This design comes from an exercise in tuning for small area, a short achievable clock period and few clock cycles per item on the open sky130 flow, not from production work. At most, simulation tests tie the RTL to the original design; equivalence was not proved. Some runs may be left out. An edit can pass the tests and still lose a function that they never use. Function not checked in runs 1, 2, 8 and 10: the RTL went through the layout flow alone.

`design.v`:
```
module mul_unit
(
    input  logic                  clk,
    input  logic                  rst,
    input  logic                  start,
    input  logic [1:0]            mul_type,
    input  logic [31:0]           a,
    input  logic [31:0]           b,
    input  logic [4:0]            arch_reg,
    input  logic [5:0]   phys_reg,
    input  logic [2:0]  rob,
    input  logic                  cdb_mul_ack,
    input  logic                  branch,
    output logic                  cdb_valid,
    output logic [2:0]  cdb_rob,
    output logic [4:0]            cdb_arch_reg,
    output logic [5:0]   cdb_phys_reg,
    output logic [31:0]           cdb_data,
    output logic [31:0]           cdb_ps1_rdata,
    output logic [31:0]           cdb_ps2_rdata,
    output logic                  done
);
    logic [249:0] cdb;
    shift_add_multiplier #(.OPERAND_WIDTH(32)) u_mul (
        .clk            (clk),
        .rst            (rst),
        .start          (start),
        .mul_type       (mul_type),
        .a              (a),
        .b              (b),
        .arch_reg       (arch_reg),
        .phys_reg       (phys_reg),
        .rob            (rob),
        .cdb_mul_ack    (cdb_mul_ack),
        .branch         (branch),
        .mul_cdb_output (cdb),
        .done           (done)
    );
    assign cdb_valid     = cdb[249];
    assign cdb_rob       = cdb[248:246];
    assign cdb_arch_reg  = cdb[245:241];
    assign cdb_phys_reg  = cdb[240:235];
    assign cdb_data      = cdb[234:203];
    assign cdb_ps1_rdata = cdb[202:171];
    assign cdb_ps2_rdata = cdb[170:139];
endmodule

package rv32i_types;
    localparam int PR_WIDTH = 6;                                         
    localparam int ROB_WIDTH = 3;                                        
    localparam int RS_WIDTH = 3;                                         
    localparam int PHYS_REG_NUM = 2**PR_WIDTH;                           
    localparam int RAT_NUM = 32;
    localparam int RRF_NUM = 32;
    localparam int RS_NUM = 2**RS_WIDTH;                                 
    localparam int ROB_NUM = 2**ROB_WIDTH;                               
    localparam logic [RS_WIDTH:0] RS_NUM_LOGIC = 2**RS_WIDTH;       
    localparam logic [ROB_WIDTH:0] ROB_NUM_LOGIC = 2**ROB_WIDTH; 
    localparam logic [ROB_WIDTH-1:0] ROB_IDX_LOGIC = 2**ROB_WIDTH;    
    localparam logic [PR_WIDTH-1:0] PR_NUM_LOGIC = 2**PR_WIDTH;
    localparam int GHR_WIDTH = 32;
    localparam int WEIGHTS_WIDTH = 8;
    localparam int P_TABLE_SIZE = 256;
    typedef enum logic [6:0] {
        op_b_lui    = 7'b0110111,  
        op_b_auipc  = 7'b0010111,  
        op_b_jal    = 7'b1101111,  
        op_b_jalr   = 7'b1100111,  
        op_b_br     = 7'b1100011,  
        op_b_load   = 7'b0000011,  
        op_b_store  = 7'b0100011,  
        op_b_imm    = 7'b0010011,  
        op_b_reg    = 7'b0110011   
    } rv32i_op_b_t;
    typedef enum bit [2:0] {
        mul     = 3'b000,
        mulh    = 3'b001,
        mulhsu  = 3'b010,
        mulhu   = 3'b011, 
        div     = 3'b100,
        divu    = 3'b101, 
        rem     = 3'b110, 
        remu    = 3'b111
    } M_ext_funct3_t;
    typedef enum bit [2:0] {
        beq  = 3'b000,
        bne  = 3'b001,
        blt  = 3'b100,
        bge  = 3'b101,
        bltu = 3'b110,
        bgeu = 3'b111
    } branch_funct3_t;
    typedef enum bit [2:0] {
        lb  = 3'b000,
        lh  = 3'b001,
        lw  = 3'b010,
        lbu = 3'b100,
        lhu = 3'b101
    } load_funct3_t;
    typedef enum bit [2:0] {
        sb = 3'b000,
        sh = 3'b001,
        sw = 3'b010
    } store_funct3_t;
    typedef enum bit [2:0] {
        alu_add = 3'b000,
        alu_sll = 3'b001,
        alu_sra = 3'b010,
        alu_sub = 3'b011,
        alu_xor = 3'b100,
        alu_srl = 3'b101,
        alu_or  = 3'b110,
        alu_and = 3'b111
    } alu_ops;
    typedef enum bit [2:0] {
        add  = 3'b000,  
        sll  = 3'b001,
        slt  = 3'b010,
        sltu = 3'b011,
        axor = 3'b100,
        sr   = 3'b101,  
        aor  = 3'b110,
        aand = 3'b111
    } arith_funct3_t;
    typedef struct packed {
        logic                       valid;
        logic   [31:0]              inst;
        logic   [4:0]               rs1_addr;
        logic   [4:0]               rs2_addr;
        logic   [31:0]              rs1_rdata;
        logic   [31:0]              rs2_rdata;
        logic   [4:0]               rd_addr;
        logic   [31:0]              rd_wdata;
        logic   [31:0]              pc_rdata, pc_wdata;
        logic   [31:0]              mem_addr;
        logic   [3:0]               mem_rmask, mem_wmask;
        logic   [31:0]              mem_rdata, mem_wdata;
    } RVFI;
    typedef struct packed {
        logic   [31:0]  pc;
        logic   [31:0]  pc_next;
        logic   [31:0]  out_inst;
        logic           prediction;
    } if_id_stage_reg_t;
    typedef struct packed {
        logic   [31:0]  pc;
        logic   [31:0]  pc_next;
        logic           valid;
        logic   [31:0]  inst;
        logic           decoded;
        logic   [6:0]   opcode;
        logic   [6:0]   funct7;
        logic   [2:0]   funct3;
        logic   [3:0]   mem_rmask;
        logic   [3:0]   mem_wmask;
        logic           RegWrite;
        logic           MemtoReg;
        logic   [4:0]   rs1_addr;
        logic   [4:0]   rs2_addr;
        logic   [4:0]   rd;
        logic   [31:0]  imm_gen;
        logic           prediction;
        logic   [1:0]   reservation_choice;
        RVFI            rvfi_sig;
    } id_ex_stage_reg_t;
    typedef struct packed {
        logic                   cdb_valid;
        logic   [ROB_WIDTH-1:0] rob;
        logic   [4:0]           arch_reg;
        logic   [PR_WIDTH-1:0]  phys_reg;
        logic   [31:0]          data;            
        logic   [31:0]          ps1_rdata;
        logic   [31:0]          ps2_rdata;
        logic                   is_store;
        logic                   is_branch;
        logic                   is_jalr;
        logic   [31:0]          branch_imm;
        logic   [31:0]          mem_addr;
        logic   [31:0]          mem_wdata;
        logic   [31:0]          mem_rdata;
        logic   [3:0]           mem_rmask;
        logic   [3:0]           mem_wmask;
    } cdb_t;
    typedef struct packed {
        logic                   rob_valid;   
        logic   [ROB_WIDTH-1:0] idx;         
        logic   [PR_WIDTH-1:0]  pReg;       
        logic   [4:0]           archReg;     
        logic                   br;          
        logic   [31:0]          br_imm;      
        logic   [31:0]          pc;          
        logic                   st;          
        logic                   jmp;         
        logic                   prediction;  
        logic                   is_branch;
        RVFI                    rvfi_sig;
    } ROBEntry_t;
    typedef struct packed {
        logic                       valid;                   
        logic   [31:0]              imm_gen;                 
        logic   [6:0]               opcode;                  
        logic   [3:0]               Op;                      
        logic   [PR_WIDTH-1:0]      prs1;                    
        logic   [PR_WIDTH-1:0]      prs2;                    
        logic                       prs1Ready;               
        logic                       prs2Ready;               
        logic   [PR_WIDTH-1:0]      pDest;                   
        logic   [4:0]               archDest;                
        logic   [ROB_WIDTH-1:0]     Wrob;                    
    } ReservationEntry_t;
    typedef struct packed {
        logic                       ls_valid;                
        logic                       operation;               
        logic   [PR_WIDTH-1:0]      addr;                    
        logic                       addrReady;               
        logic   [PR_WIDTH-1:0]      data;                    
        logic                       dataReady;               
        logic   [31:0]              offset;                  
        logic   [PR_WIDTH-1:0]      pDest;                   
        logic   [4:0]               archDest;                
        logic   [ROB_WIDTH-1:0]     Wrob;                    
        logic                       inProgress;              
        logic                       commit;                  
        logic   [2:0]               funct3;                  
    } loadStoreReservationEntry_t;
endpackage
module mul_fa (input logic a, input logic b, input logic ci, output logic s, output logic co);
    assign s  = a ^ b ^ ci;
    assign co = (a & b) | (ci & (a ^ b));
endmodule
module mul_bsel (input logic one, input logic two, input logic neg, input logic a0, input logic a1, output logic pp);
    logic n;
    mul_aoi22 u_s (.a(one), .b(a0), .c(two), .d(a1), .y(n));
    mul_xnor2 u_x (.a(n), .b(neg), .y(pp));
endmodule
module mul_aoi22 (input logic a, input logic b, input logic c, input logic d, output logic y);
    assign y = ~((a & b) | (c & d));
endmodule
module mul_xnor2 (input logic a, input logic b, output logic y);
    assign y = ~(a ^ b);
endmodule
module mul_x2 (input logic a, input logic b, output logic s);
    assign s = a ^ b;
endmodule
module mul_ha (input logic a, input logic b, output logic s, output logic co);
    assign s  = a ^ b;
    assign co = a & b;
endmodule
module shift_add_multiplier
#(
    parameter int OPERAND_WIDTH = 32
)
(
    input logic clk,
    input logic rst,
    input logic start,
    input logic [1:0] mul_type,
    input logic [OPERAND_WIDTH-1:0] a,
    input logic [OPERAND_WIDTH-1:0] b,
    input logic [4:0] arch_reg,
    input logic [rv32i_types::PR_WIDTH-1:0] phys_reg,
    input logic [rv32i_types::ROB_WIDTH-1:0] rob,
    input logic cdb_mul_ack,
    input logic branch,
    output rv32i_types::cdb_t mul_cdb_output,
    output logic done
);
    logic busy;       
    logic rdy;        
    logic zero_q;     
    logic [31:0] a_q, b_q;
    logic [rv32i_types::ROB_WIDTH-1:0] rob_q;
    logic [4:0] arch_q;
    logic [rv32i_types::PR_WIDTH-1:0] phys_q;
    logic deliver;
    assign deliver = rdy & cdb_mul_ack;
    always_ff @(posedge clk) begin
        if (rst || branch) begin
            busy <= 1'b0;
            rdy  <= 1'b0;
        end else begin
            busy <= busy ? ~deliver : start;
            rdy  <= busy & ~deliver;
        end
    end
    always_ff @(posedge clk) begin
        if (!busy) begin
            a_q    <= a[31:0];
            b_q    <= b[31:0];
            rob_q  <= rob;
            arch_q <= arch_reg;
            phys_q <= phys_reg;
            zero_q <= (mul_type == 2'b01);
        end
    end
    logic [15:0] bo_q, bt_q;
    logic [32:0] bx;
    assign bx = {b[31:0], 1'b0};
    always_ff @(posedge clk) begin
        if (!busy) begin
            for (int i = 0; i < 16; i++) begin
                bo_q[i] <= bx[2*i+1] ^ bx[2*i];
                bt_q[i] <= (bx[2*i+2] & ~bx[2*i+1] & ~bx[2*i]) | (~bx[2*i+2] & bx[2*i+1] & bx[2*i]);
            end
        end
    end
    logic pp0;
    logic pp3;
    logic pp6;
    logic pp9;
    logic pp12;
    logic pp15;
    logic pp18;
    logic pp21;
    logic pp24;
    logic pp27;
    logic pp30;
    logic pp33;
    logic pp36;
    logic pp39;
    logic pp42;
    logic pp45;
    logic pp48;
    logic pp51;
    logic pp54;
    logic pp57;
    logic pp60;
    logic pp63;
    logic pp66;
    logic pp69;
    logic pp72;
    logic pp75;
    logic pp78;
    logic pp81;
    logic pp84;
    logic pp87;
    logic pp90;
    logic pp93;
    logic pp97;
    logic pp100;
    logic pp103;
    logic pp106;
    logic pp109;
    logic pp112;
    logic pp115;
    logic pp118;
    logic pp121;
    logic pp124;
    logic pp127;
    logic pp130;
    logic pp133;
    logic pp136;
    logic pp139;
    logic pp142;
    logic pp145;
    logic pp148;
    logic pp151;
    logic pp154;
    logic pp157;
    logic pp160;
    logic pp163;
    logic pp166;
    logic pp169;
    logic pp172;
    logic pp175;
    logic pp178;
    logic pp181;
    logic pp184;
    logic pp188;
    logic pp191;
    logic pp194;
    logic pp197;
    logic pp200;
    logic pp203;
    logic pp206;
    logic pp209;
    logic pp212;
    logic pp215;
    logic pp218;
    logic pp221;
    logic pp224;
    logic pp227;
    logic pp230;
    logic pp233;
    logic pp236;
    logic pp239;
    logic pp242;
    logic pp245;
    logic pp248;
    logic pp251;
    logic pp254;
    logic pp257;
    logic pp260;
    logic pp263;
    logic pp266;
    logic pp269;
    logic pp273;
    logic pp276;
    logic pp279;
    logic pp282;
    logic pp285;
    logic pp288;
    logic pp291;
    logic pp294;
    logic pp297;
    logic pp300;
    logic pp303;
    logic pp306;
    logic pp309;
    logic pp312;
    logic pp315;
    logic pp318;
    logic pp321;
    logic pp324;
    logic pp327;
    logic pp330;
    logic pp333;
    logic pp336;
    logic pp339;
    logic pp342;
    logic pp345;
    logic pp348;
    logic pp352;
    logic pp355;
    logic pp358;
    logic pp361;
    logic pp364;
    logic pp367;
    logic pp370;
    logic pp373;
    logic pp376;
    logic pp379;
    logic pp382;
    logic pp385;
    logic pp388;
    logic pp391;
    logic pp394;
    logic pp397;
    logic pp400;
    logic pp403;
    logic pp406;
    logic pp409;
    logic pp412;
    logic pp415;
    logic pp418;
    logic pp421;
    logic pp425;
    logic pp428;
    logic pp431;
    logic pp434;
    logic pp437;
    logic pp440;
    logic pp443;
    logic pp446;
    logic pp449;
    logic pp452;
    logic pp455;
    logic pp458;
    logic pp461;
    logic pp464;
    logic pp467;
    logic pp470;
    logic pp473;
    logic pp476;
    logic pp479;
    logic pp482;
    logic pp485;
    logic pp488;
    logic pp492;
    logic pp495;
    logic pp498;
    logic pp501;
    logic pp504;
    logic pp507;
    logic pp510;
    logic pp513;
    logic pp516;
    logic pp519;
    logic pp522;
    logic pp525;
    logic pp528;
    logic pp531;
    logic pp534;
    logic pp537;
    logic pp540;
    logic pp543;
    logic pp546;
    logic pp549;
    logic pp553;
    logic pp556;
    logic pp559;
    logic pp562;
    logic pp565;
    logic pp568;
    logic pp571;
    logic pp574;
    logic pp577;
    logic pp580;
    logic pp583;
    logic pp586;
    logic pp589;
    logic pp592;
    logic pp595;
    logic pp598;
    logic pp601;
    logic pp604;
    logic pp608;
    logic pp611;
    logic pp614;
    logic pp617;
    logic pp620;
    logic pp623;
    logic pp626;
    logic pp629;
    logic pp632;
    logic pp635;
    logic pp638;
    logic pp641;
    logic pp644;
    logic pp647;
    logic pp650;
    logic pp653;
    logic pp657;
    logic pp660;
    logic pp663;
    logic pp666;
    logic pp669;
    logic pp672;
    logic pp675;
    logic pp678;
    logic pp681;
    logic pp684;
    logic pp687;
    logic pp690;
    logic pp693;
    logic pp696;
    logic pp700;
    logic pp703;
    logic pp706;
    logic pp709;
    logic pp712;
    logic pp715;
    logic pp718;
    logic pp721;
    logic pp724;
    logic pp727;
    logic pp730;
    logic pp733;
    logic pp737;
    logic pp740;
    logic pp743;
    logic pp746;
    logic pp749;
    logic pp752;
    logic pp755;
    logic pp758;
    logic pp761;
    logic pp764;
    logic pp768;
    logic pp771;
    logic pp774;
    logic pp777;
    logic pp780;
    logic pp783;
    logic pp786;
    logic pp789;
    logic pp793;
    logic pp796;
    logic pp799;
    logic pp802;
    logic pp805;
    logic pp808;
    logic pp812;
    logic pp815;
    logic pp818;
    logic pp821;
    logic pp825;
    logic pp826;
    logic s829;
    logic c830;
    logic s834;
    logic c835;
    logic s839;
    logic c840;
    logic s844;
    logic c845;
    logic s849;
    logic c850;
    logic s854;
    logic c855;
    logic s859;
    logic c860;
    logic s864;
    logic c865;
    logic s869;
    logic c870;
    logic s874;
    logic c875;
    logic s879;
    logic c880;
    logic s884;
    logic c885;
    logic s889;
    logic c890;
    logic s894;
    logic c895;
    logic s899;
    logic c900;
    logic s904;
    logic c905;
    logic s909;
    logic c910;
    logic s914;
    logic c915;
    logic s919;
    logic c920;
    logic s924;
    logic c925;
    logic s929;
    logic c930;
    logic s934;
    logic c935;
    logic s939;
    logic c940;
    logic s944;
    logic c945;
    logic s949;
    logic c950;
    logic s954;
    logic c955;
    logic s959;
    logic c960;
    logic s964;
    logic c965;
    logic s969;
    logic c970;
    logic s974;
    logic c975;
    logic s979;
    logic c980;
    logic s984;
    logic c985;
    logic s989;
    logic c990;
    logic s994;
    logic c995;
    logic s999;
    logic c1000;
    logic s1004;
    logic c1005;
    logic s1009;
    logic c1010;
    logic s1014;
    logic c1015;
    logic s1019;
    logic c1020;
    logic s1024;
    logic c1025;
    logic s1029;
    logic c1030;
    logic s1034;
    logic c1035;
    logic s1039;
    logic c1040;
    logic s1044;
    logic c1045;
    logic s1049;
    logic c1050;
    logic s1054;
    logic c1055;
    logic s1059;
    logic c1060;
    logic s1064;
    logic c1065;
    logic s1069;
    logic c1070;
    logic s1074;
    logic c1075;
    logic s1079;
    logic c1080;
    logic s1084;
    logic c1085;
    logic s1089;
    logic c1090;
    logic s1094;
    logic c1095;
    logic s1099;
    logic c1100;
    logic s1104;
    logic c1105;
    logic s1109;
    logic c1110;
    logic s1114;
    logic c1115;
    logic s1119;
    logic c1120;
    logic s1124;
    logic c1125;
    logic s1129;
    logic c1130;
    logic s1134;
    logic c1135;
    logic s1139;
    logic c1140;
    logic s1144;
    logic c1145;
    logic s1149;
    logic c1150;
    logic s1154;
    logic c1155;
    logic s1159;
    logic c1160;
    logic s1164;
    logic c1165;
    logic s1169;
    logic c1170;
    logic s1174;
    logic c1175;
    logic s1179;
    logic c1180;
    logic s1184;
    logic c1185;
    logic s1189;
    logic c1190;
    logic s1194;
    logic c1195;
    logic s1199;
    logic c1200;
    logic s1204;
    logic c1205;
    logic s1209;
    logic c1210;
    logic s1214;
    logic c1215;
    logic s1219;
    logic c1220;
    logic s1224;
    logic c1225;
    logic s1229;
    logic c1230;
    logic s1234;
    logic c1235;
    logic s1239;
    logic c1240;
    logic s1244;
    logic c1245;
    logic s1249;
    logic c1250;
    logic s1254;
    logic c1255;
    logic s1259;
    logic c1260;
    logic s1264;
    logic c1265;
    logic s1269;
    logic c1270;
    logic s1274;
    logic c1275;
    logic s1279;
    logic c1280;
    logic s1284;
    logic c1285;
    logic s1289;
    logic c1290;
    logic s1294;
    logic c1295;
    logic s1299;
    logic c1300;
    logic s1304;
    logic c1305;
    logic s1309;
    logic c1310;
    logic s1314;
    logic c1315;
    logic s1319;
    logic c1320;
    logic s1324;
    logic c1325;
    logic s1329;
    logic c1330;
    logic s1334;
    logic c1335;
    logic s1339;
    logic c1340;
    logic s1344;
    logic c1345;
    logic s1349;
    logic c1350;
    logic s1354;
    logic c1355;
    logic s1359;
    logic c1360;
    logic s1364;
    logic c1365;
    logic s1369;
    logic c1370;
    logic s1374;
    logic c1375;
    logic s1379;
    logic c1380;
    logic s1384;
    logic c1385;
    logic s1389;
    logic c1390;
    logic s1394;
    logic c1395;
    logic s1399;
    logic c1400;
    logic s1404;
    logic c1405;
    logic s1409;
    logic c1410;
    logic s1414;
    logic c1415;
    logic s1419;
    logic c1420;
    logic s1424;
    logic c1425;
    logic s1429;
    logic c1430;
    logic s1434;
    logic c1435;
    logic s1439;
    logic c1440;
    logic s1444;
    logic c1445;
    logic s1449;
    logic c1450;
    logic s1454;
    logic c1455;
    logic s1459;
    logic c1460;
    logic s1464;
    logic c1465;
    logic s1469;
    logic c1470;
    logic s1474;
    logic c1475;
    logic s1479;
    logic c1480;
    logic s1484;
    logic c1485;
    logic s1489;
    logic c1490;
    logic s1494;
    logic c1495;
    logic s1499;
    logic c1500;
    logic s1504;
    logic c1505;
    logic s1509;
    logic c1510;
    logic s1514;
    logic c1515;
    logic s1519;
    logic c1520;
    logic s1524;
    logic c1525;
    logic s1529;
    logic c1530;
    logic s1534;
    logic c1535;
    logic s1539;
    logic c1540;
    logic s1544;
    logic c1545;
    logic s1549;
    logic c1550;
    logic s1554;
    logic c1555;
    logic s1559;
    logic c1560;
    logic s1564;
    logic c1565;
    logic s1569;
    logic c1570;
    logic s1574;
    logic c1575;
    logic s1579;
    logic c1580;
    logic s1584;
    logic c1585;
    logic s1589;
    logic c1590;
    logic s1594;
    logic c1595;
    logic s1599;
    logic c1600;
    logic s1604;
    logic c1605;
    logic s1609;
    logic c1610;
    logic s1614;
    logic c1615;
    logic s1619;
    logic c1620;
    logic s1624;
    logic c1625;
    logic s1629;
    logic c1630;
    logic s1634;
    logic c1635;
    logic s1639;
    logic c1640;
    logic s1644;
    logic c1645;
    logic s1649;
    logic c1650;
    logic s1654;
    logic c1655;
    logic s1659;
    logic c1660;
    logic s1664;
    logic c1665;
    logic s1669;
    logic c1670;
    logic s1674;
    logic c1675;
    logic s1679;
    logic c1680;
    logic s1684;
    logic c1685;
    logic s1689;
    logic c1690;
    logic s1694;
    logic c1695;
    logic s1699;
    logic c1700;
    logic s1704;
    logic c1705;
    logic s1709;
    logic c1710;
    logic s1714;
    logic c1715;
    logic s1719;
    logic c1720;
    logic s1724;
    logic c1725;
    logic s1729;
    logic c1730;
    logic s1734;
    logic c1735;
    logic s1739;
    logic c1740;
    logic s1744;
    logic c1745;
    logic s1749;
    logic c1750;
    logic s1754;
    logic c1755;
    logic s1759;
    logic c1760;
    logic s1764;
    logic c1765;
    logic s1769;
    logic c1770;
    logic s1774;
    logic c1775;
    logic s1779;
    logic c1780;
    logic s1784;
    logic c1785;
    logic s1789;
    logic c1790;
    logic s1794;
    logic c1795;
    logic s1799;
    logic c1800;
    logic s1804;
    logic c1805;
    logic s1809;
    logic c1810;
    logic s1814;
    logic c1815;
    logic s1819;
    logic c1820;
    logic s1824;
    logic c1825;
    logic s1829;
    logic c1830;
    logic s1834;
    logic c1835;
    logic s1839;
    logic c1840;
    logic s1844;
    logic c1845;
    logic s1849;
    logic c1850;
    logic s1854;
    logic c1855;
    logic s1859;
    logic c1860;
    logic s1864;
    logic c1865;
    logic s1869;
    logic c1870;
    logic s1874;
    logic c1875;
    logic s1879;
    logic c1880;
    logic s1884;
    logic c1885;
    logic s1889;
    logic c1890;
    logic s1894;
    logic c1895;
    logic s1899;
    logic c1900;
    logic s1904;
    logic c1905;
    logic s1909;
    logic c1910;
    logic s1914;
    logic c1915;
    logic s1919;
    logic c1920;
    logic s1924;
    logic c1925;
    logic s1929;
    logic c1930;
    logic s1934;
    logic c1935;
    logic s1939;
    logic c1940;
    logic s1944;
    logic c1945;
    logic x1949;
    logic x1952;
    logic x1955;
    logic x1958;
    logic x1961;
    logic x1964;
    logic x1967;
    logic x1970;
    logic x1973;
    logic x1976;
    logic x1979;
    logic x1982;
    logic x1985;
    logic x1988;
    logic x1991;
    logic x1994;
    logic x1997;
    logic x2000;
    logic x2003;
    logic x2006;
    logic x2009;
    logic x2012;
    logic x2015;
    logic x2018;
    logic x2021;
    logic x2024;
    logic x2027;
    mul_bsel u1 (.one(bo_q[0]), .two(bt_q[0]), .neg(b_q[1]), .a0(a_q[0]), .a1(1'b0), .pp(pp0));
    mul_bsel u4 (.one(bo_q[0]), .two(bt_q[0]), .neg(b_q[1]), .a0(a_q[1]), .a1(a_q[0]), .pp(pp3));
    mul_bsel u7 (.one(bo_q[0]), .two(bt_q[0]), .neg(b_q[1]), .a0(a_q[2]), .a1(a_q[1]), .pp(pp6));
    mul_bsel u10 (.one(bo_q[0]), .two(bt_q[0]), .neg(b_q[1]), .a0(a_q[3]), .a1(a_q[2]), .pp(pp9));
    mul_bsel u13 (.one(bo_q[0]), .two(bt_q[0]), .neg(b_q[1]), .a0(a_q[4]), .a1(a_q[3]), .pp(pp12));
    mul_bsel u16 (.one(bo_q[0]), .two(bt_q[0]), .neg(b_q[1]), .a0(a_q[5]), .a1(a_q[4]), .pp(pp15));
    mul_bsel u19 (.one(bo_q[0]), .two(bt_q[0]), .neg(b_q[1]), .a0(a_q[6]), .a1(a_q[5]), .pp(pp18));
    mul_bsel u22 (.one(bo_q[0]), .two(bt_q[0]), .neg(b_q[1]), .a0(a_q[7]), .a1(a_q[6]), .pp(pp21));
    mul_bsel u25 (.one(bo_q[0]), .two(bt_q[0]), .neg(b_q[1]), .a0(a_q[8]), .a1(a_q[7]), .pp(pp24));
    mul_bsel u28 (.one(bo_q[0]), .two(bt_q[0]), .neg(b_q[1]), .a0(a_q[9]), .a1(a_q[8]), .pp(pp27));
    mul_bsel u31 (.one(bo_q[0]), .two(bt_q[0]), .neg(b_q[1]), .a0(a_q[10]), .a1(a_q[9]), .pp(pp30));
    mul_bsel u34 (.one(bo_q[0]), .two(bt_q[0]), .neg(b_q[1]), .a0(a_q[11]), .a1(a_q[10]), .pp(pp33));
    mul_bsel u37 (.one(bo_q[0]), .two(bt_q[0]), .neg(b_q[1]), .a0(a_q[12]), .a1(a_q[11]), .pp(pp36));
    mul_bsel u40 (.one(bo_q[0]), .two(bt_q[0]), .neg(b_q[1]), .a0(a_q[13]), .a1(a_q[12]), .pp(pp39));
    mul_bsel u43 (.one(bo_q[0]), .two(bt_q[0]), .neg(b_q[1]), .a0(a_q[14]), .a1(a_q[13]), .pp(pp42));
    mul_bsel u46 (.one(bo_q[0]), .two(bt_q[0]), .neg(b_q[1]), .a0(a_q[15]), .a1(a_q[14]), .pp(pp45));
    mul_bsel u49 (.one(bo_q[0]), .two(bt_q[0]), .neg(b_q[1]), .a0(a_q[16]), .a1(a_q[15]), .pp(pp48));
    mul_bsel u52 (.one(bo_q[0]), .two(bt_q[0]), .neg(b_q[1]), .a0(a_q[17]), .a1(a_q[16]), .pp(pp51));
    mul_bsel u55 (.one(bo_q[0]), .two(bt_q[0]), .neg(b_q[1]), .a0(a_q[18]), .a1(a_q[17]), .pp(pp54));
    mul_bsel u58 (.one(bo_q[0]), .two(bt_q[0]), .neg(b_q[1]), .a0(a_q[19]), .a1(a_q[18]), .pp(pp57));
    mul_bsel u61 (.one(bo_q[0]), .two(bt_q[0]), .neg(b_q[1]), .a0(a_q[20]), .a1(a_q[19]), .pp(pp60));
    mul_bsel u64 (.one(bo_q[0]), .two(bt_q[0]), .neg(b_q[1]), .a0(a_q[21]), .a1(a_q[20]), .pp(pp63));
    mul_bsel u67 (.one(bo_q[0]), .two(bt_q[0]), .neg(b_q[1]), .a0(a_q[22]), .a1(a_q[21]), .pp(pp66));
    mul_bsel u70 (.one(bo_q[0]), .two(bt_q[0]), .neg(b_q[1]), .a0(a_q[23]), .a1(a_q[22]), .pp(pp69));
    mul_bsel u73 (.one(bo_q[0]), .two(bt_q[0]), .neg(b_q[1]), .a0(a_q[24]), .a1(a_q[23]), .pp(pp72));
    mul_bsel u76 (.one(bo_q[0]), .two(bt_q[0]), .neg(b_q[1]), .a0(a_q[25]), .a1(a_q[24]), .pp(pp75));
    mul_bsel u79 (.one(bo_q[0]), .two(bt_q[0]), .neg(b_q[1]), .a0(a_q[26]), .a1(a_q[25]), .pp(pp78));
    mul_bsel u82 (.one(bo_q[0]), .two(bt_q[0]), .neg(b_q[1]), .a0(a_q[27]), .a1(a_q[26]), .pp(pp81));
    mul_bsel u85 (.one(bo_q[0]), .two(bt_q[0]), .neg(b_q[1]), .a0(a_q[28]), .a1(a_q[27]), .pp(pp84));
    mul_bsel u88 (.one(bo_q[0]), .two(bt_q[0]), .neg(b_q[1]), .a0(a_q[29]), .a1(a_q[28]), .pp(pp87));
    mul_bsel u91 (.one(bo_q[0]), .two(bt_q[0]), .neg(b_q[1]), .a0(a_q[30]), .a1(a_q[29]), .pp(pp90));
    mul_bsel u94 (.one(bo_q[0]), .two(bt_q[0]), .neg(b_q[1]), .a0(a_q[31]), .a1(a_q[30]), .pp(pp93));
    mul_bsel u98 (.one(bo_q[1]), .two(bt_q[1]), .neg(b_q[3]), .a0(a_q[0]), .a1(1'b0), .pp(pp97));
    mul_bsel u101 (.one(bo_q[1]), .two(bt_q[1]), .neg(b_q[3]), .a0(a_q[1]), .a1(a_q[0]), .pp(pp100));
    mul_bsel u104 (.one(bo_q[1]), .two(bt_q[1]), .neg(b_q[3]), .a0(a_q[2]), .a1(a_q[1]), .pp(pp103));
    mul_bsel u107 (.one(bo_q[1]), .two(bt_q[1]), .neg(b_q[3]), .a0(a_q[3]), .a1(a_q[2]), .pp(pp106));
    mul_bsel u110 (.one(bo_q[1]), .two(bt_q[1]), .neg(b_q[3]), .a0(a_q[4]), .a1(a_q[3]), .pp(pp109));
    mul_bsel u113 (.one(bo_q[1]), .two(bt_q[1]), .neg(b_q[3]), .a0(a_q[5]), .a1(a_q[4]), .pp(pp112));
    mul_bsel u116 (.one(bo_q[1]), .two(bt_q[1]), .neg(b_q[3]), .a0(a_q[6]), .a1(a_q[5]), .pp(pp115));
    mul_bsel u119 (.one(bo_q[1]), .two(bt_q[1]), .neg(b_q[3]), .a0(a_q[7]), .a1(a_q[6]), .pp(pp118));
    mul_bsel u122 (.one(bo_q[1]), .two(bt_q[1]), .neg(b_q[3]), .a0(a_q[8]), .a1(a_q[7]), .pp(pp121));
    mul_bsel u125 (.one(bo_q[1]), .two(bt_q[1]), .neg(b_q[3]), .a0(a_q[9]), .a1(a_q[8]), .pp(pp124));
    mul_bsel u128 (.one(bo_q[1]), .two(bt_q[1]), .neg(b_q[3]), .a0(a_q[10]), .a1(a_q[9]), .pp(pp127));
    mul_bsel u131 (.one(bo_q[1]), .two(bt_q[1]), .neg(b_q[3]), .a0(a_q[11]), .a1(a_q[10]), .pp(pp130));
    mul_bsel u134 (.one(bo_q[1]), .two(bt_q[1]), .neg(b_q[3]), .a0(a_q[12]), .a1(a_q[11]), .pp(pp133));
    mul_bsel u137 (.one(bo_q[1]), .two(bt_q[1]), .neg(b_q[3]), .a0(a_q[13]), .a1(a_q[12]), .pp(pp136));
    mul_bsel u140 (.one(bo_q[1]), .two(bt_q[1]), .neg(b_q[3]), .a0(a_q[14]), .a1(a_q[13]), .pp(pp139));
    mul_bsel u143 (.one(bo_q[1]), .two(bt_q[1]), .neg(b_q[3]), .a0(a_q[15]), .a1(a_q[14]), .pp(pp142));
    mul_bsel u146 (.one(bo_q[1]), .two(bt_q[1]), .neg(b_q[3]), .a0(a_q[16]), .a1(a_q[15]), .pp(pp145));
    mul_bsel u149 (.one(bo_q[1]), .two(bt_q[1]), .neg(b_q[3]), .a0(a_q[17]), .a1(a_q[16]), .pp(pp148));
    mul_bsel u152 (.one(bo_q[1]), .two(bt_q[1]), .neg(b_q[3]), .a0(a_q[18]), .a1(a_q[17]), .pp(pp151));
    mul_bsel u155 (.one(bo_q[1]), .two(bt_q[1]), .neg(b_q[3]), .a0(a_q[19]), .a1(a_q[18]), .pp(pp154));
    mul_bsel u158 (.one(bo_q[1]), .two(bt_q[1]), .neg(b_q[3]), .a0(a_q[20]), .a1(a_q[19]), .pp(pp157));
    mul_bsel u161 (.one(bo_q[1]), .two(bt_q[1]), .neg(b_q[3]), .a0(a_q[21]), .a1(a_q[20]), .pp(pp160));
    mul_bsel u164 (.one(bo_q[1]), .two(bt_q[1]), .neg(b_q[3]), .a0(a_q[22]), .a1(a_q[21]), .pp(pp163));
    mul_bsel u167 (.one(bo_q[1]), .two(bt_q[1]), .neg(b_q[3]), .a0(a_q[23]), .a1(a_q[22]), .pp(pp166));
    mul_bsel u170 (.one(bo_q[1]), .two(bt_q[1]), .neg(b_q[3]), .a0(a_q[24]), .a1(a_q[23]), .pp(pp169));
    mul_bsel u173 (.one(bo_q[1]), .two(bt_q[1]), .neg(b_q[3]), .a0(a_q[25]), .a1(a_q[24]), .pp(pp172));
    mul_bsel u176 (.one(bo_q[1]), .two(bt_q[1]), .neg(b_q[3]), .a0(a_q[26]), .a1(a_q[25]), .pp(pp175));
    mul_bsel u179 (.one(bo_q[1]), .two(bt_q[1]), .neg(b_q[3]), .a0(a_q[27]), .a1(a_q[26]), .pp(pp178));
    mul_bsel u182 (.one(bo_q[1]), .two(bt_q[1]), .neg(b_q[3]), .a0(a_q[28]), .a1(a_q[27]), .pp(pp181));
    mul_bsel u185 (.one(bo_q[1]), .two(bt_q[1]), .neg(b_q[3]), .a0(a_q[29]), .a1(a_q[28]), .pp(pp184));
    mul_bsel u189 (.one(bo_q[2]), .two(bt_q[2]), .neg(b_q[5]), .a0(a_q[0]), .a1(1'b0), .pp(pp188));
    mul_bsel u192 (.one(bo_q[2]), .two(bt_q[2]), .neg(b_q[5]), .a0(a_q[1]), .a1(a_q[0]), .pp(pp191));
    mul_bsel u195 (.one(bo_q[2]), .two(bt_q[2]), .neg(b_q[5]), .a0(a_q[2]), .a1(a_q[1]), .pp(pp194));
    mul_bsel u198 (.one(bo_q[2]), .two(bt_q[2]), .neg(b_q[5]), .a0(a_q[3]), .a1(a_q[2]), .pp(pp197));
    mul_bsel u201 (.one(bo_q[2]), .two(bt_q[2]), .neg(b_q[5]), .a0(a_q[4]), .a1(a_q[3]), .pp(pp200));
    mul_bsel u204 (.one(bo_q[2]), .two(bt_q[2]), .neg(b_q[5]), .a0(a_q[5]), .a1(a_q[4]), .pp(pp203));
    mul_bsel u207 (.one(bo_q[2]), .two(bt_q[2]), .neg(b_q[5]), .a0(a_q[6]), .a1(a_q[5]), .pp(pp206));
    mul_bsel u210 (.one(bo_q[2]), .two(bt_q[2]), .neg(b_q[5]), .a0(a_q[7]), .a1(a_q[6]), .pp(pp209));
    mul_bsel u213 (.one(bo_q[2]), .two(bt_q[2]), .neg(b_q[5]), .a0(a_q[8]), .a1(a_q[7]), .pp(pp212));
    mul_bsel u216 (.one(bo_q[2]), .two(bt_q[2]), .neg(b_q[5]), .a0(a_q[9]), .a1(a_q[8]), .pp(pp215));
    mul_bsel u219 (.one(bo_q[2]), .two(bt_q[2]), .neg(b_q[5]), .a0(a_q[10]), .a1(a_q[9]), .pp(pp218));
    mul_bsel u222 (.one(bo_q[2]), .two(bt_q[2]), .neg(b_q[5]), .a0(a_q[11]), .a1(a_q[10]), .pp(pp221));
    mul_bsel u225 (.one(bo_q[2]), .two(bt_q[2]), .neg(b_q[5]), .a0(a_q[12]), .a1(a_q[11]), .pp(pp224));
    mul_bsel u228 (.one(bo_q[2]), .two(bt_q[2]), .neg(b_q[5]), .a0(a_q[13]), .a1(a_q[12]), .pp(pp227));
    mul_bsel u231 (.one(bo_q[2]), .two(bt_q[2]), .neg(b_q[5]), .a0(a_q[14]), .a1(a_q[13]), .pp(pp230));
    mul_bsel u234 (.one(bo_q[2]), .two(bt_q[2]), .neg(b_q[5]), .a0(a_q[15]), .a1(a_q[14]), .pp(pp233));
    mul_bsel u237 (.one(bo_q[2]), .two(bt_q[2]), .neg(b_q[5]), .a0(a_q[16]), .a1(a_q[15]), .pp(pp236));
    mul_bsel u240 (.one(bo_q[2]), .two(bt_q[2]), .neg(b_q[5]), .a0(a_q[17]), .a1(a_q[16]), .pp(pp239));
    mul_bsel u243 (.one(bo_q[2]), .two(bt_q[2]), .neg(b_q[5]), .a0(a_q[18]), .a1(a_q[17]), .pp(pp242));
    mul_bsel u246 (.one(bo_q[2]), .two(bt_q[2]), .neg(b_q[5]), .a0(a_q[19]), .a1(a_q[18]), .pp(pp245));
    mul_bsel u249 (.one(bo_q[2]), .two(bt_q[2]), .neg(b_q[5]), .a0(a_q[20]), .a1(a_q[19]), .pp(pp248));
    mul_bsel u252 (.one(bo_q[2]), .two(bt_q[2]), .neg(b_q[5]), .a0(a_q[21]), .a1(a_q[20]), .pp(pp251));
    mul_bsel u255 (.one(bo_q[2]), .two(bt_q[2]), .neg(b_q[5]), .a0(a_q[22]), .a1(a_q[21]), .pp(pp254));
    mul_bsel u258 (.one(bo_q[2]), .two(bt_q[2]), .neg(b_q[5]), .a0(a_q[23]), .a1(a_q[22]), .pp(pp257));
    mul_bsel u261 (.one(bo_q[2]), .two(bt_q[2]), .neg(b_q[5]), .a0(a_q[24]), .a1(a_q[23]), .pp(pp260));
    mul_bsel u264 (.one(bo_q[2]), .two(bt_q[2]), .neg(b_q[5]), .a0(a_q[25]), .a1(a_q[24]), .pp(pp263));
    mul_bsel u267 (.one(bo_q[2]), .two(bt_q[2]), .neg(b_q[5]), .a0(a_q[26]), .a1(a_q[25]), .pp(pp266));
    mul_bsel u270 (.one(bo_q[2]), .two(bt_q[2]), .neg(b_q[5]), .a0(a_q[27]), .a1(a_q[26]), .pp(pp269));
    mul_bsel u274 (.one(bo_q[3]), .two(bt_q[3]), .neg(b_q[7]), .a0(a_q[0]), .a1(1'b0), .pp(pp273));
    mul_bsel u277 (.one(bo_q[3]), .two(bt_q[3]), .neg(b_q[7]), .a0(a_q[1]), .a1(a_q[0]), .pp(pp276));
    mul_bsel u280 (.one(bo_q[3]), .two(bt_q[3]), .neg(b_q[7]), .a0(a_q[2]), .a1(a_q[1]), .pp(pp279));
    mul_bsel u283 (.one(bo_q[3]), .two(bt_q[3]), .neg(b_q[7]), .a0(a_q[3]), .a1(a_q[2]), .pp(pp282));
    mul_bsel u286 (.one(bo_q[3]), .two(bt_q[3]), .neg(b_q[7]), .a0(a_q[4]), .a1(a_q[3]), .pp(pp285));
    mul_bsel u289 (.one(bo_q[3]), .two(bt_q[3]), .neg(b_q[7]), .a0(a_q[5]), .a1(a_q[4]), .pp(pp288));
    mul_bsel u292 (.one(bo_q[3]), .two(bt_q[3]), .neg(b_q[7]), .a0(a_q[6]), .a1(a_q[5]), .pp(pp291));
    mul_bsel u295 (.one(bo_q[3]), .two(bt_q[3]), .neg(b_q[7]), .a0(a_q[7]), .a1(a_q[6]), .pp(pp294));
    mul_bsel u298 (.one(bo_q[3]), .two(bt_q[3]), .neg(b_q[7]), .a0(a_q[8]), .a1(a_q[7]), .pp(pp297));
    mul_bsel u301 (.one(bo_q[3]), .two(bt_q[3]), .neg(b_q[7]), .a0(a_q[9]), .a1(a_q[8]), .pp(pp300));
    mul_bsel u304 (.one(bo_q[3]), .two(bt_q[3]), .neg(b_q[7]), .a0(a_q[10]), .a1(a_q[9]), .pp(pp303));
    mul_bsel u307 (.one(bo_q[3]), .two(bt_q[3]), .neg(b_q[7]), .a0(a_q[11]), .a1(a_q[10]), .pp(pp306));
    mul_bsel u310 (.one(bo_q[3]), .two(bt_q[3]), .neg(b_q[7]), .a0(a_q[12]), .a1(a_q[11]), .pp(pp309));
    mul_bsel u313 (.one(bo_q[3]), .two(bt_q[3]), .neg(b_q[7]), .a0(a_q[13]), .a1(a_q[12]), .pp(pp312));
    mul_bsel u316 (.one(bo_q[3]), .two(bt_q[3]), .neg(b_q[7]), .a0(a_q[14]), .a1(a_q[13]), .pp(pp315));
    mul_bsel u319 (.one(bo_q[3]), .two(bt_q[3]), .neg(b_q[7]), .a0(a_q[15]), .a1(a_q[14]), .pp(pp318));
    mul_bsel u322 (.one(bo_q[3]), .two(bt_q[3]), .neg(b_q[7]), .a0(a_q[16]), .a1(a_q[15]), .pp(pp321));
    mul_bsel u325 (.one(bo_q[3]), .two(bt_q[3]), .neg(b_q[7]), .a0(a_q[17]), .a1(a_q[16]), .pp(pp324));
    mul_bsel u328 (.one(bo_q[3]), .two(bt_q[3]), .neg(b_q[7]), .a0(a_q[18]), .a1(a_q[17]), .pp(pp327));
    mul_bsel u331 (.one(bo_q[3]), .two(bt_q[3]), .neg(b_q[7]), .a0(a_q[19]), .a1(a_q[18]), .pp(pp330));
    mul_bsel u334 (.one(bo_q[3]), .two(bt_q[3]), .neg(b_q[7]), .a0(a_q[20]), .a1(a_q[19]), .pp(pp333));
    mul_bsel u337 (.one(bo_q[3]), .two(bt_q[3]), .neg(b_q[7]), .a0(a_q[21]), .a1(a_q[20]), .pp(pp336));
    mul_bsel u340 (.one(bo_q[3]), .two(bt_q[3]), .neg(b_q[7]), .a0(a_q[22]), .a1(a_q[21]), .pp(pp339));
    mul_bsel u343 (.one(bo_q[3]), .two(bt_q[3]), .neg(b_q[7]), .a0(a_q[23]), .a1(a_q[22]), .pp(pp342));
    mul_bsel u346 (.one(bo_q[3]), .two(bt_q[3]), .neg(b_q[7]), .a0(a_q[24]), .a1(a_q[23]), .pp(pp345));
    mul_bsel u349 (.one(bo_q[3]), .two(bt_q[3]), .neg(b_q[7]), .a0(a_q[25]), .a1(a_q[24]), .pp(pp348));
    mul_bsel u353 (.one(bo_q[4]), .two(bt_q[4]), .neg(b_q[9]), .a0(a_q[0]), .a1(1'b0), .pp(pp352));
    mul_bsel u356 (.one(bo_q[4]), .two(bt_q[4]), .neg(b_q[9]), .a0(a_q[1]), .a1(a_q[0]), .pp(pp355));
    mul_bsel u359 (.one(bo_q[4]), .two(bt_q[4]), .neg(b_q[9]), .a0(a_q[2]), .a1(a_q[1]), .pp(pp358));
    mul_bsel u362 (.one(bo_q[4]), .two(bt_q[4]), .neg(b_q[9]), .a0(a_q[3]), .a1(a_q[2]), .pp(pp361));
    mul_bsel u365 (.one(bo_q[4]), .two(bt_q[4]), .neg(b_q[9]), .a0(a_q[4]), .a1(a_q[3]), .pp(pp364));
    mul_bsel u368 (.one(bo_q[4]), .two(bt_q[4]), .neg(b_q[9]), .a0(a_q[5]), .a1(a_q[4]), .pp(pp367));
    mul_bsel u371 (.one(bo_q[4]), .two(bt_q[4]), .neg(b_q[9]), .a0(a_q[6]), .a1(a_q[5]), .pp(pp370));
    mul_bsel u374 (.one(bo_q[4]), .two(bt_q[4]), .neg(b_q[9]), .a0(a_q[7]), .a1(a_q[6]), .pp(pp373));
    mul_bsel u377 (.one(bo_q[4]), .two(bt_q[4]), .neg(b_q[9]), .a0(a_q[8]), .a1(a_q[7]), .pp(pp376));
    mul_bsel u380 (.one(bo_q[4]), .two(bt_q[4]), .neg(b_q[9]), .a0(a_q[9]), .a1(a_q[8]), .pp(pp379));
    mul_bsel u383 (.one(bo_q[4]), .two(bt_q[4]), .neg(b_q[9]), .a0(a_q[10]), .a1(a_q[9]), .pp(pp382));
    mul_bsel u386 (.one(bo_q[4]), .two(bt_q[4]), .neg(b_q[9]), .a0(a_q[11]), .a1(a_q[10]), .pp(pp385));
    mul_bsel u389 (.one(bo_q[4]), .two(bt_q[4]), .neg(b_q[9]), .a0(a_q[12]), .a1(a_q[11]), .pp(pp388));
    mul_bsel u392 (.one(bo_q[4]), .two(bt_q[4]), .neg(b_q[9]), .a0(a_q[13]), .a1(a_q[12]), .pp(pp391));
    mul_bsel u395 (.one(bo_q[4]), .two(bt_q[4]), .neg(b_q[9]), .a0(a_q[14]), .a1(a_q[13]), .pp(pp394));
    mul_bsel u398 (.one(bo_q[4]), .two(bt_q[4]), .neg(b_q[9]), .a0(a_q[15]), .a1(a_q[14]), .pp(pp397));
    mul_bsel u401 (.one(bo_q[4]), .two(bt_q[4]), .neg(b_q[9]), .a0(a_q[16]), .a1(a_q[15]), .pp(pp400));
    mul_bsel u404 (.one(bo_q[4]), .two(bt_q[4]), .neg(b_q[9]), .a0(a_q[17]), .a1(a_q[16]), .pp(pp403));
    mul_bsel u407 (.one(bo_q[4]), .two(bt_q[4]), .neg(b_q[9]), .a0(a_q[18]), .a1(a_q[17]), .pp(pp406));
    mul_bsel u410 (.one(bo_q[4]), .two(bt_q[4]), .neg(b_q[9]), .a0(a_q[19]), .a1(a_q[18]), .pp(pp409));
    mul_bsel u413 (.one(bo_q[4]), .two(bt_q[4]), .neg(b_q[9]), .a0(a_q[20]), .a1(a_q[19]), .pp(pp412));
    mul_bsel u416 (.one(bo_q[4]), .two(bt_q[4]), .neg(b_q[9]), .a0(a_q[21]), .a1(a_q[20]), .pp(pp415));
    mul_bsel u419 (.one(bo_q[4]), .two(bt_q[4]), .neg(b_q[9]), .a0(a_q[22]), .a1(a_q[21]), .pp(pp418));
    mul_bsel u422 (.one(bo_q[4]), .two(bt_q[4]), .neg(b_q[9]), .a0(a_q[23]), .a1(a_q[22]), .pp(pp421));
    mul_bsel u426 (.one(bo_q[5]), .two(bt_q[5]), .neg(b_q[11]), .a0(a_q[0]), .a1(1'b0), .pp(pp425));
    mul_bsel u429 (.one(bo_q[5]), .two(bt_q[5]), .neg(b_q[11]), .a0(a_q[1]), .a1(a_q[0]), .pp(pp428));
    mul_bsel u432 (.one(bo_q[5]), .two(bt_q[5]), .neg(b_q[11]), .a0(a_q[2]), .a1(a_q[1]), .pp(pp431));
    mul_bsel u435 (.one(bo_q[5]), .two(bt_q[5]), .neg(b_q[11]), .a0(a_q[3]), .a1(a_q[2]), .pp(pp434));
    mul_bsel u438 (.one(bo_q[5]), .two(bt_q[5]), .neg(b_q[11]), .a0(a_q[4]), .a1(a_q[3]), .pp(pp437));
    mul_bsel u441 (.one(bo_q[5]), .two(bt_q[5]), .neg(b_q[11]), .a0(a_q[5]), .a1(a_q[4]), .pp(pp440));
    mul_bsel u444 (.one(bo_q[5]), .two(bt_q[5]), .neg(b_q[11]), .a0(a_q[6]), .a1(a_q[5]), .pp(pp443));
    mul_bsel u447 (.one(bo_q[5]), .two(bt_q[5]), .neg(b_q[11]), .a0(a_q[7]), .a1(a_q[6]), .pp(pp446));
    mul_bsel u450 (.one(bo_q[5]), .two(bt_q[5]), .neg(b_q[11]), .a0(a_q[8]), .a1(a_q[7]), .pp(pp449));
    mul_bsel u453 (.one(bo_q[5]), .two(bt_q[5]), .neg(b_q[11]), .a0(a_q[9]), .a1(a_q[8]), .pp(pp452));
    mul_bsel u456 (.one(bo_q[5]), .two(bt_q[5]), .neg(b_q[11]), .a0(a_q[10]), .a1(a_q[9]), .pp(pp455));
    mul_bsel u459 (.one(bo_q[5]), .two(bt_q[5]), .neg(b_q[11]), .a0(a_q[11]), .a1(a_q[10]), .pp(pp458));
    mul_bsel u462 (.one(bo_q[5]), .two(bt_q[5]), .neg(b_q[11]), .a0(a_q[12]), .a1(a_q[11]), .pp(pp461));
    mul_bsel u465 (.one(bo_q[5]), .two(bt_q[5]), .neg(b_q[11]), .a0(a_q[13]), .a1(a_q[12]), .pp(pp464));
    mul_bsel u468 (.one(bo_q[5]), .two(bt_q[5]), .neg(b_q[11]), .a0(a_q[14]), .a1(a_q[13]), .pp(pp467));
    mul_bsel u471 (.one(bo_q[5]), .two(bt_q[5]), .neg(b_q[11]), .a0(a_q[15]), .a1(a_q[14]), .pp(pp470));
    mul_bsel u474 (.one(bo_q[5]), .two(bt_q[5]), .neg(b_q[11]), .a0(a_q[16]), .a1(a_q[15]), .pp(pp473));
    mul_bsel u477 (.one(bo_q[5]), .two(bt_q[5]), .neg(b_q[11]), .a0(a_q[17]), .a1(a_q[16]), .pp(pp476));
    mul_bsel u480 (.one(bo_q[5]), .two(bt_q[5]), .neg(b_q[11]), .a0(a_q[18]), .a1(a_q[17]), .pp(pp479));
    mul_bsel u483 (.one(bo_q[5]), .two(bt_q[5]), .neg(b_q[11]), .a0(a_q[19]), .a1(a_q[18]), .pp(pp482));
    mul_bsel u486 (.one(bo_q[5]), .two(bt_q[5]), .neg(b_q[11]), .a0(a_q[20]), .a1(a_q[19]), .pp(pp485));
    mul_bsel u489 (.one(bo_q[5]), .two(bt_q[5]), .neg(b_q[11]), .a0(a_q[21]), .a1(a_q[20]), .pp(pp488));
    mul_bsel u493 (.one(bo_q[6]), .two(bt_q[6]), .neg(b_q[13]), .a0(a_q[0]), .a1(1'b0), .pp(pp492));
    mul_bsel u496 (.one(bo_q[6]), .two(bt_q[6]), .neg(b_q[13]), .a0(a_q[1]), .a1(a_q[0]), .pp(pp495));
    mul_bsel u499 (.one(bo_q[6]), .two(bt_q[6]), .neg(b_q[13]), .a0(a_q[2]), .a1(a_q[1]), .pp(pp498));
    mul_bsel u502 (.one(bo_q[6]), .two(bt_q[6]), .neg(b_q[13]), .a0(a_q[3]), .a1(a_q[2]), .pp(pp501));
    mul_bsel u505 (.one(bo_q[6]), .two(bt_q[6]), .neg(b_q[13]), .a0(a_q[4]), .a1(a_q[3]), .pp(pp504));
    mul_bsel u508 (.one(bo_q[6]), .two(bt_q[6]), .neg(b_q[13]), .a0(a_q[5]), .a1(a_q[4]), .pp(pp507));
    mul_bsel u511 (.one(bo_q[6]), .two(bt_q[6]), .neg(b_q[13]), .a0(a_q[6]), .a1(a_q[5]), .pp(pp510));
    mul_bsel u514 (.one(bo_q[6]), .two(bt_q[6]), .neg(b_q[13]), .a0(a_q[7]), .a1(a_q[6]), .pp(pp513));
    mul_bsel u517 (.one(bo_q[6]), .two(bt_q[6]), .neg(b_q[13]), .a0(a_q[8]), .a1(a_q[7]), .pp(pp516));
    mul_bsel u520 (.one(bo_q[6]), .two(bt_q[6]), .neg(b_q[13]), .a0(a_q[9]), .a1(a_q[8]), .pp(pp519));
    mul_bsel u523 (.one(bo_q[6]), .two(bt_q[6]), .neg(b_q[13]), .a0(a_q[10]), .a1(a_q[9]), .pp(pp522));
    mul_bsel u526 (.one(bo_q[6]), .two(bt_q[6]), .neg(b_q[13]), .a0(a_q[11]), .a1(a_q[10]), .pp(pp525));
    mul_bsel u529 (.one(bo_q[6]), .two(bt_q[6]), .neg(b_q[13]), .a0(a_q[12]), .a1(a_q[11]), .pp(pp528));
    mul_bsel u532 (.one(bo_q[6]), .two(bt_q[6]), .neg(b_q[13]), .a0(a_q[13]), .a1(a_q[12]), .pp(pp531));
    mul_bsel u535 (.one(bo_q[6]), .two(bt_q[6]), .neg(b_q[13]), .a0(a_q[14]), .a1(a_q[13]), .pp(pp534));
    mul_bsel u538 (.one(bo_q[6]), .two(bt_q[6]), .neg(b_q[13]), .a0(a_q[15]), .a1(a_q[14]), .pp(pp537));
    mul_bsel u541 (.one(bo_q[6]), .two(bt_q[6]), .neg(b_q[13]), .a0(a_q[16]), .a1(a_q[15]), .pp(pp540));
    mul_bsel u544 (.one(bo_q[6]), .two(bt_q[6]), .neg(b_q[13]), .a0(a_q[17]), .a1(a_q[16]), .pp(pp543));
    mul_bsel u547 (.one(bo_q[6]), .two(bt_q[6]), .neg(b_q[13]), .a0(a_q[18]), .a1(a_q[17]), .pp(pp546));
    mul_bsel u550 (.one(bo_q[6]), .two(bt_q[6]), .neg(b_q[13]), .a0(a_q[19]), .a1(a_q[18]), .pp(pp549));
    mul_bsel u554 (.one(bo_q[7]), .two(bt_q[7]), .neg(b_q[15]), .a0(a_q[0]), .a1(1'b0), .pp(pp553));
    mul_bsel u557 (.one(bo_q[7]), .two(bt_q[7]), .neg(b_q[15]), .a0(a_q[1]), .a1(a_q[0]), .pp(pp556));
    mul_bsel u560 (.one(bo_q[7]), .two(bt_q[7]), .neg(b_q[15]), .a0(a_q[2]), .a1(a_q[1]), .pp(pp559));
    mul_bsel u563 (.one(bo_q[7]), .two(bt_q[7]), .neg(b_q[15]), .a0(a_q[3]), .a1(a_q[2]), .pp(pp562));
    mul_bsel u566 (.one(bo_q[7]), .two(bt_q[7]), .neg(b_q[15]), .a0(a_q[4]), .a1(a_q[3]), .pp(pp565));
    mul_bsel u569 (.one(bo_q[7]), .two(bt_q[7]), .neg(b_q[15]), .a0(a_q[5]), .a1(a_q[4]), .pp(pp568));
    mul_bsel u572 (.one(bo_q[7]), .two(bt_q[7]), .neg(b_q[15]), .a0(a_q[6]), .a1(a_q[5]), .pp(pp571));
    mul_bsel u575 (.one(bo_q[7]), .two(bt_q[7]), .neg(b_q[15]), .a0(a_q[7]), .a1(a_q[6]), .pp(pp574));
    mul_bsel u578 (.one(bo_q[7]), .two(bt_q[7]), .neg(b_q[15]), .a0(a_q[8]), .a1(a_q[7]), .pp(pp577));
    mul_bsel u581 (.one(bo_q[7]), .two(bt_q[7]), .neg(b_q[15]), .a0(a_q[9]), .a1(a_q[8]), .pp(pp580));
    mul_bsel u584 (.one(bo_q[7]), .two(bt_q[7]), .neg(b_q[15]), .a0(a_q[10]), .a1(a_q[9]), .pp(pp583));
    mul_bsel u587 (.one(bo_q[7]), .two(bt_q[7]), .neg(b_q[15]), .a0(a_q[11]), .a1(a_q[10]), .pp(pp586));
    mul_bsel u590 (.one(bo_q[7]), .two(bt_q[7]), .neg(b_q[15]), .a0(a_q[12]), .a1(a_q[11]), .pp(pp589));
    mul_bsel u593 (.one(bo_q[7]), .two(bt_q[7]), .neg(b_q[15]), .a0(a_q[13]), .a1(a_q[12]), .pp(pp592));
    mul_bsel u596 (.one(bo_q[7]), .two(bt_q[7]), .neg(b_q[15]), .a0(a_q[14]), .a1(a_q[13]), .pp(pp595));
    mul_bsel u599 (.one(bo_q[7]), .two(bt_q[7]), .neg(b_q[15]), .a0(a_q[15]), .a1(a_q[14]), .pp(pp598));
    mul_bsel u602 (.one(bo_q[7]), .two(bt_q[7]), .neg(b_q[15]), .a0(a_q[16]), .a1(a_q[15]), .pp(pp601));
    mul_bsel u605 (.one(bo_q[7]), .two(bt_q[7]), .neg(b_q[15]), .a0(a_q[17]), .a1(a_q[16]), .pp(pp604));
    mul_bsel u609 (.one(bo_q[8]), .two(bt_q[8]), .neg(b_q[17]), .a0(a_q[0]), .a1(1'b0), .pp(pp608));
    mul_bsel u612 (.one(bo_q[8]), .two(bt_q[8]), .neg(b_q[17]), .a0(a_q[1]), .a1(a_q[0]), .pp(pp611));
    mul_bsel u615 (.one(bo_q[8]), .two(bt_q[8]), .neg(b_q[17]), .a0(a_q[2]), .a1(a_q[1]), .pp(pp614));
    mul_bsel u618 (.one(bo_q[8]), .two(bt_q[8]), .neg(b_q[17]), .a0(a_q[3]), .a1(a_q[2]), .pp(pp617));
    mul_bsel u621 (.one(bo_q[8]), .two(bt_q[8]), .neg(b_q[17]), .a0(a_q[4]), .a1(a_q[3]), .pp(pp620));
    mul_bsel u624 (.one(bo_q[8]), .two(bt_q[8]), .neg(b_q[17]), .a0(a_q[5]), .a1(a_q[4]), .pp(pp623));
    mul_bsel u627 (.one(bo_q[8]), .two(bt_q[8]), .neg(b_q[17]), .a0(a_q[6]), .a1(a_q[5]), .pp(pp626));
    mul_bsel u630 (.one(bo_q[8]), .two(bt_q[8]), .neg(b_q[17]), .a0(a_q[7]), .a1(a_q[6]), .pp(pp629));
    mul_bsel u633 (.one(bo_q[8]), .two(bt_q[8]), .neg(b_q[17]), .a0(a_q[8]), .a1(a_q[7]), .pp(pp632));
    mul_bsel u636 (.one(bo_q[8]), .two(bt_q[8]), .neg(b_q[17]), .a0(a_q[9]), .a1(a_q[8]), .pp(pp635));
    mul_bsel u639 (.one(bo_q[8]), .two(bt_q[8]), .neg(b_q[17]), .a0(a_q[10]), .a1(a_q[9]), .pp(pp638));
    mul_bsel u642 (.one(bo_q[8]), .two(bt_q[8]), .neg(b_q[17]), .a0(a_q[11]), .a1(a_q[10]), .pp(pp641));
    mul_bsel u645 (.one(bo_q[8]), .two(bt_q[8]), .neg(b_q[17]), .a0(a_q[12]), .a1(a_q[11]), .pp(pp644));
    mul_bsel u648 (.one(bo_q[8]), .two(bt_q[8]), .neg(b_q[17]), .a0(a_q[13]), .a1(a_q[12]), .pp(pp647));
    mul_bsel u651 (.one(bo_q[8]), .two(bt_q[8]), .neg(b_q[17]), .a0(a_q[14]), .a1(a_q[13]), .pp(pp650));
    mul_bsel u654 (.one(bo_q[8]), .two(bt_q[8]), .neg(b_q[17]), .a0(a_q[15]), .a1(a_q[14]), .pp(pp653));
    mul_bsel u658 (.one(bo_q[9]), .two(bt_q[9]), .neg(b_q[19]), .a0(a_q[0]), .a1(1'b0), .pp(pp657));
    mul_bsel u661 (.one(bo_q[9]), .two(bt_q[9]), .neg(b_q[19]), .a0(a_q[1]), .a1(a_q[0]), .pp(pp660));
    mul_bsel u664 (.one(bo_q[9]), .two(bt_q[9]), .neg(b_q[19]), .a0(a_q[2]), .a1(a_q[1]), .pp(pp663));
    mul_bsel u667 (.one(bo_q[9]), .two(bt_q[9]), .neg(b_q[19]), .a0(a_q[3]), .a1(a_q[2]), .pp(pp666));
    mul_bsel u670 (.one(bo_q[9]), .two(bt_q[9]), .neg(b_q[19]), .a0(a_q[4]), .a1(a_q[3]), .pp(pp669));
    mul_bsel u673 (.one(bo_q[9]), .two(bt_q[9]), .neg(b_q[19]), .a0(a_q[5]), .a1(a_q[4]), .pp(pp672));
    mul_bsel u676 (.one(bo_q[9]), .two(bt_q[9]), .neg(b_q[19]), .a0(a_q[6]), .a1(a_q[5]), .pp(pp675));
    mul_bsel u679 (.one(bo_q[9]), .two(bt_q[9]), .neg(b_q[19]), .a0(a_q[7]), .a1(a_q[6]), .pp(pp678));
    mul_bsel u682 (.one(bo_q[9]), .two(bt_q[9]), .neg(b_q[19]), .a0(a_q[8]), .a1(a_q[7]), .pp(pp681));
    mul_bsel u685 (.one(bo_q[9]), .two(bt_q[9]), .neg(b_q[19]), .a0(a_q[9]), .a1(a_q[8]), .pp(pp684));
    mul_bsel u688 (.one(bo_q[9]), .two(bt_q[9]), .neg(b_q[19]), .a0(a_q[10]), .a1(a_q[9]), .pp(pp687));
    mul_bsel u691 (.one(bo_q[9]), .two(bt_q[9]), .neg(b_q[19]), .a0(a_q[11]), .a1(a_q[10]), .pp(pp690));
    mul_bsel u694 (.one(bo_q[9]), .two(bt_q[9]), .neg(b_q[19]), .a0(a_q[12]), .a1(a_q[11]), .pp(pp693));
    mul_bsel u697 (.one(bo_q[9]), .two(bt_q[9]), .neg(b_q[19]), .a0(a_q[13]), .a1(a_q[12]), .pp(pp696));
    mul_bsel u701 (.one(bo_q[10]), .two(bt_q[10]), .neg(b_q[21]), .a0(a_q[0]), .a1(1'b0), .pp(pp700));
    mul_bsel u704 (.one(bo_q[10]), .two(bt_q[10]), .neg(b_q[21]), .a0(a_q[1]), .a1(a_q[0]), .pp(pp703));
    mul_bsel u707 (.one(bo_q[10]), .two(bt_q[10]), .neg(b_q[21]), .a0(a_q[2]), .a1(a_q[1]), .pp(pp706));
    mul_bsel u710 (.one(bo_q[10]), .two(bt_q[10]), .neg(b_q[21]), .a0(a_q[3]), .a1(a_q[2]), .pp(pp709));
    mul_bsel u713 (.one(bo_q[10]), .two(bt_q[10]), .neg(b_q[21]), .a0(a_q[4]), .a1(a_q[3]), .pp(pp712));
    mul_bsel u716 (.one(bo_q[10]), .two(bt_q[10]), .neg(b_q[21]), .a0(a_q[5]), .a1(a_q[4]), .pp(pp715));
    mul_bsel u719 (.one(bo_q[10]), .two(bt_q[10]), .neg(b_q[21]), .a0(a_q[6]), .a1(a_q[5]), .pp(pp718));
    mul_bsel u722 (.one(bo_q[10]), .two(bt_q[10]), .neg(b_q[21]), .a0(a_q[7]), .a1(a_q[6]), .pp(pp721));
    mul_bsel u725 (.one(bo_q[10]), .two(bt_q[10]), .neg(b_q[21]), .a0(a_q[8]), .a1(a_q[7]), .pp(pp724));
    mul_bsel u728 (.one(bo_q[10]), .two(bt_q[10]), .neg(b_q[21]), .a0(a_q[9]), .a1(a_q[8]), .pp(pp727));
    mul_bsel u731 (.one(bo_q[10]), .two(bt_q[10]), .neg(b_q[21]), .a0(a_q[10]), .a1(a_q[9]), .pp(pp730));
    mul_bsel u734 (.one(bo_q[10]), .two(bt_q[10]), .neg(b_q[21]), .a0(a_q[11]), .a1(a_q[10]), .pp(pp733));
    mul_bsel u738 (.one(bo_q[11]), .two(bt_q[11]), .neg(b_q[23]), .a0(a_q[0]), .a1(1'b0), .pp(pp737));
    mul_bsel u741 (.one(bo_q[11]), .two(bt_q[11]), .neg(b_q[23]), .a0(a_q[1]), .a1(a_q[0]), .pp(pp740));
    mul_bsel u744 (.one(bo_q[11]), .two(bt_q[11]), .neg(b_q[23]), .a0(a_q[2]), .a1(a_q[1]), .pp(pp743));
    mul_bsel u747 (.one(bo_q[11]), .two(bt_q[11]), .neg(b_q[23]), .a0(a_q[3]), .a1(a_q[2]), .pp(pp746));
    mul_bsel u750 (.one(bo_q[11]), .two(bt_q[11]), .neg(b_q[23]), .a0(a_q[4]), .a1(a_q[3]), .pp(pp749));
    mul_bsel u753 (.one(bo_q[11]), .two(bt_q[11]), .neg(b_q[23]), .a0(a_q[5]), .a1(a_q[4]), .pp(pp752));
    mul_bsel u756 (.one(bo_q[11]), .two(bt_q[11]), .neg(b_q[23]), .a0(a_q[6]), .a1(a_q[5]), .pp(pp755));
    mul_bsel u759 (.one(bo_q[11]), .two(bt_q[11]), .neg(b_q[23]), .a0(a_q[7]), .a1(a_q[6]), .pp(pp758));
    mul_bsel u762 (.one(bo_q[11]), .two(bt_q[11]), .neg(b_q[23]), .a0(a_q[8]), .a1(a_q[7]), .pp(pp761));
    mul_bsel u765 (.one(bo_q[11]), .two(bt_q[11]), .neg(b_q[23]), .a0(a_q[9]), .a1(a_q[8]), .pp(pp764));
    mul_bsel u769 (.one(bo_q[12]), .two(bt_q[12]), .neg(b_q[25]), .a0(a_q[0]), .a1(1'b0), .pp(pp768));
    mul_bsel u772 (.one(bo_q[12]), .two(bt_q[12]), .neg(b_q[25]), .a0(a_q[1]), .a1(a_q[0]), .pp(pp771));
    mul_bsel u775 (.one(bo_q[12]), .two(bt_q[12]), .neg(b_q[25]), .a0(a_q[2]), .a1(a_q[1]), .pp(pp774));
    mul_bsel u778 (.one(bo_q[12]), .two(bt_q[12]), .neg(b_q[25]), .a0(a_q[3]), .a1(a_q[2]), .pp(pp777));
    mul_bsel u781 (.one(bo_q[12]), .two(bt_q[12]), .neg(b_q[25]), .a0(a_q[4]), .a1(a_q[3]), .pp(pp780));
    mul_bsel u784 (.one(bo_q[12]), .two(bt_q[12]), .neg(b_q[25]), .a0(a_q[5]), .a1(a_q[4]), .pp(pp783));
    mul_bsel u787 (.one(bo_q[12]), .two(bt_q[12]), .neg(b_q[25]), .a0(a_q[6]), .a1(a_q[5]), .pp(pp786));
    mul_bsel u790 (.one(bo_q[12]), .two(bt_q[12]), .neg(b_q[25]), .a0(a_q[7]), .a1(a_q[6]), .pp(pp789));
    mul_bsel u794 (.one(bo_q[13]), .two(bt_q[13]), .neg(b_q[27]), .a0(a_q[0]), .a1(1'b0), .pp(pp793));
    mul_bsel u797 (.one(bo_q[13]), .two(bt_q[13]), .neg(b_q[27]), .a0(a_q[1]), .a1(a_q[0]), .pp(pp796));
    mul_bsel u800 (.one(bo_q[13]), .two(bt_q[13]), .neg(b_q[27]), .a0(a_q[2]), .a1(a_q[1]), .pp(pp799));
    mul_bsel u803 (.one(bo_q[13]), .two(bt_q[13]), .neg(b_q[27]), .a0(a_q[3]), .a1(a_q[2]), .pp(pp802));
    mul_bsel u806 (.one(bo_q[13]), .two(bt_q[13]), .neg(b_q[27]), .a0(a_q[4]), .a1(a_q[3]), .pp(pp805));
    mul_bsel u809 (.one(bo_q[13]), .two(bt_q[13]), .neg(b_q[27]), .a0(a_q[5]), .a1(a_q[4]), .pp(pp808));
    mul_bsel u813 (.one(bo_q[14]), .two(bt_q[14]), .neg(b_q[29]), .a0(a_q[0]), .a1(1'b0), .pp(pp812));
    mul_bsel u816 (.one(bo_q[14]), .two(bt_q[14]), .neg(b_q[29]), .a0(a_q[1]), .a1(a_q[0]), .pp(pp815));
    mul_bsel u819 (.one(bo_q[14]), .two(bt_q[14]), .neg(b_q[29]), .a0(a_q[2]), .a1(a_q[1]), .pp(pp818));
    mul_bsel u822 (.one(bo_q[14]), .two(bt_q[14]), .neg(b_q[29]), .a0(a_q[3]), .a1(a_q[2]), .pp(pp821));
    assign pp825 = bo_q[15] & a_q[0];
    assign pp826 = (bo_q[15] & (a_q[1] ^ (b_q[31] & a_q[0]))) | (bt_q[15] & a_q[0]);
    mul_ha u831 (.a(b_q[3]), .b(pp6), .s(s829), .co(c830));
    mul_ha u836 (.a(pp9), .b(pp100), .s(s834), .co(c835));
    mul_fa u841 (.a(b_q[5]), .b(pp12), .ci(pp103), .s(s839), .co(c840));
    mul_ha u846 (.a(pp188), .b(c835), .s(s844), .co(c845));
    mul_fa u851 (.a(pp15), .b(pp106), .ci(pp191), .s(s849), .co(c850));
    mul_ha u856 (.a(c840), .b(c845), .s(s854), .co(c855));
    mul_fa u861 (.a(b_q[7]), .b(pp18), .ci(pp109), .s(s859), .co(c860));
    mul_fa u866 (.a(pp194), .b(pp273), .ci(c850), .s(s864), .co(c865));
    mul_ha u871 (.a(s859), .b(c855), .s(s869), .co(c870));
    mul_fa u876 (.a(pp21), .b(pp112), .ci(pp197), .s(s874), .co(c875));
    mul_fa u881 (.a(pp276), .b(c860), .ci(s874), .s(s879), .co(c880));
    mul_ha u886 (.a(c865), .b(c870), .s(s884), .co(c885));
    mul_fa u891 (.a(b_q[9]), .b(pp24), .ci(pp115), .s(s889), .co(c890));
    mul_fa u896 (.a(pp200), .b(pp279), .ci(pp352), .s(s894), .co(c895));
    mul_fa u901 (.a(c875), .b(s889), .ci(s894), .s(s899), .co(c900));
    mul_ha u906 (.a(c880), .b(s899), .s(s904), .co(c905));
    mul_fa u911 (.a(pp27), .b(pp118), .ci(pp203), .s(s909), .co(c910));
    mul_fa u916 (.a(pp282), .b(pp355), .ci(c890), .s(s914), .co(c915));
    mul_fa u921 (.a(c895), .b(s909), .ci(c900), .s(s919), .co(c920));
    mul_ha u926 (.a(s914), .b(c905), .s(s924), .co(c925));
    mul_fa u931 (.a(b_q[11]), .b(pp30), .ci(pp121), .s(s929), .co(c930));
    mul_fa u936 (.a(pp206), .b(pp285), .ci(pp358), .s(s934), .co(c935));
    mul_fa u941 (.a(pp425), .b(c910), .ci(s929), .s(s939), .co(c940));
    mul_fa u946 (.a(s934), .b(c915), .ci(s939), .s(s944), .co(c945));
    mul_ha u951 (.a(c920), .b(c925), .s(s949), .co(c950));
    mul_fa u956 (.a(pp33), .b(pp124), .ci(pp209), .s(s954), .co(c955));
    mul_fa u961 (.a(pp288), .b(pp361), .ci(pp428), .s(s959), .co(c960));
    mul_fa u966 (.a(c930), .b(c935), .ci(s954), .s(s964), .co(c965));
    mul_fa u971 (.a(s959), .b(c940), .ci(s964), .s(s969), .co(c970));
    mul_ha u976 (.a(c945), .b(s969), .s(s974), .co(c975));
    mul_fa u981 (.a(b_q[13]), .b(pp36), .ci(pp127), .s(s979), .co(c980));
    mul_fa u986 (.a(pp212), .b(pp291), .ci(pp364), .s(s984), .co(c985));
    mul_fa u991 (.a(pp431), .b(pp492), .ci(c955), .s(s989), .co(c990));
    mul_fa u996 (.a(c960), .b(s979), .ci(s984), .s(s994), .co(c995));
    mul_fa u1001 (.a(c965), .b(s989), .ci(s994), .s(s999), .co(c1000));
    mul_ha u1006 (.a(c970), .b(s999), .s(s1004), .co(c1005));
    mul_fa u1011 (.a(pp39), .b(pp130), .ci(pp215), .s(s1009), .co(c1010));
    mul_fa u1016 (.a(pp294), .b(pp367), .ci(pp434), .s(s1014), .co(c1015));
    mul_fa u1021 (.a(pp495), .b(c980), .ci(c985), .s(s1019), .co(c1020));
    mul_fa u1026 (.a(s1009), .b(s1014), .ci(c990), .s(s1024), .co(c1025));
    mul_fa u1031 (.a(c995), .b(s1019), .ci(s1024), .s(s1029), .co(c1030));
    mul_ha u1036 (.a(c1000), .b(c1005), .s(s1034), .co(c1035));
    mul_fa u1041 (.a(b_q[15]), .b(pp42), .ci(pp133), .s(s1039), .co(c1040));
    mul_fa u1046 (.a(pp218), .b(pp297), .ci(pp370), .s(s1044), .co(c1045));
    mul_fa u1051 (.a(pp437), .b(pp498), .ci(pp553), .s(s1049), .co(c1050));
    mul_fa u1056 (.a(c1010), .b(c1015), .ci(s1039), .s(s1054), .co(c1055));
    mul_fa u1061 (.a(s1044), .b(s1049), .ci(c1020), .s(s1059), .co(c1060));
    mul_fa u1066 (.a(s1054), .b(c1025), .ci(s1059), .s(s1064), .co(c1065));
    mul_ha u1071 (.a(c1030), .b(s1064), .s(s1069), .co(c1070));
    mul_fa u1076 (.a(pp45), .b(pp136), .ci(pp221), .s(s1074), .co(c1075));
    mul_fa u1081 (.a(pp300), .b(pp373), .ci(pp440), .s(s1079), .co(c1080));
    mul_fa u1086 (.a(pp501), .b(pp556), .ci(c1040), .s(s1084), .co(c1085));
    mul_fa u1091 (.a(c1045), .b(c1050), .ci(s1074), .s(s1089), .co(c1090));
    mul_fa u1096 (.a(s1079), .b(c1055), .ci(s1084), .s(s1094), .co(c1095));
    mul_fa u1101 (.a(s1089), .b(c1060), .ci(s1094), .s(s1099), .co(c1100));
    mul_ha u1106 (.a(c1065), .b(s1099), .s(s1104), .co(c1105));
    mul_fa u1111 (.a(b_q[17]), .b(pp48), .ci(pp139), .s(s1109), .co(c1110));
    mul_fa u1116 (.a(pp224), .b(pp303), .ci(pp376), .s(s1114), .co(c1115));
    mul_fa u1121 (.a(pp443), .b(pp504), .ci(pp559), .s(s1119), .co(c1120));
    mul_fa u1126 (.a(pp608), .b(c1075), .ci(c1080), .s(s1124), .co(c1125));
    mul_fa u1131 (.a(s1109), .b(s1114), .ci(s1119), .s(s1129), .co(c1130));
    mul_fa u1136 (.a(c1085), .b(c1090), .ci(s1124), .s(s1134), .co(c1135));
    mul_fa u1141 (.a(s1129), .b(c1095), .ci(s1134), .s(s1139), .co(c1140));
    mul_ha u1146 (.a(c1100), .b(s1139), .s(s1144), .co(c1145));
    mul_fa u1151 (.a(pp51), .b(pp142), .ci(pp227), .s(s1149), .co(c1150));
    mul_fa u1156 (.a(pp306), .b(pp379), .ci(pp446), .s(s1154), .co(c1155));
    mul_fa u1161 (.a(pp507), .b(pp562), .ci(pp611), .s(s1159), .co(c1160));
    mul_fa u1166 (.a(c1110), .b(c1115), .ci(c1120), .s(s1164), .co(c1165));
    mul_fa u1171 (.a(s1149), .b(s1154), .ci(s1159), .s(s1169), .co(c1170));
    mul_fa u1176 (.a(c1125), .b(c1130), .ci(s1164), .s(s1174), .co(c1175));
    mul_fa u1181 (.a(s1169), .b(c1135), .ci(s1174), .s(s1179), .co(c1180));
    mul_ha u1186 (.a(c1140), .b(s1179), .s(s1184), .co(c1185));
    mul_fa u1191 (.a(b_q[19]), .b(pp54), .ci(pp145), .s(s1189), .co(c1190));
    mul_fa u1196 (.a(pp230), .b(pp309), .ci(pp382), .s(s1194), .co(c1195));
    mul_fa u1201 (.a(pp449), .b(pp510), .ci(pp565), .s(s1199), .co(c1200));
    mul_fa u1206 (.a(pp614), .b(pp657), .ci(c1150), .s(s1204), .co(c1205));
    mul_fa u1211 (.a(c1155), .b(c1160), .ci(s1189), .s(s1209), .co(c1210));
    mul_fa u1216 (.a(s1194), .b(s1199), .ci(c1165), .s(s1214), .co(c1215));
    mul_fa u1221 (.a(c1170), .b(s1204), .ci(s1209), .s(s1219), .co(c1220));
    mul_fa u1226 (.a(c1175), .b(s1214), .ci(s1219), .s(s1224), .co(c1225));
    mul_ha u1231 (.a(c1180), .b(s1224), .s(s1229), .co(c1230));
    mul_fa u1236 (.a(pp57), .b(pp148), .ci(pp233), .s(s1234), .co(c1235));
    mul_fa u1241 (.a(pp312), .b(pp385), .ci(pp452), .s(s1239), .co(c1240));
    mul_fa u1246 (.a(pp513), .b(pp568), .ci(pp617), .s(s1244), .co(c1245));
    mul_fa u1251 (.a(pp660), .b(c1190), .ci(c1195), .s(s1249), .co(c1250));
    mul_fa u1256 (.a(c1200), .b(s1234), .ci(s1239), .s(s1254), .co(c1255));
    mul_fa u1261 (.a(s1244), .b(c1205), .ci(c1210), .s(s1259), .co(c1260));
    mul_fa u1266 (.a(s1249), .b(s1254), .ci(c1215), .s(s1264), .co(c1265));
    mul_fa u1271 (.a(c1220), .b(s1259), .ci(s1264), .s(s1269), .co(c1270));
    mul_ha u1276 (.a(c1225), .b(s1269), .s(s1274), .co(c1275));
    mul_fa u1281 (.a(b_q[21]), .b(pp60), .ci(pp151), .s(s1279), .co(c1280));
    mul_fa u1286 (.a(pp236), .b(pp315), .ci(pp388), .s(s1284), .co(c1285));
    mul_fa u1291 (.a(pp455), .b(pp516), .ci(pp571), .s(s1289), .co(c1290));
    mul_fa u1296 (.a(pp620), .b(pp663), .ci(pp700), .s(s1294), .co(c1295));
    mul_fa u1301 (.a(c1235), .b(c1240), .ci(c1245), .s(s1299), .co(c1300));
    mul_fa u1306 (.a(s1279), .b(s1284), .ci(s1289), .s(s1304), .co(c1305));
    mul_fa u1311 (.a(s1294), .b(c1250), .ci(c1255), .s(s1309), .co(c1310));
    mul_fa u1316 (.a(s1299), .b(s1304), .ci(c1260), .s(s1314), .co(c1315));
    mul_fa u1321 (.a(s1309), .b(c1265), .ci(s1314), .s(s1319), .co(c1320));
    mul_ha u1326 (.a(c1270), .b(s1319), .s(s1324), .co(c1325));
    mul_fa u1331 (.a(pp63), .b(pp154), .ci(pp239), .s(s1329), .co(c1330));
    mul_fa u1336 (.a(pp318), .b(pp391), .ci(pp458), .s(s1334), .co(c1335));
    mul_fa u1341 (.a(pp519), .b(pp574), .ci(pp623), .s(s1339), .co(c1340));
    mul_fa u1346 (.a(pp666), .b(pp703), .ci(c1280), .s(s1344), .co(c1345));
    mul_fa u1351 (.a(c1285), .b(c1290), .ci(c1295), .s(s1349), .co(c1350));
    mul_fa u1356 (.a(s1329), .b(s1334), .ci(s1339), .s(s1354), .co(c1355));
    mul_fa u1361 (.a(c1300), .b(c1305), .ci(s1344), .s(s1359), .co(c1360));
    mul_fa u1366 (.a(s1349), .b(s1354), .ci(c1310), .s(s1364), .co(c1365));
    mul_fa u1371 (.a(s1359), .b(c1315), .ci(s1364), .s(s1369), .co(c1370));
    mul_ha u1376 (.a(c1320), .b(s1369), .s(s1374), .co(c1375));
    mul_fa u1381 (.a(b_q[23]), .b(pp66), .ci(pp157), .s(s1379), .co(c1380));
    mul_fa u1386 (.a(pp242), .b(pp321), .ci(pp394), .s(s1384), .co(c1385));
    mul_fa u1391 (.a(pp461), .b(pp522), .ci(pp577), .s(s1389), .co(c1390));
    mul_fa u1396 (.a(pp626), .b(pp669), .ci(pp706), .s(s1394), .co(c1395));
    mul_fa u1401 (.a(pp737), .b(c1330), .ci(c1335), .s(s1399), .co(c1400));
    mul_fa u1406 (.a(c1340), .b(s1379), .ci(s1384), .s(s1404), .co(c1405));
    mul_fa u1411 (.a(s1389), .b(s1394), .ci(c1345), .s(s1409), .co(c1410));
    mul_fa u1416 (.a(c1350), .b(c1355), .ci(s1399), .s(s1414), .co(c1415));
    mul_fa u1421 (.a(s1404), .b(c1360), .ci(s1409), .s(s1419), .co(c1420));
    mul_fa u1426 (.a(s1414), .b(c1365), .ci(s1419), .s(s1424), .co(c1425));
    mul_ha u1431 (.a(c1370), .b(s1424), .s(s1429), .co(c1430));
    mul_fa u1436 (.a(pp69), .b(pp160), .ci(pp245), .s(s1434), .co(c1435));
    mul_fa u1441 (.a(pp324), .b(pp397), .ci(pp464), .s(s1439), .co(c1440));
    mul_fa u1446 (.a(pp525), .b(pp580), .ci(pp629), .s(s1444), .co(c1445));
    mul_fa u1451 (.a(pp672), .b(pp709), .ci(pp740), .s(s1449), .co(c1450));
    mul_fa u1456 (.a(c1380), .b(c1385), .ci(c1390), .s(s1454), .co(c1455));
    mul_fa u1461 (.a(c1395), .b(s1434), .ci(s1439), .s(s1459), .co(c1460));
    mul_fa u1466 (.a(s1444), .b(s1449), .ci(c1400), .s(s1464), .co(c1465));
    mul_fa u1471 (.a(c1405), .b(s1454), .ci(s1459), .s(s1469), .co(c1470));
    mul_fa u1476 (.a(c1410), .b(c1415), .ci(s1464), .s(s1474), .co(c1475));
    mul_fa u1481 (.a(s1469), .b(c1420), .ci(s1474), .s(s1479), .co(c1480));
    mul_ha u1486 (.a(c1425), .b(s1479), .s(s1484), .co(c1485));
    mul_fa u1491 (.a(b_q[25]), .b(pp72), .ci(pp163), .s(s1489), .co(c1490));
    mul_fa u1496 (.a(pp248), .b(pp327), .ci(pp400), .s(s1494), .co(c1495));
    mul_fa u1501 (.a(pp467), .b(pp528), .ci(pp583), .s(s1499), .co(c1500));
    mul_fa u1506 (.a(pp632), .b(pp675), .ci(pp712), .s(s1504), .co(c1505));
    mul_fa u1511 (.a(pp743), .b(pp768), .ci(c1435), .s(s1509), .co(c1510));
    mul_fa u1516 (.a(c1440), .b(c1445), .ci(c1450), .s(s1514), .co(c1515));
    mul_fa u1521 (.a(s1489), .b(s1494), .ci(s1499), .s(s1519), .co(c1520));
    mul_fa u1526 (.a(s1504), .b(c1455), .ci(c1460), .s(s1524), .co(c1525));
    mul_fa u1531 (.a(s1509), .b(s1514), .ci(s1519), .s(s1529), .co(c1530));
    mul_fa u1536 (.a(c1465), .b(c1470), .ci(s1524), .s(s1534), .co(c1535));
    mul_fa u1541 (.a(s1529), .b(c1475), .ci(s1534), .s(s1539), .co(c1540));
    mul_ha u1546 (.a(c1480), .b(s1539), .s(s1544), .co(c1545));
    mul_fa u1551 (.a(pp75), .b(pp166), .ci(pp251), .s(s1549), .co(c1550));
    mul_fa u1556 (.a(pp330), .b(pp403), .ci(pp470), .s(s1554), .co(c1555));
    mul_fa u1561 (.a(pp531), .b(pp586), .ci(pp635), .s(s1559), .co(c1560));
    mul_fa u1566 (.a(pp678), .b(pp715), .ci(pp746), .s(s1564), .co(c1565));
    mul_fa u1571 (.a(pp771), .b(c1490), .ci(c1495), .s(s1569), .co(c1570));
    mul_fa u1576 (.a(c1500), .b(c1505), .ci(s1549), .s(s1574), .co(c1575));
    mul_fa u1581 (.a(s1554), .b(s1559), .ci(s1564), .s(s1579), .co(c1580));
    mul_fa u1586 (.a(c1510), .b(c1515), .ci(c1520), .s(s1584), .co(c1585));
    mul_fa u1591 (.a(s1569), .b(s1574), .ci(s1579), .s(s1589), .co(c1590));
    mul_fa u1596 (.a(c1525), .b(c1530), .ci(s1584), .s(s1594), .co(c1595));
    mul_fa u1601 (.a(s1589), .b(c1535), .ci(s1594), .s(s1599), .co(c1600));
    mul_ha u1606 (.a(c1540), .b(s1599), .s(s1604), .co(c1605));
    mul_fa u1611 (.a(b_q[27]), .b(pp78), .ci(pp169), .s(s1609), .co(c1610));
    mul_fa u1616 (.a(pp254), .b(pp333), .ci(pp406), .s(s1614), .co(c1615));
    mul_fa u1621 (.a(pp473), .b(pp534), .ci(pp589), .s(s1619), .co(c1620));
    mul_fa u1626 (.a(pp638), .b(pp681), .ci(pp718), .s(s1624), .co(c1625));
    mul_fa u1631 (.a(pp749), .b(pp774), .ci(pp793), .s(s1629), .co(c1630));
    mul_fa u1636 (.a(c1550), .b(c1555), .ci(c1560), .s(s1634), .co(c1635));
    mul_fa u1641 (.a(c1565), .b(s1609), .ci(s1614), .s(s1639), .co(c1640));
    mul_fa u1646 (.a(s1619), .b(s1624), .ci(s1629), .s(s1644), .co(c1645));
    mul_fa u1651 (.a(c1570), .b(c1575), .ci(c1580), .s(s1649), .co(c1650));
    mul_fa u1656 (.a(s1634), .b(s1639), .ci(s1644), .s(s1654), .co(c1655));
    mul_fa u1661 (.a(c1585), .b(c1590), .ci(s1649), .s(s1659), .co(c1660));
    mul_fa u1666 (.a(s1654), .b(c1595), .ci(s1659), .s(s1664), .co(c1665));
    mul_ha u1671 (.a(c1600), .b(s1664), .s(s1669), .co(c1670));
    mul_fa u1676 (.a(pp81), .b(pp172), .ci(pp257), .s(s1674), .co(c1675));
    mul_fa u1681 (.a(pp336), .b(pp409), .ci(pp476), .s(s1679), .co(c1680));
    mul_fa u1686 (.a(pp537), .b(pp592), .ci(pp641), .s(s1684), .co(c1685));
    mul_fa u1691 (.a(pp684), .b(pp721), .ci(pp752), .s(s1689), .co(c1690));
    mul_fa u1696 (.a(pp777), .b(pp796), .ci(c1610), .s(s1694), .co(c1695));
    mul_fa u1701 (.a(c1615), .b(c1620), .ci(c1625), .s(s1699), .co(c1700));
    mul_fa u1706 (.a(c1630), .b(s1674), .ci(s1679), .s(s1704), .co(c1705));
    mul_fa u1711 (.a(s1684), .b(s1689), .ci(c1635), .s(s1709), .co(c1710));
    mul_fa u1716 (.a(c1640), .b(c1645), .ci(s1694), .s(s1714), .co(c1715));
    mul_fa u1721 (.a(s1699), .b(s1704), .ci(c1650), .s(s1719), .co(c1720));
    mul_fa u1726 (.a(s1709), .b(c1655), .ci(s1714), .s(s1724), .co(c1725));
    mul_fa u1731 (.a(c1660), .b(s1719), .ci(s1724), .s(s1729), .co(c1730));
    mul_ha u1736 (.a(c1665), .b(s1729), .s(s1734), .co(c1735));
    mul_fa u1741 (.a(b_q[29]), .b(pp84), .ci(pp175), .s(s1739), .co(c1740));
    mul_fa u1746 (.a(pp260), .b(pp339), .ci(pp412), .s(s1744), .co(c1745));
    mul_fa u1751 (.a(pp479), .b(pp540), .ci(pp595), .s(s1749), .co(c1750));
    mul_fa u1756 (.a(pp644), .b(pp687), .ci(pp724), .s(s1754), .co(c1755));
    mul_fa u1761 (.a(pp755), .b(pp780), .ci(pp799), .s(s1759), .co(c1760));
    mul_fa u1766 (.a(pp812), .b(c1675), .ci(c1680), .s(s1764), .co(c1765));
    mul_fa u1771 (.a(c1685), .b(c1690), .ci(s1739), .s(s1769), .co(c1770));
    mul_fa u1776 (.a(s1744), .b(s1749), .ci(s1754), .s(s1774), .co(c1775));
    mul_fa u1781 (.a(s1759), .b(c1695), .ci(c1700), .s(s1779), .co(c1780));
    mul_fa u1786 (.a(c1705), .b(s1764), .ci(s1769), .s(s1784), .co(c1785));
    mul_fa u1791 (.a(s1774), .b(c1710), .ci(c1715), .s(s1789), .co(c1790));
    mul_fa u1796 (.a(s1779), .b(s1784), .ci(c1720), .s(s1794), .co(c1795));
    mul_fa u1801 (.a(c1725), .b(s1789), .ci(s1794), .s(s1799), .co(c1800));
    mul_ha u1806 (.a(c1730), .b(c1735), .s(s1804), .co(c1805));
    mul_fa u1811 (.a(pp87), .b(pp178), .ci(pp263), .s(s1809), .co(c1810));
    mul_fa u1816 (.a(pp342), .b(pp415), .ci(pp482), .s(s1814), .co(c1815));
    mul_fa u1821 (.a(pp543), .b(pp598), .ci(pp647), .s(s1819), .co(c1820));
    mul_fa u1826 (.a(pp690), .b(pp727), .ci(pp758), .s(s1824), .co(c1825));
    mul_fa u1831 (.a(pp783), .b(pp802), .ci(pp815), .s(s1829), .co(c1830));
    mul_fa u1836 (.a(c1740), .b(c1745), .ci(c1750), .s(s1834), .co(c1835));
    mul_fa u1841 (.a(c1755), .b(c1760), .ci(s1809), .s(s1839), .co(c1840));
    mul_fa u1846 (.a(s1814), .b(s1819), .ci(s1824), .s(s1844), .co(c1845));
    mul_fa u1851 (.a(s1829), .b(c1765), .ci(c1770), .s(s1849), .co(c1850));
    mul_fa u1856 (.a(c1775), .b(s1834), .ci(s1839), .s(s1854), .co(c1855));
    mul_fa u1861 (.a(s1844), .b(c1780), .ci(c1785), .s(s1859), .co(c1860));
    mul_fa u1866 (.a(s1849), .b(s1854), .ci(c1790), .s(s1864), .co(c1865));
    mul_fa u1871 (.a(s1859), .b(c1795), .ci(s1864), .s(s1869), .co(c1870));
    mul_ha u1876 (.a(c1800), .b(s1869), .s(s1874), .co(c1875));
    mul_fa u1881 (.a(pp825), .b(pp90), .ci(pp181), .s(s1879), .co(c1880));
    mul_fa u1886 (.a(pp266), .b(pp345), .ci(pp418), .s(s1884), .co(c1885));
    mul_fa u1891 (.a(pp485), .b(pp546), .ci(pp601), .s(s1889), .co(c1890));
    mul_fa u1896 (.a(pp650), .b(pp693), .ci(pp730), .s(s1894), .co(c1895));
    mul_fa u1901 (.a(pp761), .b(pp786), .ci(pp805), .s(s1899), .co(c1900));
    mul_fa u1906 (.a(pp818), .b(c1810), .ci(c1815), .s(s1904), .co(c1905));
    mul_fa u1911 (.a(c1820), .b(c1825), .ci(c1830), .s(s1909), .co(c1910));
    mul_fa u1916 (.a(s1879), .b(s1884), .ci(s1889), .s(s1914), .co(c1915));
    mul_fa u1921 (.a(s1894), .b(s1899), .ci(c1835), .s(s1919), .co(c1920));
    mul_fa u1926 (.a(c1840), .b(c1845), .ci(s1904), .s(s1924), .co(c1925));
    mul_fa u1931 (.a(s1909), .b(s1914), .ci(c1850), .s(s1929), .co(c1930));
    mul_fa u1936 (.a(s1919), .b(c1855), .ci(s1924), .s(s1934), .co(c1935));
    mul_fa u1941 (.a(c1860), .b(s1929), .ci(s1934), .s(s1939), .co(c1940));
    mul_fa u1946 (.a(c1865), .b(s1939), .ci(c1870), .s(s1944), .co(c1945));
    mul_x2 u1950 (.a(pp826), .b(pp93), .s(x1949));
    mul_x2 u1953 (.a(pp184), .b(pp269), .s(x1952));
    mul_x2 u1956 (.a(pp348), .b(pp421), .s(x1955));
    mul_x2 u1959 (.a(pp488), .b(pp549), .s(x1958));
    mul_x2 u1962 (.a(pp604), .b(pp653), .s(x1961));
    mul_x2 u1965 (.a(pp696), .b(pp733), .s(x1964));
    mul_x2 u1968 (.a(pp764), .b(pp789), .s(x1967));
    mul_x2 u1971 (.a(pp808), .b(pp821), .s(x1970));
    mul_x2 u1974 (.a(x1949), .b(x1952), .s(x1973));
    mul_x2 u1977 (.a(x1955), .b(x1958), .s(x1976));
    mul_x2 u1980 (.a(x1961), .b(x1964), .s(x1979));
    mul_x2 u1983 (.a(x1967), .b(x1970), .s(x1982));
    mul_x2 u1986 (.a(c1880), .b(c1885), .s(x1985));
    mul_x2 u1989 (.a(c1890), .b(c1895), .s(x1988));
    mul_x2 u1992 (.a(c1900), .b(x1973), .s(x1991));
    mul_x2 u1995 (.a(x1976), .b(x1979), .s(x1994));
    mul_x2 u1998 (.a(x1982), .b(x1985), .s(x1997));
    mul_x2 u2001 (.a(x1988), .b(x1991), .s(x2000));
    mul_x2 u2004 (.a(x1994), .b(x1997), .s(x2003));
    mul_x2 u2007 (.a(x2000), .b(c1905), .s(x2006));
    mul_x2 u2010 (.a(c1910), .b(c1915), .s(x2009));
    mul_x2 u2013 (.a(x2003), .b(x2006), .s(x2012));
    mul_x2 u2016 (.a(x2009), .b(c1920), .s(x2015));
    mul_x2 u2019 (.a(x2012), .b(c1925), .s(x2018));
    mul_x2 u2022 (.a(x2015), .b(x2018), .s(x2021));
    mul_x2 u2025 (.a(c1930), .b(x2021), .s(x2024));
    mul_x2 u2028 (.a(c1935), .b(x2024), .s(x2027));
    logic [30:0] cs0_q;
    logic [30:0] cs1_q;
    logic [2:0] top_q;
    always_ff @(posedge clk) begin
        cs0_q <= {c1875, c1805, s1799, c1670, c1605, c1545, c1485, c1430, c1375, c1325, c1275, c1230, c1185, c1145, c1105, c1070, c1035, s1029, c975, c950, s944, s919, c885, s879, s864, s849, s839, c830, pp97, pp3, b_q[1]};
        cs1_q <= {s1944, s1874, s1804, s1734, s1669, s1604, s1544, s1484, s1429, s1374, s1324, s1274, s1229, s1184, s1144, s1104, s1069, s1034, s1004, s974, s949, s924, s904, s884, s869, s854, s844, s834, s829, 1'b0, pp0};
        top_q <= {c1945, c1940, x2027};
    end
    logic [31:0] prod;
    assign prod = ({1'b0, cs0_q} + {1'b0, cs1_q}) ^ {^top_q, 31'b0};
    logic g, gd;
    assign g  = deliver;
    assign gd = deliver & ~zero_q;
    always_comb begin
        mul_cdb_output = '0;
        mul_cdb_output.cdb_valid = g;
        mul_cdb_output.rob       = {rv32i_types::ROB_WIDTH{g}} & rob_q;
        mul_cdb_output.arch_reg  = {5{g}} & arch_q;
        mul_cdb_output.phys_reg  = {rv32i_types::PR_WIDTH{g}} & phys_q;
        mul_cdb_output.data      = {32{gd}} & prod;
        mul_cdb_output.ps1_rdata = {32{g}} & a_q;
        mul_cdb_output.ps2_rdata = {32{g}} & b_q;
    end
    assign done = ~start & (~busy | deliver);
endmodule
```
`flow/run.sh`:
```
#!/bin/bash
# The standard ORFS layout (standard.sh) with two changes:
#  - the port buffers are sky130_fd_sc_hd__buf_2 instead of the cell
#    buffer_ports picks by itself (a slow delay cell);
#  - after the standard synthesis every combinational cell is set to its
#    drive-1 variant; floorplan/placement repair sizes up what timing needs.
set -euo pipefail
export BUFFER_PORTS_ARGS="-buffer_cell sky130_fd_sc_hd__buf_2"
RES=orfs/results/${FLOW_PLATFORM}/mul_unit/base
bash standard.sh synth > synth.log 2>&1
DS_ODB=$RES/1_synth.odb openroad -no_init -exit flow/downsize.tcl > downsize.log 2>&1
touch $RES/1_synth.sdc
bash standard.sh > standard.log 2>&1
```
`flow/downsize.tcl`:
```
# Set every combinational cell of the synthesized netlist to its drive-1
# variant; the resizer's repair steps size up what timing needs.
set odb_file $::env(DS_ODB)
read_db $odb_file
set db [ord::get_db]
set n 0
foreach inst [[ord::get_db_block] getInsts] {
  set m [[$inst getMaster] getName]
  if {[regexp {^(sky130_fd_sc_hd__[a-z0-9]+)_([0-9]+)$} $m -> base drive]} {
    if {$drive <= 1} continue
    if {[regexp {df|dl|sdf|edf|clk|conb|buf} $base]} continue
    set new [$db findMaster ${base}_1]
    if {$new == "NULL" || $new == ""} continue
    $inst swapMaster $new
    incr n
  }
}
puts "downsized $n cells"
write_db $odb_file
```
`standard.sh`:
```
#!/bin/bash
# synth_recipe.tcl (not shown) runs the flow's synth.tcl, then flattens the netlist and writes it again
# the make line also repeats each setting of config.mk as NAME=value (left out here)
make -C /OpenROAD-flow-scripts/flow DESIGN_CONFIG=/design/flow/config.mk WORK_HOME=/design/flow/orfs CLKGATE_MAP_FILE= SYNTH_SCRIPT=/design/flow/synth_recipe.tcl "${@:-finish}"
```
`config.mk`:
```
export PLATFORM = sky130hd
export DESIGN_NAME = mul_unit
export DESIGN_NICKNAME = mul_unit
export VERILOG_FILES = /design/flow/design.v
export SDC_FILE = /design/flow/constraint.sdc
export NUM_CORES = 4
export LEC_CHECK = 0
export CAP_MARGIN = 20
export CORE_MARGIN = 2
export CORE_UTILIZATION = 40
export SETUP_SLACK_MARGIN = 0.8
export SLEW_MARGIN = 20
export SYNTH_HIERARCHICAL = 1
export SYNTH_MINIMUM_KEEP_SIZE = 0
```
`constraint.sdc`:
```
create_clock -name core_clock -period 5.0 [get_ports {clk}]
set_input_delay 1.0000 -clock core_clock [delete_from_list [all_inputs] [get_ports {clk}]]
set_output_delay 1.0000 -clock core_clock [all_outputs]
set_load 0.01 [all_outputs]
```
==> impl_metrics.env, run 1 <==
export IMPL_status="timing/DRC/antenna clean"
export IMPL_buffers=386
export IMPL_cts_buffer_depth=2
export IMPL_drt_pass1_iterations=6
export IMPL_wl_met1_um=22230
export IMPL_wl_met3_um=4615
export IMPL_cts_resized=1
export IMPL_postCtsSetupBuffers=52
export IMPL_grt_pass1_vias=13444
export IMPL_dpl_cell_count=2200
export IMPL_multi_input_area_share_pct=57.99
export IMPL_buffer_area_share_pct=13.15
export IMPL_fmax_mhz=243.5
export IMPL_comb_multi_input_count=1226
export IMPL_period_needed_ps=4107
export IMPL_synth_cell_area_sq_um=16450
export IMPL_endpoint="u_mul.cs1_q[30]"
export IMPL_clock_skew_ps=11.95
export IMPL_cp_arrival_ps=4450
export IMPL_wl_met2_um=25150
export IMPL_antenna_found_initial=1
export IMPL_clk_share_pct=2.804
export IMPL_place_hpwl_um=39280
export IMPL_nWellTaps=532
export IMPL_root_buffer="clkbuf_16"
export IMPL_top_layer_used="met4"
export IMPL_core_sq_um=40740
export IMPL_totalWireLength_um=54250
export IMPL_final_cells=2364
export IMPL_hold_viol=0
export IMPL_grt_max_degree=79
export IMPL_hold_buffers=0
export IMPL_top_level_ports=197
export IMPL_grt_use_total_pct=25.22
export IMPL_startpoint="u_mul.bo_q[7]"
export IMPL_finalCritPeriodShare_pct=82.13
export IMPL_cts_tree="yes"
export IMPL_syn2layout_area_growth_pct=24.54
export IMPL_path_cells="buf_4 -> buf_4 -> a22oi_1 -> xnor2_1 -> fa_1 -> fa_2 -> fa_1 -> fa_1 -> fa_1 -> fa_1"
export IMPL_regArea_sq_um=4626
export IMPL_worstSetupEndpointType="flop"
export IMPL_ctsHtreeMaxLevel=4
export IMPL_rows=74
export IMPL_maxCapViolCount=0
export IMPL_cp_max_fo=3
export IMPL_layout_common_cells="276 x xnor2_1, 265 x a22oi_1, 196 x buf_2"
export IMPL_yosysWarnings=7
export IMPL_final_common_cell="xnor2_1"
export IMPL_cp_common_cell="fa_1"
export IMPL_tightest_slew_ps=922.3
export IMPL_port_buffers=196
export IMPL_gr_total_overflow=0
export IMPL_slew_headroom_pct=38.51
export IMPL_hold_path_class="flop to flop"
export IMPL_viasPerCell=5.753
export IMPL_crit_family="adder cells"
export IMPL_largestClassByArea="multi-input gates"
export IMPL_setup_viol=0
export IMPL_regToRegEndpoint="u_mul.cs1_q[30]"
export IMPL_place_congestion=0.9059
export IMPL_regToRegStartpoint="u_mul.bo_q[7]"
export IMPL_die_y_um=206.8
export IMPL_nonClockInverterCount=11
export IMPL_reg2reg_slack_ps=890
export IMPL_required_ps=5340
export IMPL_slew_viol_final=0
export IMPL_worstSetupPathType="flop to flop"
export IMPL_crit_buf_inv=2
export IMPL_route_detailed_drc=0
export IMPL_multi_input_area_sq_um=11880
export IMPL_postRouteAntennaNets=0
export IMPL_first_iter_violations=1408
export IMPL_nets=2158
export IMPL_syn_avg_cell_area_sq_um=11.55
export IMPL_setup_tns_ps=0
export IMPL_hp_start="u_mul.busy"
export IMPL_antenna_cells=1
export IMPL_crit_path_start_kind="flop"
export IMPL_die_area_sq_um=42760
export IMPL_synthCells=1424
export IMPL_path_clk_slew_ps=70
export IMPL_die_w_um=206.8
export IMPL_vias=13600
export IMPL_r2r_cells=10
export IMPL_final_util_pct=50.28
export IMPL_crit_cells=10
export IMPL_holdPathEnd="u_mul.busy"
export IMPL_grt_pass1_wl_um=80440
export IMPL_crit_path_max_incr_delay_ps=540
export IMPL_worstHoldPathCells=2
export IMPL_rsz0062_at_grt="false"
export IMPL_slowest_stage="fa_1"
export IMPL_drive_above_1_share_pct=24.85
export IMPL_wl_per_cell_um=22.95
export IMPL_initial_core_util_pct=40.37
==> run 1: stage by stage <==
step | hold slack [ps] | worst slack [ps] | cell area, sq um
3_5_place_dp | 559.5 | 507.4 | 18570
6_report | 564.2 | 893.4 | 20480
2_1_floorplan | 471.1 | 612.5 | 16560
4_1_cts | 568.4 | 790.5 | 19620
3_3_place_gp | 541.7 | 595.5 | 18570
5_1_grt | 631.0 | 785.9 | 20480
==> run 1: flip-flops by register name, summed over array words and instances, names as in the netlist, 3 cells and up <==
signal,flops
u_mul.arch_q,5
u_mul.bo_q,15
u_mul.b_q,32
u_mul.rob_q,3
u_mul.top_q,3
u_mul.cs0_q,31
u_mul.cs1_q,30
u_mul.phys_q,6
u_mul.bt_q,16
u_mul.a_q,32
==> run 1: routing by layer <==
layer / GRT usage [%] / up-vias
li1: - / 6091
met1: 33.32 / 6684
met2: 39.52 / 723
met3: 5.589 / 102
met4: 11.88 / 0
met5: 0 / -
Figure 1. Signal wires on met3 (run 1).
Drawn at 2 px/um.
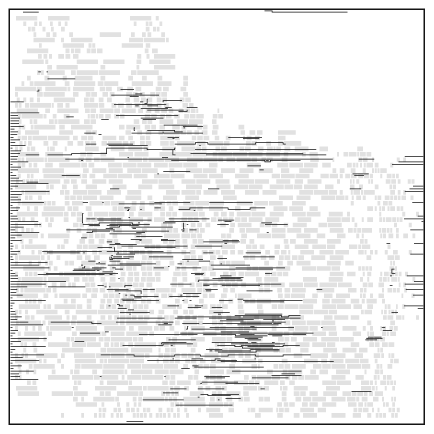
The layer holds 8.5% of the routed length. The longest straight run is 133 um. The wires run mostly horizontal. The layer carries 4,620 um of wire.

Figure 2. Clock routing (run 1).
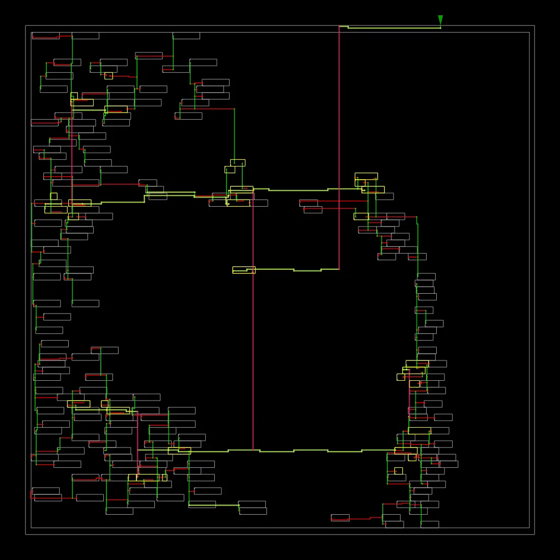
clock buf count: 17
TritonCTS buffer count: 17
# clock sinks: 176
Worst-Skew Late Latency: 470 ps
FFs & Latches: 176

Figure 3. The metal 1 layer (run 1).
Drawn at 3 px/um. Supply wires on this layer in grey.
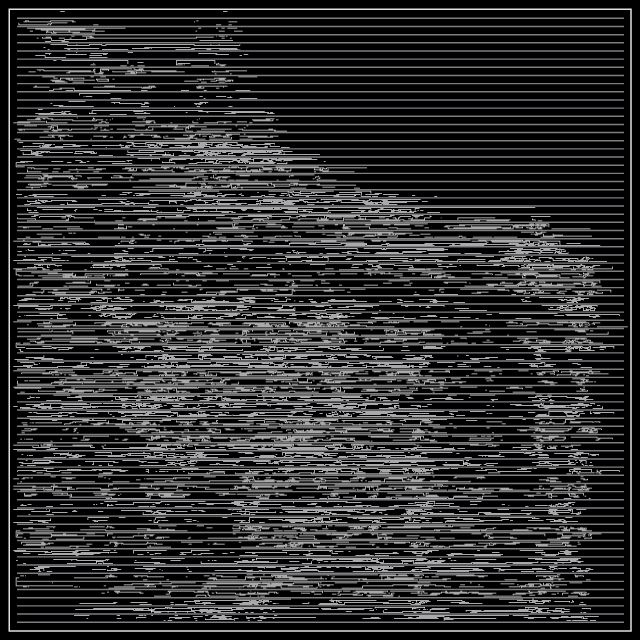
1,974 nets have wire on it. The longest straight run is 116 um. The layer carries 22.2 mm of wire.

Figure 4. Cell outlines without signal wires (run 1).
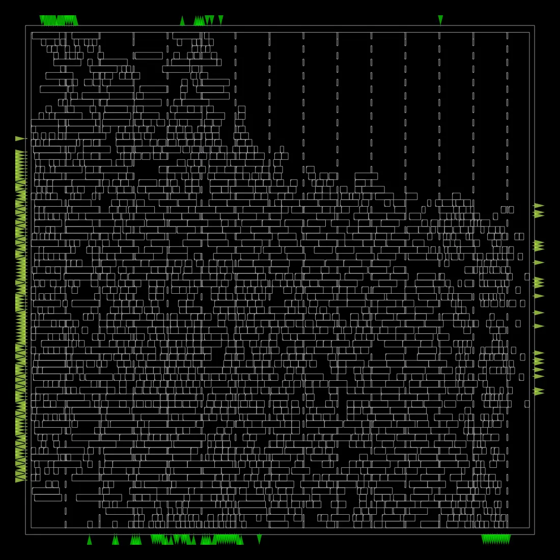
sequential fraction of total cell area: 22.58%
Fill cells: 3,750

==> run 2: changes to the inputs <==
--- a/config.mk
+++ b/config.mk
@@ -9,5 +9,5 @@
 export CORE_MARGIN = 2
 export CORE_UTILIZATION = 40
-export SETUP_SLACK_MARGIN = 0.8
+export SETUP_SLACK_MARGIN = 1.2
 export SLEW_MARGIN = 20
 export SYNTH_HIERARCHICAL = 1
==> run 2 against run 1 <==
Compared with the run above:
- via count up 3.2%
- still clean on timing, DRC and antenna
- first-iteration DRC count down 13%
- die area unchanged
- largest cell class unchanged
- highest routed layer unchanged
==> impl_metrics.env, run 2 <==
export IMPL_status="timing/DRC/antenna clean"
export IMPL_route_detailed_drc=0
export IMPL_setup_viol=0
export IMPL_final_util_pct=54.06
export IMPL_cts_sinks=176
export IMPL_place_ws_ps=604.7
export IMPL_grt_pass1_wl_um=85530
export IMPL_worstSetupEndpointType="flop"
export IMPL_gr_total_overflow=0
export IMPL_wl_per_cell_um=23.76
export IMPL_syn2layout_area_growth_pct=33.90
export IMPL_hold_viol=0
export IMPL_cts_tree="yes"
export IMPL_cp_arrival_ps=4380
export IMPL_tightest_slew_ps=852.1
export IMPL_regToRegEndpoint="u_mul.cs1_q[30]"
export IMPL_slowest_stage="fa_1"
export IMPL_clock_buffers=17
export IMPL_setup_tns_ps=0
export IMPL_postRouteAntennaNets=0
export IMPL_syn_avg_cell_area_sq_um=11.55
export IMPL_yosysWarnings=7
export IMPL_synth_cell_area_sq_um=16450
export IMPL_hold_path_class="flop to flop"
export IMPL_buffers=446
export IMPL_required_ps=5350
export IMPL_fmax_mhz=248.1
export IMPL_antenna_cells=1
export IMPL_top_level_ports=197
export IMPL_rsz0062_at_grt="true"
export IMPL_reg_top3="u_mul.a_q: 32 flops, u_mul.b_q: 32 flops, u_mul.cs0_q: 31 flops"
export IMPL_die_w_um=206.8
export IMPL_maxCapViolCount=0
export IMPL_slew_headroom_pct=43.20
export IMPL_initial_core_util_pct=40.37
export IMPL_synthCells=1424
export IMPL_drive_above_1_share_pct=37.81
export IMPL_holdPathEnd="u_mul.busy"
export IMPL_nets=2218
export IMPL_largestClassByArea="multi-input gates"
export IMPL_clk_share_pct=2.778
export IMPL_cp_common_cell="fa_1"
export IMPL_viasPerCell=5.792
export IMPL_crit_path_max_incr_delay_ps=660
export IMPL_path_clk_slew_ps=80
export IMPL_nFillCells=3536
export IMPL_cts_buffers=17
export IMPL_crit_family="adder cells"
export IMPL_hold_buffers=0
export IMPL_layout_common_cells="258 x xnor2_1, 199 x a22oi_1, 197 x buf_4"
export IMPL_grt_pass1_vias=14283
export IMPL_cts_buffer_depth=2
export IMPL_crit_buf_inv=3
export IMPL_multi_input_area_share_pct=58.25
export IMPL_port_buffers=196
export IMPL_buffer_area_share_pct=14.73
export IMPL_postCtsSetupBuffers=161
export IMPL_fin_ws_ps=968.6
export IMPL_seq_cells=176
export IMPL_slew_viol_final=0
export IMPL_sh_seq_area_pct=21.01
export IMPL_rows=74
export IMPL_period_needed_ps=4031
export IMPL_multi_input_area_sq_um=12830
export IMPL_path_cells="buf_4 -> buf_4 -> buf_4 -> a22oi_1 -> xnor2_1 -> fa_1 -> fa_1 -> fa_1 -> fa_1 -> fa_1"
export IMPL_nonClockInverterCount=11
export IMPL_cp_max_fo=4
export IMPL_antenna_found_initial=1
export IMPL_grt_use_total_pct=26.95
export IMPL_die_area_sq_um=42760
export IMPL_first_iter_violations=1222
export IMPL_dpl_cell_count=2208
export IMPL_place_hpwl_um=40930
export IMPL_reg2reg_slack_ps=970
export IMPL_cts_resized=126
export IMPL_grt_max_degree=79
export IMPL_r2r_cells=10
export IMPL_finalCritPeriodShare_pct=80.63
export IMPL_place_congestion=0.9112
export IMPL_worstSetupPathType="flop to flop"
export IMPL_ctsHtreeMaxLevel=4
export IMPL_worstHoldPathCells=2
export IMPL_regArea_sq_um=4627
export IMPL_hp_start="u_mul.busy"
export IMPL_root_buffer="clkbuf_16"
export IMPL_regToRegStartpoint="u_mul.a_q[20]"
export IMPL_die_y_um=206.8
export IMPL_final_common_cell="xnor2_1"
export IMPL_drt_pass1_iterations=6
export IMPL_comb_multi_input_count=1226
export IMPL_crit_path_start_kind="flop"
==> run 2: stage by stage <==
stage | hold WS, ps | instance area (sq um)
6_report | 563.5 | 22020
5_1_grt | 601.7 | 22020
4_1_cts | 571.5 | 21350
3_5_place_dp | 561.3 | 18740
3_3_place_gp | 543.6 | 18740
2_1_floorplan | 471.1 | 16670
==> run 2: metal layers <==
metal  track usage (%)  vias up  part of all wire [%]
li1                  -     6217                     -
met1             34.84     6985                    40
met2             43.88      716                    47
met3             4.992      123                   7.9
met4             12.72        0                   4.9
met5                 0        -                     0
==> run 2: how the worst max path moves through the flow <==
| stage | cells after the start | endpoint | slack [ps] | from |
|---|---|---|---|---|
| after CTS | 9 | u_mul.cs1_q[30] | 1010 | u_mul.a_q[11] |
| after global routing | 10 | u_mul.cs1_q[30] | 930 | u_mul.b_q[0] |
| after global placement | 9 | u_mul.cs1_q[30] | 670 | u_mul.bo_q[5] |
| after detailed placement | 9 | u_mul.cs1_q[30] | 600 | u_mul.bo_q[5] |
| final | 10 | u_mul.cs1_q[30] | 970 | u_mul.a_q[20] |
| after floorplan | 8 | u_mul.cs1_q[30] | 610 | u_mul.b_q[1] |
Figure 5. Cell outlines without signal wires (run 2).
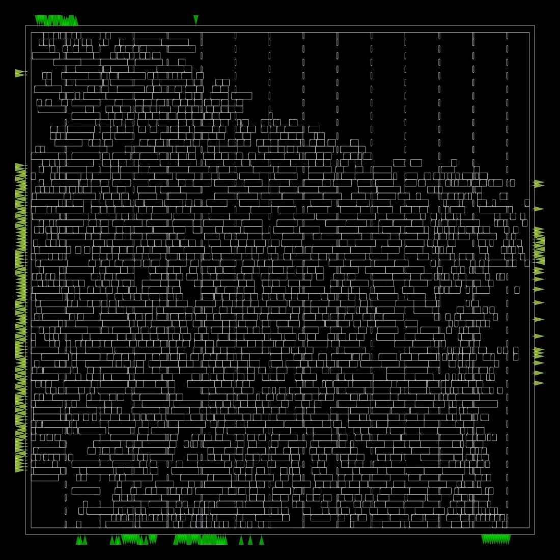
core area: 40,740 sq um
tapcell count: 532
Finished Layout Cells: 2,424

Figure 6. The metal 1 layer (run 2).
Drawn at 3 px/um. Supply wires on this layer in grey.
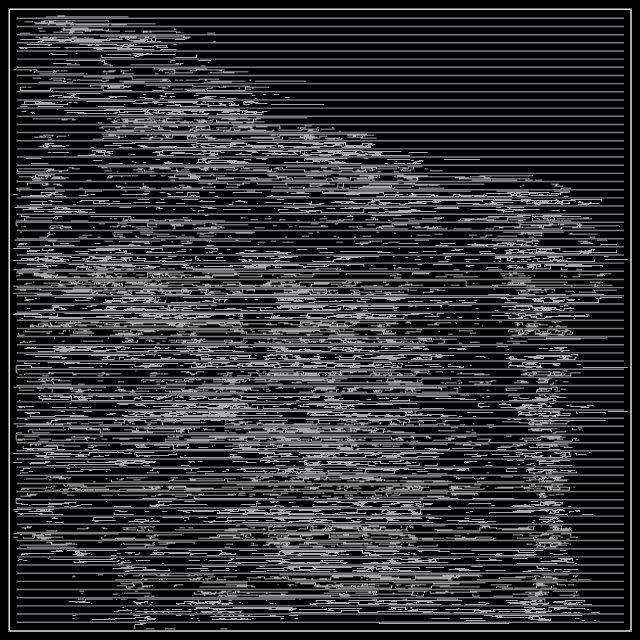
2,039 nets have wire on it. The layer carries 23.1 mm of wire. The wires run mostly horizontal.
total wire length: 57,600 um
via count: 14.04k
met1 track demand over resource: 34.84%

Figure 7. Signal wires on met3 (run 2).
Drawn at 2 px/um.
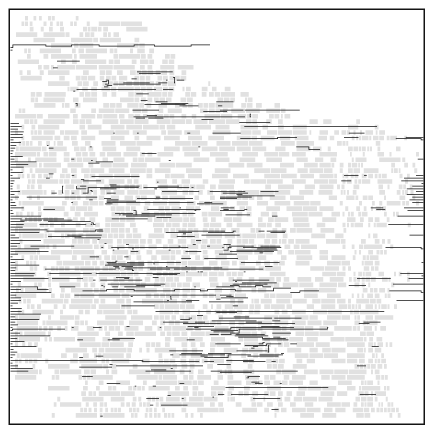
The layer holds 7.9% of the routed length. 327 nets have wire on it.

Figure 8. Clock routing (run 2).
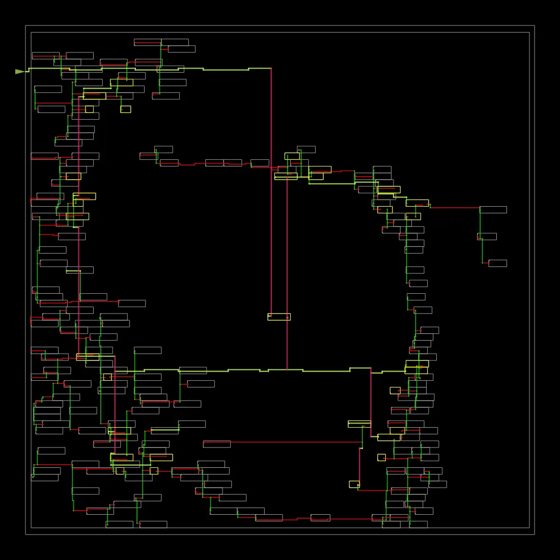
post-route clock skew: 25.74 ps
Worst-Skew Late Latency: 480 ps

==> run 3: changes to the inputs <==
--- a/design.v
+++ b/design.v
@@ -270,4 +270,5 @@
     logic zero_q;     
     logic [31:0] a_q, b_q;
+    logic [15:0] bodd_q;
     logic [rv32i_types::ROB_WIDTH-1:0] rob_q;
     logic [4:0] arch_q;
@@ -287,5 +288,5 @@
         if (!busy) begin
             a_q    <= a[31:0];
-            b_q    <= b[31:0];
+            for (int i = 0; i < 16; i++) bodd_q[i] <= b[2*i+1];
             rob_q  <= rob;
             arch_q <= arch_reg;
@@ -305,4 +306,10 @@
         end
     end
+    always_comb begin
+        for (int i = 0; i < 16; i++) begin
+            b_q[2*i+1] = bodd_q[i];
+            b_q[2*i]   = bo_q[i] ^ ((i == 0) ? 1'b0 : bodd_q[i-1]);
+        end
+    end
     logic pp0;
     logic pp3;
--- a/config.mk
+++ b/config.mk
@@ -9,5 +9,5 @@
 export CORE_MARGIN = 2
 export CORE_UTILIZATION = 40
-export SETUP_SLACK_MARGIN = 1.2
+export SETUP_SLACK_MARGIN = 0.8
 export SLEW_MARGIN = 20
 export SYNTH_HIERARCHICAL = 1
==> run 3 against run 2 <==
Compared with the run above:
- still clean on timing, DRC and antenna
- count of clock-buffer cells in the layout grew 1
- clock skew shrank 13 ps
- design area shrank 9.0%
- non-clock buffer count shrank 78
- sequential cell count shrank 15
- via count shrank 4.5%
- largest cell class unchanged
==> impl_metrics.env, run 3 <==
export IMPL_status="timing/DRC/antenna clean"
export IMPL_hp_start="u_mul.busy"
export IMPL_root_buffer="clkbuf_16"
export IMPL_nets=2140
export IMPL_die_w_um=204.6
export IMPL_place_ws_ps=590.2
export IMPL_ctsHtreeMaxLevel=4
export IMPL_first_iter_violations=1205
export IMPL_syn2layout_area_growth_pct=24.55
export IMPL_synthCells=1423
export IMPL_drt_pass1_iterations=6
export IMPL_startpoint="u_mul.a_q[10]"
export IMPL_nFillCells=3602
export IMPL_setup_tns_ps=0
export IMPL_grt_max_degree=65
export IMPL_path_clk_slew_ps=70
export IMPL_hold_path_class="flop to flop"
export IMPL_hold_viol=0
export IMPL_worstSetupEndpointType="flop"
export IMPL_grt_pass1_vias=13666
export IMPL_hold_ws_ps=572.0
export IMPL_hold_buffers=0
export IMPL_path_cells="buf_4 -> a22oi_1 -> xnor2_1 -> fa_1 -> fa_1 -> fa_1 -> fa_1 -> fa_1 -> fa_1"
export IMPL_yosysWarnings=7
export IMPL_dpl_cell_count=2190
export IMPL_regToRegStartpoint="u_mul.a_q[10]"
export IMPL_slew_viol_final=0
export IMPL_cp_arrival_ps=4490
export IMPL_rows=73
export IMPL_final_common_cell="xnor2_1"
export IMPL_period_needed_ps=4147
export IMPL_syn_avg_cell_area_sq_um=11.31
export IMPL_rsz0062_at_grt="true"
export IMPL_reg_top3="u_mul.a_q: 32 flops, u_mul.cs0_q: 31 flops, u_mul.cs1_q: 30 flops"
export IMPL_maxCapViolCount=0
export IMPL_fmax_mhz=241.2
export IMPL_top_level_ports=197
export IMPL_place_congestion=0.9269
export IMPL_cts_buffers=17
export IMPL_tightest_slew_ps=781.1
export IMPL_placed_area_sq_um=18230
export IMPL_wl_per_cell_um=23.66
export IMPL_grt_use_total_pct=26.46
export IMPL_clock_latency_ps=460
export IMPL_cts_sinks=161
export IMPL_slew_headroom_pct=47.93
export IMPL_core_sq_um=39730
export IMPL_synth_cell_area_sq_um=16090
export IMPL_worstSetupPathType="flop to flop"
export IMPL_cts_resized=4
export IMPL_antenna_found_initial=0
export IMPL_setup_viol=0
export IMPL_initial_core_util_pct=40.50
export IMPL_die_y_um=204.6
export IMPL_grt_pass1_wl_um=83060
export IMPL_cp_max_fo=7
export IMPL_viasPerCell=5.737
export IMPL_place_hpwl_um=40400
export IMPL_required_ps=5340
export IMPL_gr_total_overflow=0
export IMPL_final_cells=2338
export IMPL_crit_path_max_incr_delay_ps=560
export IMPL_finalCritPeriodShare_pct=82.93
export IMPL_fin_ws_ps=853.4
export IMPL_layout_common_cells="287 x xnor2_1, 268 x a22oi_1, 196 x buf_2"
export IMPL_clock_skew_ps=12.28
export IMPL_drive_above_1_share_pct=24.32
export IMPL_route_detailed_drc=0
export IMPL_cts_buffer_depth=2
export IMPL_cts_tree="yes"
export IMPL_fin_area_sq_um=20040
Testbench counts for the RTL of run 3, summed over its fixed seeds: cycles 7,208, ops 2,400.
[run 3: critical path, delay by kind of cell (launching register included)]
kind / cells / cell delay, ps
buf+inv: 1 / 220
compound gates: 1 / 220
fa+ha+maj: 6 / 2850
xor+xnor: 1 / 180
flops: 1 / 560
[run 3: layer usage]
layer  GRT usage [%]  share of wire [%]  vias up  routed length [um]
met1           34.65                 42     6664               23240
met3           4.152                6.4      115                3529
met2           42.54                 47      614               25960
li1                -                  -     6020                   -
met4           13.35                4.7        0                2591
met5               0                  0        -                   0
[run 3: final timing paths]
| check | endpoint | slack, ps | cells past startpoint |
|---|---|---|---|
| worst min-delay path | u_mul.busy | 570 | 2 |
| worst max-delay path | u_mul.cs1_q[30] | 850 | 9 |
| worst min register to register | u_mul.busy | 570 | 2 |
| worst max register to register | u_mul.cs1_q[30] | 850 | 9 |
[run 3: final cells by class]
class	instances	area (sq um)	share of cell area, %
tap	525	656.9	3.278
multi-input combinational	1241	12020	59.98
clock buffer	18	429.2	2.141
clock inverter	14	177.7	0.8866
timing repair buffer	368	2539	12.67
sequential	161	4174	20.83
inverter	11	43.79	0.2185
Figure 9. Where the registers sit (run 3).
Drawn at 3 px/um. Other sequential cells in the stronger grey, the rest of the logic in the fainter grey.
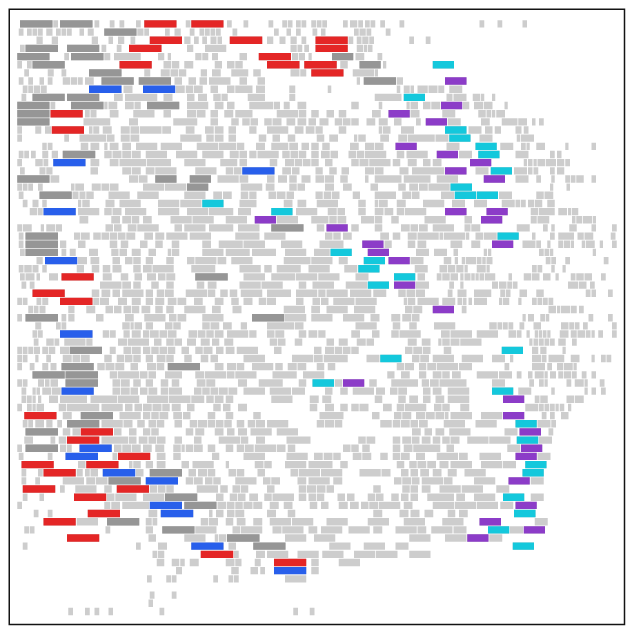
Key: blue = u_mul.bt_q [placed flops 16]; purple = u_mul.cs0_q [placed flops 31]; red = u_mul.a_q [placed flops 32]; cyan = u_mul.cs1_q [placed flops 30]
Another 52 sequential cells are not coloured.

Figure 10. Close-up of the layout (run 3).
Region (31, 31) to (71, 71) um. Cells in grey, sequential cells in the stronger grey; small squares are vias.
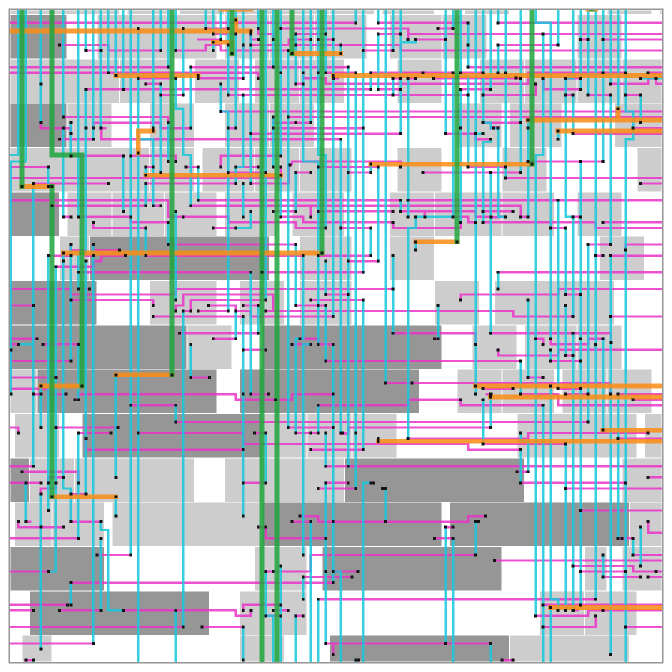
Key: magenta = met1; orange = met3; green = met4; cyan = met2
95 logic cells have their middle in the window. Sequential cells in the window: 13. Most frequent: buf_4 (26), a22oi_1 (17), xnor2_1 (16). Netlist names of flops here include u_mul.bo_q (4), u_mul.bt_q (4), u_mul.a_q (3).

Figure 11. Cell outlines without signal wires (run 3).
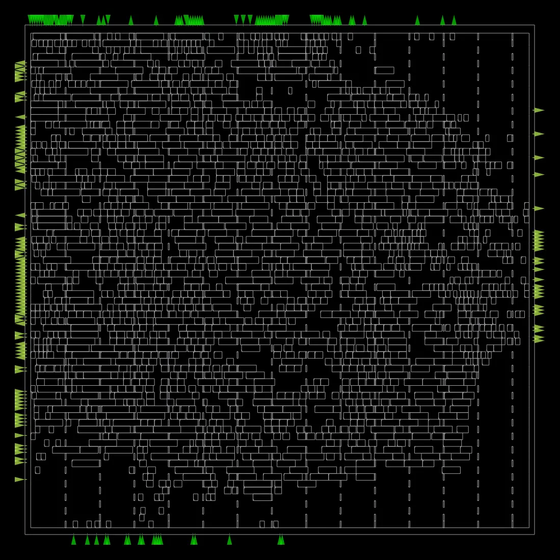
sequential fraction of total cell area: 20.83%
Core Util, Final: 50.44%

Figure 12. The metal 1 layer (run 3).
Drawn at 3 px/um. Supply wires on this layer in grey.
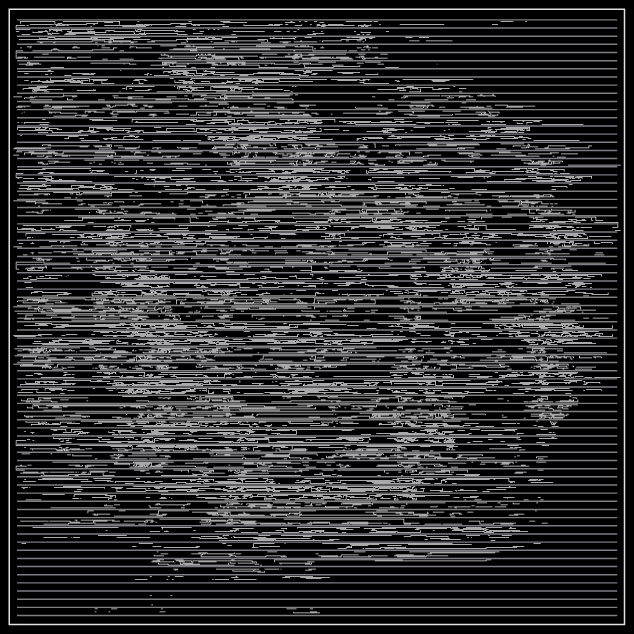
The layer carries 23.2 mm of wire. The longest straight run is 76.8 um.
total wire length: 55,320 um
via count: 13.41k
met1 track demand over resource: 34.65%

==> run 4: changes to the inputs <==
--- a/config.mk
+++ b/config.mk
@@ -9,5 +9,5 @@
 export CORE_MARGIN = 2
 export CORE_UTILIZATION = 40
-export SETUP_SLACK_MARGIN = 0.8
+export SETUP_SLACK_MARGIN = 0.5
 export SLEW_MARGIN = 20
 export SYNTH_HIERARCHICAL = 1
==> run 4 against run 3 <==
Compared with the run above:
- synthesized cell count stayed put
- register-to-register slack worse by 250 ps
- utilization is 2.8 points lower
- critical path type unchanged
- highest routed layer unchanged
==> impl_metrics.env, run 4 <==
export IMPL_reg_top3="u_mul.a_q: 32 flops, u_mul.cs0_q: 31 flops, u_mul.cs1_q: 30 flops"
export IMPL_slowest_stage="edfxtp_1"
export IMPL_synthCells=1423
export IMPL_crit_buf_inv=1
export IMPL_cts_buffers=17
export IMPL_nets=2041
export IMPL_syn2layout_area_growth_pct=17.70
export IMPL_maxCapViolCount=0
export IMPL_die_area_sq_um=41850
export IMPL_ctsHtreeMaxLevel=4
export IMPL_synth_cell_area_sq_um=16090
export IMPL_core_sq_um=39730
export IMPL_worstHoldPathCells=1
export IMPL_cts_sinks=161
export IMPL_clock_skew_ps=14.23
export IMPL_die_y_um=204.6
export IMPL_cts_buffer_depth=2
export IMPL_cts_resized=0
export IMPL_port_buffers=196
export IMPL_finalCritPeriodShare_pct=87.85
export IMPL_final_cells=2239
export IMPL_slew_headroom_pct=42.39
export IMPL_root_buffer="clkbuf_16"
export IMPL_gr_total_overflow=0
export IMPL_top_register="u_mul.a_q"
export IMPL_die_w_um=204.6
export IMPL_cp_max_fo=20
export IMPL_rsz0062_at_grt="false"
export IMPL_regToRegEndpoint="u_mul.cs1_q[30]"
export IMPL_nFillCells=3736
export IMPL_reg2reg_slack_ps=610
export IMPL_totalWireLength_um=53320
export IMPL_setup_tns_ps=0
export IMPL_grt_use_total_pct=25.67
export IMPL_fmax_mhz=227.7
export IMPL_rows=73
export IMPL_grt_max_degree=65
export IMPL_drt_pass1_iterations=6
export IMPL_wl_per_cell_um=23.82
export IMPL_hold_path_class="flop to flop"
export IMPL_postCtsSetupBuffers=0
export IMPL_drive_above_1_share_pct=18.09
export IMPL_slew_viol_final=0
export IMPL_largest_reg_flops=32
export IMPL_grt_pass1_wl_um=80900
export IMPL_period_needed_ps=4392
export IMPL_place_ws_ps=566.6
export IMPL_crit_family="adder cells"
export IMPL_postRouteAntennaNets=0
export IMPL_vias=13070
export IMPL_worstSetupEndpointType="flop"
export IMPL_hp_start="u_mul.busy"
export IMPL_route_detailed_drc=0
export IMPL_hold_buffers=0
export IMPL_cp_common_cell="fa_1"
export IMPL_path_clk_slew_ps=70
export IMPL_first_iter_violations=1228
export IMPL_antenna_cells=0
export IMPL_cts_tree="yes"
export IMPL_top_level_ports=197
export IMPL_hold_viol=0
export IMPL_worstSetupPathType="flop to flop"
export IMPL_crit_path_start_kind="flop"
export IMPL_final_util_pct=47.66
export IMPL_viasPerCell=5.837
export IMPL_tightest_slew_ps=864.2
export IMPL_setup_viol=0
export IMPL_crit_path_max_incr_delay_ps=660
export IMPL_initial_core_util_pct=40.50
export IMPL_path_cells="buf_4 -> a22oi_1 -> xnor2_1 -> fa_1 -> fa_1 -> fa_1 -> fa_1 -> fa_2 -> fa_2 -> fa_1"
export IMPL_yosysWarnings=7
export IMPL_antenna_found_initial=0
export IMPL_regToRegStartpoint="u_mul.a_q[5]"
export IMPL_fin_ws_ps=607.5
export IMPL_status="timing/DRC/antenna clean"
export IMPL_syn_avg_cell_area_sq_um=11.31
export IMPL_place_hpwl_um=39780
export IMPL_place_congestion=0.9320
export IMPL_fin_area_sq_um=18940
export IMPL_placed_area_sq_um=18210
export IMPL_hold_ws_ps=584.9
export IMPL_holdPathEnd="u_mul.busy"
export IMPL_r2r_cells=10
export IMPL_cp_arrival_ps=4720
export IMPL_layout_common_cells="293 x xnor2_1, 270 x a22oi_1, 196 x buf_2"
export IMPL_required_ps=5330
export IMPL_dpl_cell_count=2197
export IMPL_grt_pass1_vias=13511
export IMPL_final_common_cell="xnor2_1"
[run 4: worst max-delay path by stage]
stage                         start              end  cells past startpoint
floorplan           u_mul.bodd_q[0]  u_mul.cs1_q[30]                      7
global placement      u_mul.a_q[15]  u_mul.cs1_q[30]                      9
detailed placement    u_mul.a_q[15]  u_mul.cs1_q[30]                      9
CTS                   u_mul.a_q[15]  u_mul.cs1_q[30]                      9
global route           u_mul.a_q[3]  u_mul.cs1_q[30]                     10
finish                 u_mul.a_q[5]  u_mul.cs1_q[30]                     10
[run 4: final cells by class]
| class | instances | area (sq um) | area share, % |
|---|---|---|---|
| clock inverters | 15 | 220.2 | 1.163 |
| repair buffers | 269 | 1554 | 8.206 |
| inverters | 11 | 43.79 | 0.2312 |
| multi-input cells | 1241 | 11860 | 62.65 |
| clock buffers | 17 | 425.4 | 2.246 |
| well taps | 525 | 656.9 | 3.469 |
| flip-flops and latches | 161 | 4174 | 22.04 |
[run 4: metal layers]
metal | vias to the layer above | GRT usage [%] | share of wire, %
li1 | 5819 | - | -
met1 | 6502 | 32.45 | 41
met2 | 645 | 42.63 | 48
met3 | 104 | 4.120 | 6.6
met4 | 0 | 12.86 | 4.7
met5 | - | 0 | 0
Figure 13. Where the registers sit (run 4).
Drawn at 3 px/um. Other sequential cells in the stronger grey, the rest of the logic in the fainter grey.
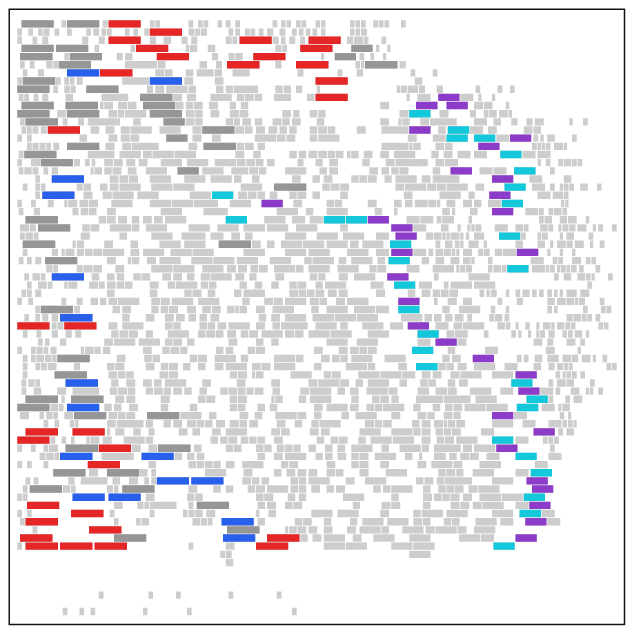
Key: red = u_mul.a_q [placed flops 32]; cyan = u_mul.cs1_q [placed flops 30]; purple = u_mul.cs0_q [placed flops 31]; blue = u_mul.bt_q [placed flops 16]
Another 52 sequential cells are not coloured.

Figure 14. Signal wires on met3 (run 4).
Drawn at 2 px/um.
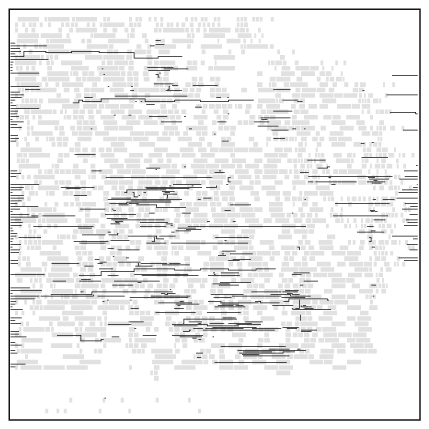
300 nets have wire on it. The wires run mostly horizontal. The layer holds 6.6% of the routed length.

Figure 15. Clock routing (run 4).
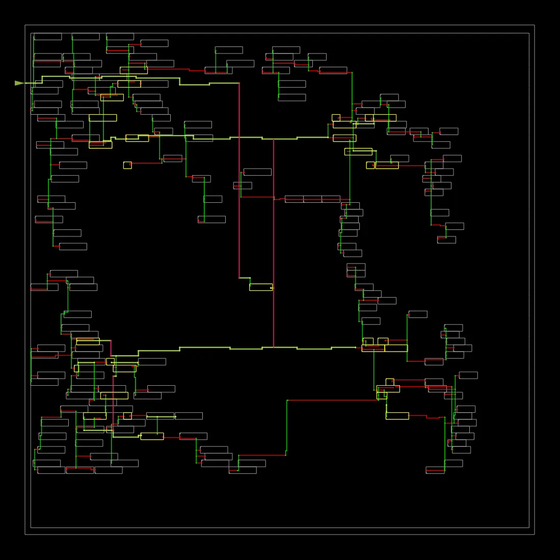
Worst-Skew Late Latency: 460 ps
FFs & Latches: 161

Figure 16. Close-up of the layout (run 4).
Region (31, 31) to (71, 71) um. Cells in grey, sequential cells in the stronger grey; small squares are vias.
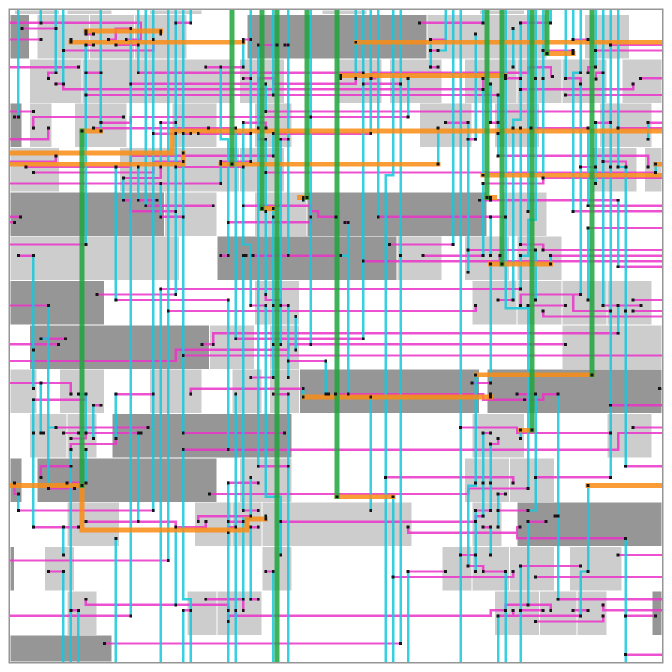
Key: orange = met3; cyan = met2; magenta = met1; green = met4
Netlist names of flops here include u_mul.bt_q (4), u_mul.a_q (3), u_mul.bodd_q (3). Sequential cells in the window: 12. Most frequent: buf_4 (13), edfxtp_1 (12), xnor2_1 (10). 80 logic cells have their middle in the window.

==> run 5: changes to the inputs <==
==> flow/run.sh (replaced) <==
#!/bin/bash
# The standard ORFS layout (standard.sh) with two changes:
#  - the port buffers are sky130_fd_sc_hd__buf_1 instead of the cell
#    buffer_ports picks by itself (a slow delay cell);
#  - after the standard synthesis every combinational cell is set to its
#    drive-1 variant; floorplan/placement repair sizes up what timing needs.
set -euo pipefail
export BUFFER_PORTS_ARGS="-buffer_cell sky130_fd_sc_hd__buf_1"
RES=orfs/results/${FLOW_PLATFORM}/mul_unit/base
bash standard.sh synth > synth.log 2>&1
DS_ODB=$RES/1_synth.odb openroad -no_init -exit flow/downsize.tcl > downsize.log 2>&1
touch $RES/1_synth.sdc
bash standard.sh > standard.log 2>&1
--- a/config.mk
+++ b/config.mk
@@ -8,6 +8,6 @@
 export CAP_MARGIN = 20
 export CORE_MARGIN = 2
-export CORE_UTILIZATION = 40
-export SETUP_SLACK_MARGIN = 0.5
+export CORE_UTILIZATION = 60
+export SETUP_SLACK_MARGIN = 0.65
 export SLEW_MARGIN = 20
 export SYNTH_HIERARCHICAL = 1
==> run 5 against run 4 <==
Compared with the run above:
- still clean
- wire length is 2.9% lower
- register-to-register slack better by 90 ps
- setup slack better by 94 ps
- non-clock buffer count is 48 higher
- global-route usage is 11 points higher
- synthesized area stayed put
- synthesized cell count stayed put
- critical path type unchanged
- critical endpoint unchanged
- largest cell class unchanged
==> impl_metrics.env, run 5 <==
export IMPL_period_needed_ps=4299
export IMPL_die_y_um=167.8
export IMPL_cp_max_fo=13
export IMPL_place_congestion=0.9510
export IMPL_cts_buffers=17
export IMPL_required_ps=5310
export IMPL_hold_ws_ps=550.7
export IMPL_cts_sinks=161
export IMPL_cts_buffer_depth=2
export IMPL_grt_use_total_pct=36.53
export IMPL_final_util_pct=72.11
export IMPL_cts_tree="yes"
export IMPL_slowest_stage="edfxtp_1"
export IMPL_grt_pass1_wl_um=78250
export IMPL_rows=59
export IMPL_regArea_sq_um=4174
export IMPL_reg_top3="u_mul.a_q: 32 flops, u_mul.cs0_q: 31 flops, u_mul.cs1_q: 30 flops"
export IMPL_first_iter_violations=1606
export IMPL_cp_arrival_ps=4610
export IMPL_top_register="u_mul.a_q"
export IMPL_fin_area_sq_um=18900
export IMPL_drive_above_1_share_pct=10.10
export IMPL_synthCells=1423
export IMPL_placed_area_sq_um=17820
export IMPL_tightest_slew_ps=1011
export IMPL_maxCapViolCount=0
export IMPL_crit_family="adder cells"
export IMPL_top_level_ports=197
export IMPL_worstSetupEndpointType="flop"
export IMPL_postRouteAntennaNets=0
export IMPL_slew_viol_final=0
export IMPL_hold_viol=0
export IMPL_root_buffer="clkbuf_16"
export IMPL_finalCritPeriodShare_pct=85.97
export IMPL_path_clk_slew_ps=80
export IMPL_multi_input_area_sq_um=11940
export IMPL_status="timing/DRC/antenna clean"
export IMPL_hold_path_class="flop to flop"
export IMPL_die_area_sq_um=28140
export IMPL_ctsHtreeMaxLevel=4
export IMPL_setup_tns_ps=0
export IMPL_cp_common_cell="fa_1"
export IMPL_dpl_cell_count=2014
export IMPL_setup_viol=0
export IMPL_slew_headroom_pct=32.61
export IMPL_vias=13768
export IMPL_yosysWarnings=7
export IMPL_wl_per_cell_um=24.68
export IMPL_initial_core_util_pct=61.40
export IMPL_core_sq_um=26210
export IMPL_crit_path_start_kind="flop"
export IMPL_syn2layout_area_growth_pct=17.44
export IMPL_crit_buf_inv=1
export IMPL_antenna_cells=0
export IMPL_place_hpwl_um=37740
export IMPL_port_buffers=196
export IMPL_fin_ws_ps=701.3
export IMPL_largest_reg_flops=32
export IMPL_totalWireLength_um=51750
export IMPL_drt_pass1_iterations=6
export IMPL_worstSetupPathType="flop to flop"
export IMPL_place_ws_ps=626.2
export IMPL_nets=2089
export IMPL_clock_latency_ps=440
export IMPL_hold_buffers=0
export IMPL_gr_total_overflow=0
export IMPL_synth_cell_area_sq_um=16090
export IMPL_viasPerCell=6.566
export IMPL_final_common_cell="xnor2_1"
export IMPL_layout_common_cells="288 x xnor2_1, 270 x a22oi_1, 195 x buf_1"
export IMPL_fmax_mhz=232.6
export IMPL_crit_path_max_incr_delay_ps=580
export IMPL_antenna_found_initial=0
export IMPL_final_cells=2097
export IMPL_nFillCells=1966
export IMPL_path_cells="buf_4 -> a22oi_1 -> xnor2_1 -> fa_1 -> fa_1 -> fa_1 -> fa_1 -> fa_2 -> fa_2 -> fa_1"
export IMPL_grt_pass1_vias=13625
export IMPL_syn_avg_cell_area_sq_um=11.31
export IMPL_grt_max_degree=65
export IMPL_route_detailed_drc=0
export IMPL_rsz0062_at_grt="true"
export IMPL_die_w_um=167.8
==> run 5: path summary, 6_finish.rpt <==
check                 from  slack (ps)  depth (start not counted)         endpoint
max          u_mul.a_q[14]         700                         10  u_mul.cs1_q[30]
min             u_mul.busy         550                          1       u_mul.busy
max reg2reg  u_mul.a_q[14]         700                         10  u_mul.cs1_q[30]
min reg2reg     u_mul.busy         550                          1       u_mul.busy
==> run 5: timing repair <==
| action | 4_1_cts | 5_1_grt |
|---|---|---|
| buffers inserted | 4 | 47 |
| gates resized for setup | 2 | 1 |
| pin swaps | 0 | 0 |
| endpoints found under the hold margin | 0 | 0 |
| endpoints found under the setup margin | 4 | 14 |
==> run 5: routing by layer <==
layer / global-route usage [%] / vias to the layer above / part of all wire (%)
met5: 0 / - / 0
met4: 15.12 / 0 / 3.9
met2: 60.85 / 895 / 49
met3: 6.996 / 144 / 9.6
met1: 47.12 / 6803 / 38
li1: - / 5926 / -
==> run 5: final cells by class <==
cell class,instances,area share [%]
Inverter,11,0.2251
Multi-Input combinational cell,1241,63.17
Clock inverter,14,0.7416
Sequential cell,161,22.09
Tap cell,335,2.218
Clock buffer,18,2.324
Timing Repair Buffer,317,9.237
Figure 17. Signal wires on met3 (run 5).
Drawn at 3 px/um.
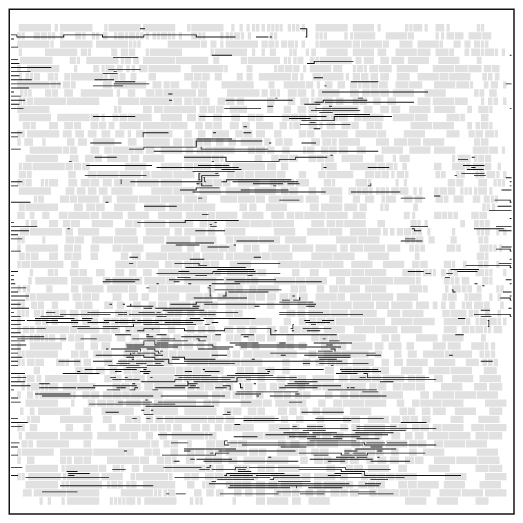
The layer carries 4,990 um of wire. 378 nets have wire on it. The wires run mostly horizontal. The longest straight run is 74.5 um.

Figure 18. Clock routing (run 5).
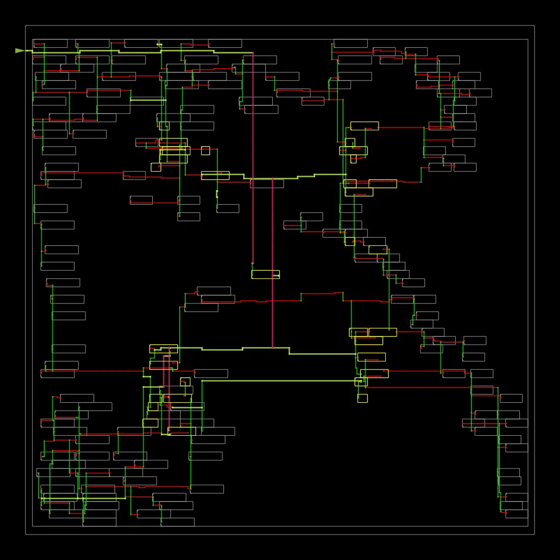
post-route clock skew: 21.84 ps

Figure 19. Close-up of the layout (run 5).
Region (22, 22) to (62, 62) um. Cells in grey, sequential cells in the stronger grey; small squares are vias.
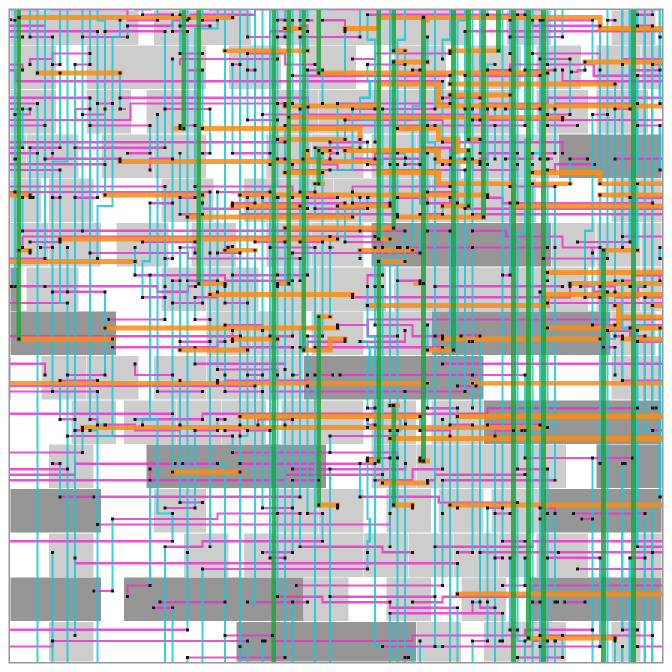
Key: green = met4; magenta = met1; orange = met3; cyan = met2
Netlist names of flops here include u_mul.bodd_q (5), u_mul.a_q (3), u_mul.bo_q (3). 113 logic cells have their middle in the window. Sequential cells in the window: 13. Most frequent: xnor2_1 (28), a22oi_1 (27), buf_4 (25).

Figure 20. The metal 1 layer (run 5).
Drawn at 3 px/um. Supply wires on this layer in grey.
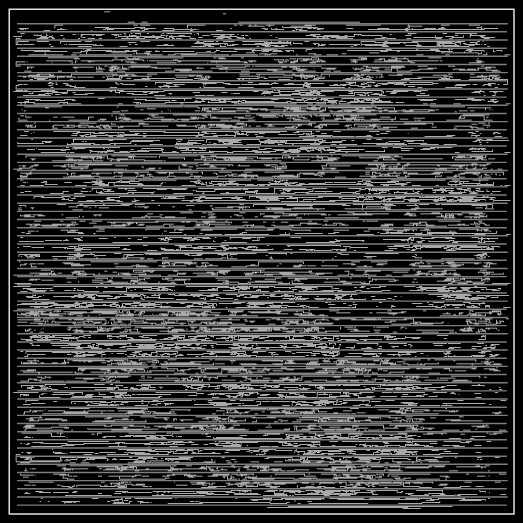
The wires run mostly horizontal. The longest straight run is 60.7 um.

==> run 6: changes to the inputs <==
--- a/config.mk
+++ b/config.mk
@@ -8,5 +8,6 @@
 export CAP_MARGIN = 20
 export CORE_MARGIN = 2
-export CORE_UTILIZATION = 60
+export CORE_UTILIZATION = 70
+export PLACE_DENSITY = 0.85
 export SETUP_SLACK_MARGIN = 0.65
 export SLEW_MARGIN = 20
==> run 6 against run 5 <==
Compared with the run above:
- die area shrank 14%
- first-iteration DRC count grew 71%
- global-route usage up 7.8 points
- design area hardly changed
- register-to-register slack got worse by 340 ps
- setup slack got worse by 340 ps
- via count up 7.1%
- hold slack improved by 31 ps
- clock skew shrank 1.5 ps
==> impl_metrics.env, run 6 <==
export IMPL_nets=2088
export IMPL_top_register="u_mul.a_q"
export IMPL_setup_tns_ps=0
export IMPL_gr_total_overflow=0
export IMPL_core_sq_um=22570
export IMPL_crit_buf_inv=0
export IMPL_cts_tree="yes"
export IMPL_status="timing/DRC/antenna clean"
export IMPL_cp_arrival_ps=4950
export IMPL_hold_viol=0
export IMPL_rsz0062_at_grt="true"
export IMPL_cp_max_fo=16
export IMPL_setup_viol=0
export IMPL_crit_path_start_kind="flop"
export IMPL_slew_viol_final=0
export IMPL_grt_use_total_pct=44.35
export IMPL_fmax_mhz=215.4
export IMPL_hold_buffers=0
export IMPL_finalCritPeriodShare_pct=92.87
export IMPL_grt_pass1_vias=14184
export IMPL_port_buffers=196
export IMPL_hold_path_class="flop to flop"
export IMPL_required_ps=5310
export IMPL_fin_area_sq_um=18890
export IMPL_path_clk_slew_ps=70
export IMPL_postRouteAntennaNets=0
export IMPL_grt_pass1_wl_um=80300
export IMPL_period_needed_ps=4643
export IMPL_cts_buffer_depth=2
export IMPL_die_area_sq_um=24210
export IMPL_wl_met2_um=25910
export IMPL_vias=14747
export IMPL_die_w_um=155.6
export IMPL_crit_family="adder cells"
export IMPL_cp_common_cell="fa_1"
export IMPL_place_congestion=0.9821
export IMPL_wl_met3_um=7382
export IMPL_place_ws_ps=647.7
export IMPL_route_detailed_drc=0
export IMPL_slew_headroom_pct=39.56
export IMPL_viasPerCell=7.208
export IMPL_largest_reg_flops=32
export IMPL_clock_skew_ps=20.35
export IMPL_hold_ws_ps=581.6
export IMPL_drt_pass1_iterations=7
export IMPL_wl_per_cell_um=27.88
export IMPL_slowest_stage="edfxtp_1"
export IMPL_worstSetupPathType="flop to flop"
export IMPL_top_level_ports=197
export IMPL_reg_top3="u_mul.a_q: 32 flops, u_mul.cs0_q: 31 flops, u_mul.cs1_q: 30 flops"
export IMPL_fin_ws_ps=356.7
export IMPL_first_iter_violations=2747
export IMPL_path_cells="a22oi_1 -> xnor2_1 -> fa_1 -> fa_1 -> fa_1 -> fa_1 -> fa_2 -> fa_2 -> fa_1"
export IMPL_placed_area_sq_um=17700
export IMPL_top_layer_used="met5"
export IMPL_cts_buffers=17
export IMPL_worstSetupEndpointType="flop"
export IMPL_synthCells=1423
export IMPL_crit_path_max_incr_delay_ps=870
export IMPL_layout_common_cells="287 x xnor2_1, 270 x a22oi_1, 195 x buf_1"
export IMPL_cts_resized=1
run 6: layout make-up:
| cell class | count | area, sq um | share of cell area, % |
|---|---|---|---|
| timing repair buffer | 316 | 1804 | 9.553 |
| tap | 285 | 356.6 | 1.888 |
| clock buffer | 18 | 429.2 | 2.272 |
| clock inverter | 14 | 141.4 | 0.7486 |
| sequential | 161 | 4174 | 22.10 |
| multi-input combinational | 1241 | 11940 | 63.21 |
| inverter | 11 | 42.54 | 0.2253 |
run 6: worst paths after layout:
check / from / end / slack [ps] / cells past startpoint
hold / removal: u_mul.busy / u_mul.busy / 580 / 1
setup reg to reg: u_mul.bt_q[8] / u_mul.cs1_q[30] / 360 / 9
hold reg to reg: u_mul.busy / u_mul.busy / 580 / 1
setup / recovery: u_mul.bt_q[8] / u_mul.cs1_q[30] / 360 / 9
run 6: metal layers:
layer / up-vias / track usage [%]
li1: 5923 / -
met1: 6949 / 53.80
met2: 1450 / 71.03
met3: 419 / 11.67
met4: 6 / 28.05
met5: - / 0
run 6: worst register-to-register path: stages (launching register included):
cell,delay (ps)
edfxtp_1,870
a22oi_1,240
xnor2_1,240
fa_1,510
fa_1,550
fa_1,460
fa_1,440
fa_2,370
fa_2,380
fa_1,440
Figure 21. Signal wires on met3 (run 6).
Drawn at 3 px/um.
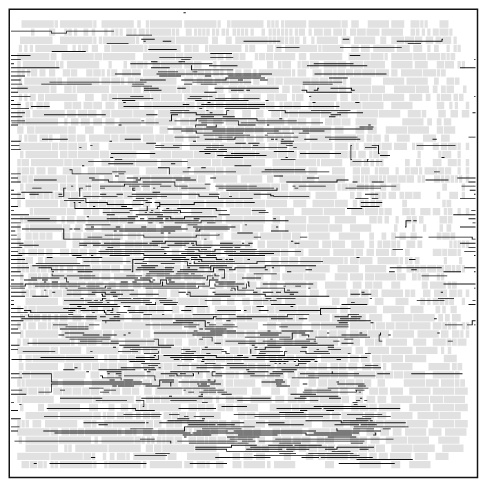
547 nets have wire on it. The layer carries 7,380 um of wire.

Figure 22. Cell outlines without signal wires (run 6).
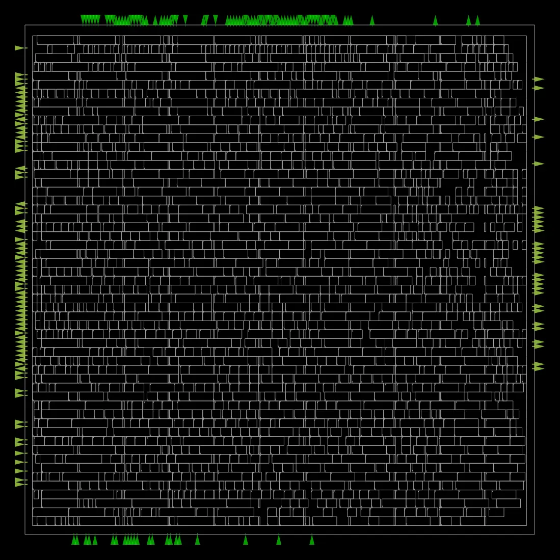
Core Util, Final: 83.67%
Finished Layout Cells: 2,046
Rows: 55

Figure 23. Clock routing (run 6).
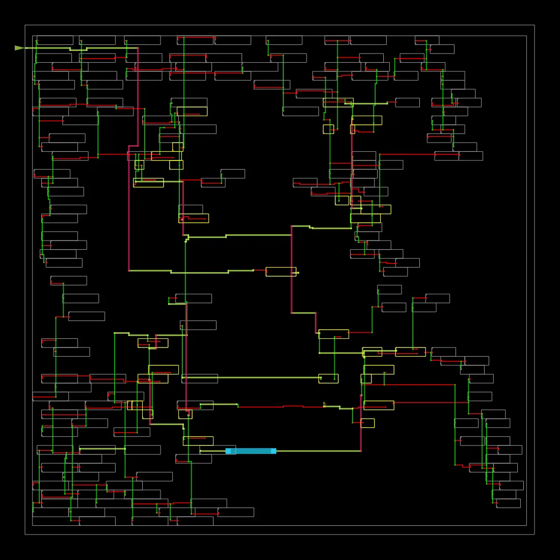
Worst-Skew Late Latency: 450 ps
clock buf count: 18
# clock sinks: 161

Figure 24. The metal 1 layer (run 6).
Drawn at 4 px/um. Supply wires on this layer in grey.
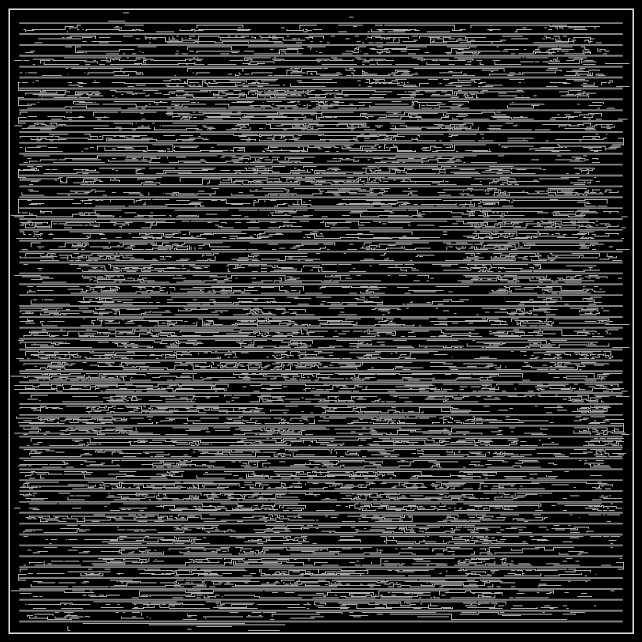
The layer carries 18,900 um of wire. 1,908 nets have wire on it. The longest straight run is 40.5 um.

==> run 7: changes to the inputs <==
--- a/config.mk
+++ b/config.mk
@@ -8,7 +8,7 @@
 export CAP_MARGIN = 20
 export CORE_MARGIN = 2
-export CORE_UTILIZATION = 70
-export PLACE_DENSITY = 0.85
-export SETUP_SLACK_MARGIN = 0.65
+export CORE_UTILIZATION = 60
+export PLACE_DENSITY = 0.75
+export SETUP_SLACK_MARGIN = 0.8
 export SLEW_MARGIN = 20
 export SYNTH_HIERARCHICAL = 1
==> run 7 against run 6 <==
Compared with the run above:
- maximum frequency rose by 12%
- register-to-register slack improved by 490 ps
- wire length fell by 3.0%
- critical path depth did not move
- largest cell class unchanged
- critical endpoint is now u_mul.cs1_q[22]
- via count fell by 4.0%
==> impl_metrics.env, run 7 <==
export IMPL_totalWireLength_um=55350
export IMPL_slew_headroom_pct=52.36
export IMPL_syn2layout_area_growth_pct=22.22
export IMPL_path_cells="buf_4 -> a22oi_1 -> xnor2_1 -> fa_1 -> fa_1 -> fa_1 -> fa_1 -> fa_1 -> ha_1"
export IMPL_startpoint="u_mul.a_q[7]"
export IMPL_worstHoldPathCells=1
export IMPL_vias=14156
export IMPL_tightest_slew_ps=714.7
export IMPL_slew_viol_final=0
export IMPL_wl_per_cell_um=25.59
export IMPL_cts_sinks=161
export IMPL_cp_arrival_ps=4470
export IMPL_hold_viol=0
export IMPL_place_hpwl_um=37910
export IMPL_setup_viol=0
export IMPL_worstSetupEndpointType="flop"
export IMPL_synthCells=1423
export IMPL_period_needed_ps=4157
export IMPL_grt_max_degree=65
export IMPL_hold_ws_ps=602.2
export IMPL_route_detailed_drc=0
export IMPL_antenna_cells=0
export IMPL_crit_family="adder cells"
export IMPL_gr_total_overflow=0
export IMPL_reg_top3="u_mul.a_q: 32 flops, u_mul.cs0_q: 31 flops, u_mul.cs1_q: 30 flops"
export IMPL_regToRegEndpoint="u_mul.cs1_q[22]"
export IMPL_largest_reg_flops=32
export IMPL_crit_cells=9
export IMPL_die_y_um=167.8
export IMPL_synth_cell_area_sq_um=16090
export IMPL_cts_tree="yes"
export IMPL_drive_above_1_share_pct=14.61
export IMPL_antenna_found_initial=1
export IMPL_hold_buffers=0
export IMPL_slowest_stage="fa_1"
export IMPL_yosysWarnings=7
export IMPL_final_common_cell="xnor2_1"
export IMPL_hold_path_class="flop to flop"
export IMPL_layout_common_cells="286 x xnor2_1, 264 x a22oi_1, 195 x buf_1"
export IMPL_cp_common_cell="fa_1"
export IMPL_place_congestion=0.9702
export IMPL_r2r_cells=9
export IMPL_cp_max_fo=17
export IMPL_finalCritPeriodShare_pct=83.13
export IMPL_worstSetupPathType="flop to flop"
export IMPL_cts_buffer_depth=2
export IMPL_placed_area_sq_um=17800
export IMPL_drt_pass1_iterations=7
export IMPL_grt_pass1_wl_um=81880
export IMPL_grt_pass1_vias=14222
export IMPL_hp_start="u_mul.busy"
export IMPL_port_buffers=196
export IMPL_rsz0062_at_grt="false"
export IMPL_cts_buffers=17
export IMPL_ctsHtreeMaxLevel=4
export IMPL_status="timing/DRC/antenna clean"
export IMPL_top_register="u_mul.a_q"
export IMPL_postRouteAntennaNets=0
export IMPL_nets=2155
export IMPL_initial_core_util_pct=61.40
export IMPL_endpoint="u_mul.cs1_q[22]"
export IMPL_fin_ws_ps=843.3
export IMPL_root_buffer="clkbuf_16"
export IMPL_fin_area_sq_um=19670
export IMPL_crit_path_start_kind="flop"
export IMPL_path_clk_slew_ps=80
export IMPL_grt_use_total_pct=38.21
export IMPL_dpl_cell_count=2005
export IMPL_maxCapViolCount=0
export IMPL_regToRegStartpoint="u_mul.a_q[7]"
export IMPL_place_ws_ps=584.2
export IMPL_holdPathEnd="u_mul.busy"
export IMPL_die_w_um=167.8
export IMPL_syn_avg_cell_area_sq_um=11.31
export IMPL_reg2reg_slack_ps=840
export IMPL_die_area_sq_um=28140
export IMPL_top_level_ports=197
export IMPL_fmax_mhz=240.6
export IMPL_setup_tns_ps=0
export IMPL_crit_buf_inv=1
export IMPL_viasPerCell=6.545
export IMPL_crit_path_max_incr_delay_ps=560
export IMPL_required_ps=5310
export IMPL_first_iter_violations=1796
## run 7: routing by layer
layer / global-route usage [%] / wire length, um / vias up
met5: 0 / 13 / -
met4: 22.08 / 3469 / 2
met3: 7.705 / 5512 / 210
met2: 61.41 / 25840 / 998
met1: 48.38 / 20510 / 6895
li1: - / - / 6051
## run 7: worst reg2reg max path: stages, from the launching register on
cell and delay [ps]:
edfxtp_1 520, buf_4 280, a22oi_1 330, xnor2_1 170, fa_1 560, fa_1 440
fa_1 470, fa_1 530, fa_1 430, ha_1 300
## run 7: cell type report
type,instances,area (sq um)
Inverter,11,43.79
Fill cell,1832,6540
Clock inverter,14,148.9
Timing Repair Buffer,383,2395
Sequential cell,161,4174
Tap cell,335,419.2
Clock buffer,18,429.2
Multi-Input combinational cell,1241,12060
## run 7: what timing repair did
item	CTS	global route
buffers inserted	42	83
endpoints found under the setup margin	21	24
gates resized for setup	5	18
gates cloned	0	1
pin swaps	0	6
Figure 25. Cell outlines without signal wires (run 7).
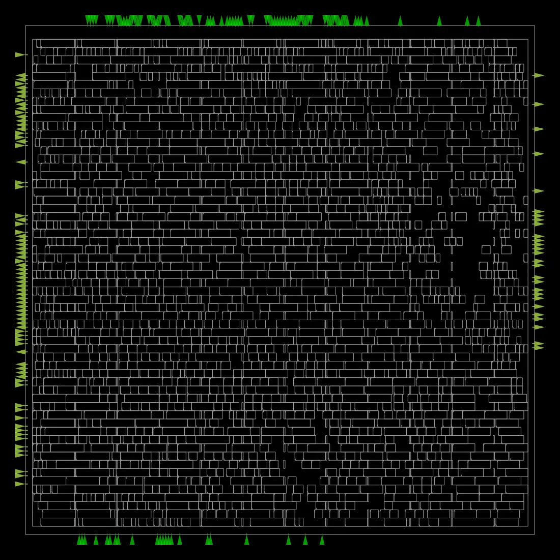
Rows: 59
Finished Layout Cells: 2,163
core area: 26,210 sq um
Core Util, Final: 75.04%
tapcell count: 335

Figure 26. Where the registers sit (run 7).
Drawn at 3 px/um. Other sequential cells in the stronger grey, the rest of the logic in the fainter grey.
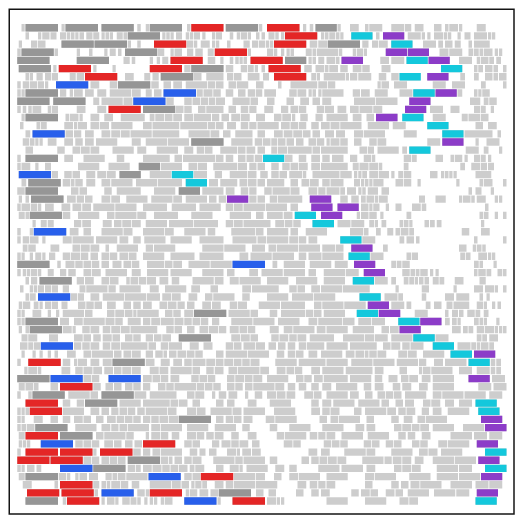
Key: cyan = u_mul.cs1_q [placed flops 30]; blue = u_mul.bt_q [placed flops 16]; purple = u_mul.cs0_q [placed flops 31]; red = u_mul.a_q [placed flops 32]

Figure 27. Clock routing (run 7).
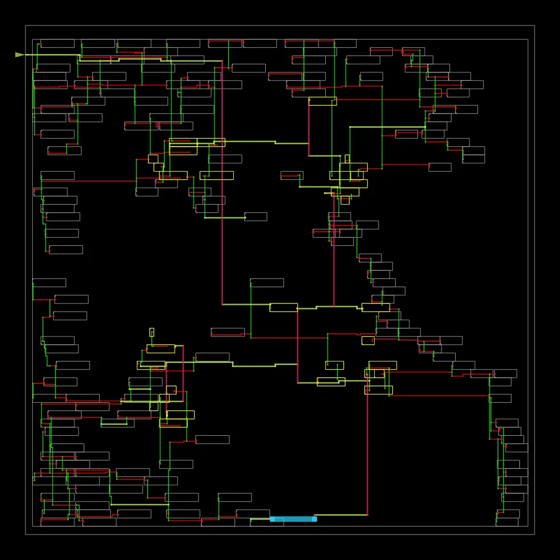
Worst-Skew Late Latency: 440 ps
post-route clock skew: 26.30 ps

Figure 28. Close-up of the layout (run 7).
Region (22, 22) to (62, 62) um. Cells in grey, sequential cells in the stronger grey; small squares are vias.
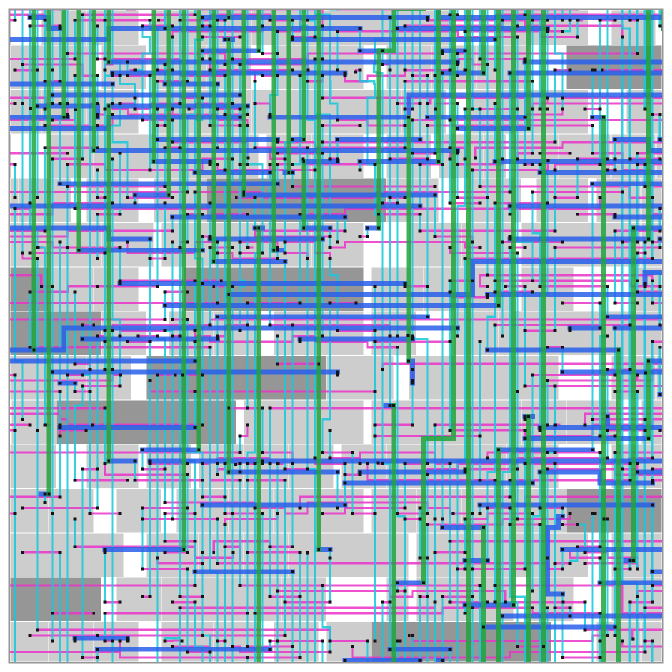
Key: green = met4; cyan = met2; magenta = met1; blue = met3
Most frequent: buf_4 (36), xnor2_1 (33), a22oi_1 (32). 135 logic cells have their middle in the window. Netlist names of flops here include u_mul.bo_q (4), u_mul.a_q (2), u_mul.bodd_q (2). Sequential cells in the window: 9.

==> run 8: too many edits to list; what changed since run 7 <==
design.v: 1608 -> 1192 lines; modules unchanged: 7
  mul_bsel8: new, 8 lines
  mul_nand2: new, 3 lines
  mul_xor2: new, 3 lines
  shift_add_multiplier: edited, 1360 -> 930 lines
==> module mul_xor2 as of run 8 <==
module mul_xor2 (input logic a, input logic b, output logic y);
    assign y = a ^ b;
endmodule
==> module mul_bsel8 as of run 8 <==
module mul_bsel8 (input logic s1, input logic s2, input logic s3, input logic s4, input logic neg,
                  input logic a0, input logic a1, input logic t0, input logic a2, output logic pp);
    logic n0, n1, p;
    mul_aoi22 u_0 (.a(s1), .b(a0), .c(s2), .d(a1), .y(n0));
    mul_aoi22 u_1 (.a(s3), .b(t0), .c(s4), .d(a2), .y(n1));
    mul_nand2 u_n (.a(n0), .b(n1), .y(p));
    mul_xor2 u_x (.a(p), .b(neg), .y(pp));
endmodule
==> module mul_nand2 as of run 8 <==
module mul_nand2 (input logic a, input logic b, output logic y);
    assign y = ~(a & b);
endmodule
==> flow/run.sh (replaced) <==
#!/bin/bash
# The standard ORFS layout (standard.sh) with two changes:
#  - the port buffers are sky130_fd_sc_hd__buf_2 instead of the cell
#    buffer_ports picks by itself (a slow delay cell);
#  - after the standard synthesis every combinational cell is set to its
#    drive-1 variant; floorplan/placement repair sizes up what timing needs.
set -euo pipefail
export BUFFER_PORTS_ARGS="-buffer_cell sky130_fd_sc_hd__buf_2"
RES=orfs/results/${FLOW_PLATFORM}/mul_unit/base
bash standard.sh synth > synth.log 2>&1
DS_ODB=$RES/1_synth.odb openroad -no_init -exit flow/downsize.tcl > downsize.log 2>&1
touch $RES/1_synth.sdc
bash standard.sh > standard.log 2>&1
--- a/config.mk
+++ b/config.mk
@@ -8,6 +8,5 @@
 export CAP_MARGIN = 20
 export CORE_MARGIN = 2
-export CORE_UTILIZATION = 60
-export PLACE_DENSITY = 0.75
+export CORE_UTILIZATION = 40
 export SETUP_SLACK_MARGIN = 0.8
 export SLEW_MARGIN = 20
==> run 8 against run 7 <==
Compared with the run above:
- first-iteration DRC count increased by 1.0%
- design area up 9.5%
- hold slack worse by 11 ps
- sequential cell count rose by 58
- synthesized area rose by 15%
- die area increased by 70%
- sequential share of layout area up 6.3 points
- setup slack better by 60 ps
- synthesized cell count increased by 28%
- critical endpoint is now cdb_data[31]
- highest routed layer is now met4
==> impl_metrics.env, run 8 <==
export IMPL_status="timing/DRC/antenna clean"
export IMPL_route_detailed_drc=0
export IMPL_antenna_cells=0
export IMPL_cts_buffers=25
export IMPL_layout_common_cells="374 x a22oi_1, 241 x nand2_1, 229 x xor2_1"
export IMPL_reg_top3="u_mul.a_q: 32 flops, u_mul.b_q: 32 flops"
export IMPL_vias=16031
export IMPL_initial_core_util_pct=40.60
export IMPL_gr_total_overflow=0
export IMPL_slew_headroom_pct=22.89
export IMPL_rsz0062_at_grt="false"
export IMPL_tightest_slew_ps=1157
export IMPL_top_level_ports=197
export IMPL_place_ws_ps=976.8
export IMPL_cp_arrival_ps=3100
export IMPL_wl_per_cell_um=22.54
export IMPL_cp_max_fo=8
export IMPL_fmax_mhz=244.1
export IMPL_finalCritPeriodShare_pct=81.93
export IMPL_die_y_um=218.9
export IMPL_clock_latency_ps=550
export IMPL_die_area_sq_um=47900
export IMPL_placed_area_sq_um=20520
export IMPL_synthCells=1825
export IMPL_cts_sinks=219
export IMPL_place_hpwl_um=46670
export IMPL_antenna_found_initial=1
export IMPL_place_congestion=0.9804
export IMPL_worstSetupPathType="flop to output port"
export IMPL_crit_path_max_incr_delay_ps=460
export IMPL_die_w_um=218.9
export IMPL_crit_path_start_kind="flop"
export IMPL_path_clk_slew_ps=60
export IMPL_setup_tns_ps=0
export IMPL_fin_area_sq_um=21530
export IMPL_first_iter_violations=1814
export IMPL_core_sq_um=45480
export IMPL_worstSetupEndpointType="output port"
export IMPL_hold_path_class="flop to flop"
export IMPL_maxCapViolCount=0
export IMPL_syn2layout_area_growth_pct=16.59
export IMPL_cts_tree="yes"
export IMPL_fin_ws_ps=903.4
export IMPL_final_util_pct=47.33
export IMPL_crit_buf_inv=1
export IMPL_hold_viol=0
export IMPL_syn_avg_cell_area_sq_um=10.12
export IMPL_hold_buffers=0
export IMPL_multi_input_area_sq_um=12550
export IMPL_postRouteAntennaNets=0
export IMPL_totalWireLength_um=61040
export IMPL_port_buffers=196
export IMPL_drt_pass1_iterations=7
export IMPL_nets=2380
export IMPL_root_buffer="clkbuf_16"
export IMPL_synth_cell_area_sq_um=18460
export IMPL_grt_pass1_wl_um=92960
export IMPL_yosysWarnings=7
export IMPL_slew_viol_final=0
export IMPL_grt_use_total_pct=25.04
export IMPL_path_cells="ha_1 -> and4_2 -> and2_1 -> nand2_1 -> or4_4 -> a211o_1 -> nand3_1 -> nor3b_2 -> buf_2"
export IMPL_setup_viol=0
export IMPL_final_cells=2708
export IMPL_required_ps=4000
export IMPL_final_common_cell="a22oi_1"
export IMPL_regArea_sq_um=5927
export IMPL_drive_above_1_share_pct=14.23
export IMPL_grt_max_degree=156
export IMPL_hold_ws_ps=591.4
export IMPL_grt_pass1_vias=15537
export IMPL_dpl_cell_count=2661
export IMPL_cts_buffer_depth=3
export IMPL_viasPerCell=5.920
export IMPL_rows=78
export IMPL_nFillCells=4331
export IMPL_ctsHtreeMaxLevel=1
export IMPL_period_needed_ps=4097
export IMPL_crit_family="simple AND/OR/NAND/NOR gates"
export IMPL_slowest_stage="or4_4"
[run 8: final timing paths]
check / start / end / slack, ps / cells after the start
setup / recovery: u_mul.cs0_q[14] / cdb_data[31] / 900 / 9
hold / removal: u_mul.busy / u_mul.busy / 590 / 2
setup reg to reg: u_mul.s1_q[1] / u_mul.cs1_q[30] / 970 / 10
hold reg to reg: u_mul.busy / u_mul.busy / 590 / 2
[run 8: routing by layer]
metal / routed length, um / global-route usage [%] / vias to the layer above
li1: - / - / 7407
met1: 26240 / 33.52 / 7790
met2: 27810 / 40.49 / 692
met3: 4026 / 3.243 / 142
met4: 2968 / 11.33 / 0
met5: 0 / 0 / -
[run 8: what timing repair did]
item,CTS,global route
setup endpoints to repair,9,12
resized for setup,6,10
buffers inserted,0,2
pin swaps,1,1
[run 8: cell type report]
cell class	count	area share, %
Multi-Input combinational cell	1587	58.28
Inverter	15	0.2848
Clock inverter	10	0.2964
Sequential cell	219	27.53
Timing Repair Buffer	242	6.254
Clock buffer	35	3.865
Tap cell	600	3.487
Figure 29. Signal wires on met3 (run 8).
Drawn at 2 px/um.
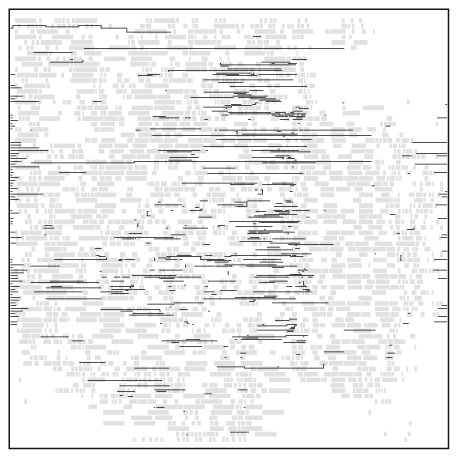
The layer holds 6.6% of the routed length. 285 nets have wire on it.

Figure 30. Clock routing (run 8).
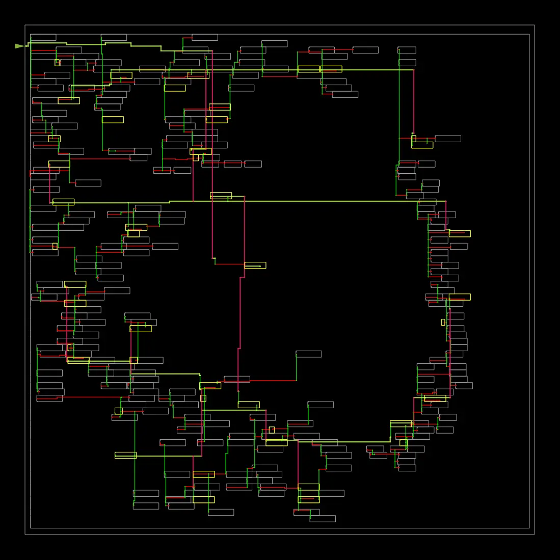
post-route clock skew: 15.47 ps

Figure 31. Where the registers sit (run 8).
Drawn at 2 px/um. Other sequential cells in the stronger grey, the rest of the logic in the fainter grey.
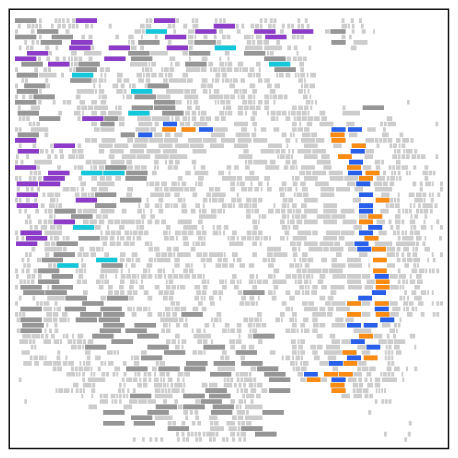
Key: purple = u_mul.b_q [placed flops 32]; orange = u_mul.cs0_q [placed flops 31]; cyan = u_mul.s2_q [placed flops 11]; blue = u_mul.cs1_q [placed flops 29]
sequential fraction of total cell area: 27.53%

Figure 32. Close-up of the layout (run 8).
Region (35, 35) to (75, 75) um. Cells in grey, sequential cells in the stronger grey; small squares are vias.
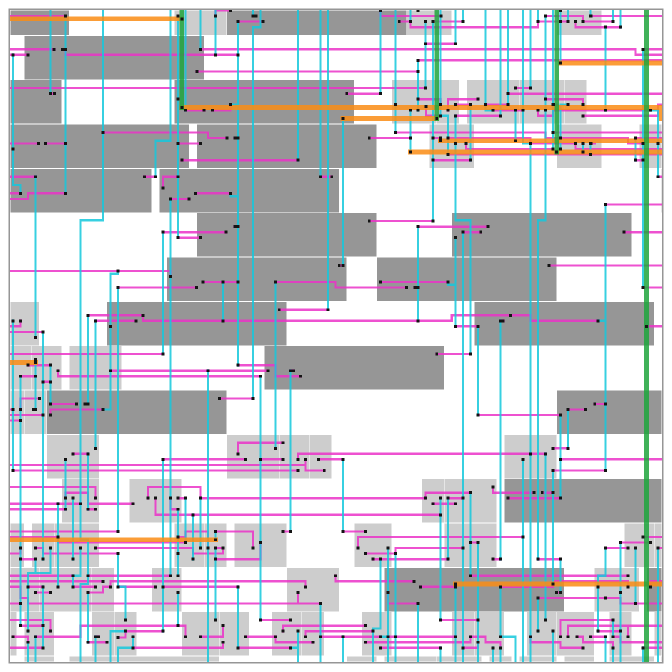
Key: magenta = met1; orange = met3; cyan = met2; green = met4
70 logic cells have their middle in the window. Most frequent: edfxtp_1 (18), nand2_1 (7), a22oi_1 (7). Netlist names of flops here include u_mul.t_q (14), u_mul.a_q (2). Sequential cells in the window: 18.

--- run 9: outline of the changes from run 8 ---
design.v: 1192 -> 1890 lines; modules unchanged: 1
  shift_add_multiplier: edited, 930 -> 1664 lines
  removed: mul_fa, mul_bsel, mul_bsel8, mul_nand2, mul_xor2, mul_aoi22, mul_xnor2, mul_x2, mul_ha
==> run.sh (new file) <==
#!/bin/bash
# synth_recipe.tcl (not shown) runs the flow's synth.tcl, then flattens the netlist and writes it again
# the make line also repeats each setting of config.mk as NAME=value (left out here)
make -C /OpenROAD-flow-scripts/flow DESIGN_CONFIG=/design/flow/config.mk WORK_HOME=/design/flow/orfs CLKGATE_MAP_FILE= SYNTH_SCRIPT=/design/flow/synth_recipe.tcl finish
--- a/config.mk
+++ b/config.mk
@@ -9,6 +9,3 @@
 export CORE_MARGIN = 2
 export CORE_UTILIZATION = 40
-export SETUP_SLACK_MARGIN = 0.8
 export SLEW_MARGIN = 20
-export SYNTH_HIERARCHICAL = 1
-export SYNTH_MINIMUM_KEEP_SIZE = 0
removed: flow/run.sh
removed: flow/downsize.tcl
removed: standard.sh
==> run 9 against run 8 <==
Compared with the run above:
- utilization rose by 0.30 points
- design area rose by 17%
- hold slack got worse by 1.3 ps
- via count rose by 30%
- critical endpoint is now u_mul.cs0_q[31]
- setup slack got worse by 700 ps
- first-iteration DRC count rose by 11%
==> impl_metrics.env, run 9 <==
export IMPL_ctsHtreeMaxLevel=4
export IMPL_cts_buffers=17
export IMPL_grt_met2_usage_pct=44.50
export IMPL_route_detailed_drc=0
export IMPL_cp_max_fo=6
export IMPL_crit_path_start_kind="flop"
export IMPL_fin_ws_ps=201.1
export IMPL_period_needed_ps=4799
export IMPL_regToRegEndpoint="u_mul.cs0_q[31]"
export IMPL_yosysWarnings=1
export IMPL_maxCapViolCount=0
export IMPL_tightest_slew_ps=848.8
export IMPL_hp_start="u_mul.busy"
export IMPL_hold_buffers=0
export IMPL_top_level_ports=197
export IMPL_root_buffer="clkbuf_16"
export IMPL_place_congestion=0.9281
export IMPL_worstSetupEndpointType="flop"
export IMPL_path_cells="xor2_1 -> and2_1 -> a22oi_1 -> o21ai_0 -> fa_1 -> fa_1 -> fa_1 -> fa_1 -> fa_1 -> xnor2_1 -> xnor2_1 -> xnor2_1 -> xnor2_1 -> xnor2_1 -> xnor2_1"
export IMPL_endpoint="u_mul.cs0_q[31]"
export IMPL_drive_above_1_share_pct=8.448
export IMPL_finalCritPeriodShare_pct=95.98
export IMPL_crit_path_max_incr_delay_ps=540
export IMPL_cts_buffer_depth=2
export IMPL_synth_cell_area_sq_um=21430
export IMPL_crit_cells=15
export IMPL_hold_path_class="flop to flop"
export IMPL_final_util_pct=47.63
export IMPL_status="timing/DRC/antenna clean"
export IMPL_holdPathEnd="u_mul.busy"
export IMPL_first_iter_violations=2012
export IMPL_cts_tree="yes"
export IMPL_cts_sinks=144
export IMPL_wl_met2_um=35830
export IMPL_worstSetupPathType="flop to flop"
export IMPL_crit_family="adder cells"
export IMPL_die_y_um=235.5
export IMPL_initial_core_util_pct=40.63
export IMPL_crit_buf_inv=0
export IMPL_antenna_cells=0
export IMPL_grt_pass1_wl_um=118100
export IMPL_slowest_stage="fa_1"
export IMPL_wl_met3_um=4740
export IMPL_die_w_um=235.5
export IMPL_syn_avg_cell_area_sq_um=7.766
export IMPL_regArea_sq_um=3675
export IMPL_startpoint="u_mul.b_q[20]"
export IMPL_slew_headroom_pct=43.20
export IMPL_multi_input_area_sq_um=15730
export IMPL_grt_max_degree=86
export IMPL_syn2layout_area_growth_pct=17.25
export IMPL_top_layer_used="met4"
export IMPL_hold_viol=0
Testbench counts for the RTL of run 9, summed over its fixed seeds: cycles 7,208, ops 2,400.
## run 9: stage by stage
step | cell area (sq um) | hold WS [ps] | TNS [ps] | cells
after floorplan | 21430 | 425.0 | 0 | 2760
after global placement | 24450 | 543.4 | 0 | 3492
after detailed placement | 24450 | 584.0 | 0 | 3492
after CTS | 25090 | 597.1 | 0 | 3524
after global routing | 25130 | 647.9 | -12.29 | 3529
final | 25130 | 590.1 | 0 | 3529
## run 9: final cells by class
class | count | share of cell area [%]
clock buffer | 18 | 1.708
clock inverter | 14 | 0.8065
inverter | 206 | 3.087
multi-input combinational | 2083 | 62.59
sequential | 144 | 14.62
tap | 688 | 3.425
timing repair buffer | 376 | 13.76
## run 9: cell families (layout without fill, tap and decap cells)
kind of cell,after synthesis,after routing
flip-flops,144,144
AO/OA/AOI/OAI,811,811
multiplexers,15,15
AND/OR/NAND/NOR,800,800
adder cells (fa/ha/maj),360,360
buffers and inverters,533,614
XOR/XNOR,97,97
## run 9: worst min-delay path: cells and delay by family (launching register included)
| family | cells | cell delay (ps) |
|---|---|---|
| flops | 1 | 360 |
| simple gates | 1 | 110 |
| compound gates | 1 | 70 |
Figure 33. Clock routing (run 9).
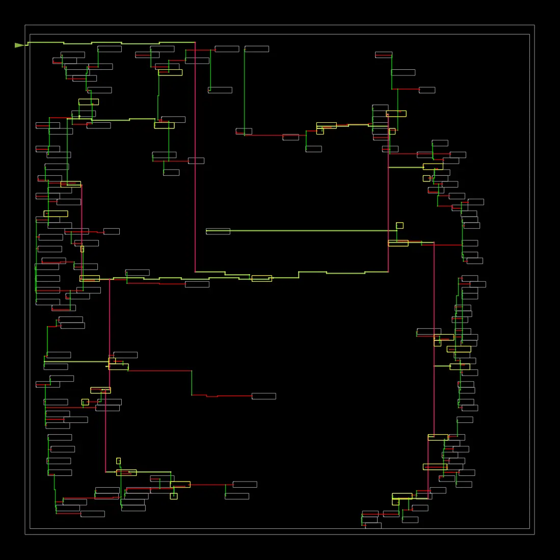
post-route clock skew: 15.34 ps
Worst-Skew Late Latency: 490 ps

Figure 34. Cell outlines without signal wires (run 9).
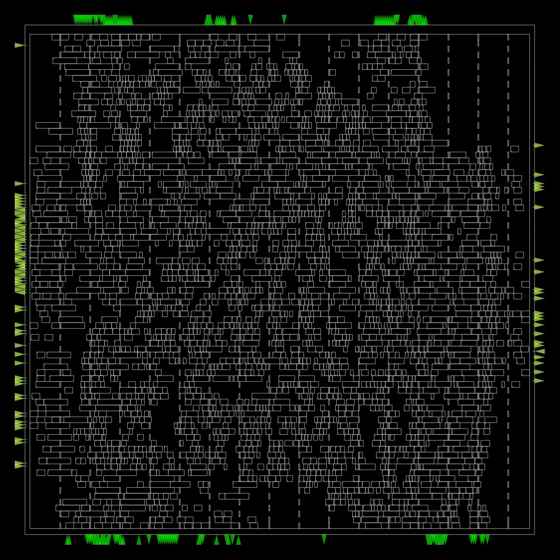
Fill cells: 5,212
core area: 52,760 sq um
tapcell count: 688
Rows: 84
Finished Layout Cells: 3,529

Figure 35. Close-up of the layout (run 9).
Region (39, 39) to (79, 79) um. Cells in grey, sequential cells in the stronger grey; small squares are vias.
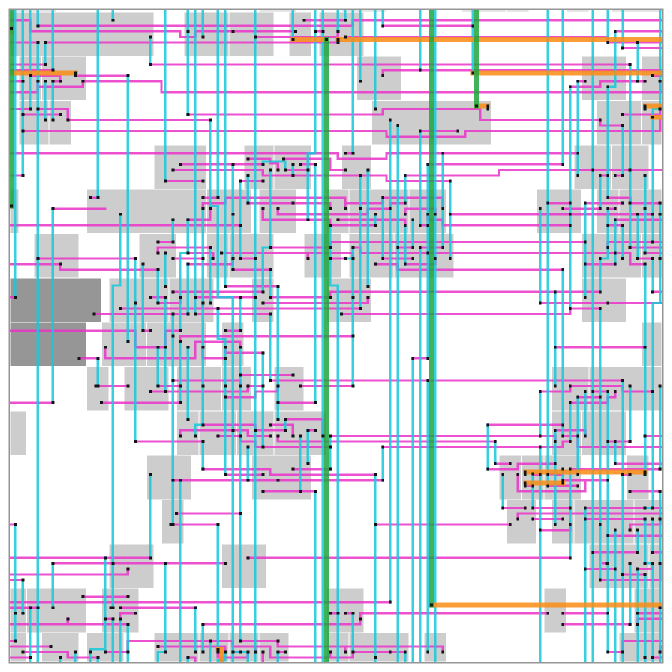
Key: green = met4; magenta = met1; cyan = met2; orange = met3
Most frequent: buf_4 (19), nand2_1 (10), a21oi_1 (10). Netlist names of flops here include u_mul.a_q (1). 90 logic cells have their middle in the window. Sequential cells in the window: 1.

Figure 36. The metal 1 layer (run 9).
Drawn at 2 px/um. Supply wires on this layer in grey.
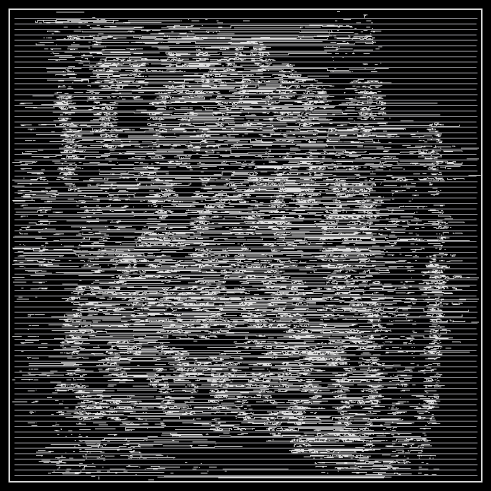
The wires run mostly horizontal. The layer carries 33.0 mm of wire. The layer holds 43% of the routed length. 2,930 nets have wire on it.
met1 track demand over resource: 36.52%
total wire length: 77,420 um
via count: 20.83k

--- run 10: outline of the changes from run 9 ---
design.v: 1890 -> 2699 lines; modules unchanged: 1
  mul_fa: new, 4 lines
  mul_x2: new, 3 lines
  mul_ha: new, 4 lines
  shift_add_multiplier: edited, 1664 -> 2462 lines
==> module mul_ha as of run 10 <==
module mul_ha (input logic a, input logic b, output logic s, output logic co);
    assign s  = a ^ b;
    assign co = a & b;
endmodule
==> module mul_x2 as of run 10 <==
module mul_x2 (input logic a, input logic b, output logic s);
    assign s = a ^ b;
endmodule
==> module mul_fa as of run 10 <==
module mul_fa (input logic a, input logic b, input logic ci, output logic s, output logic co);
    assign s  = a ^ b ^ ci;
    assign co = (a & b) | (ci & (a ^ b));
endmodule
--- a/config.mk
+++ b/config.mk
@@ -10,2 +10,4 @@
 export CORE_UTILIZATION = 40
 export SLEW_MARGIN = 20
+export SYNTH_HIERARCHICAL = 1
+export SYNTH_MINIMUM_KEEP_SIZE = 0
==> run 10 against run 9 <==
Compared with the run above:
- critical path depth shrank 5
- synthesized area is 9.7% lower
- setup slack worse by 37 ps
- maximum frequency fell by 0.77%
- global-route usage decreased by 2.5 points
- register-to-register slack better by 350 ps
- synthesized cell count down 40%
- sequential cell count is 30 higher
- critical path type is now flop to output port
- die area decreased by 9.5%
==> impl_metrics.env, run 10 <==
export IMPL_status="timing/DRC/antenna clean"
export IMPL_multi_input_area_sq_um=14680
export IMPL_tightest_slew_ps=991.5
export IMPL_fin_area_sq_um=22730
export IMPL_cts_buffers=17
export IMPL_setup_tns_ps=0
export IMPL_crit_buf_inv=1
export IMPL_viasPerCell=5.422
export IMPL_root_buffer="clkbuf_16"
export IMPL_nFillCells=4313
export IMPL_required_ps=4000
export IMPL_grt_pass1_wl_um=92630
export IMPL_crit_path_start_kind="flop"
export IMPL_crit_family="compound AO/OA/AOI/OAI gates"
export IMPL_yosysWarnings=7
export IMPL_die_area_sq_um=50170
export IMPL_path_cells="fa_1 -> ha_2 -> a21oi_4 -> nand2_2 -> o2111ai_4 -> a31oi_1 -> o2111a_1 -> o31a_1 -> nor3_2 -> clkdlybuf4s50_1"
export IMPL_grt_pass1_vias=14935
export IMPL_reg2reg_slack_ps=550
export IMPL_cp_arrival_ps=3840
export IMPL_wl_per_cell_um=24.68
export IMPL_final_common_cell="and2_1"
export IMPL_slew_headroom_pct=33.90
export IMPL_postCtsSetupBuffers=2
export IMPL_grt_met2_usage_pct=40.97
export IMPL_die_y_um=224.0
export IMPL_first_iter_violations=906
export IMPL_hp_start="u_mul.busy"
export IMPL_hold_viol=0
export IMPL_cp_max_fo=5
export IMPL_slowest_stage="clkdlybuf4s50_1"
export IMPL_cts_sinks=174
export IMPL_worstHoldPathCells=2
export IMPL_worstSetupPathType="flop to output port"
export IMPL_slew_viol_final=0
export IMPL_top_level_ports=197
export IMPL_busiest_layer="met2"
export IMPL_fin_ws_ps=164.0
export IMPL_r2r_cells=9
export IMPL_hold_buffers=0
export IMPL_hold_path_class="flop to flop"
export IMPL_holdPathEnd="u_mul.busy"
export IMPL_dpl_cell_count=2421
export IMPL_path_clk_slew_ps=70
export IMPL_rsz0062_at_grt="false"
export IMPL_place_ws_ps=226.0
export IMPL_syn_avg_cell_area_sq_um=11.64
export IMPL_clock_skew_ps=14.13
export IMPL_place_congestion=0.9079
export IMPL_period_needed_ps=4836
export IMPL_reg_top3="u_mul.a_q: 32 flops, u_mul.b_q: 32 flops, u_mul.cs0_q: 31 flops"
export IMPL_placed_area_sq_um=22110
export IMPL_crit_path_max_incr_delay_ps=580
export IMPL_fmax_mhz=206.8
export IMPL_regToRegEndpoint="u_mul.cs2_q[26]"
export IMPL_cts_resized=8
export IMPL_rows=80
export IMPL_drt_pass1_iterations=7
export IMPL_port_buffers=196
export IMPL_grt_max_degree=79
export IMPL_antenna_found_initial=2
export IMPL_setup_viol=0
export IMPL_synth_cell_area_sq_um=19360
export IMPL_nets=2378
export IMPL_regArea_sq_um=4275
export IMPL_syn2layout_area_growth_pct=17.43
export IMPL_clock_latency_ps=480
export IMPL_grt_use_total_pct=25.11
export IMPL_maxCapViolCount=0
export IMPL_die_w_um=224.0
export IMPL_final_cells=2456
export IMPL_layout_common_cells="533 x and2_1, 408 x fa_1, 192 x clkdlybuf4s50_1"
export IMPL_route_detailed_drc=0
export IMPL_place_hpwl_um=45050
export IMPL_cts_buffer_depth=2
export IMPL_postRouteAntennaNets=0
export IMPL_synthCells=1663
export IMPL_gr_total_overflow=0
export IMPL_finalCritPeriodShare_pct=96.72
export IMPL_ctsHtreeMaxLevel=4
export IMPL_hold_ws_ps=569.9
export IMPL_core_sq_um=47750
export IMPL_drive_above_1_share_pct=6.141
export IMPL_cts_tree="yes"
export IMPL_initial_core_util_pct=40.54
export IMPL_worstSetupEndpointType="output port"
export IMPL_final_util_pct=47.61
export IMPL_regToRegStartpoint="u_mul.b_q[12]"
[run 10: worst max-delay path by stage]
stage	startpoint	end	slack, ps	cells past startpoint
floorplan	u_mul.b_q[0]	u_mul.cs2_q[30]	1160	9
global placement	u_mul.cs0_q[2]	cdb_data[28]	310	12
detailed placement	u_mul.cs0_q[2]	cdb_data[28]	230	12
CTS	u_mul.cs0_q[2]	cdb_data[24]	4	12
global route	u_mul.cs0_q[2]	cdb_data[28]	5	12
finish	u_mul.cs0_q[6]	cdb_data[29]	160	10
[run 10: layer usage]
layer / wire (um) / vias to the layer above
met2: 28690 / 610
li1: - / 5642
met4: 1538 / 2
met5: 10 / -
met1: 26270 / 6967
met3: 4117 / 96
[run 10: final cells by class]
cell class	count	share of cell area, %
Clock buffer	19	1.948
Clock inverter	13	0.3908
Inverter	14	0.2367
Timing Repair Buffer	255	10.63
Sequential cell	174	18.81
Antenna cell	1	0.01101
Multi-Input combinational cell	1365	64.59
Tap cell	615	3.385
Figure 37. Signal wires on met3 (run 10).
Drawn at 2 px/um.
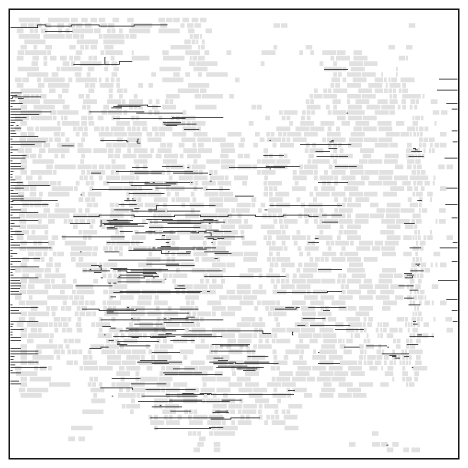
259 nets have wire on it. The wires run mostly horizontal. The layer carries 4,120 um of wire. The layer holds 6.8% of the routed length.
via count: 13.32k
met3 Use GR: 4.578%
total wire length: 60,620 um

Figure 38. Close-up of the layout (run 10).
Region (36, 36) to (76, 76) um. Cells in grey, sequential cells in the stronger grey; small squares are vias.
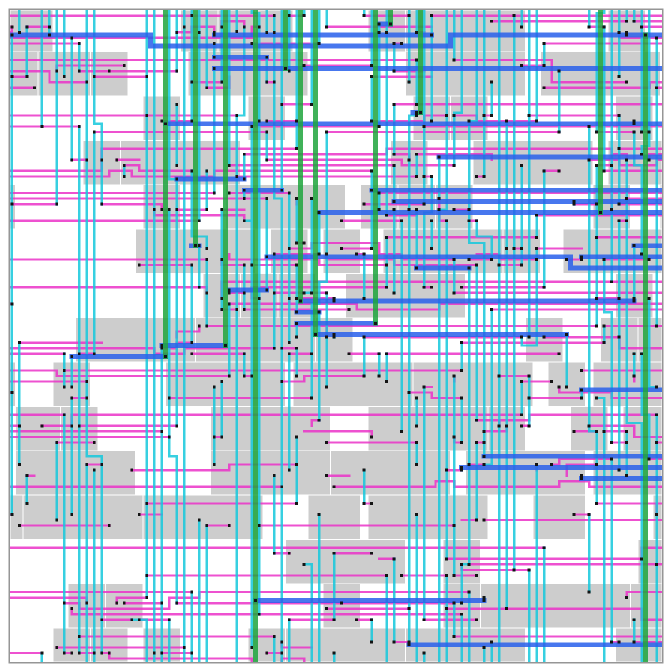
Key: magenta = met1; cyan = met2; green = met4; blue = met3
Sequential cells in the window: 0. 81 logic cells have their middle in the window. Most frequent: and2_1 (44), fa_1 (30), xor2_1 (3).

Figure 39. The metal 1 layer (run 10).
Drawn at 2 px/um. Supply wires on this layer in grey.
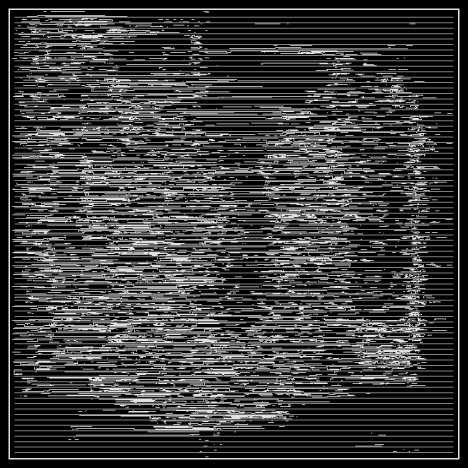
The longest straight run is 66.7 um. The layer holds 43% of the routed length.
met1 track demand over resource: 34.09%

Figure 40. Where the registers sit (run 10).
Drawn at 2 px/um. Other sequential cells in the stronger grey, the rest of the logic in the fainter grey.
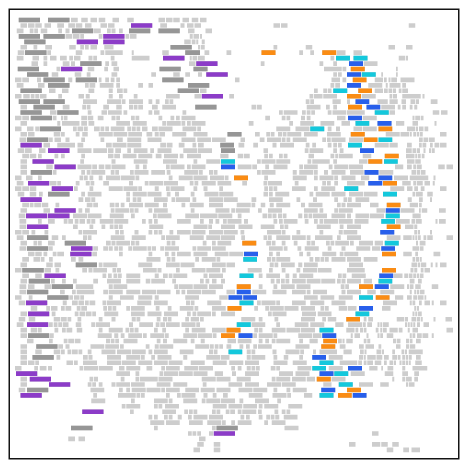
Key: blue = u_mul.cs2_q [placed flops 29]; cyan = u_mul.cs1_q [placed flops 30]; purple = u_mul.b_q [placed flops 32]; orange = u_mul.cs0_q [placed flops 31]

==> run 11: too many edits to list; what changed since run 10 <==
design.v: 2699 -> 3214 lines; modules unchanged: 1
  shift_add_multiplier: edited, 2462 -> 2988 lines
  removed: mul_fa, mul_x2, mul_ha
--- a/config.mk
+++ b/config.mk
@@ -10,4 +10,2 @@
 export CORE_UTILIZATION = 40
 export SLEW_MARGIN = 20
-export SYNTH_HIERARCHICAL = 1
-export SYNTH_MINIMUM_KEEP_SIZE = 0
==> run 11 against run 10 <==
Compared with the run above:
- now fails the layout checks on negative setup slack
- register-to-register slack got worse by 730 ps
- via count increased by 9.6%
- count of clock-buffer cells in the layout decreased by 2
- cell count increased by 19%
- setup slack got worse by 350 ps
- critical path depth increased by 9
- maximum frequency decreased by 6.7%
- first-iteration DRC count increased by 0.44%
- critical endpoint is now u_mul.cs1_q[31]
==> impl_metrics.env, run 11 <==
export IMPL_status="failed layout checks"
export IMPL_so_faults="negative setup slack"
export IMPL_synth_compound_area_share_pct=3.770
export IMPL_root_buffer="clkbuf_16"
export IMPL_totalWireLength_um=63380
export IMPL_crit_cells=19
export IMPL_startpoint="u_mul.b_q[2]"
export IMPL_period_needed_ps=5183
export IMPL_first_iter_violations=910
export IMPL_wl_met2_um=30500
export IMPL_path_clk_slew_ps=70
export IMPL_setup_viol=1
export IMPL_antenna_found_initial=3
export IMPL_drive_above_1_share_pct=11.63
export IMPL_top_layer_used="met4"
export IMPL_synth_seq_area_share_pct=18.76
export IMPL_synthCells=2006
export IMPL_syn2layout_area_growth_pct=22.20
export IMPL_worstHoldPathCells=1
export IMPL_rows=81
export IMPL_maxCapViolCount=0
export IMPL_regToRegEndpoint="u_mul.cs1_q[31]"
export IMPL_top_level_ports=197
export IMPL_final_util_pct=49.18
export IMPL_synth_xor_xnor_area_share_pct=3.534
export IMPL_route_detailed_drc=0
export IMPL_synth_flop_cell="edfxtp_1"
export IMPL_grt_pass1_wl_um=98740
export IMPL_netlist_top_cells_count="407 x fa_1, 403 x inv_1, 282 x nand2_1"
export IMPL_synth_top_cell_area_share_pct=41.62
export IMPL_ys_types=61
export IMPL_fin_ws_ps=-183.2
export IMPL_die_w_um=225.2
export IMPL_drt_pass1_iterations=5
export IMPL_cts_buffer_depth=2
export IMPL_final_common_cell="inv_1"
export IMPL_hold_buffers=0
export IMPL_rsz0062_at_grt="true"
export IMPL_grt_max_degree=79
export IMPL_worstSetupEndpointType="flop"
export IMPL_synthMuxAreaShare_pct=0.05112
export IMPL_synth_fa_ha_area_share_pct=45.39
export IMPL_synth_cell_area_sq_um=19580
export IMPL_reg2reg_slack_ps=-180
export IMPL_r2r_cells=19
export IMPL_yosysWarnings=1
export IMPL_tightest_slew_ps=1172
export IMPL_required_ps=5360
export IMPL_dpl_cell_count=2861
export IMPL_cp_arrival_ps=5550
export IMPL_clock_latency_ps=500
export IMPL_holdPathEnd="u_mul.busy"
export IMPL_wl_per_cell_um=21.77
export IMPL_crit_buf_inv=4
export IMPL_final_cells=2911
export IMPL_viasPerCell=5.012
export IMPL_fmax_mhz=192.9
export IMPL_ctsHtreeMaxLevel=4
export IMPL_yosysTopAreaCell="fa_1"
export IMPL_postRouteAntennaNets=0
export IMPL_grt_use_total_pct=26.73
export IMPL_cts_tree="yes"
export IMPL_synth_area_leaders="fa_1 42%, edfxtp_1 12%, and2_1 8.8%"
export IMPL_place_ws_ps=-332.9
export IMPL_slowest_stage="fa_2"
export IMPL_hold_viol=0
export IMPL_finalCritPeriodShare_pct=103.7
export IMPL_worstSetupPathType="flop to flop"
export IMPL_hold_ws_ps=542.3
export IMPL_setup_tns_ps=-183.2
export IMPL_nets=2826
export IMPL_hp_start="u_mul.busy"
export IMPL_path_cells="buf_4 -> and2_1 -> fa_1 -> inv_2 -> fa_2 -> fa_1 -> inv_1 -> fa_2 -> inv_2 -> fa_2 -> fa_2 -> fa_2 -> xnor2_2 -> xnor2_1 -> xnor2_1 -> xnor2_1 -> xnor2_1 -> xnor2_1 -> xnor2_1"
export IMPL_cp_max_fo=3
export IMPL_place_congestion=0.9568
export IMPL_crit_path_start_kind="flop"
export IMPL_wl_met3_um=3623
export IMPL_slew_viol_final=0
export IMPL_synth_top_family_by_area="adder cells"
export IMPL_regToRegStartpoint="u_mul.b_q[2]"
export IMPL_async_flop_share_pct=0
export IMPL_grt_pass1_vias=16402
export IMPL_crit_path_max_incr_delay_ps=570
export IMPL_slew_headroom_pct=21.56
export IMPL_reg_top3="u_mul.a_q: 32 flops, u_mul.b_q: 32 flops, u_mul.cs0_q: 32 flops"
export IMPL_hold_path_class="flop to flop"
export IMPL_synth_simple_area_share_pct=18.42
export IMPL_cp_common_cell="xnor2_1"
export IMPL_synth_edf_count=79
export IMPL_die_y_um=225.2
export IMPL_wl_met1_um=25430
export IMPL_port_buffers=196
export IMPL_layout_common_cells="394 x inv_1, 381 x fa_1, 282 x nand2_1"
export IMPL_crit_family="adder cells"
export IMPL_ys_ff_latch=144
export IMPL_gr_total_overflow=0
export IMPL_endpoint="u_mul.cs1_q[31]"
export IMPL_fin_area_sq_um=23930
export IMPL_placed_area_sq_um=23040
export IMPL_die_area_sq_um=50730
export IMPL_cts_buffers=17
export IMPL_initial_core_util_pct=40.25
export IMPL_synth_most_common_cell="fa_1"
export IMPL_syn_avg_cell_area_sq_um=9.760
export IMPL_vias=14591
export IMPL_clock_skew_ps=15.06
export IMPL_place_hpwl_um=51480
Testbench counts for the RTL of run 11, summed over its fixed seeds: cycles 7,208, ops 2,400.
## run 11: cell count changes in the layout (fill, tap and decap cells not counted), sizes merged, moves of 30 or more
cell / change
xnor2: +47
and2: -256
inv: +392
dfxtp: -30
nand2: +256
buf: +110
xor2: -45
## run 11: cell type report
| type | instances | area, sq um | share of cell area [%] |
|---|---|---|---|
| Clock inverter | 15 | 180.2 | 0.7531 |
| Timing Repair Buffer | 365 | 3321 | 13.88 |
| Multi-Input combinational cell | 1344 | 14030 | 58.64 |
| Tap cell | 622 | 778.2 | 3.253 |
| Clock buffer | 17 | 425.4 | 1.778 |
| Antenna cell | 1 | 2.502 | 0.01046 |
| Sequential cell | 144 | 3675 | 15.36 |
| Inverter | 403 | 1514 | 6.328 |
## run 11: what timing repair did
item | 4_1_cts | 5_1_grt
gates resized for setup | 22 | 30
setup buffers | 12 | 5
hold endpoints to repair | 0 | 0
pin swaps | 17 | 22
endpoints found under the setup margin | 3 | 12
## run 11: metal layers
metal,track usage [%],vias up
li1,-,6472
met1,32.73,7405
met2,44.56,565
met3,4.707,149
met4,15.40,0
met5,0,-
Figure 41. Cell outlines without signal wires (run 11).
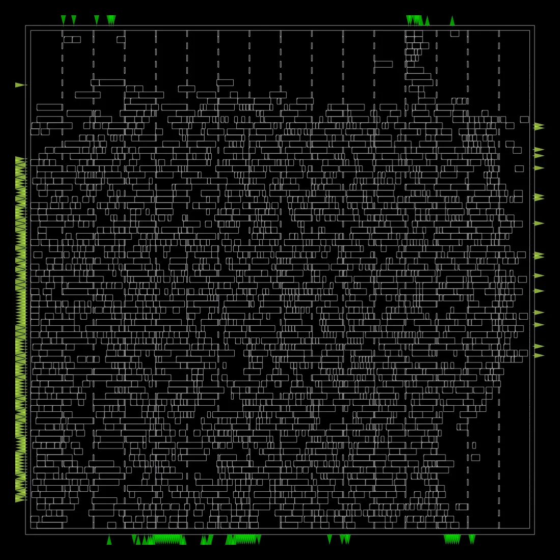
sequential fraction of total cell area: 15.36%
core area: 48,650 sq um
Fill cells: 4,569

Figure 42. Signal wires on met3 (run 11).
Drawn at 2 px/um.
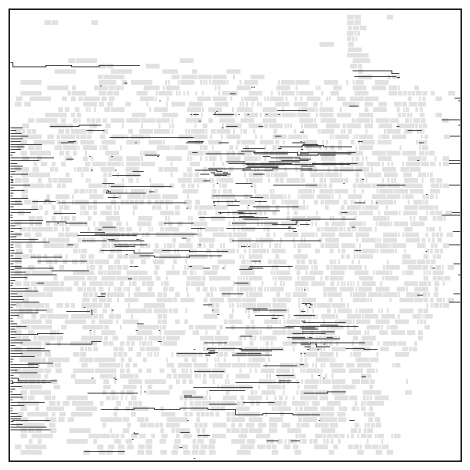
The layer holds 5.7% of the routed length. The wires run mostly horizontal. 275 nets have wire on it. The layer carries 3,620 um of wire.

Figure 43. Clock routing (run 11).
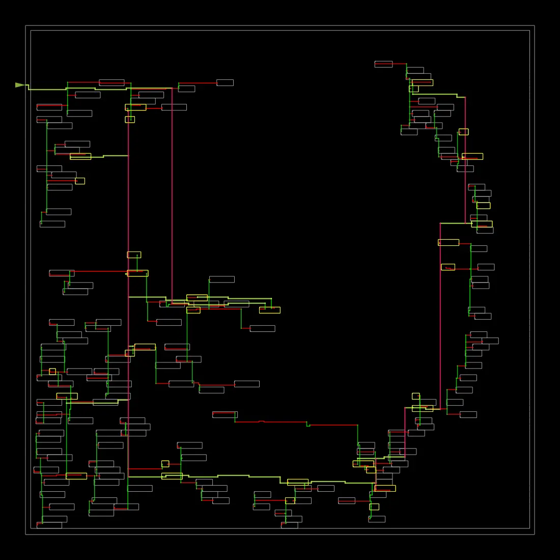
clock buf count: 17
FFs & Latches: 144
# clock sinks: 144

Figure 44. Close-up of the layout (run 11).
Region (36, 36) to (76, 76) um. Cells in grey, sequential cells in the stronger grey; small squares are vias.
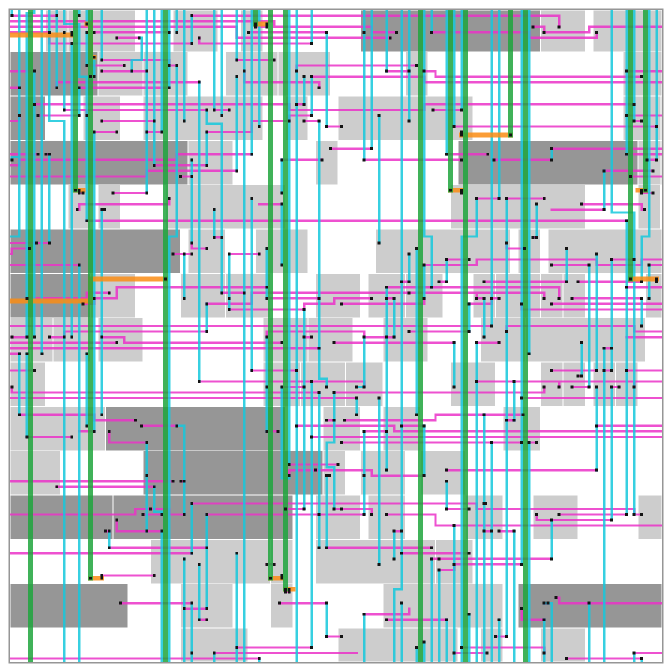
Key: orange = met3; cyan = met2; magenta = met1; green = met4
Netlist names of flops here include u_mul.a_q (5), u_mul.b_q (5). Sequential cells in the window: 10. 94 logic cells have their middle in the window. Most frequent: buf_4 (25), inv_1 (12), and2_1 (12).

what the ideal ports hide:
Ports are ideal in the flow. The routed layouts listed here were re-timed in OpenROAD. Step 1: set_driving_cell puts a clkbuf_16 on clk and a buf_2 on each other input, an assumption about the parent block. Step 2 moves the port delays by t, midway between the first and last clock arrival at a register: inputs arrive t later, outputs are due t later. That takes back most of the time a late clock gives input paths. a / b / c = no drivers / after step 1 / after step 2; a / b = the first two.
run | t (ns) | slack for setup (ns) | pins driven straight from the clock port
run 1 | 0.512 | 0.893 / 0.876 / 0.893 | 1
run 2 | 0.524 | 0.969 / 0.969 / 0.969 | 1
run 3 | 0.506 | 0.853 / 0.853 / 0.853 | 1
run 4 | 0.508 | 0.608 / 0.608 / 0.608 | 1
run 5 | 0.484 | 0.701 / 0.701 / 0.701 | 1
run 6 | 0.488 | 0.357 / 0.357 / 0.357 | 1
run 7 | 0.485 | 0.843 / 0.817 / 0.843 | 1
run 8 | 0.595 | 0.903 / 0.850 / 0.975 | 1
run 9 | 0.542 | 0.201 / 0.201 / 0.201 | 1
run 10 | 0.528 | 0.164 / 0.108 / 0.547 | 1
run 11 | 0.548 | -0.183 / -0.183 / -0.183 | 1
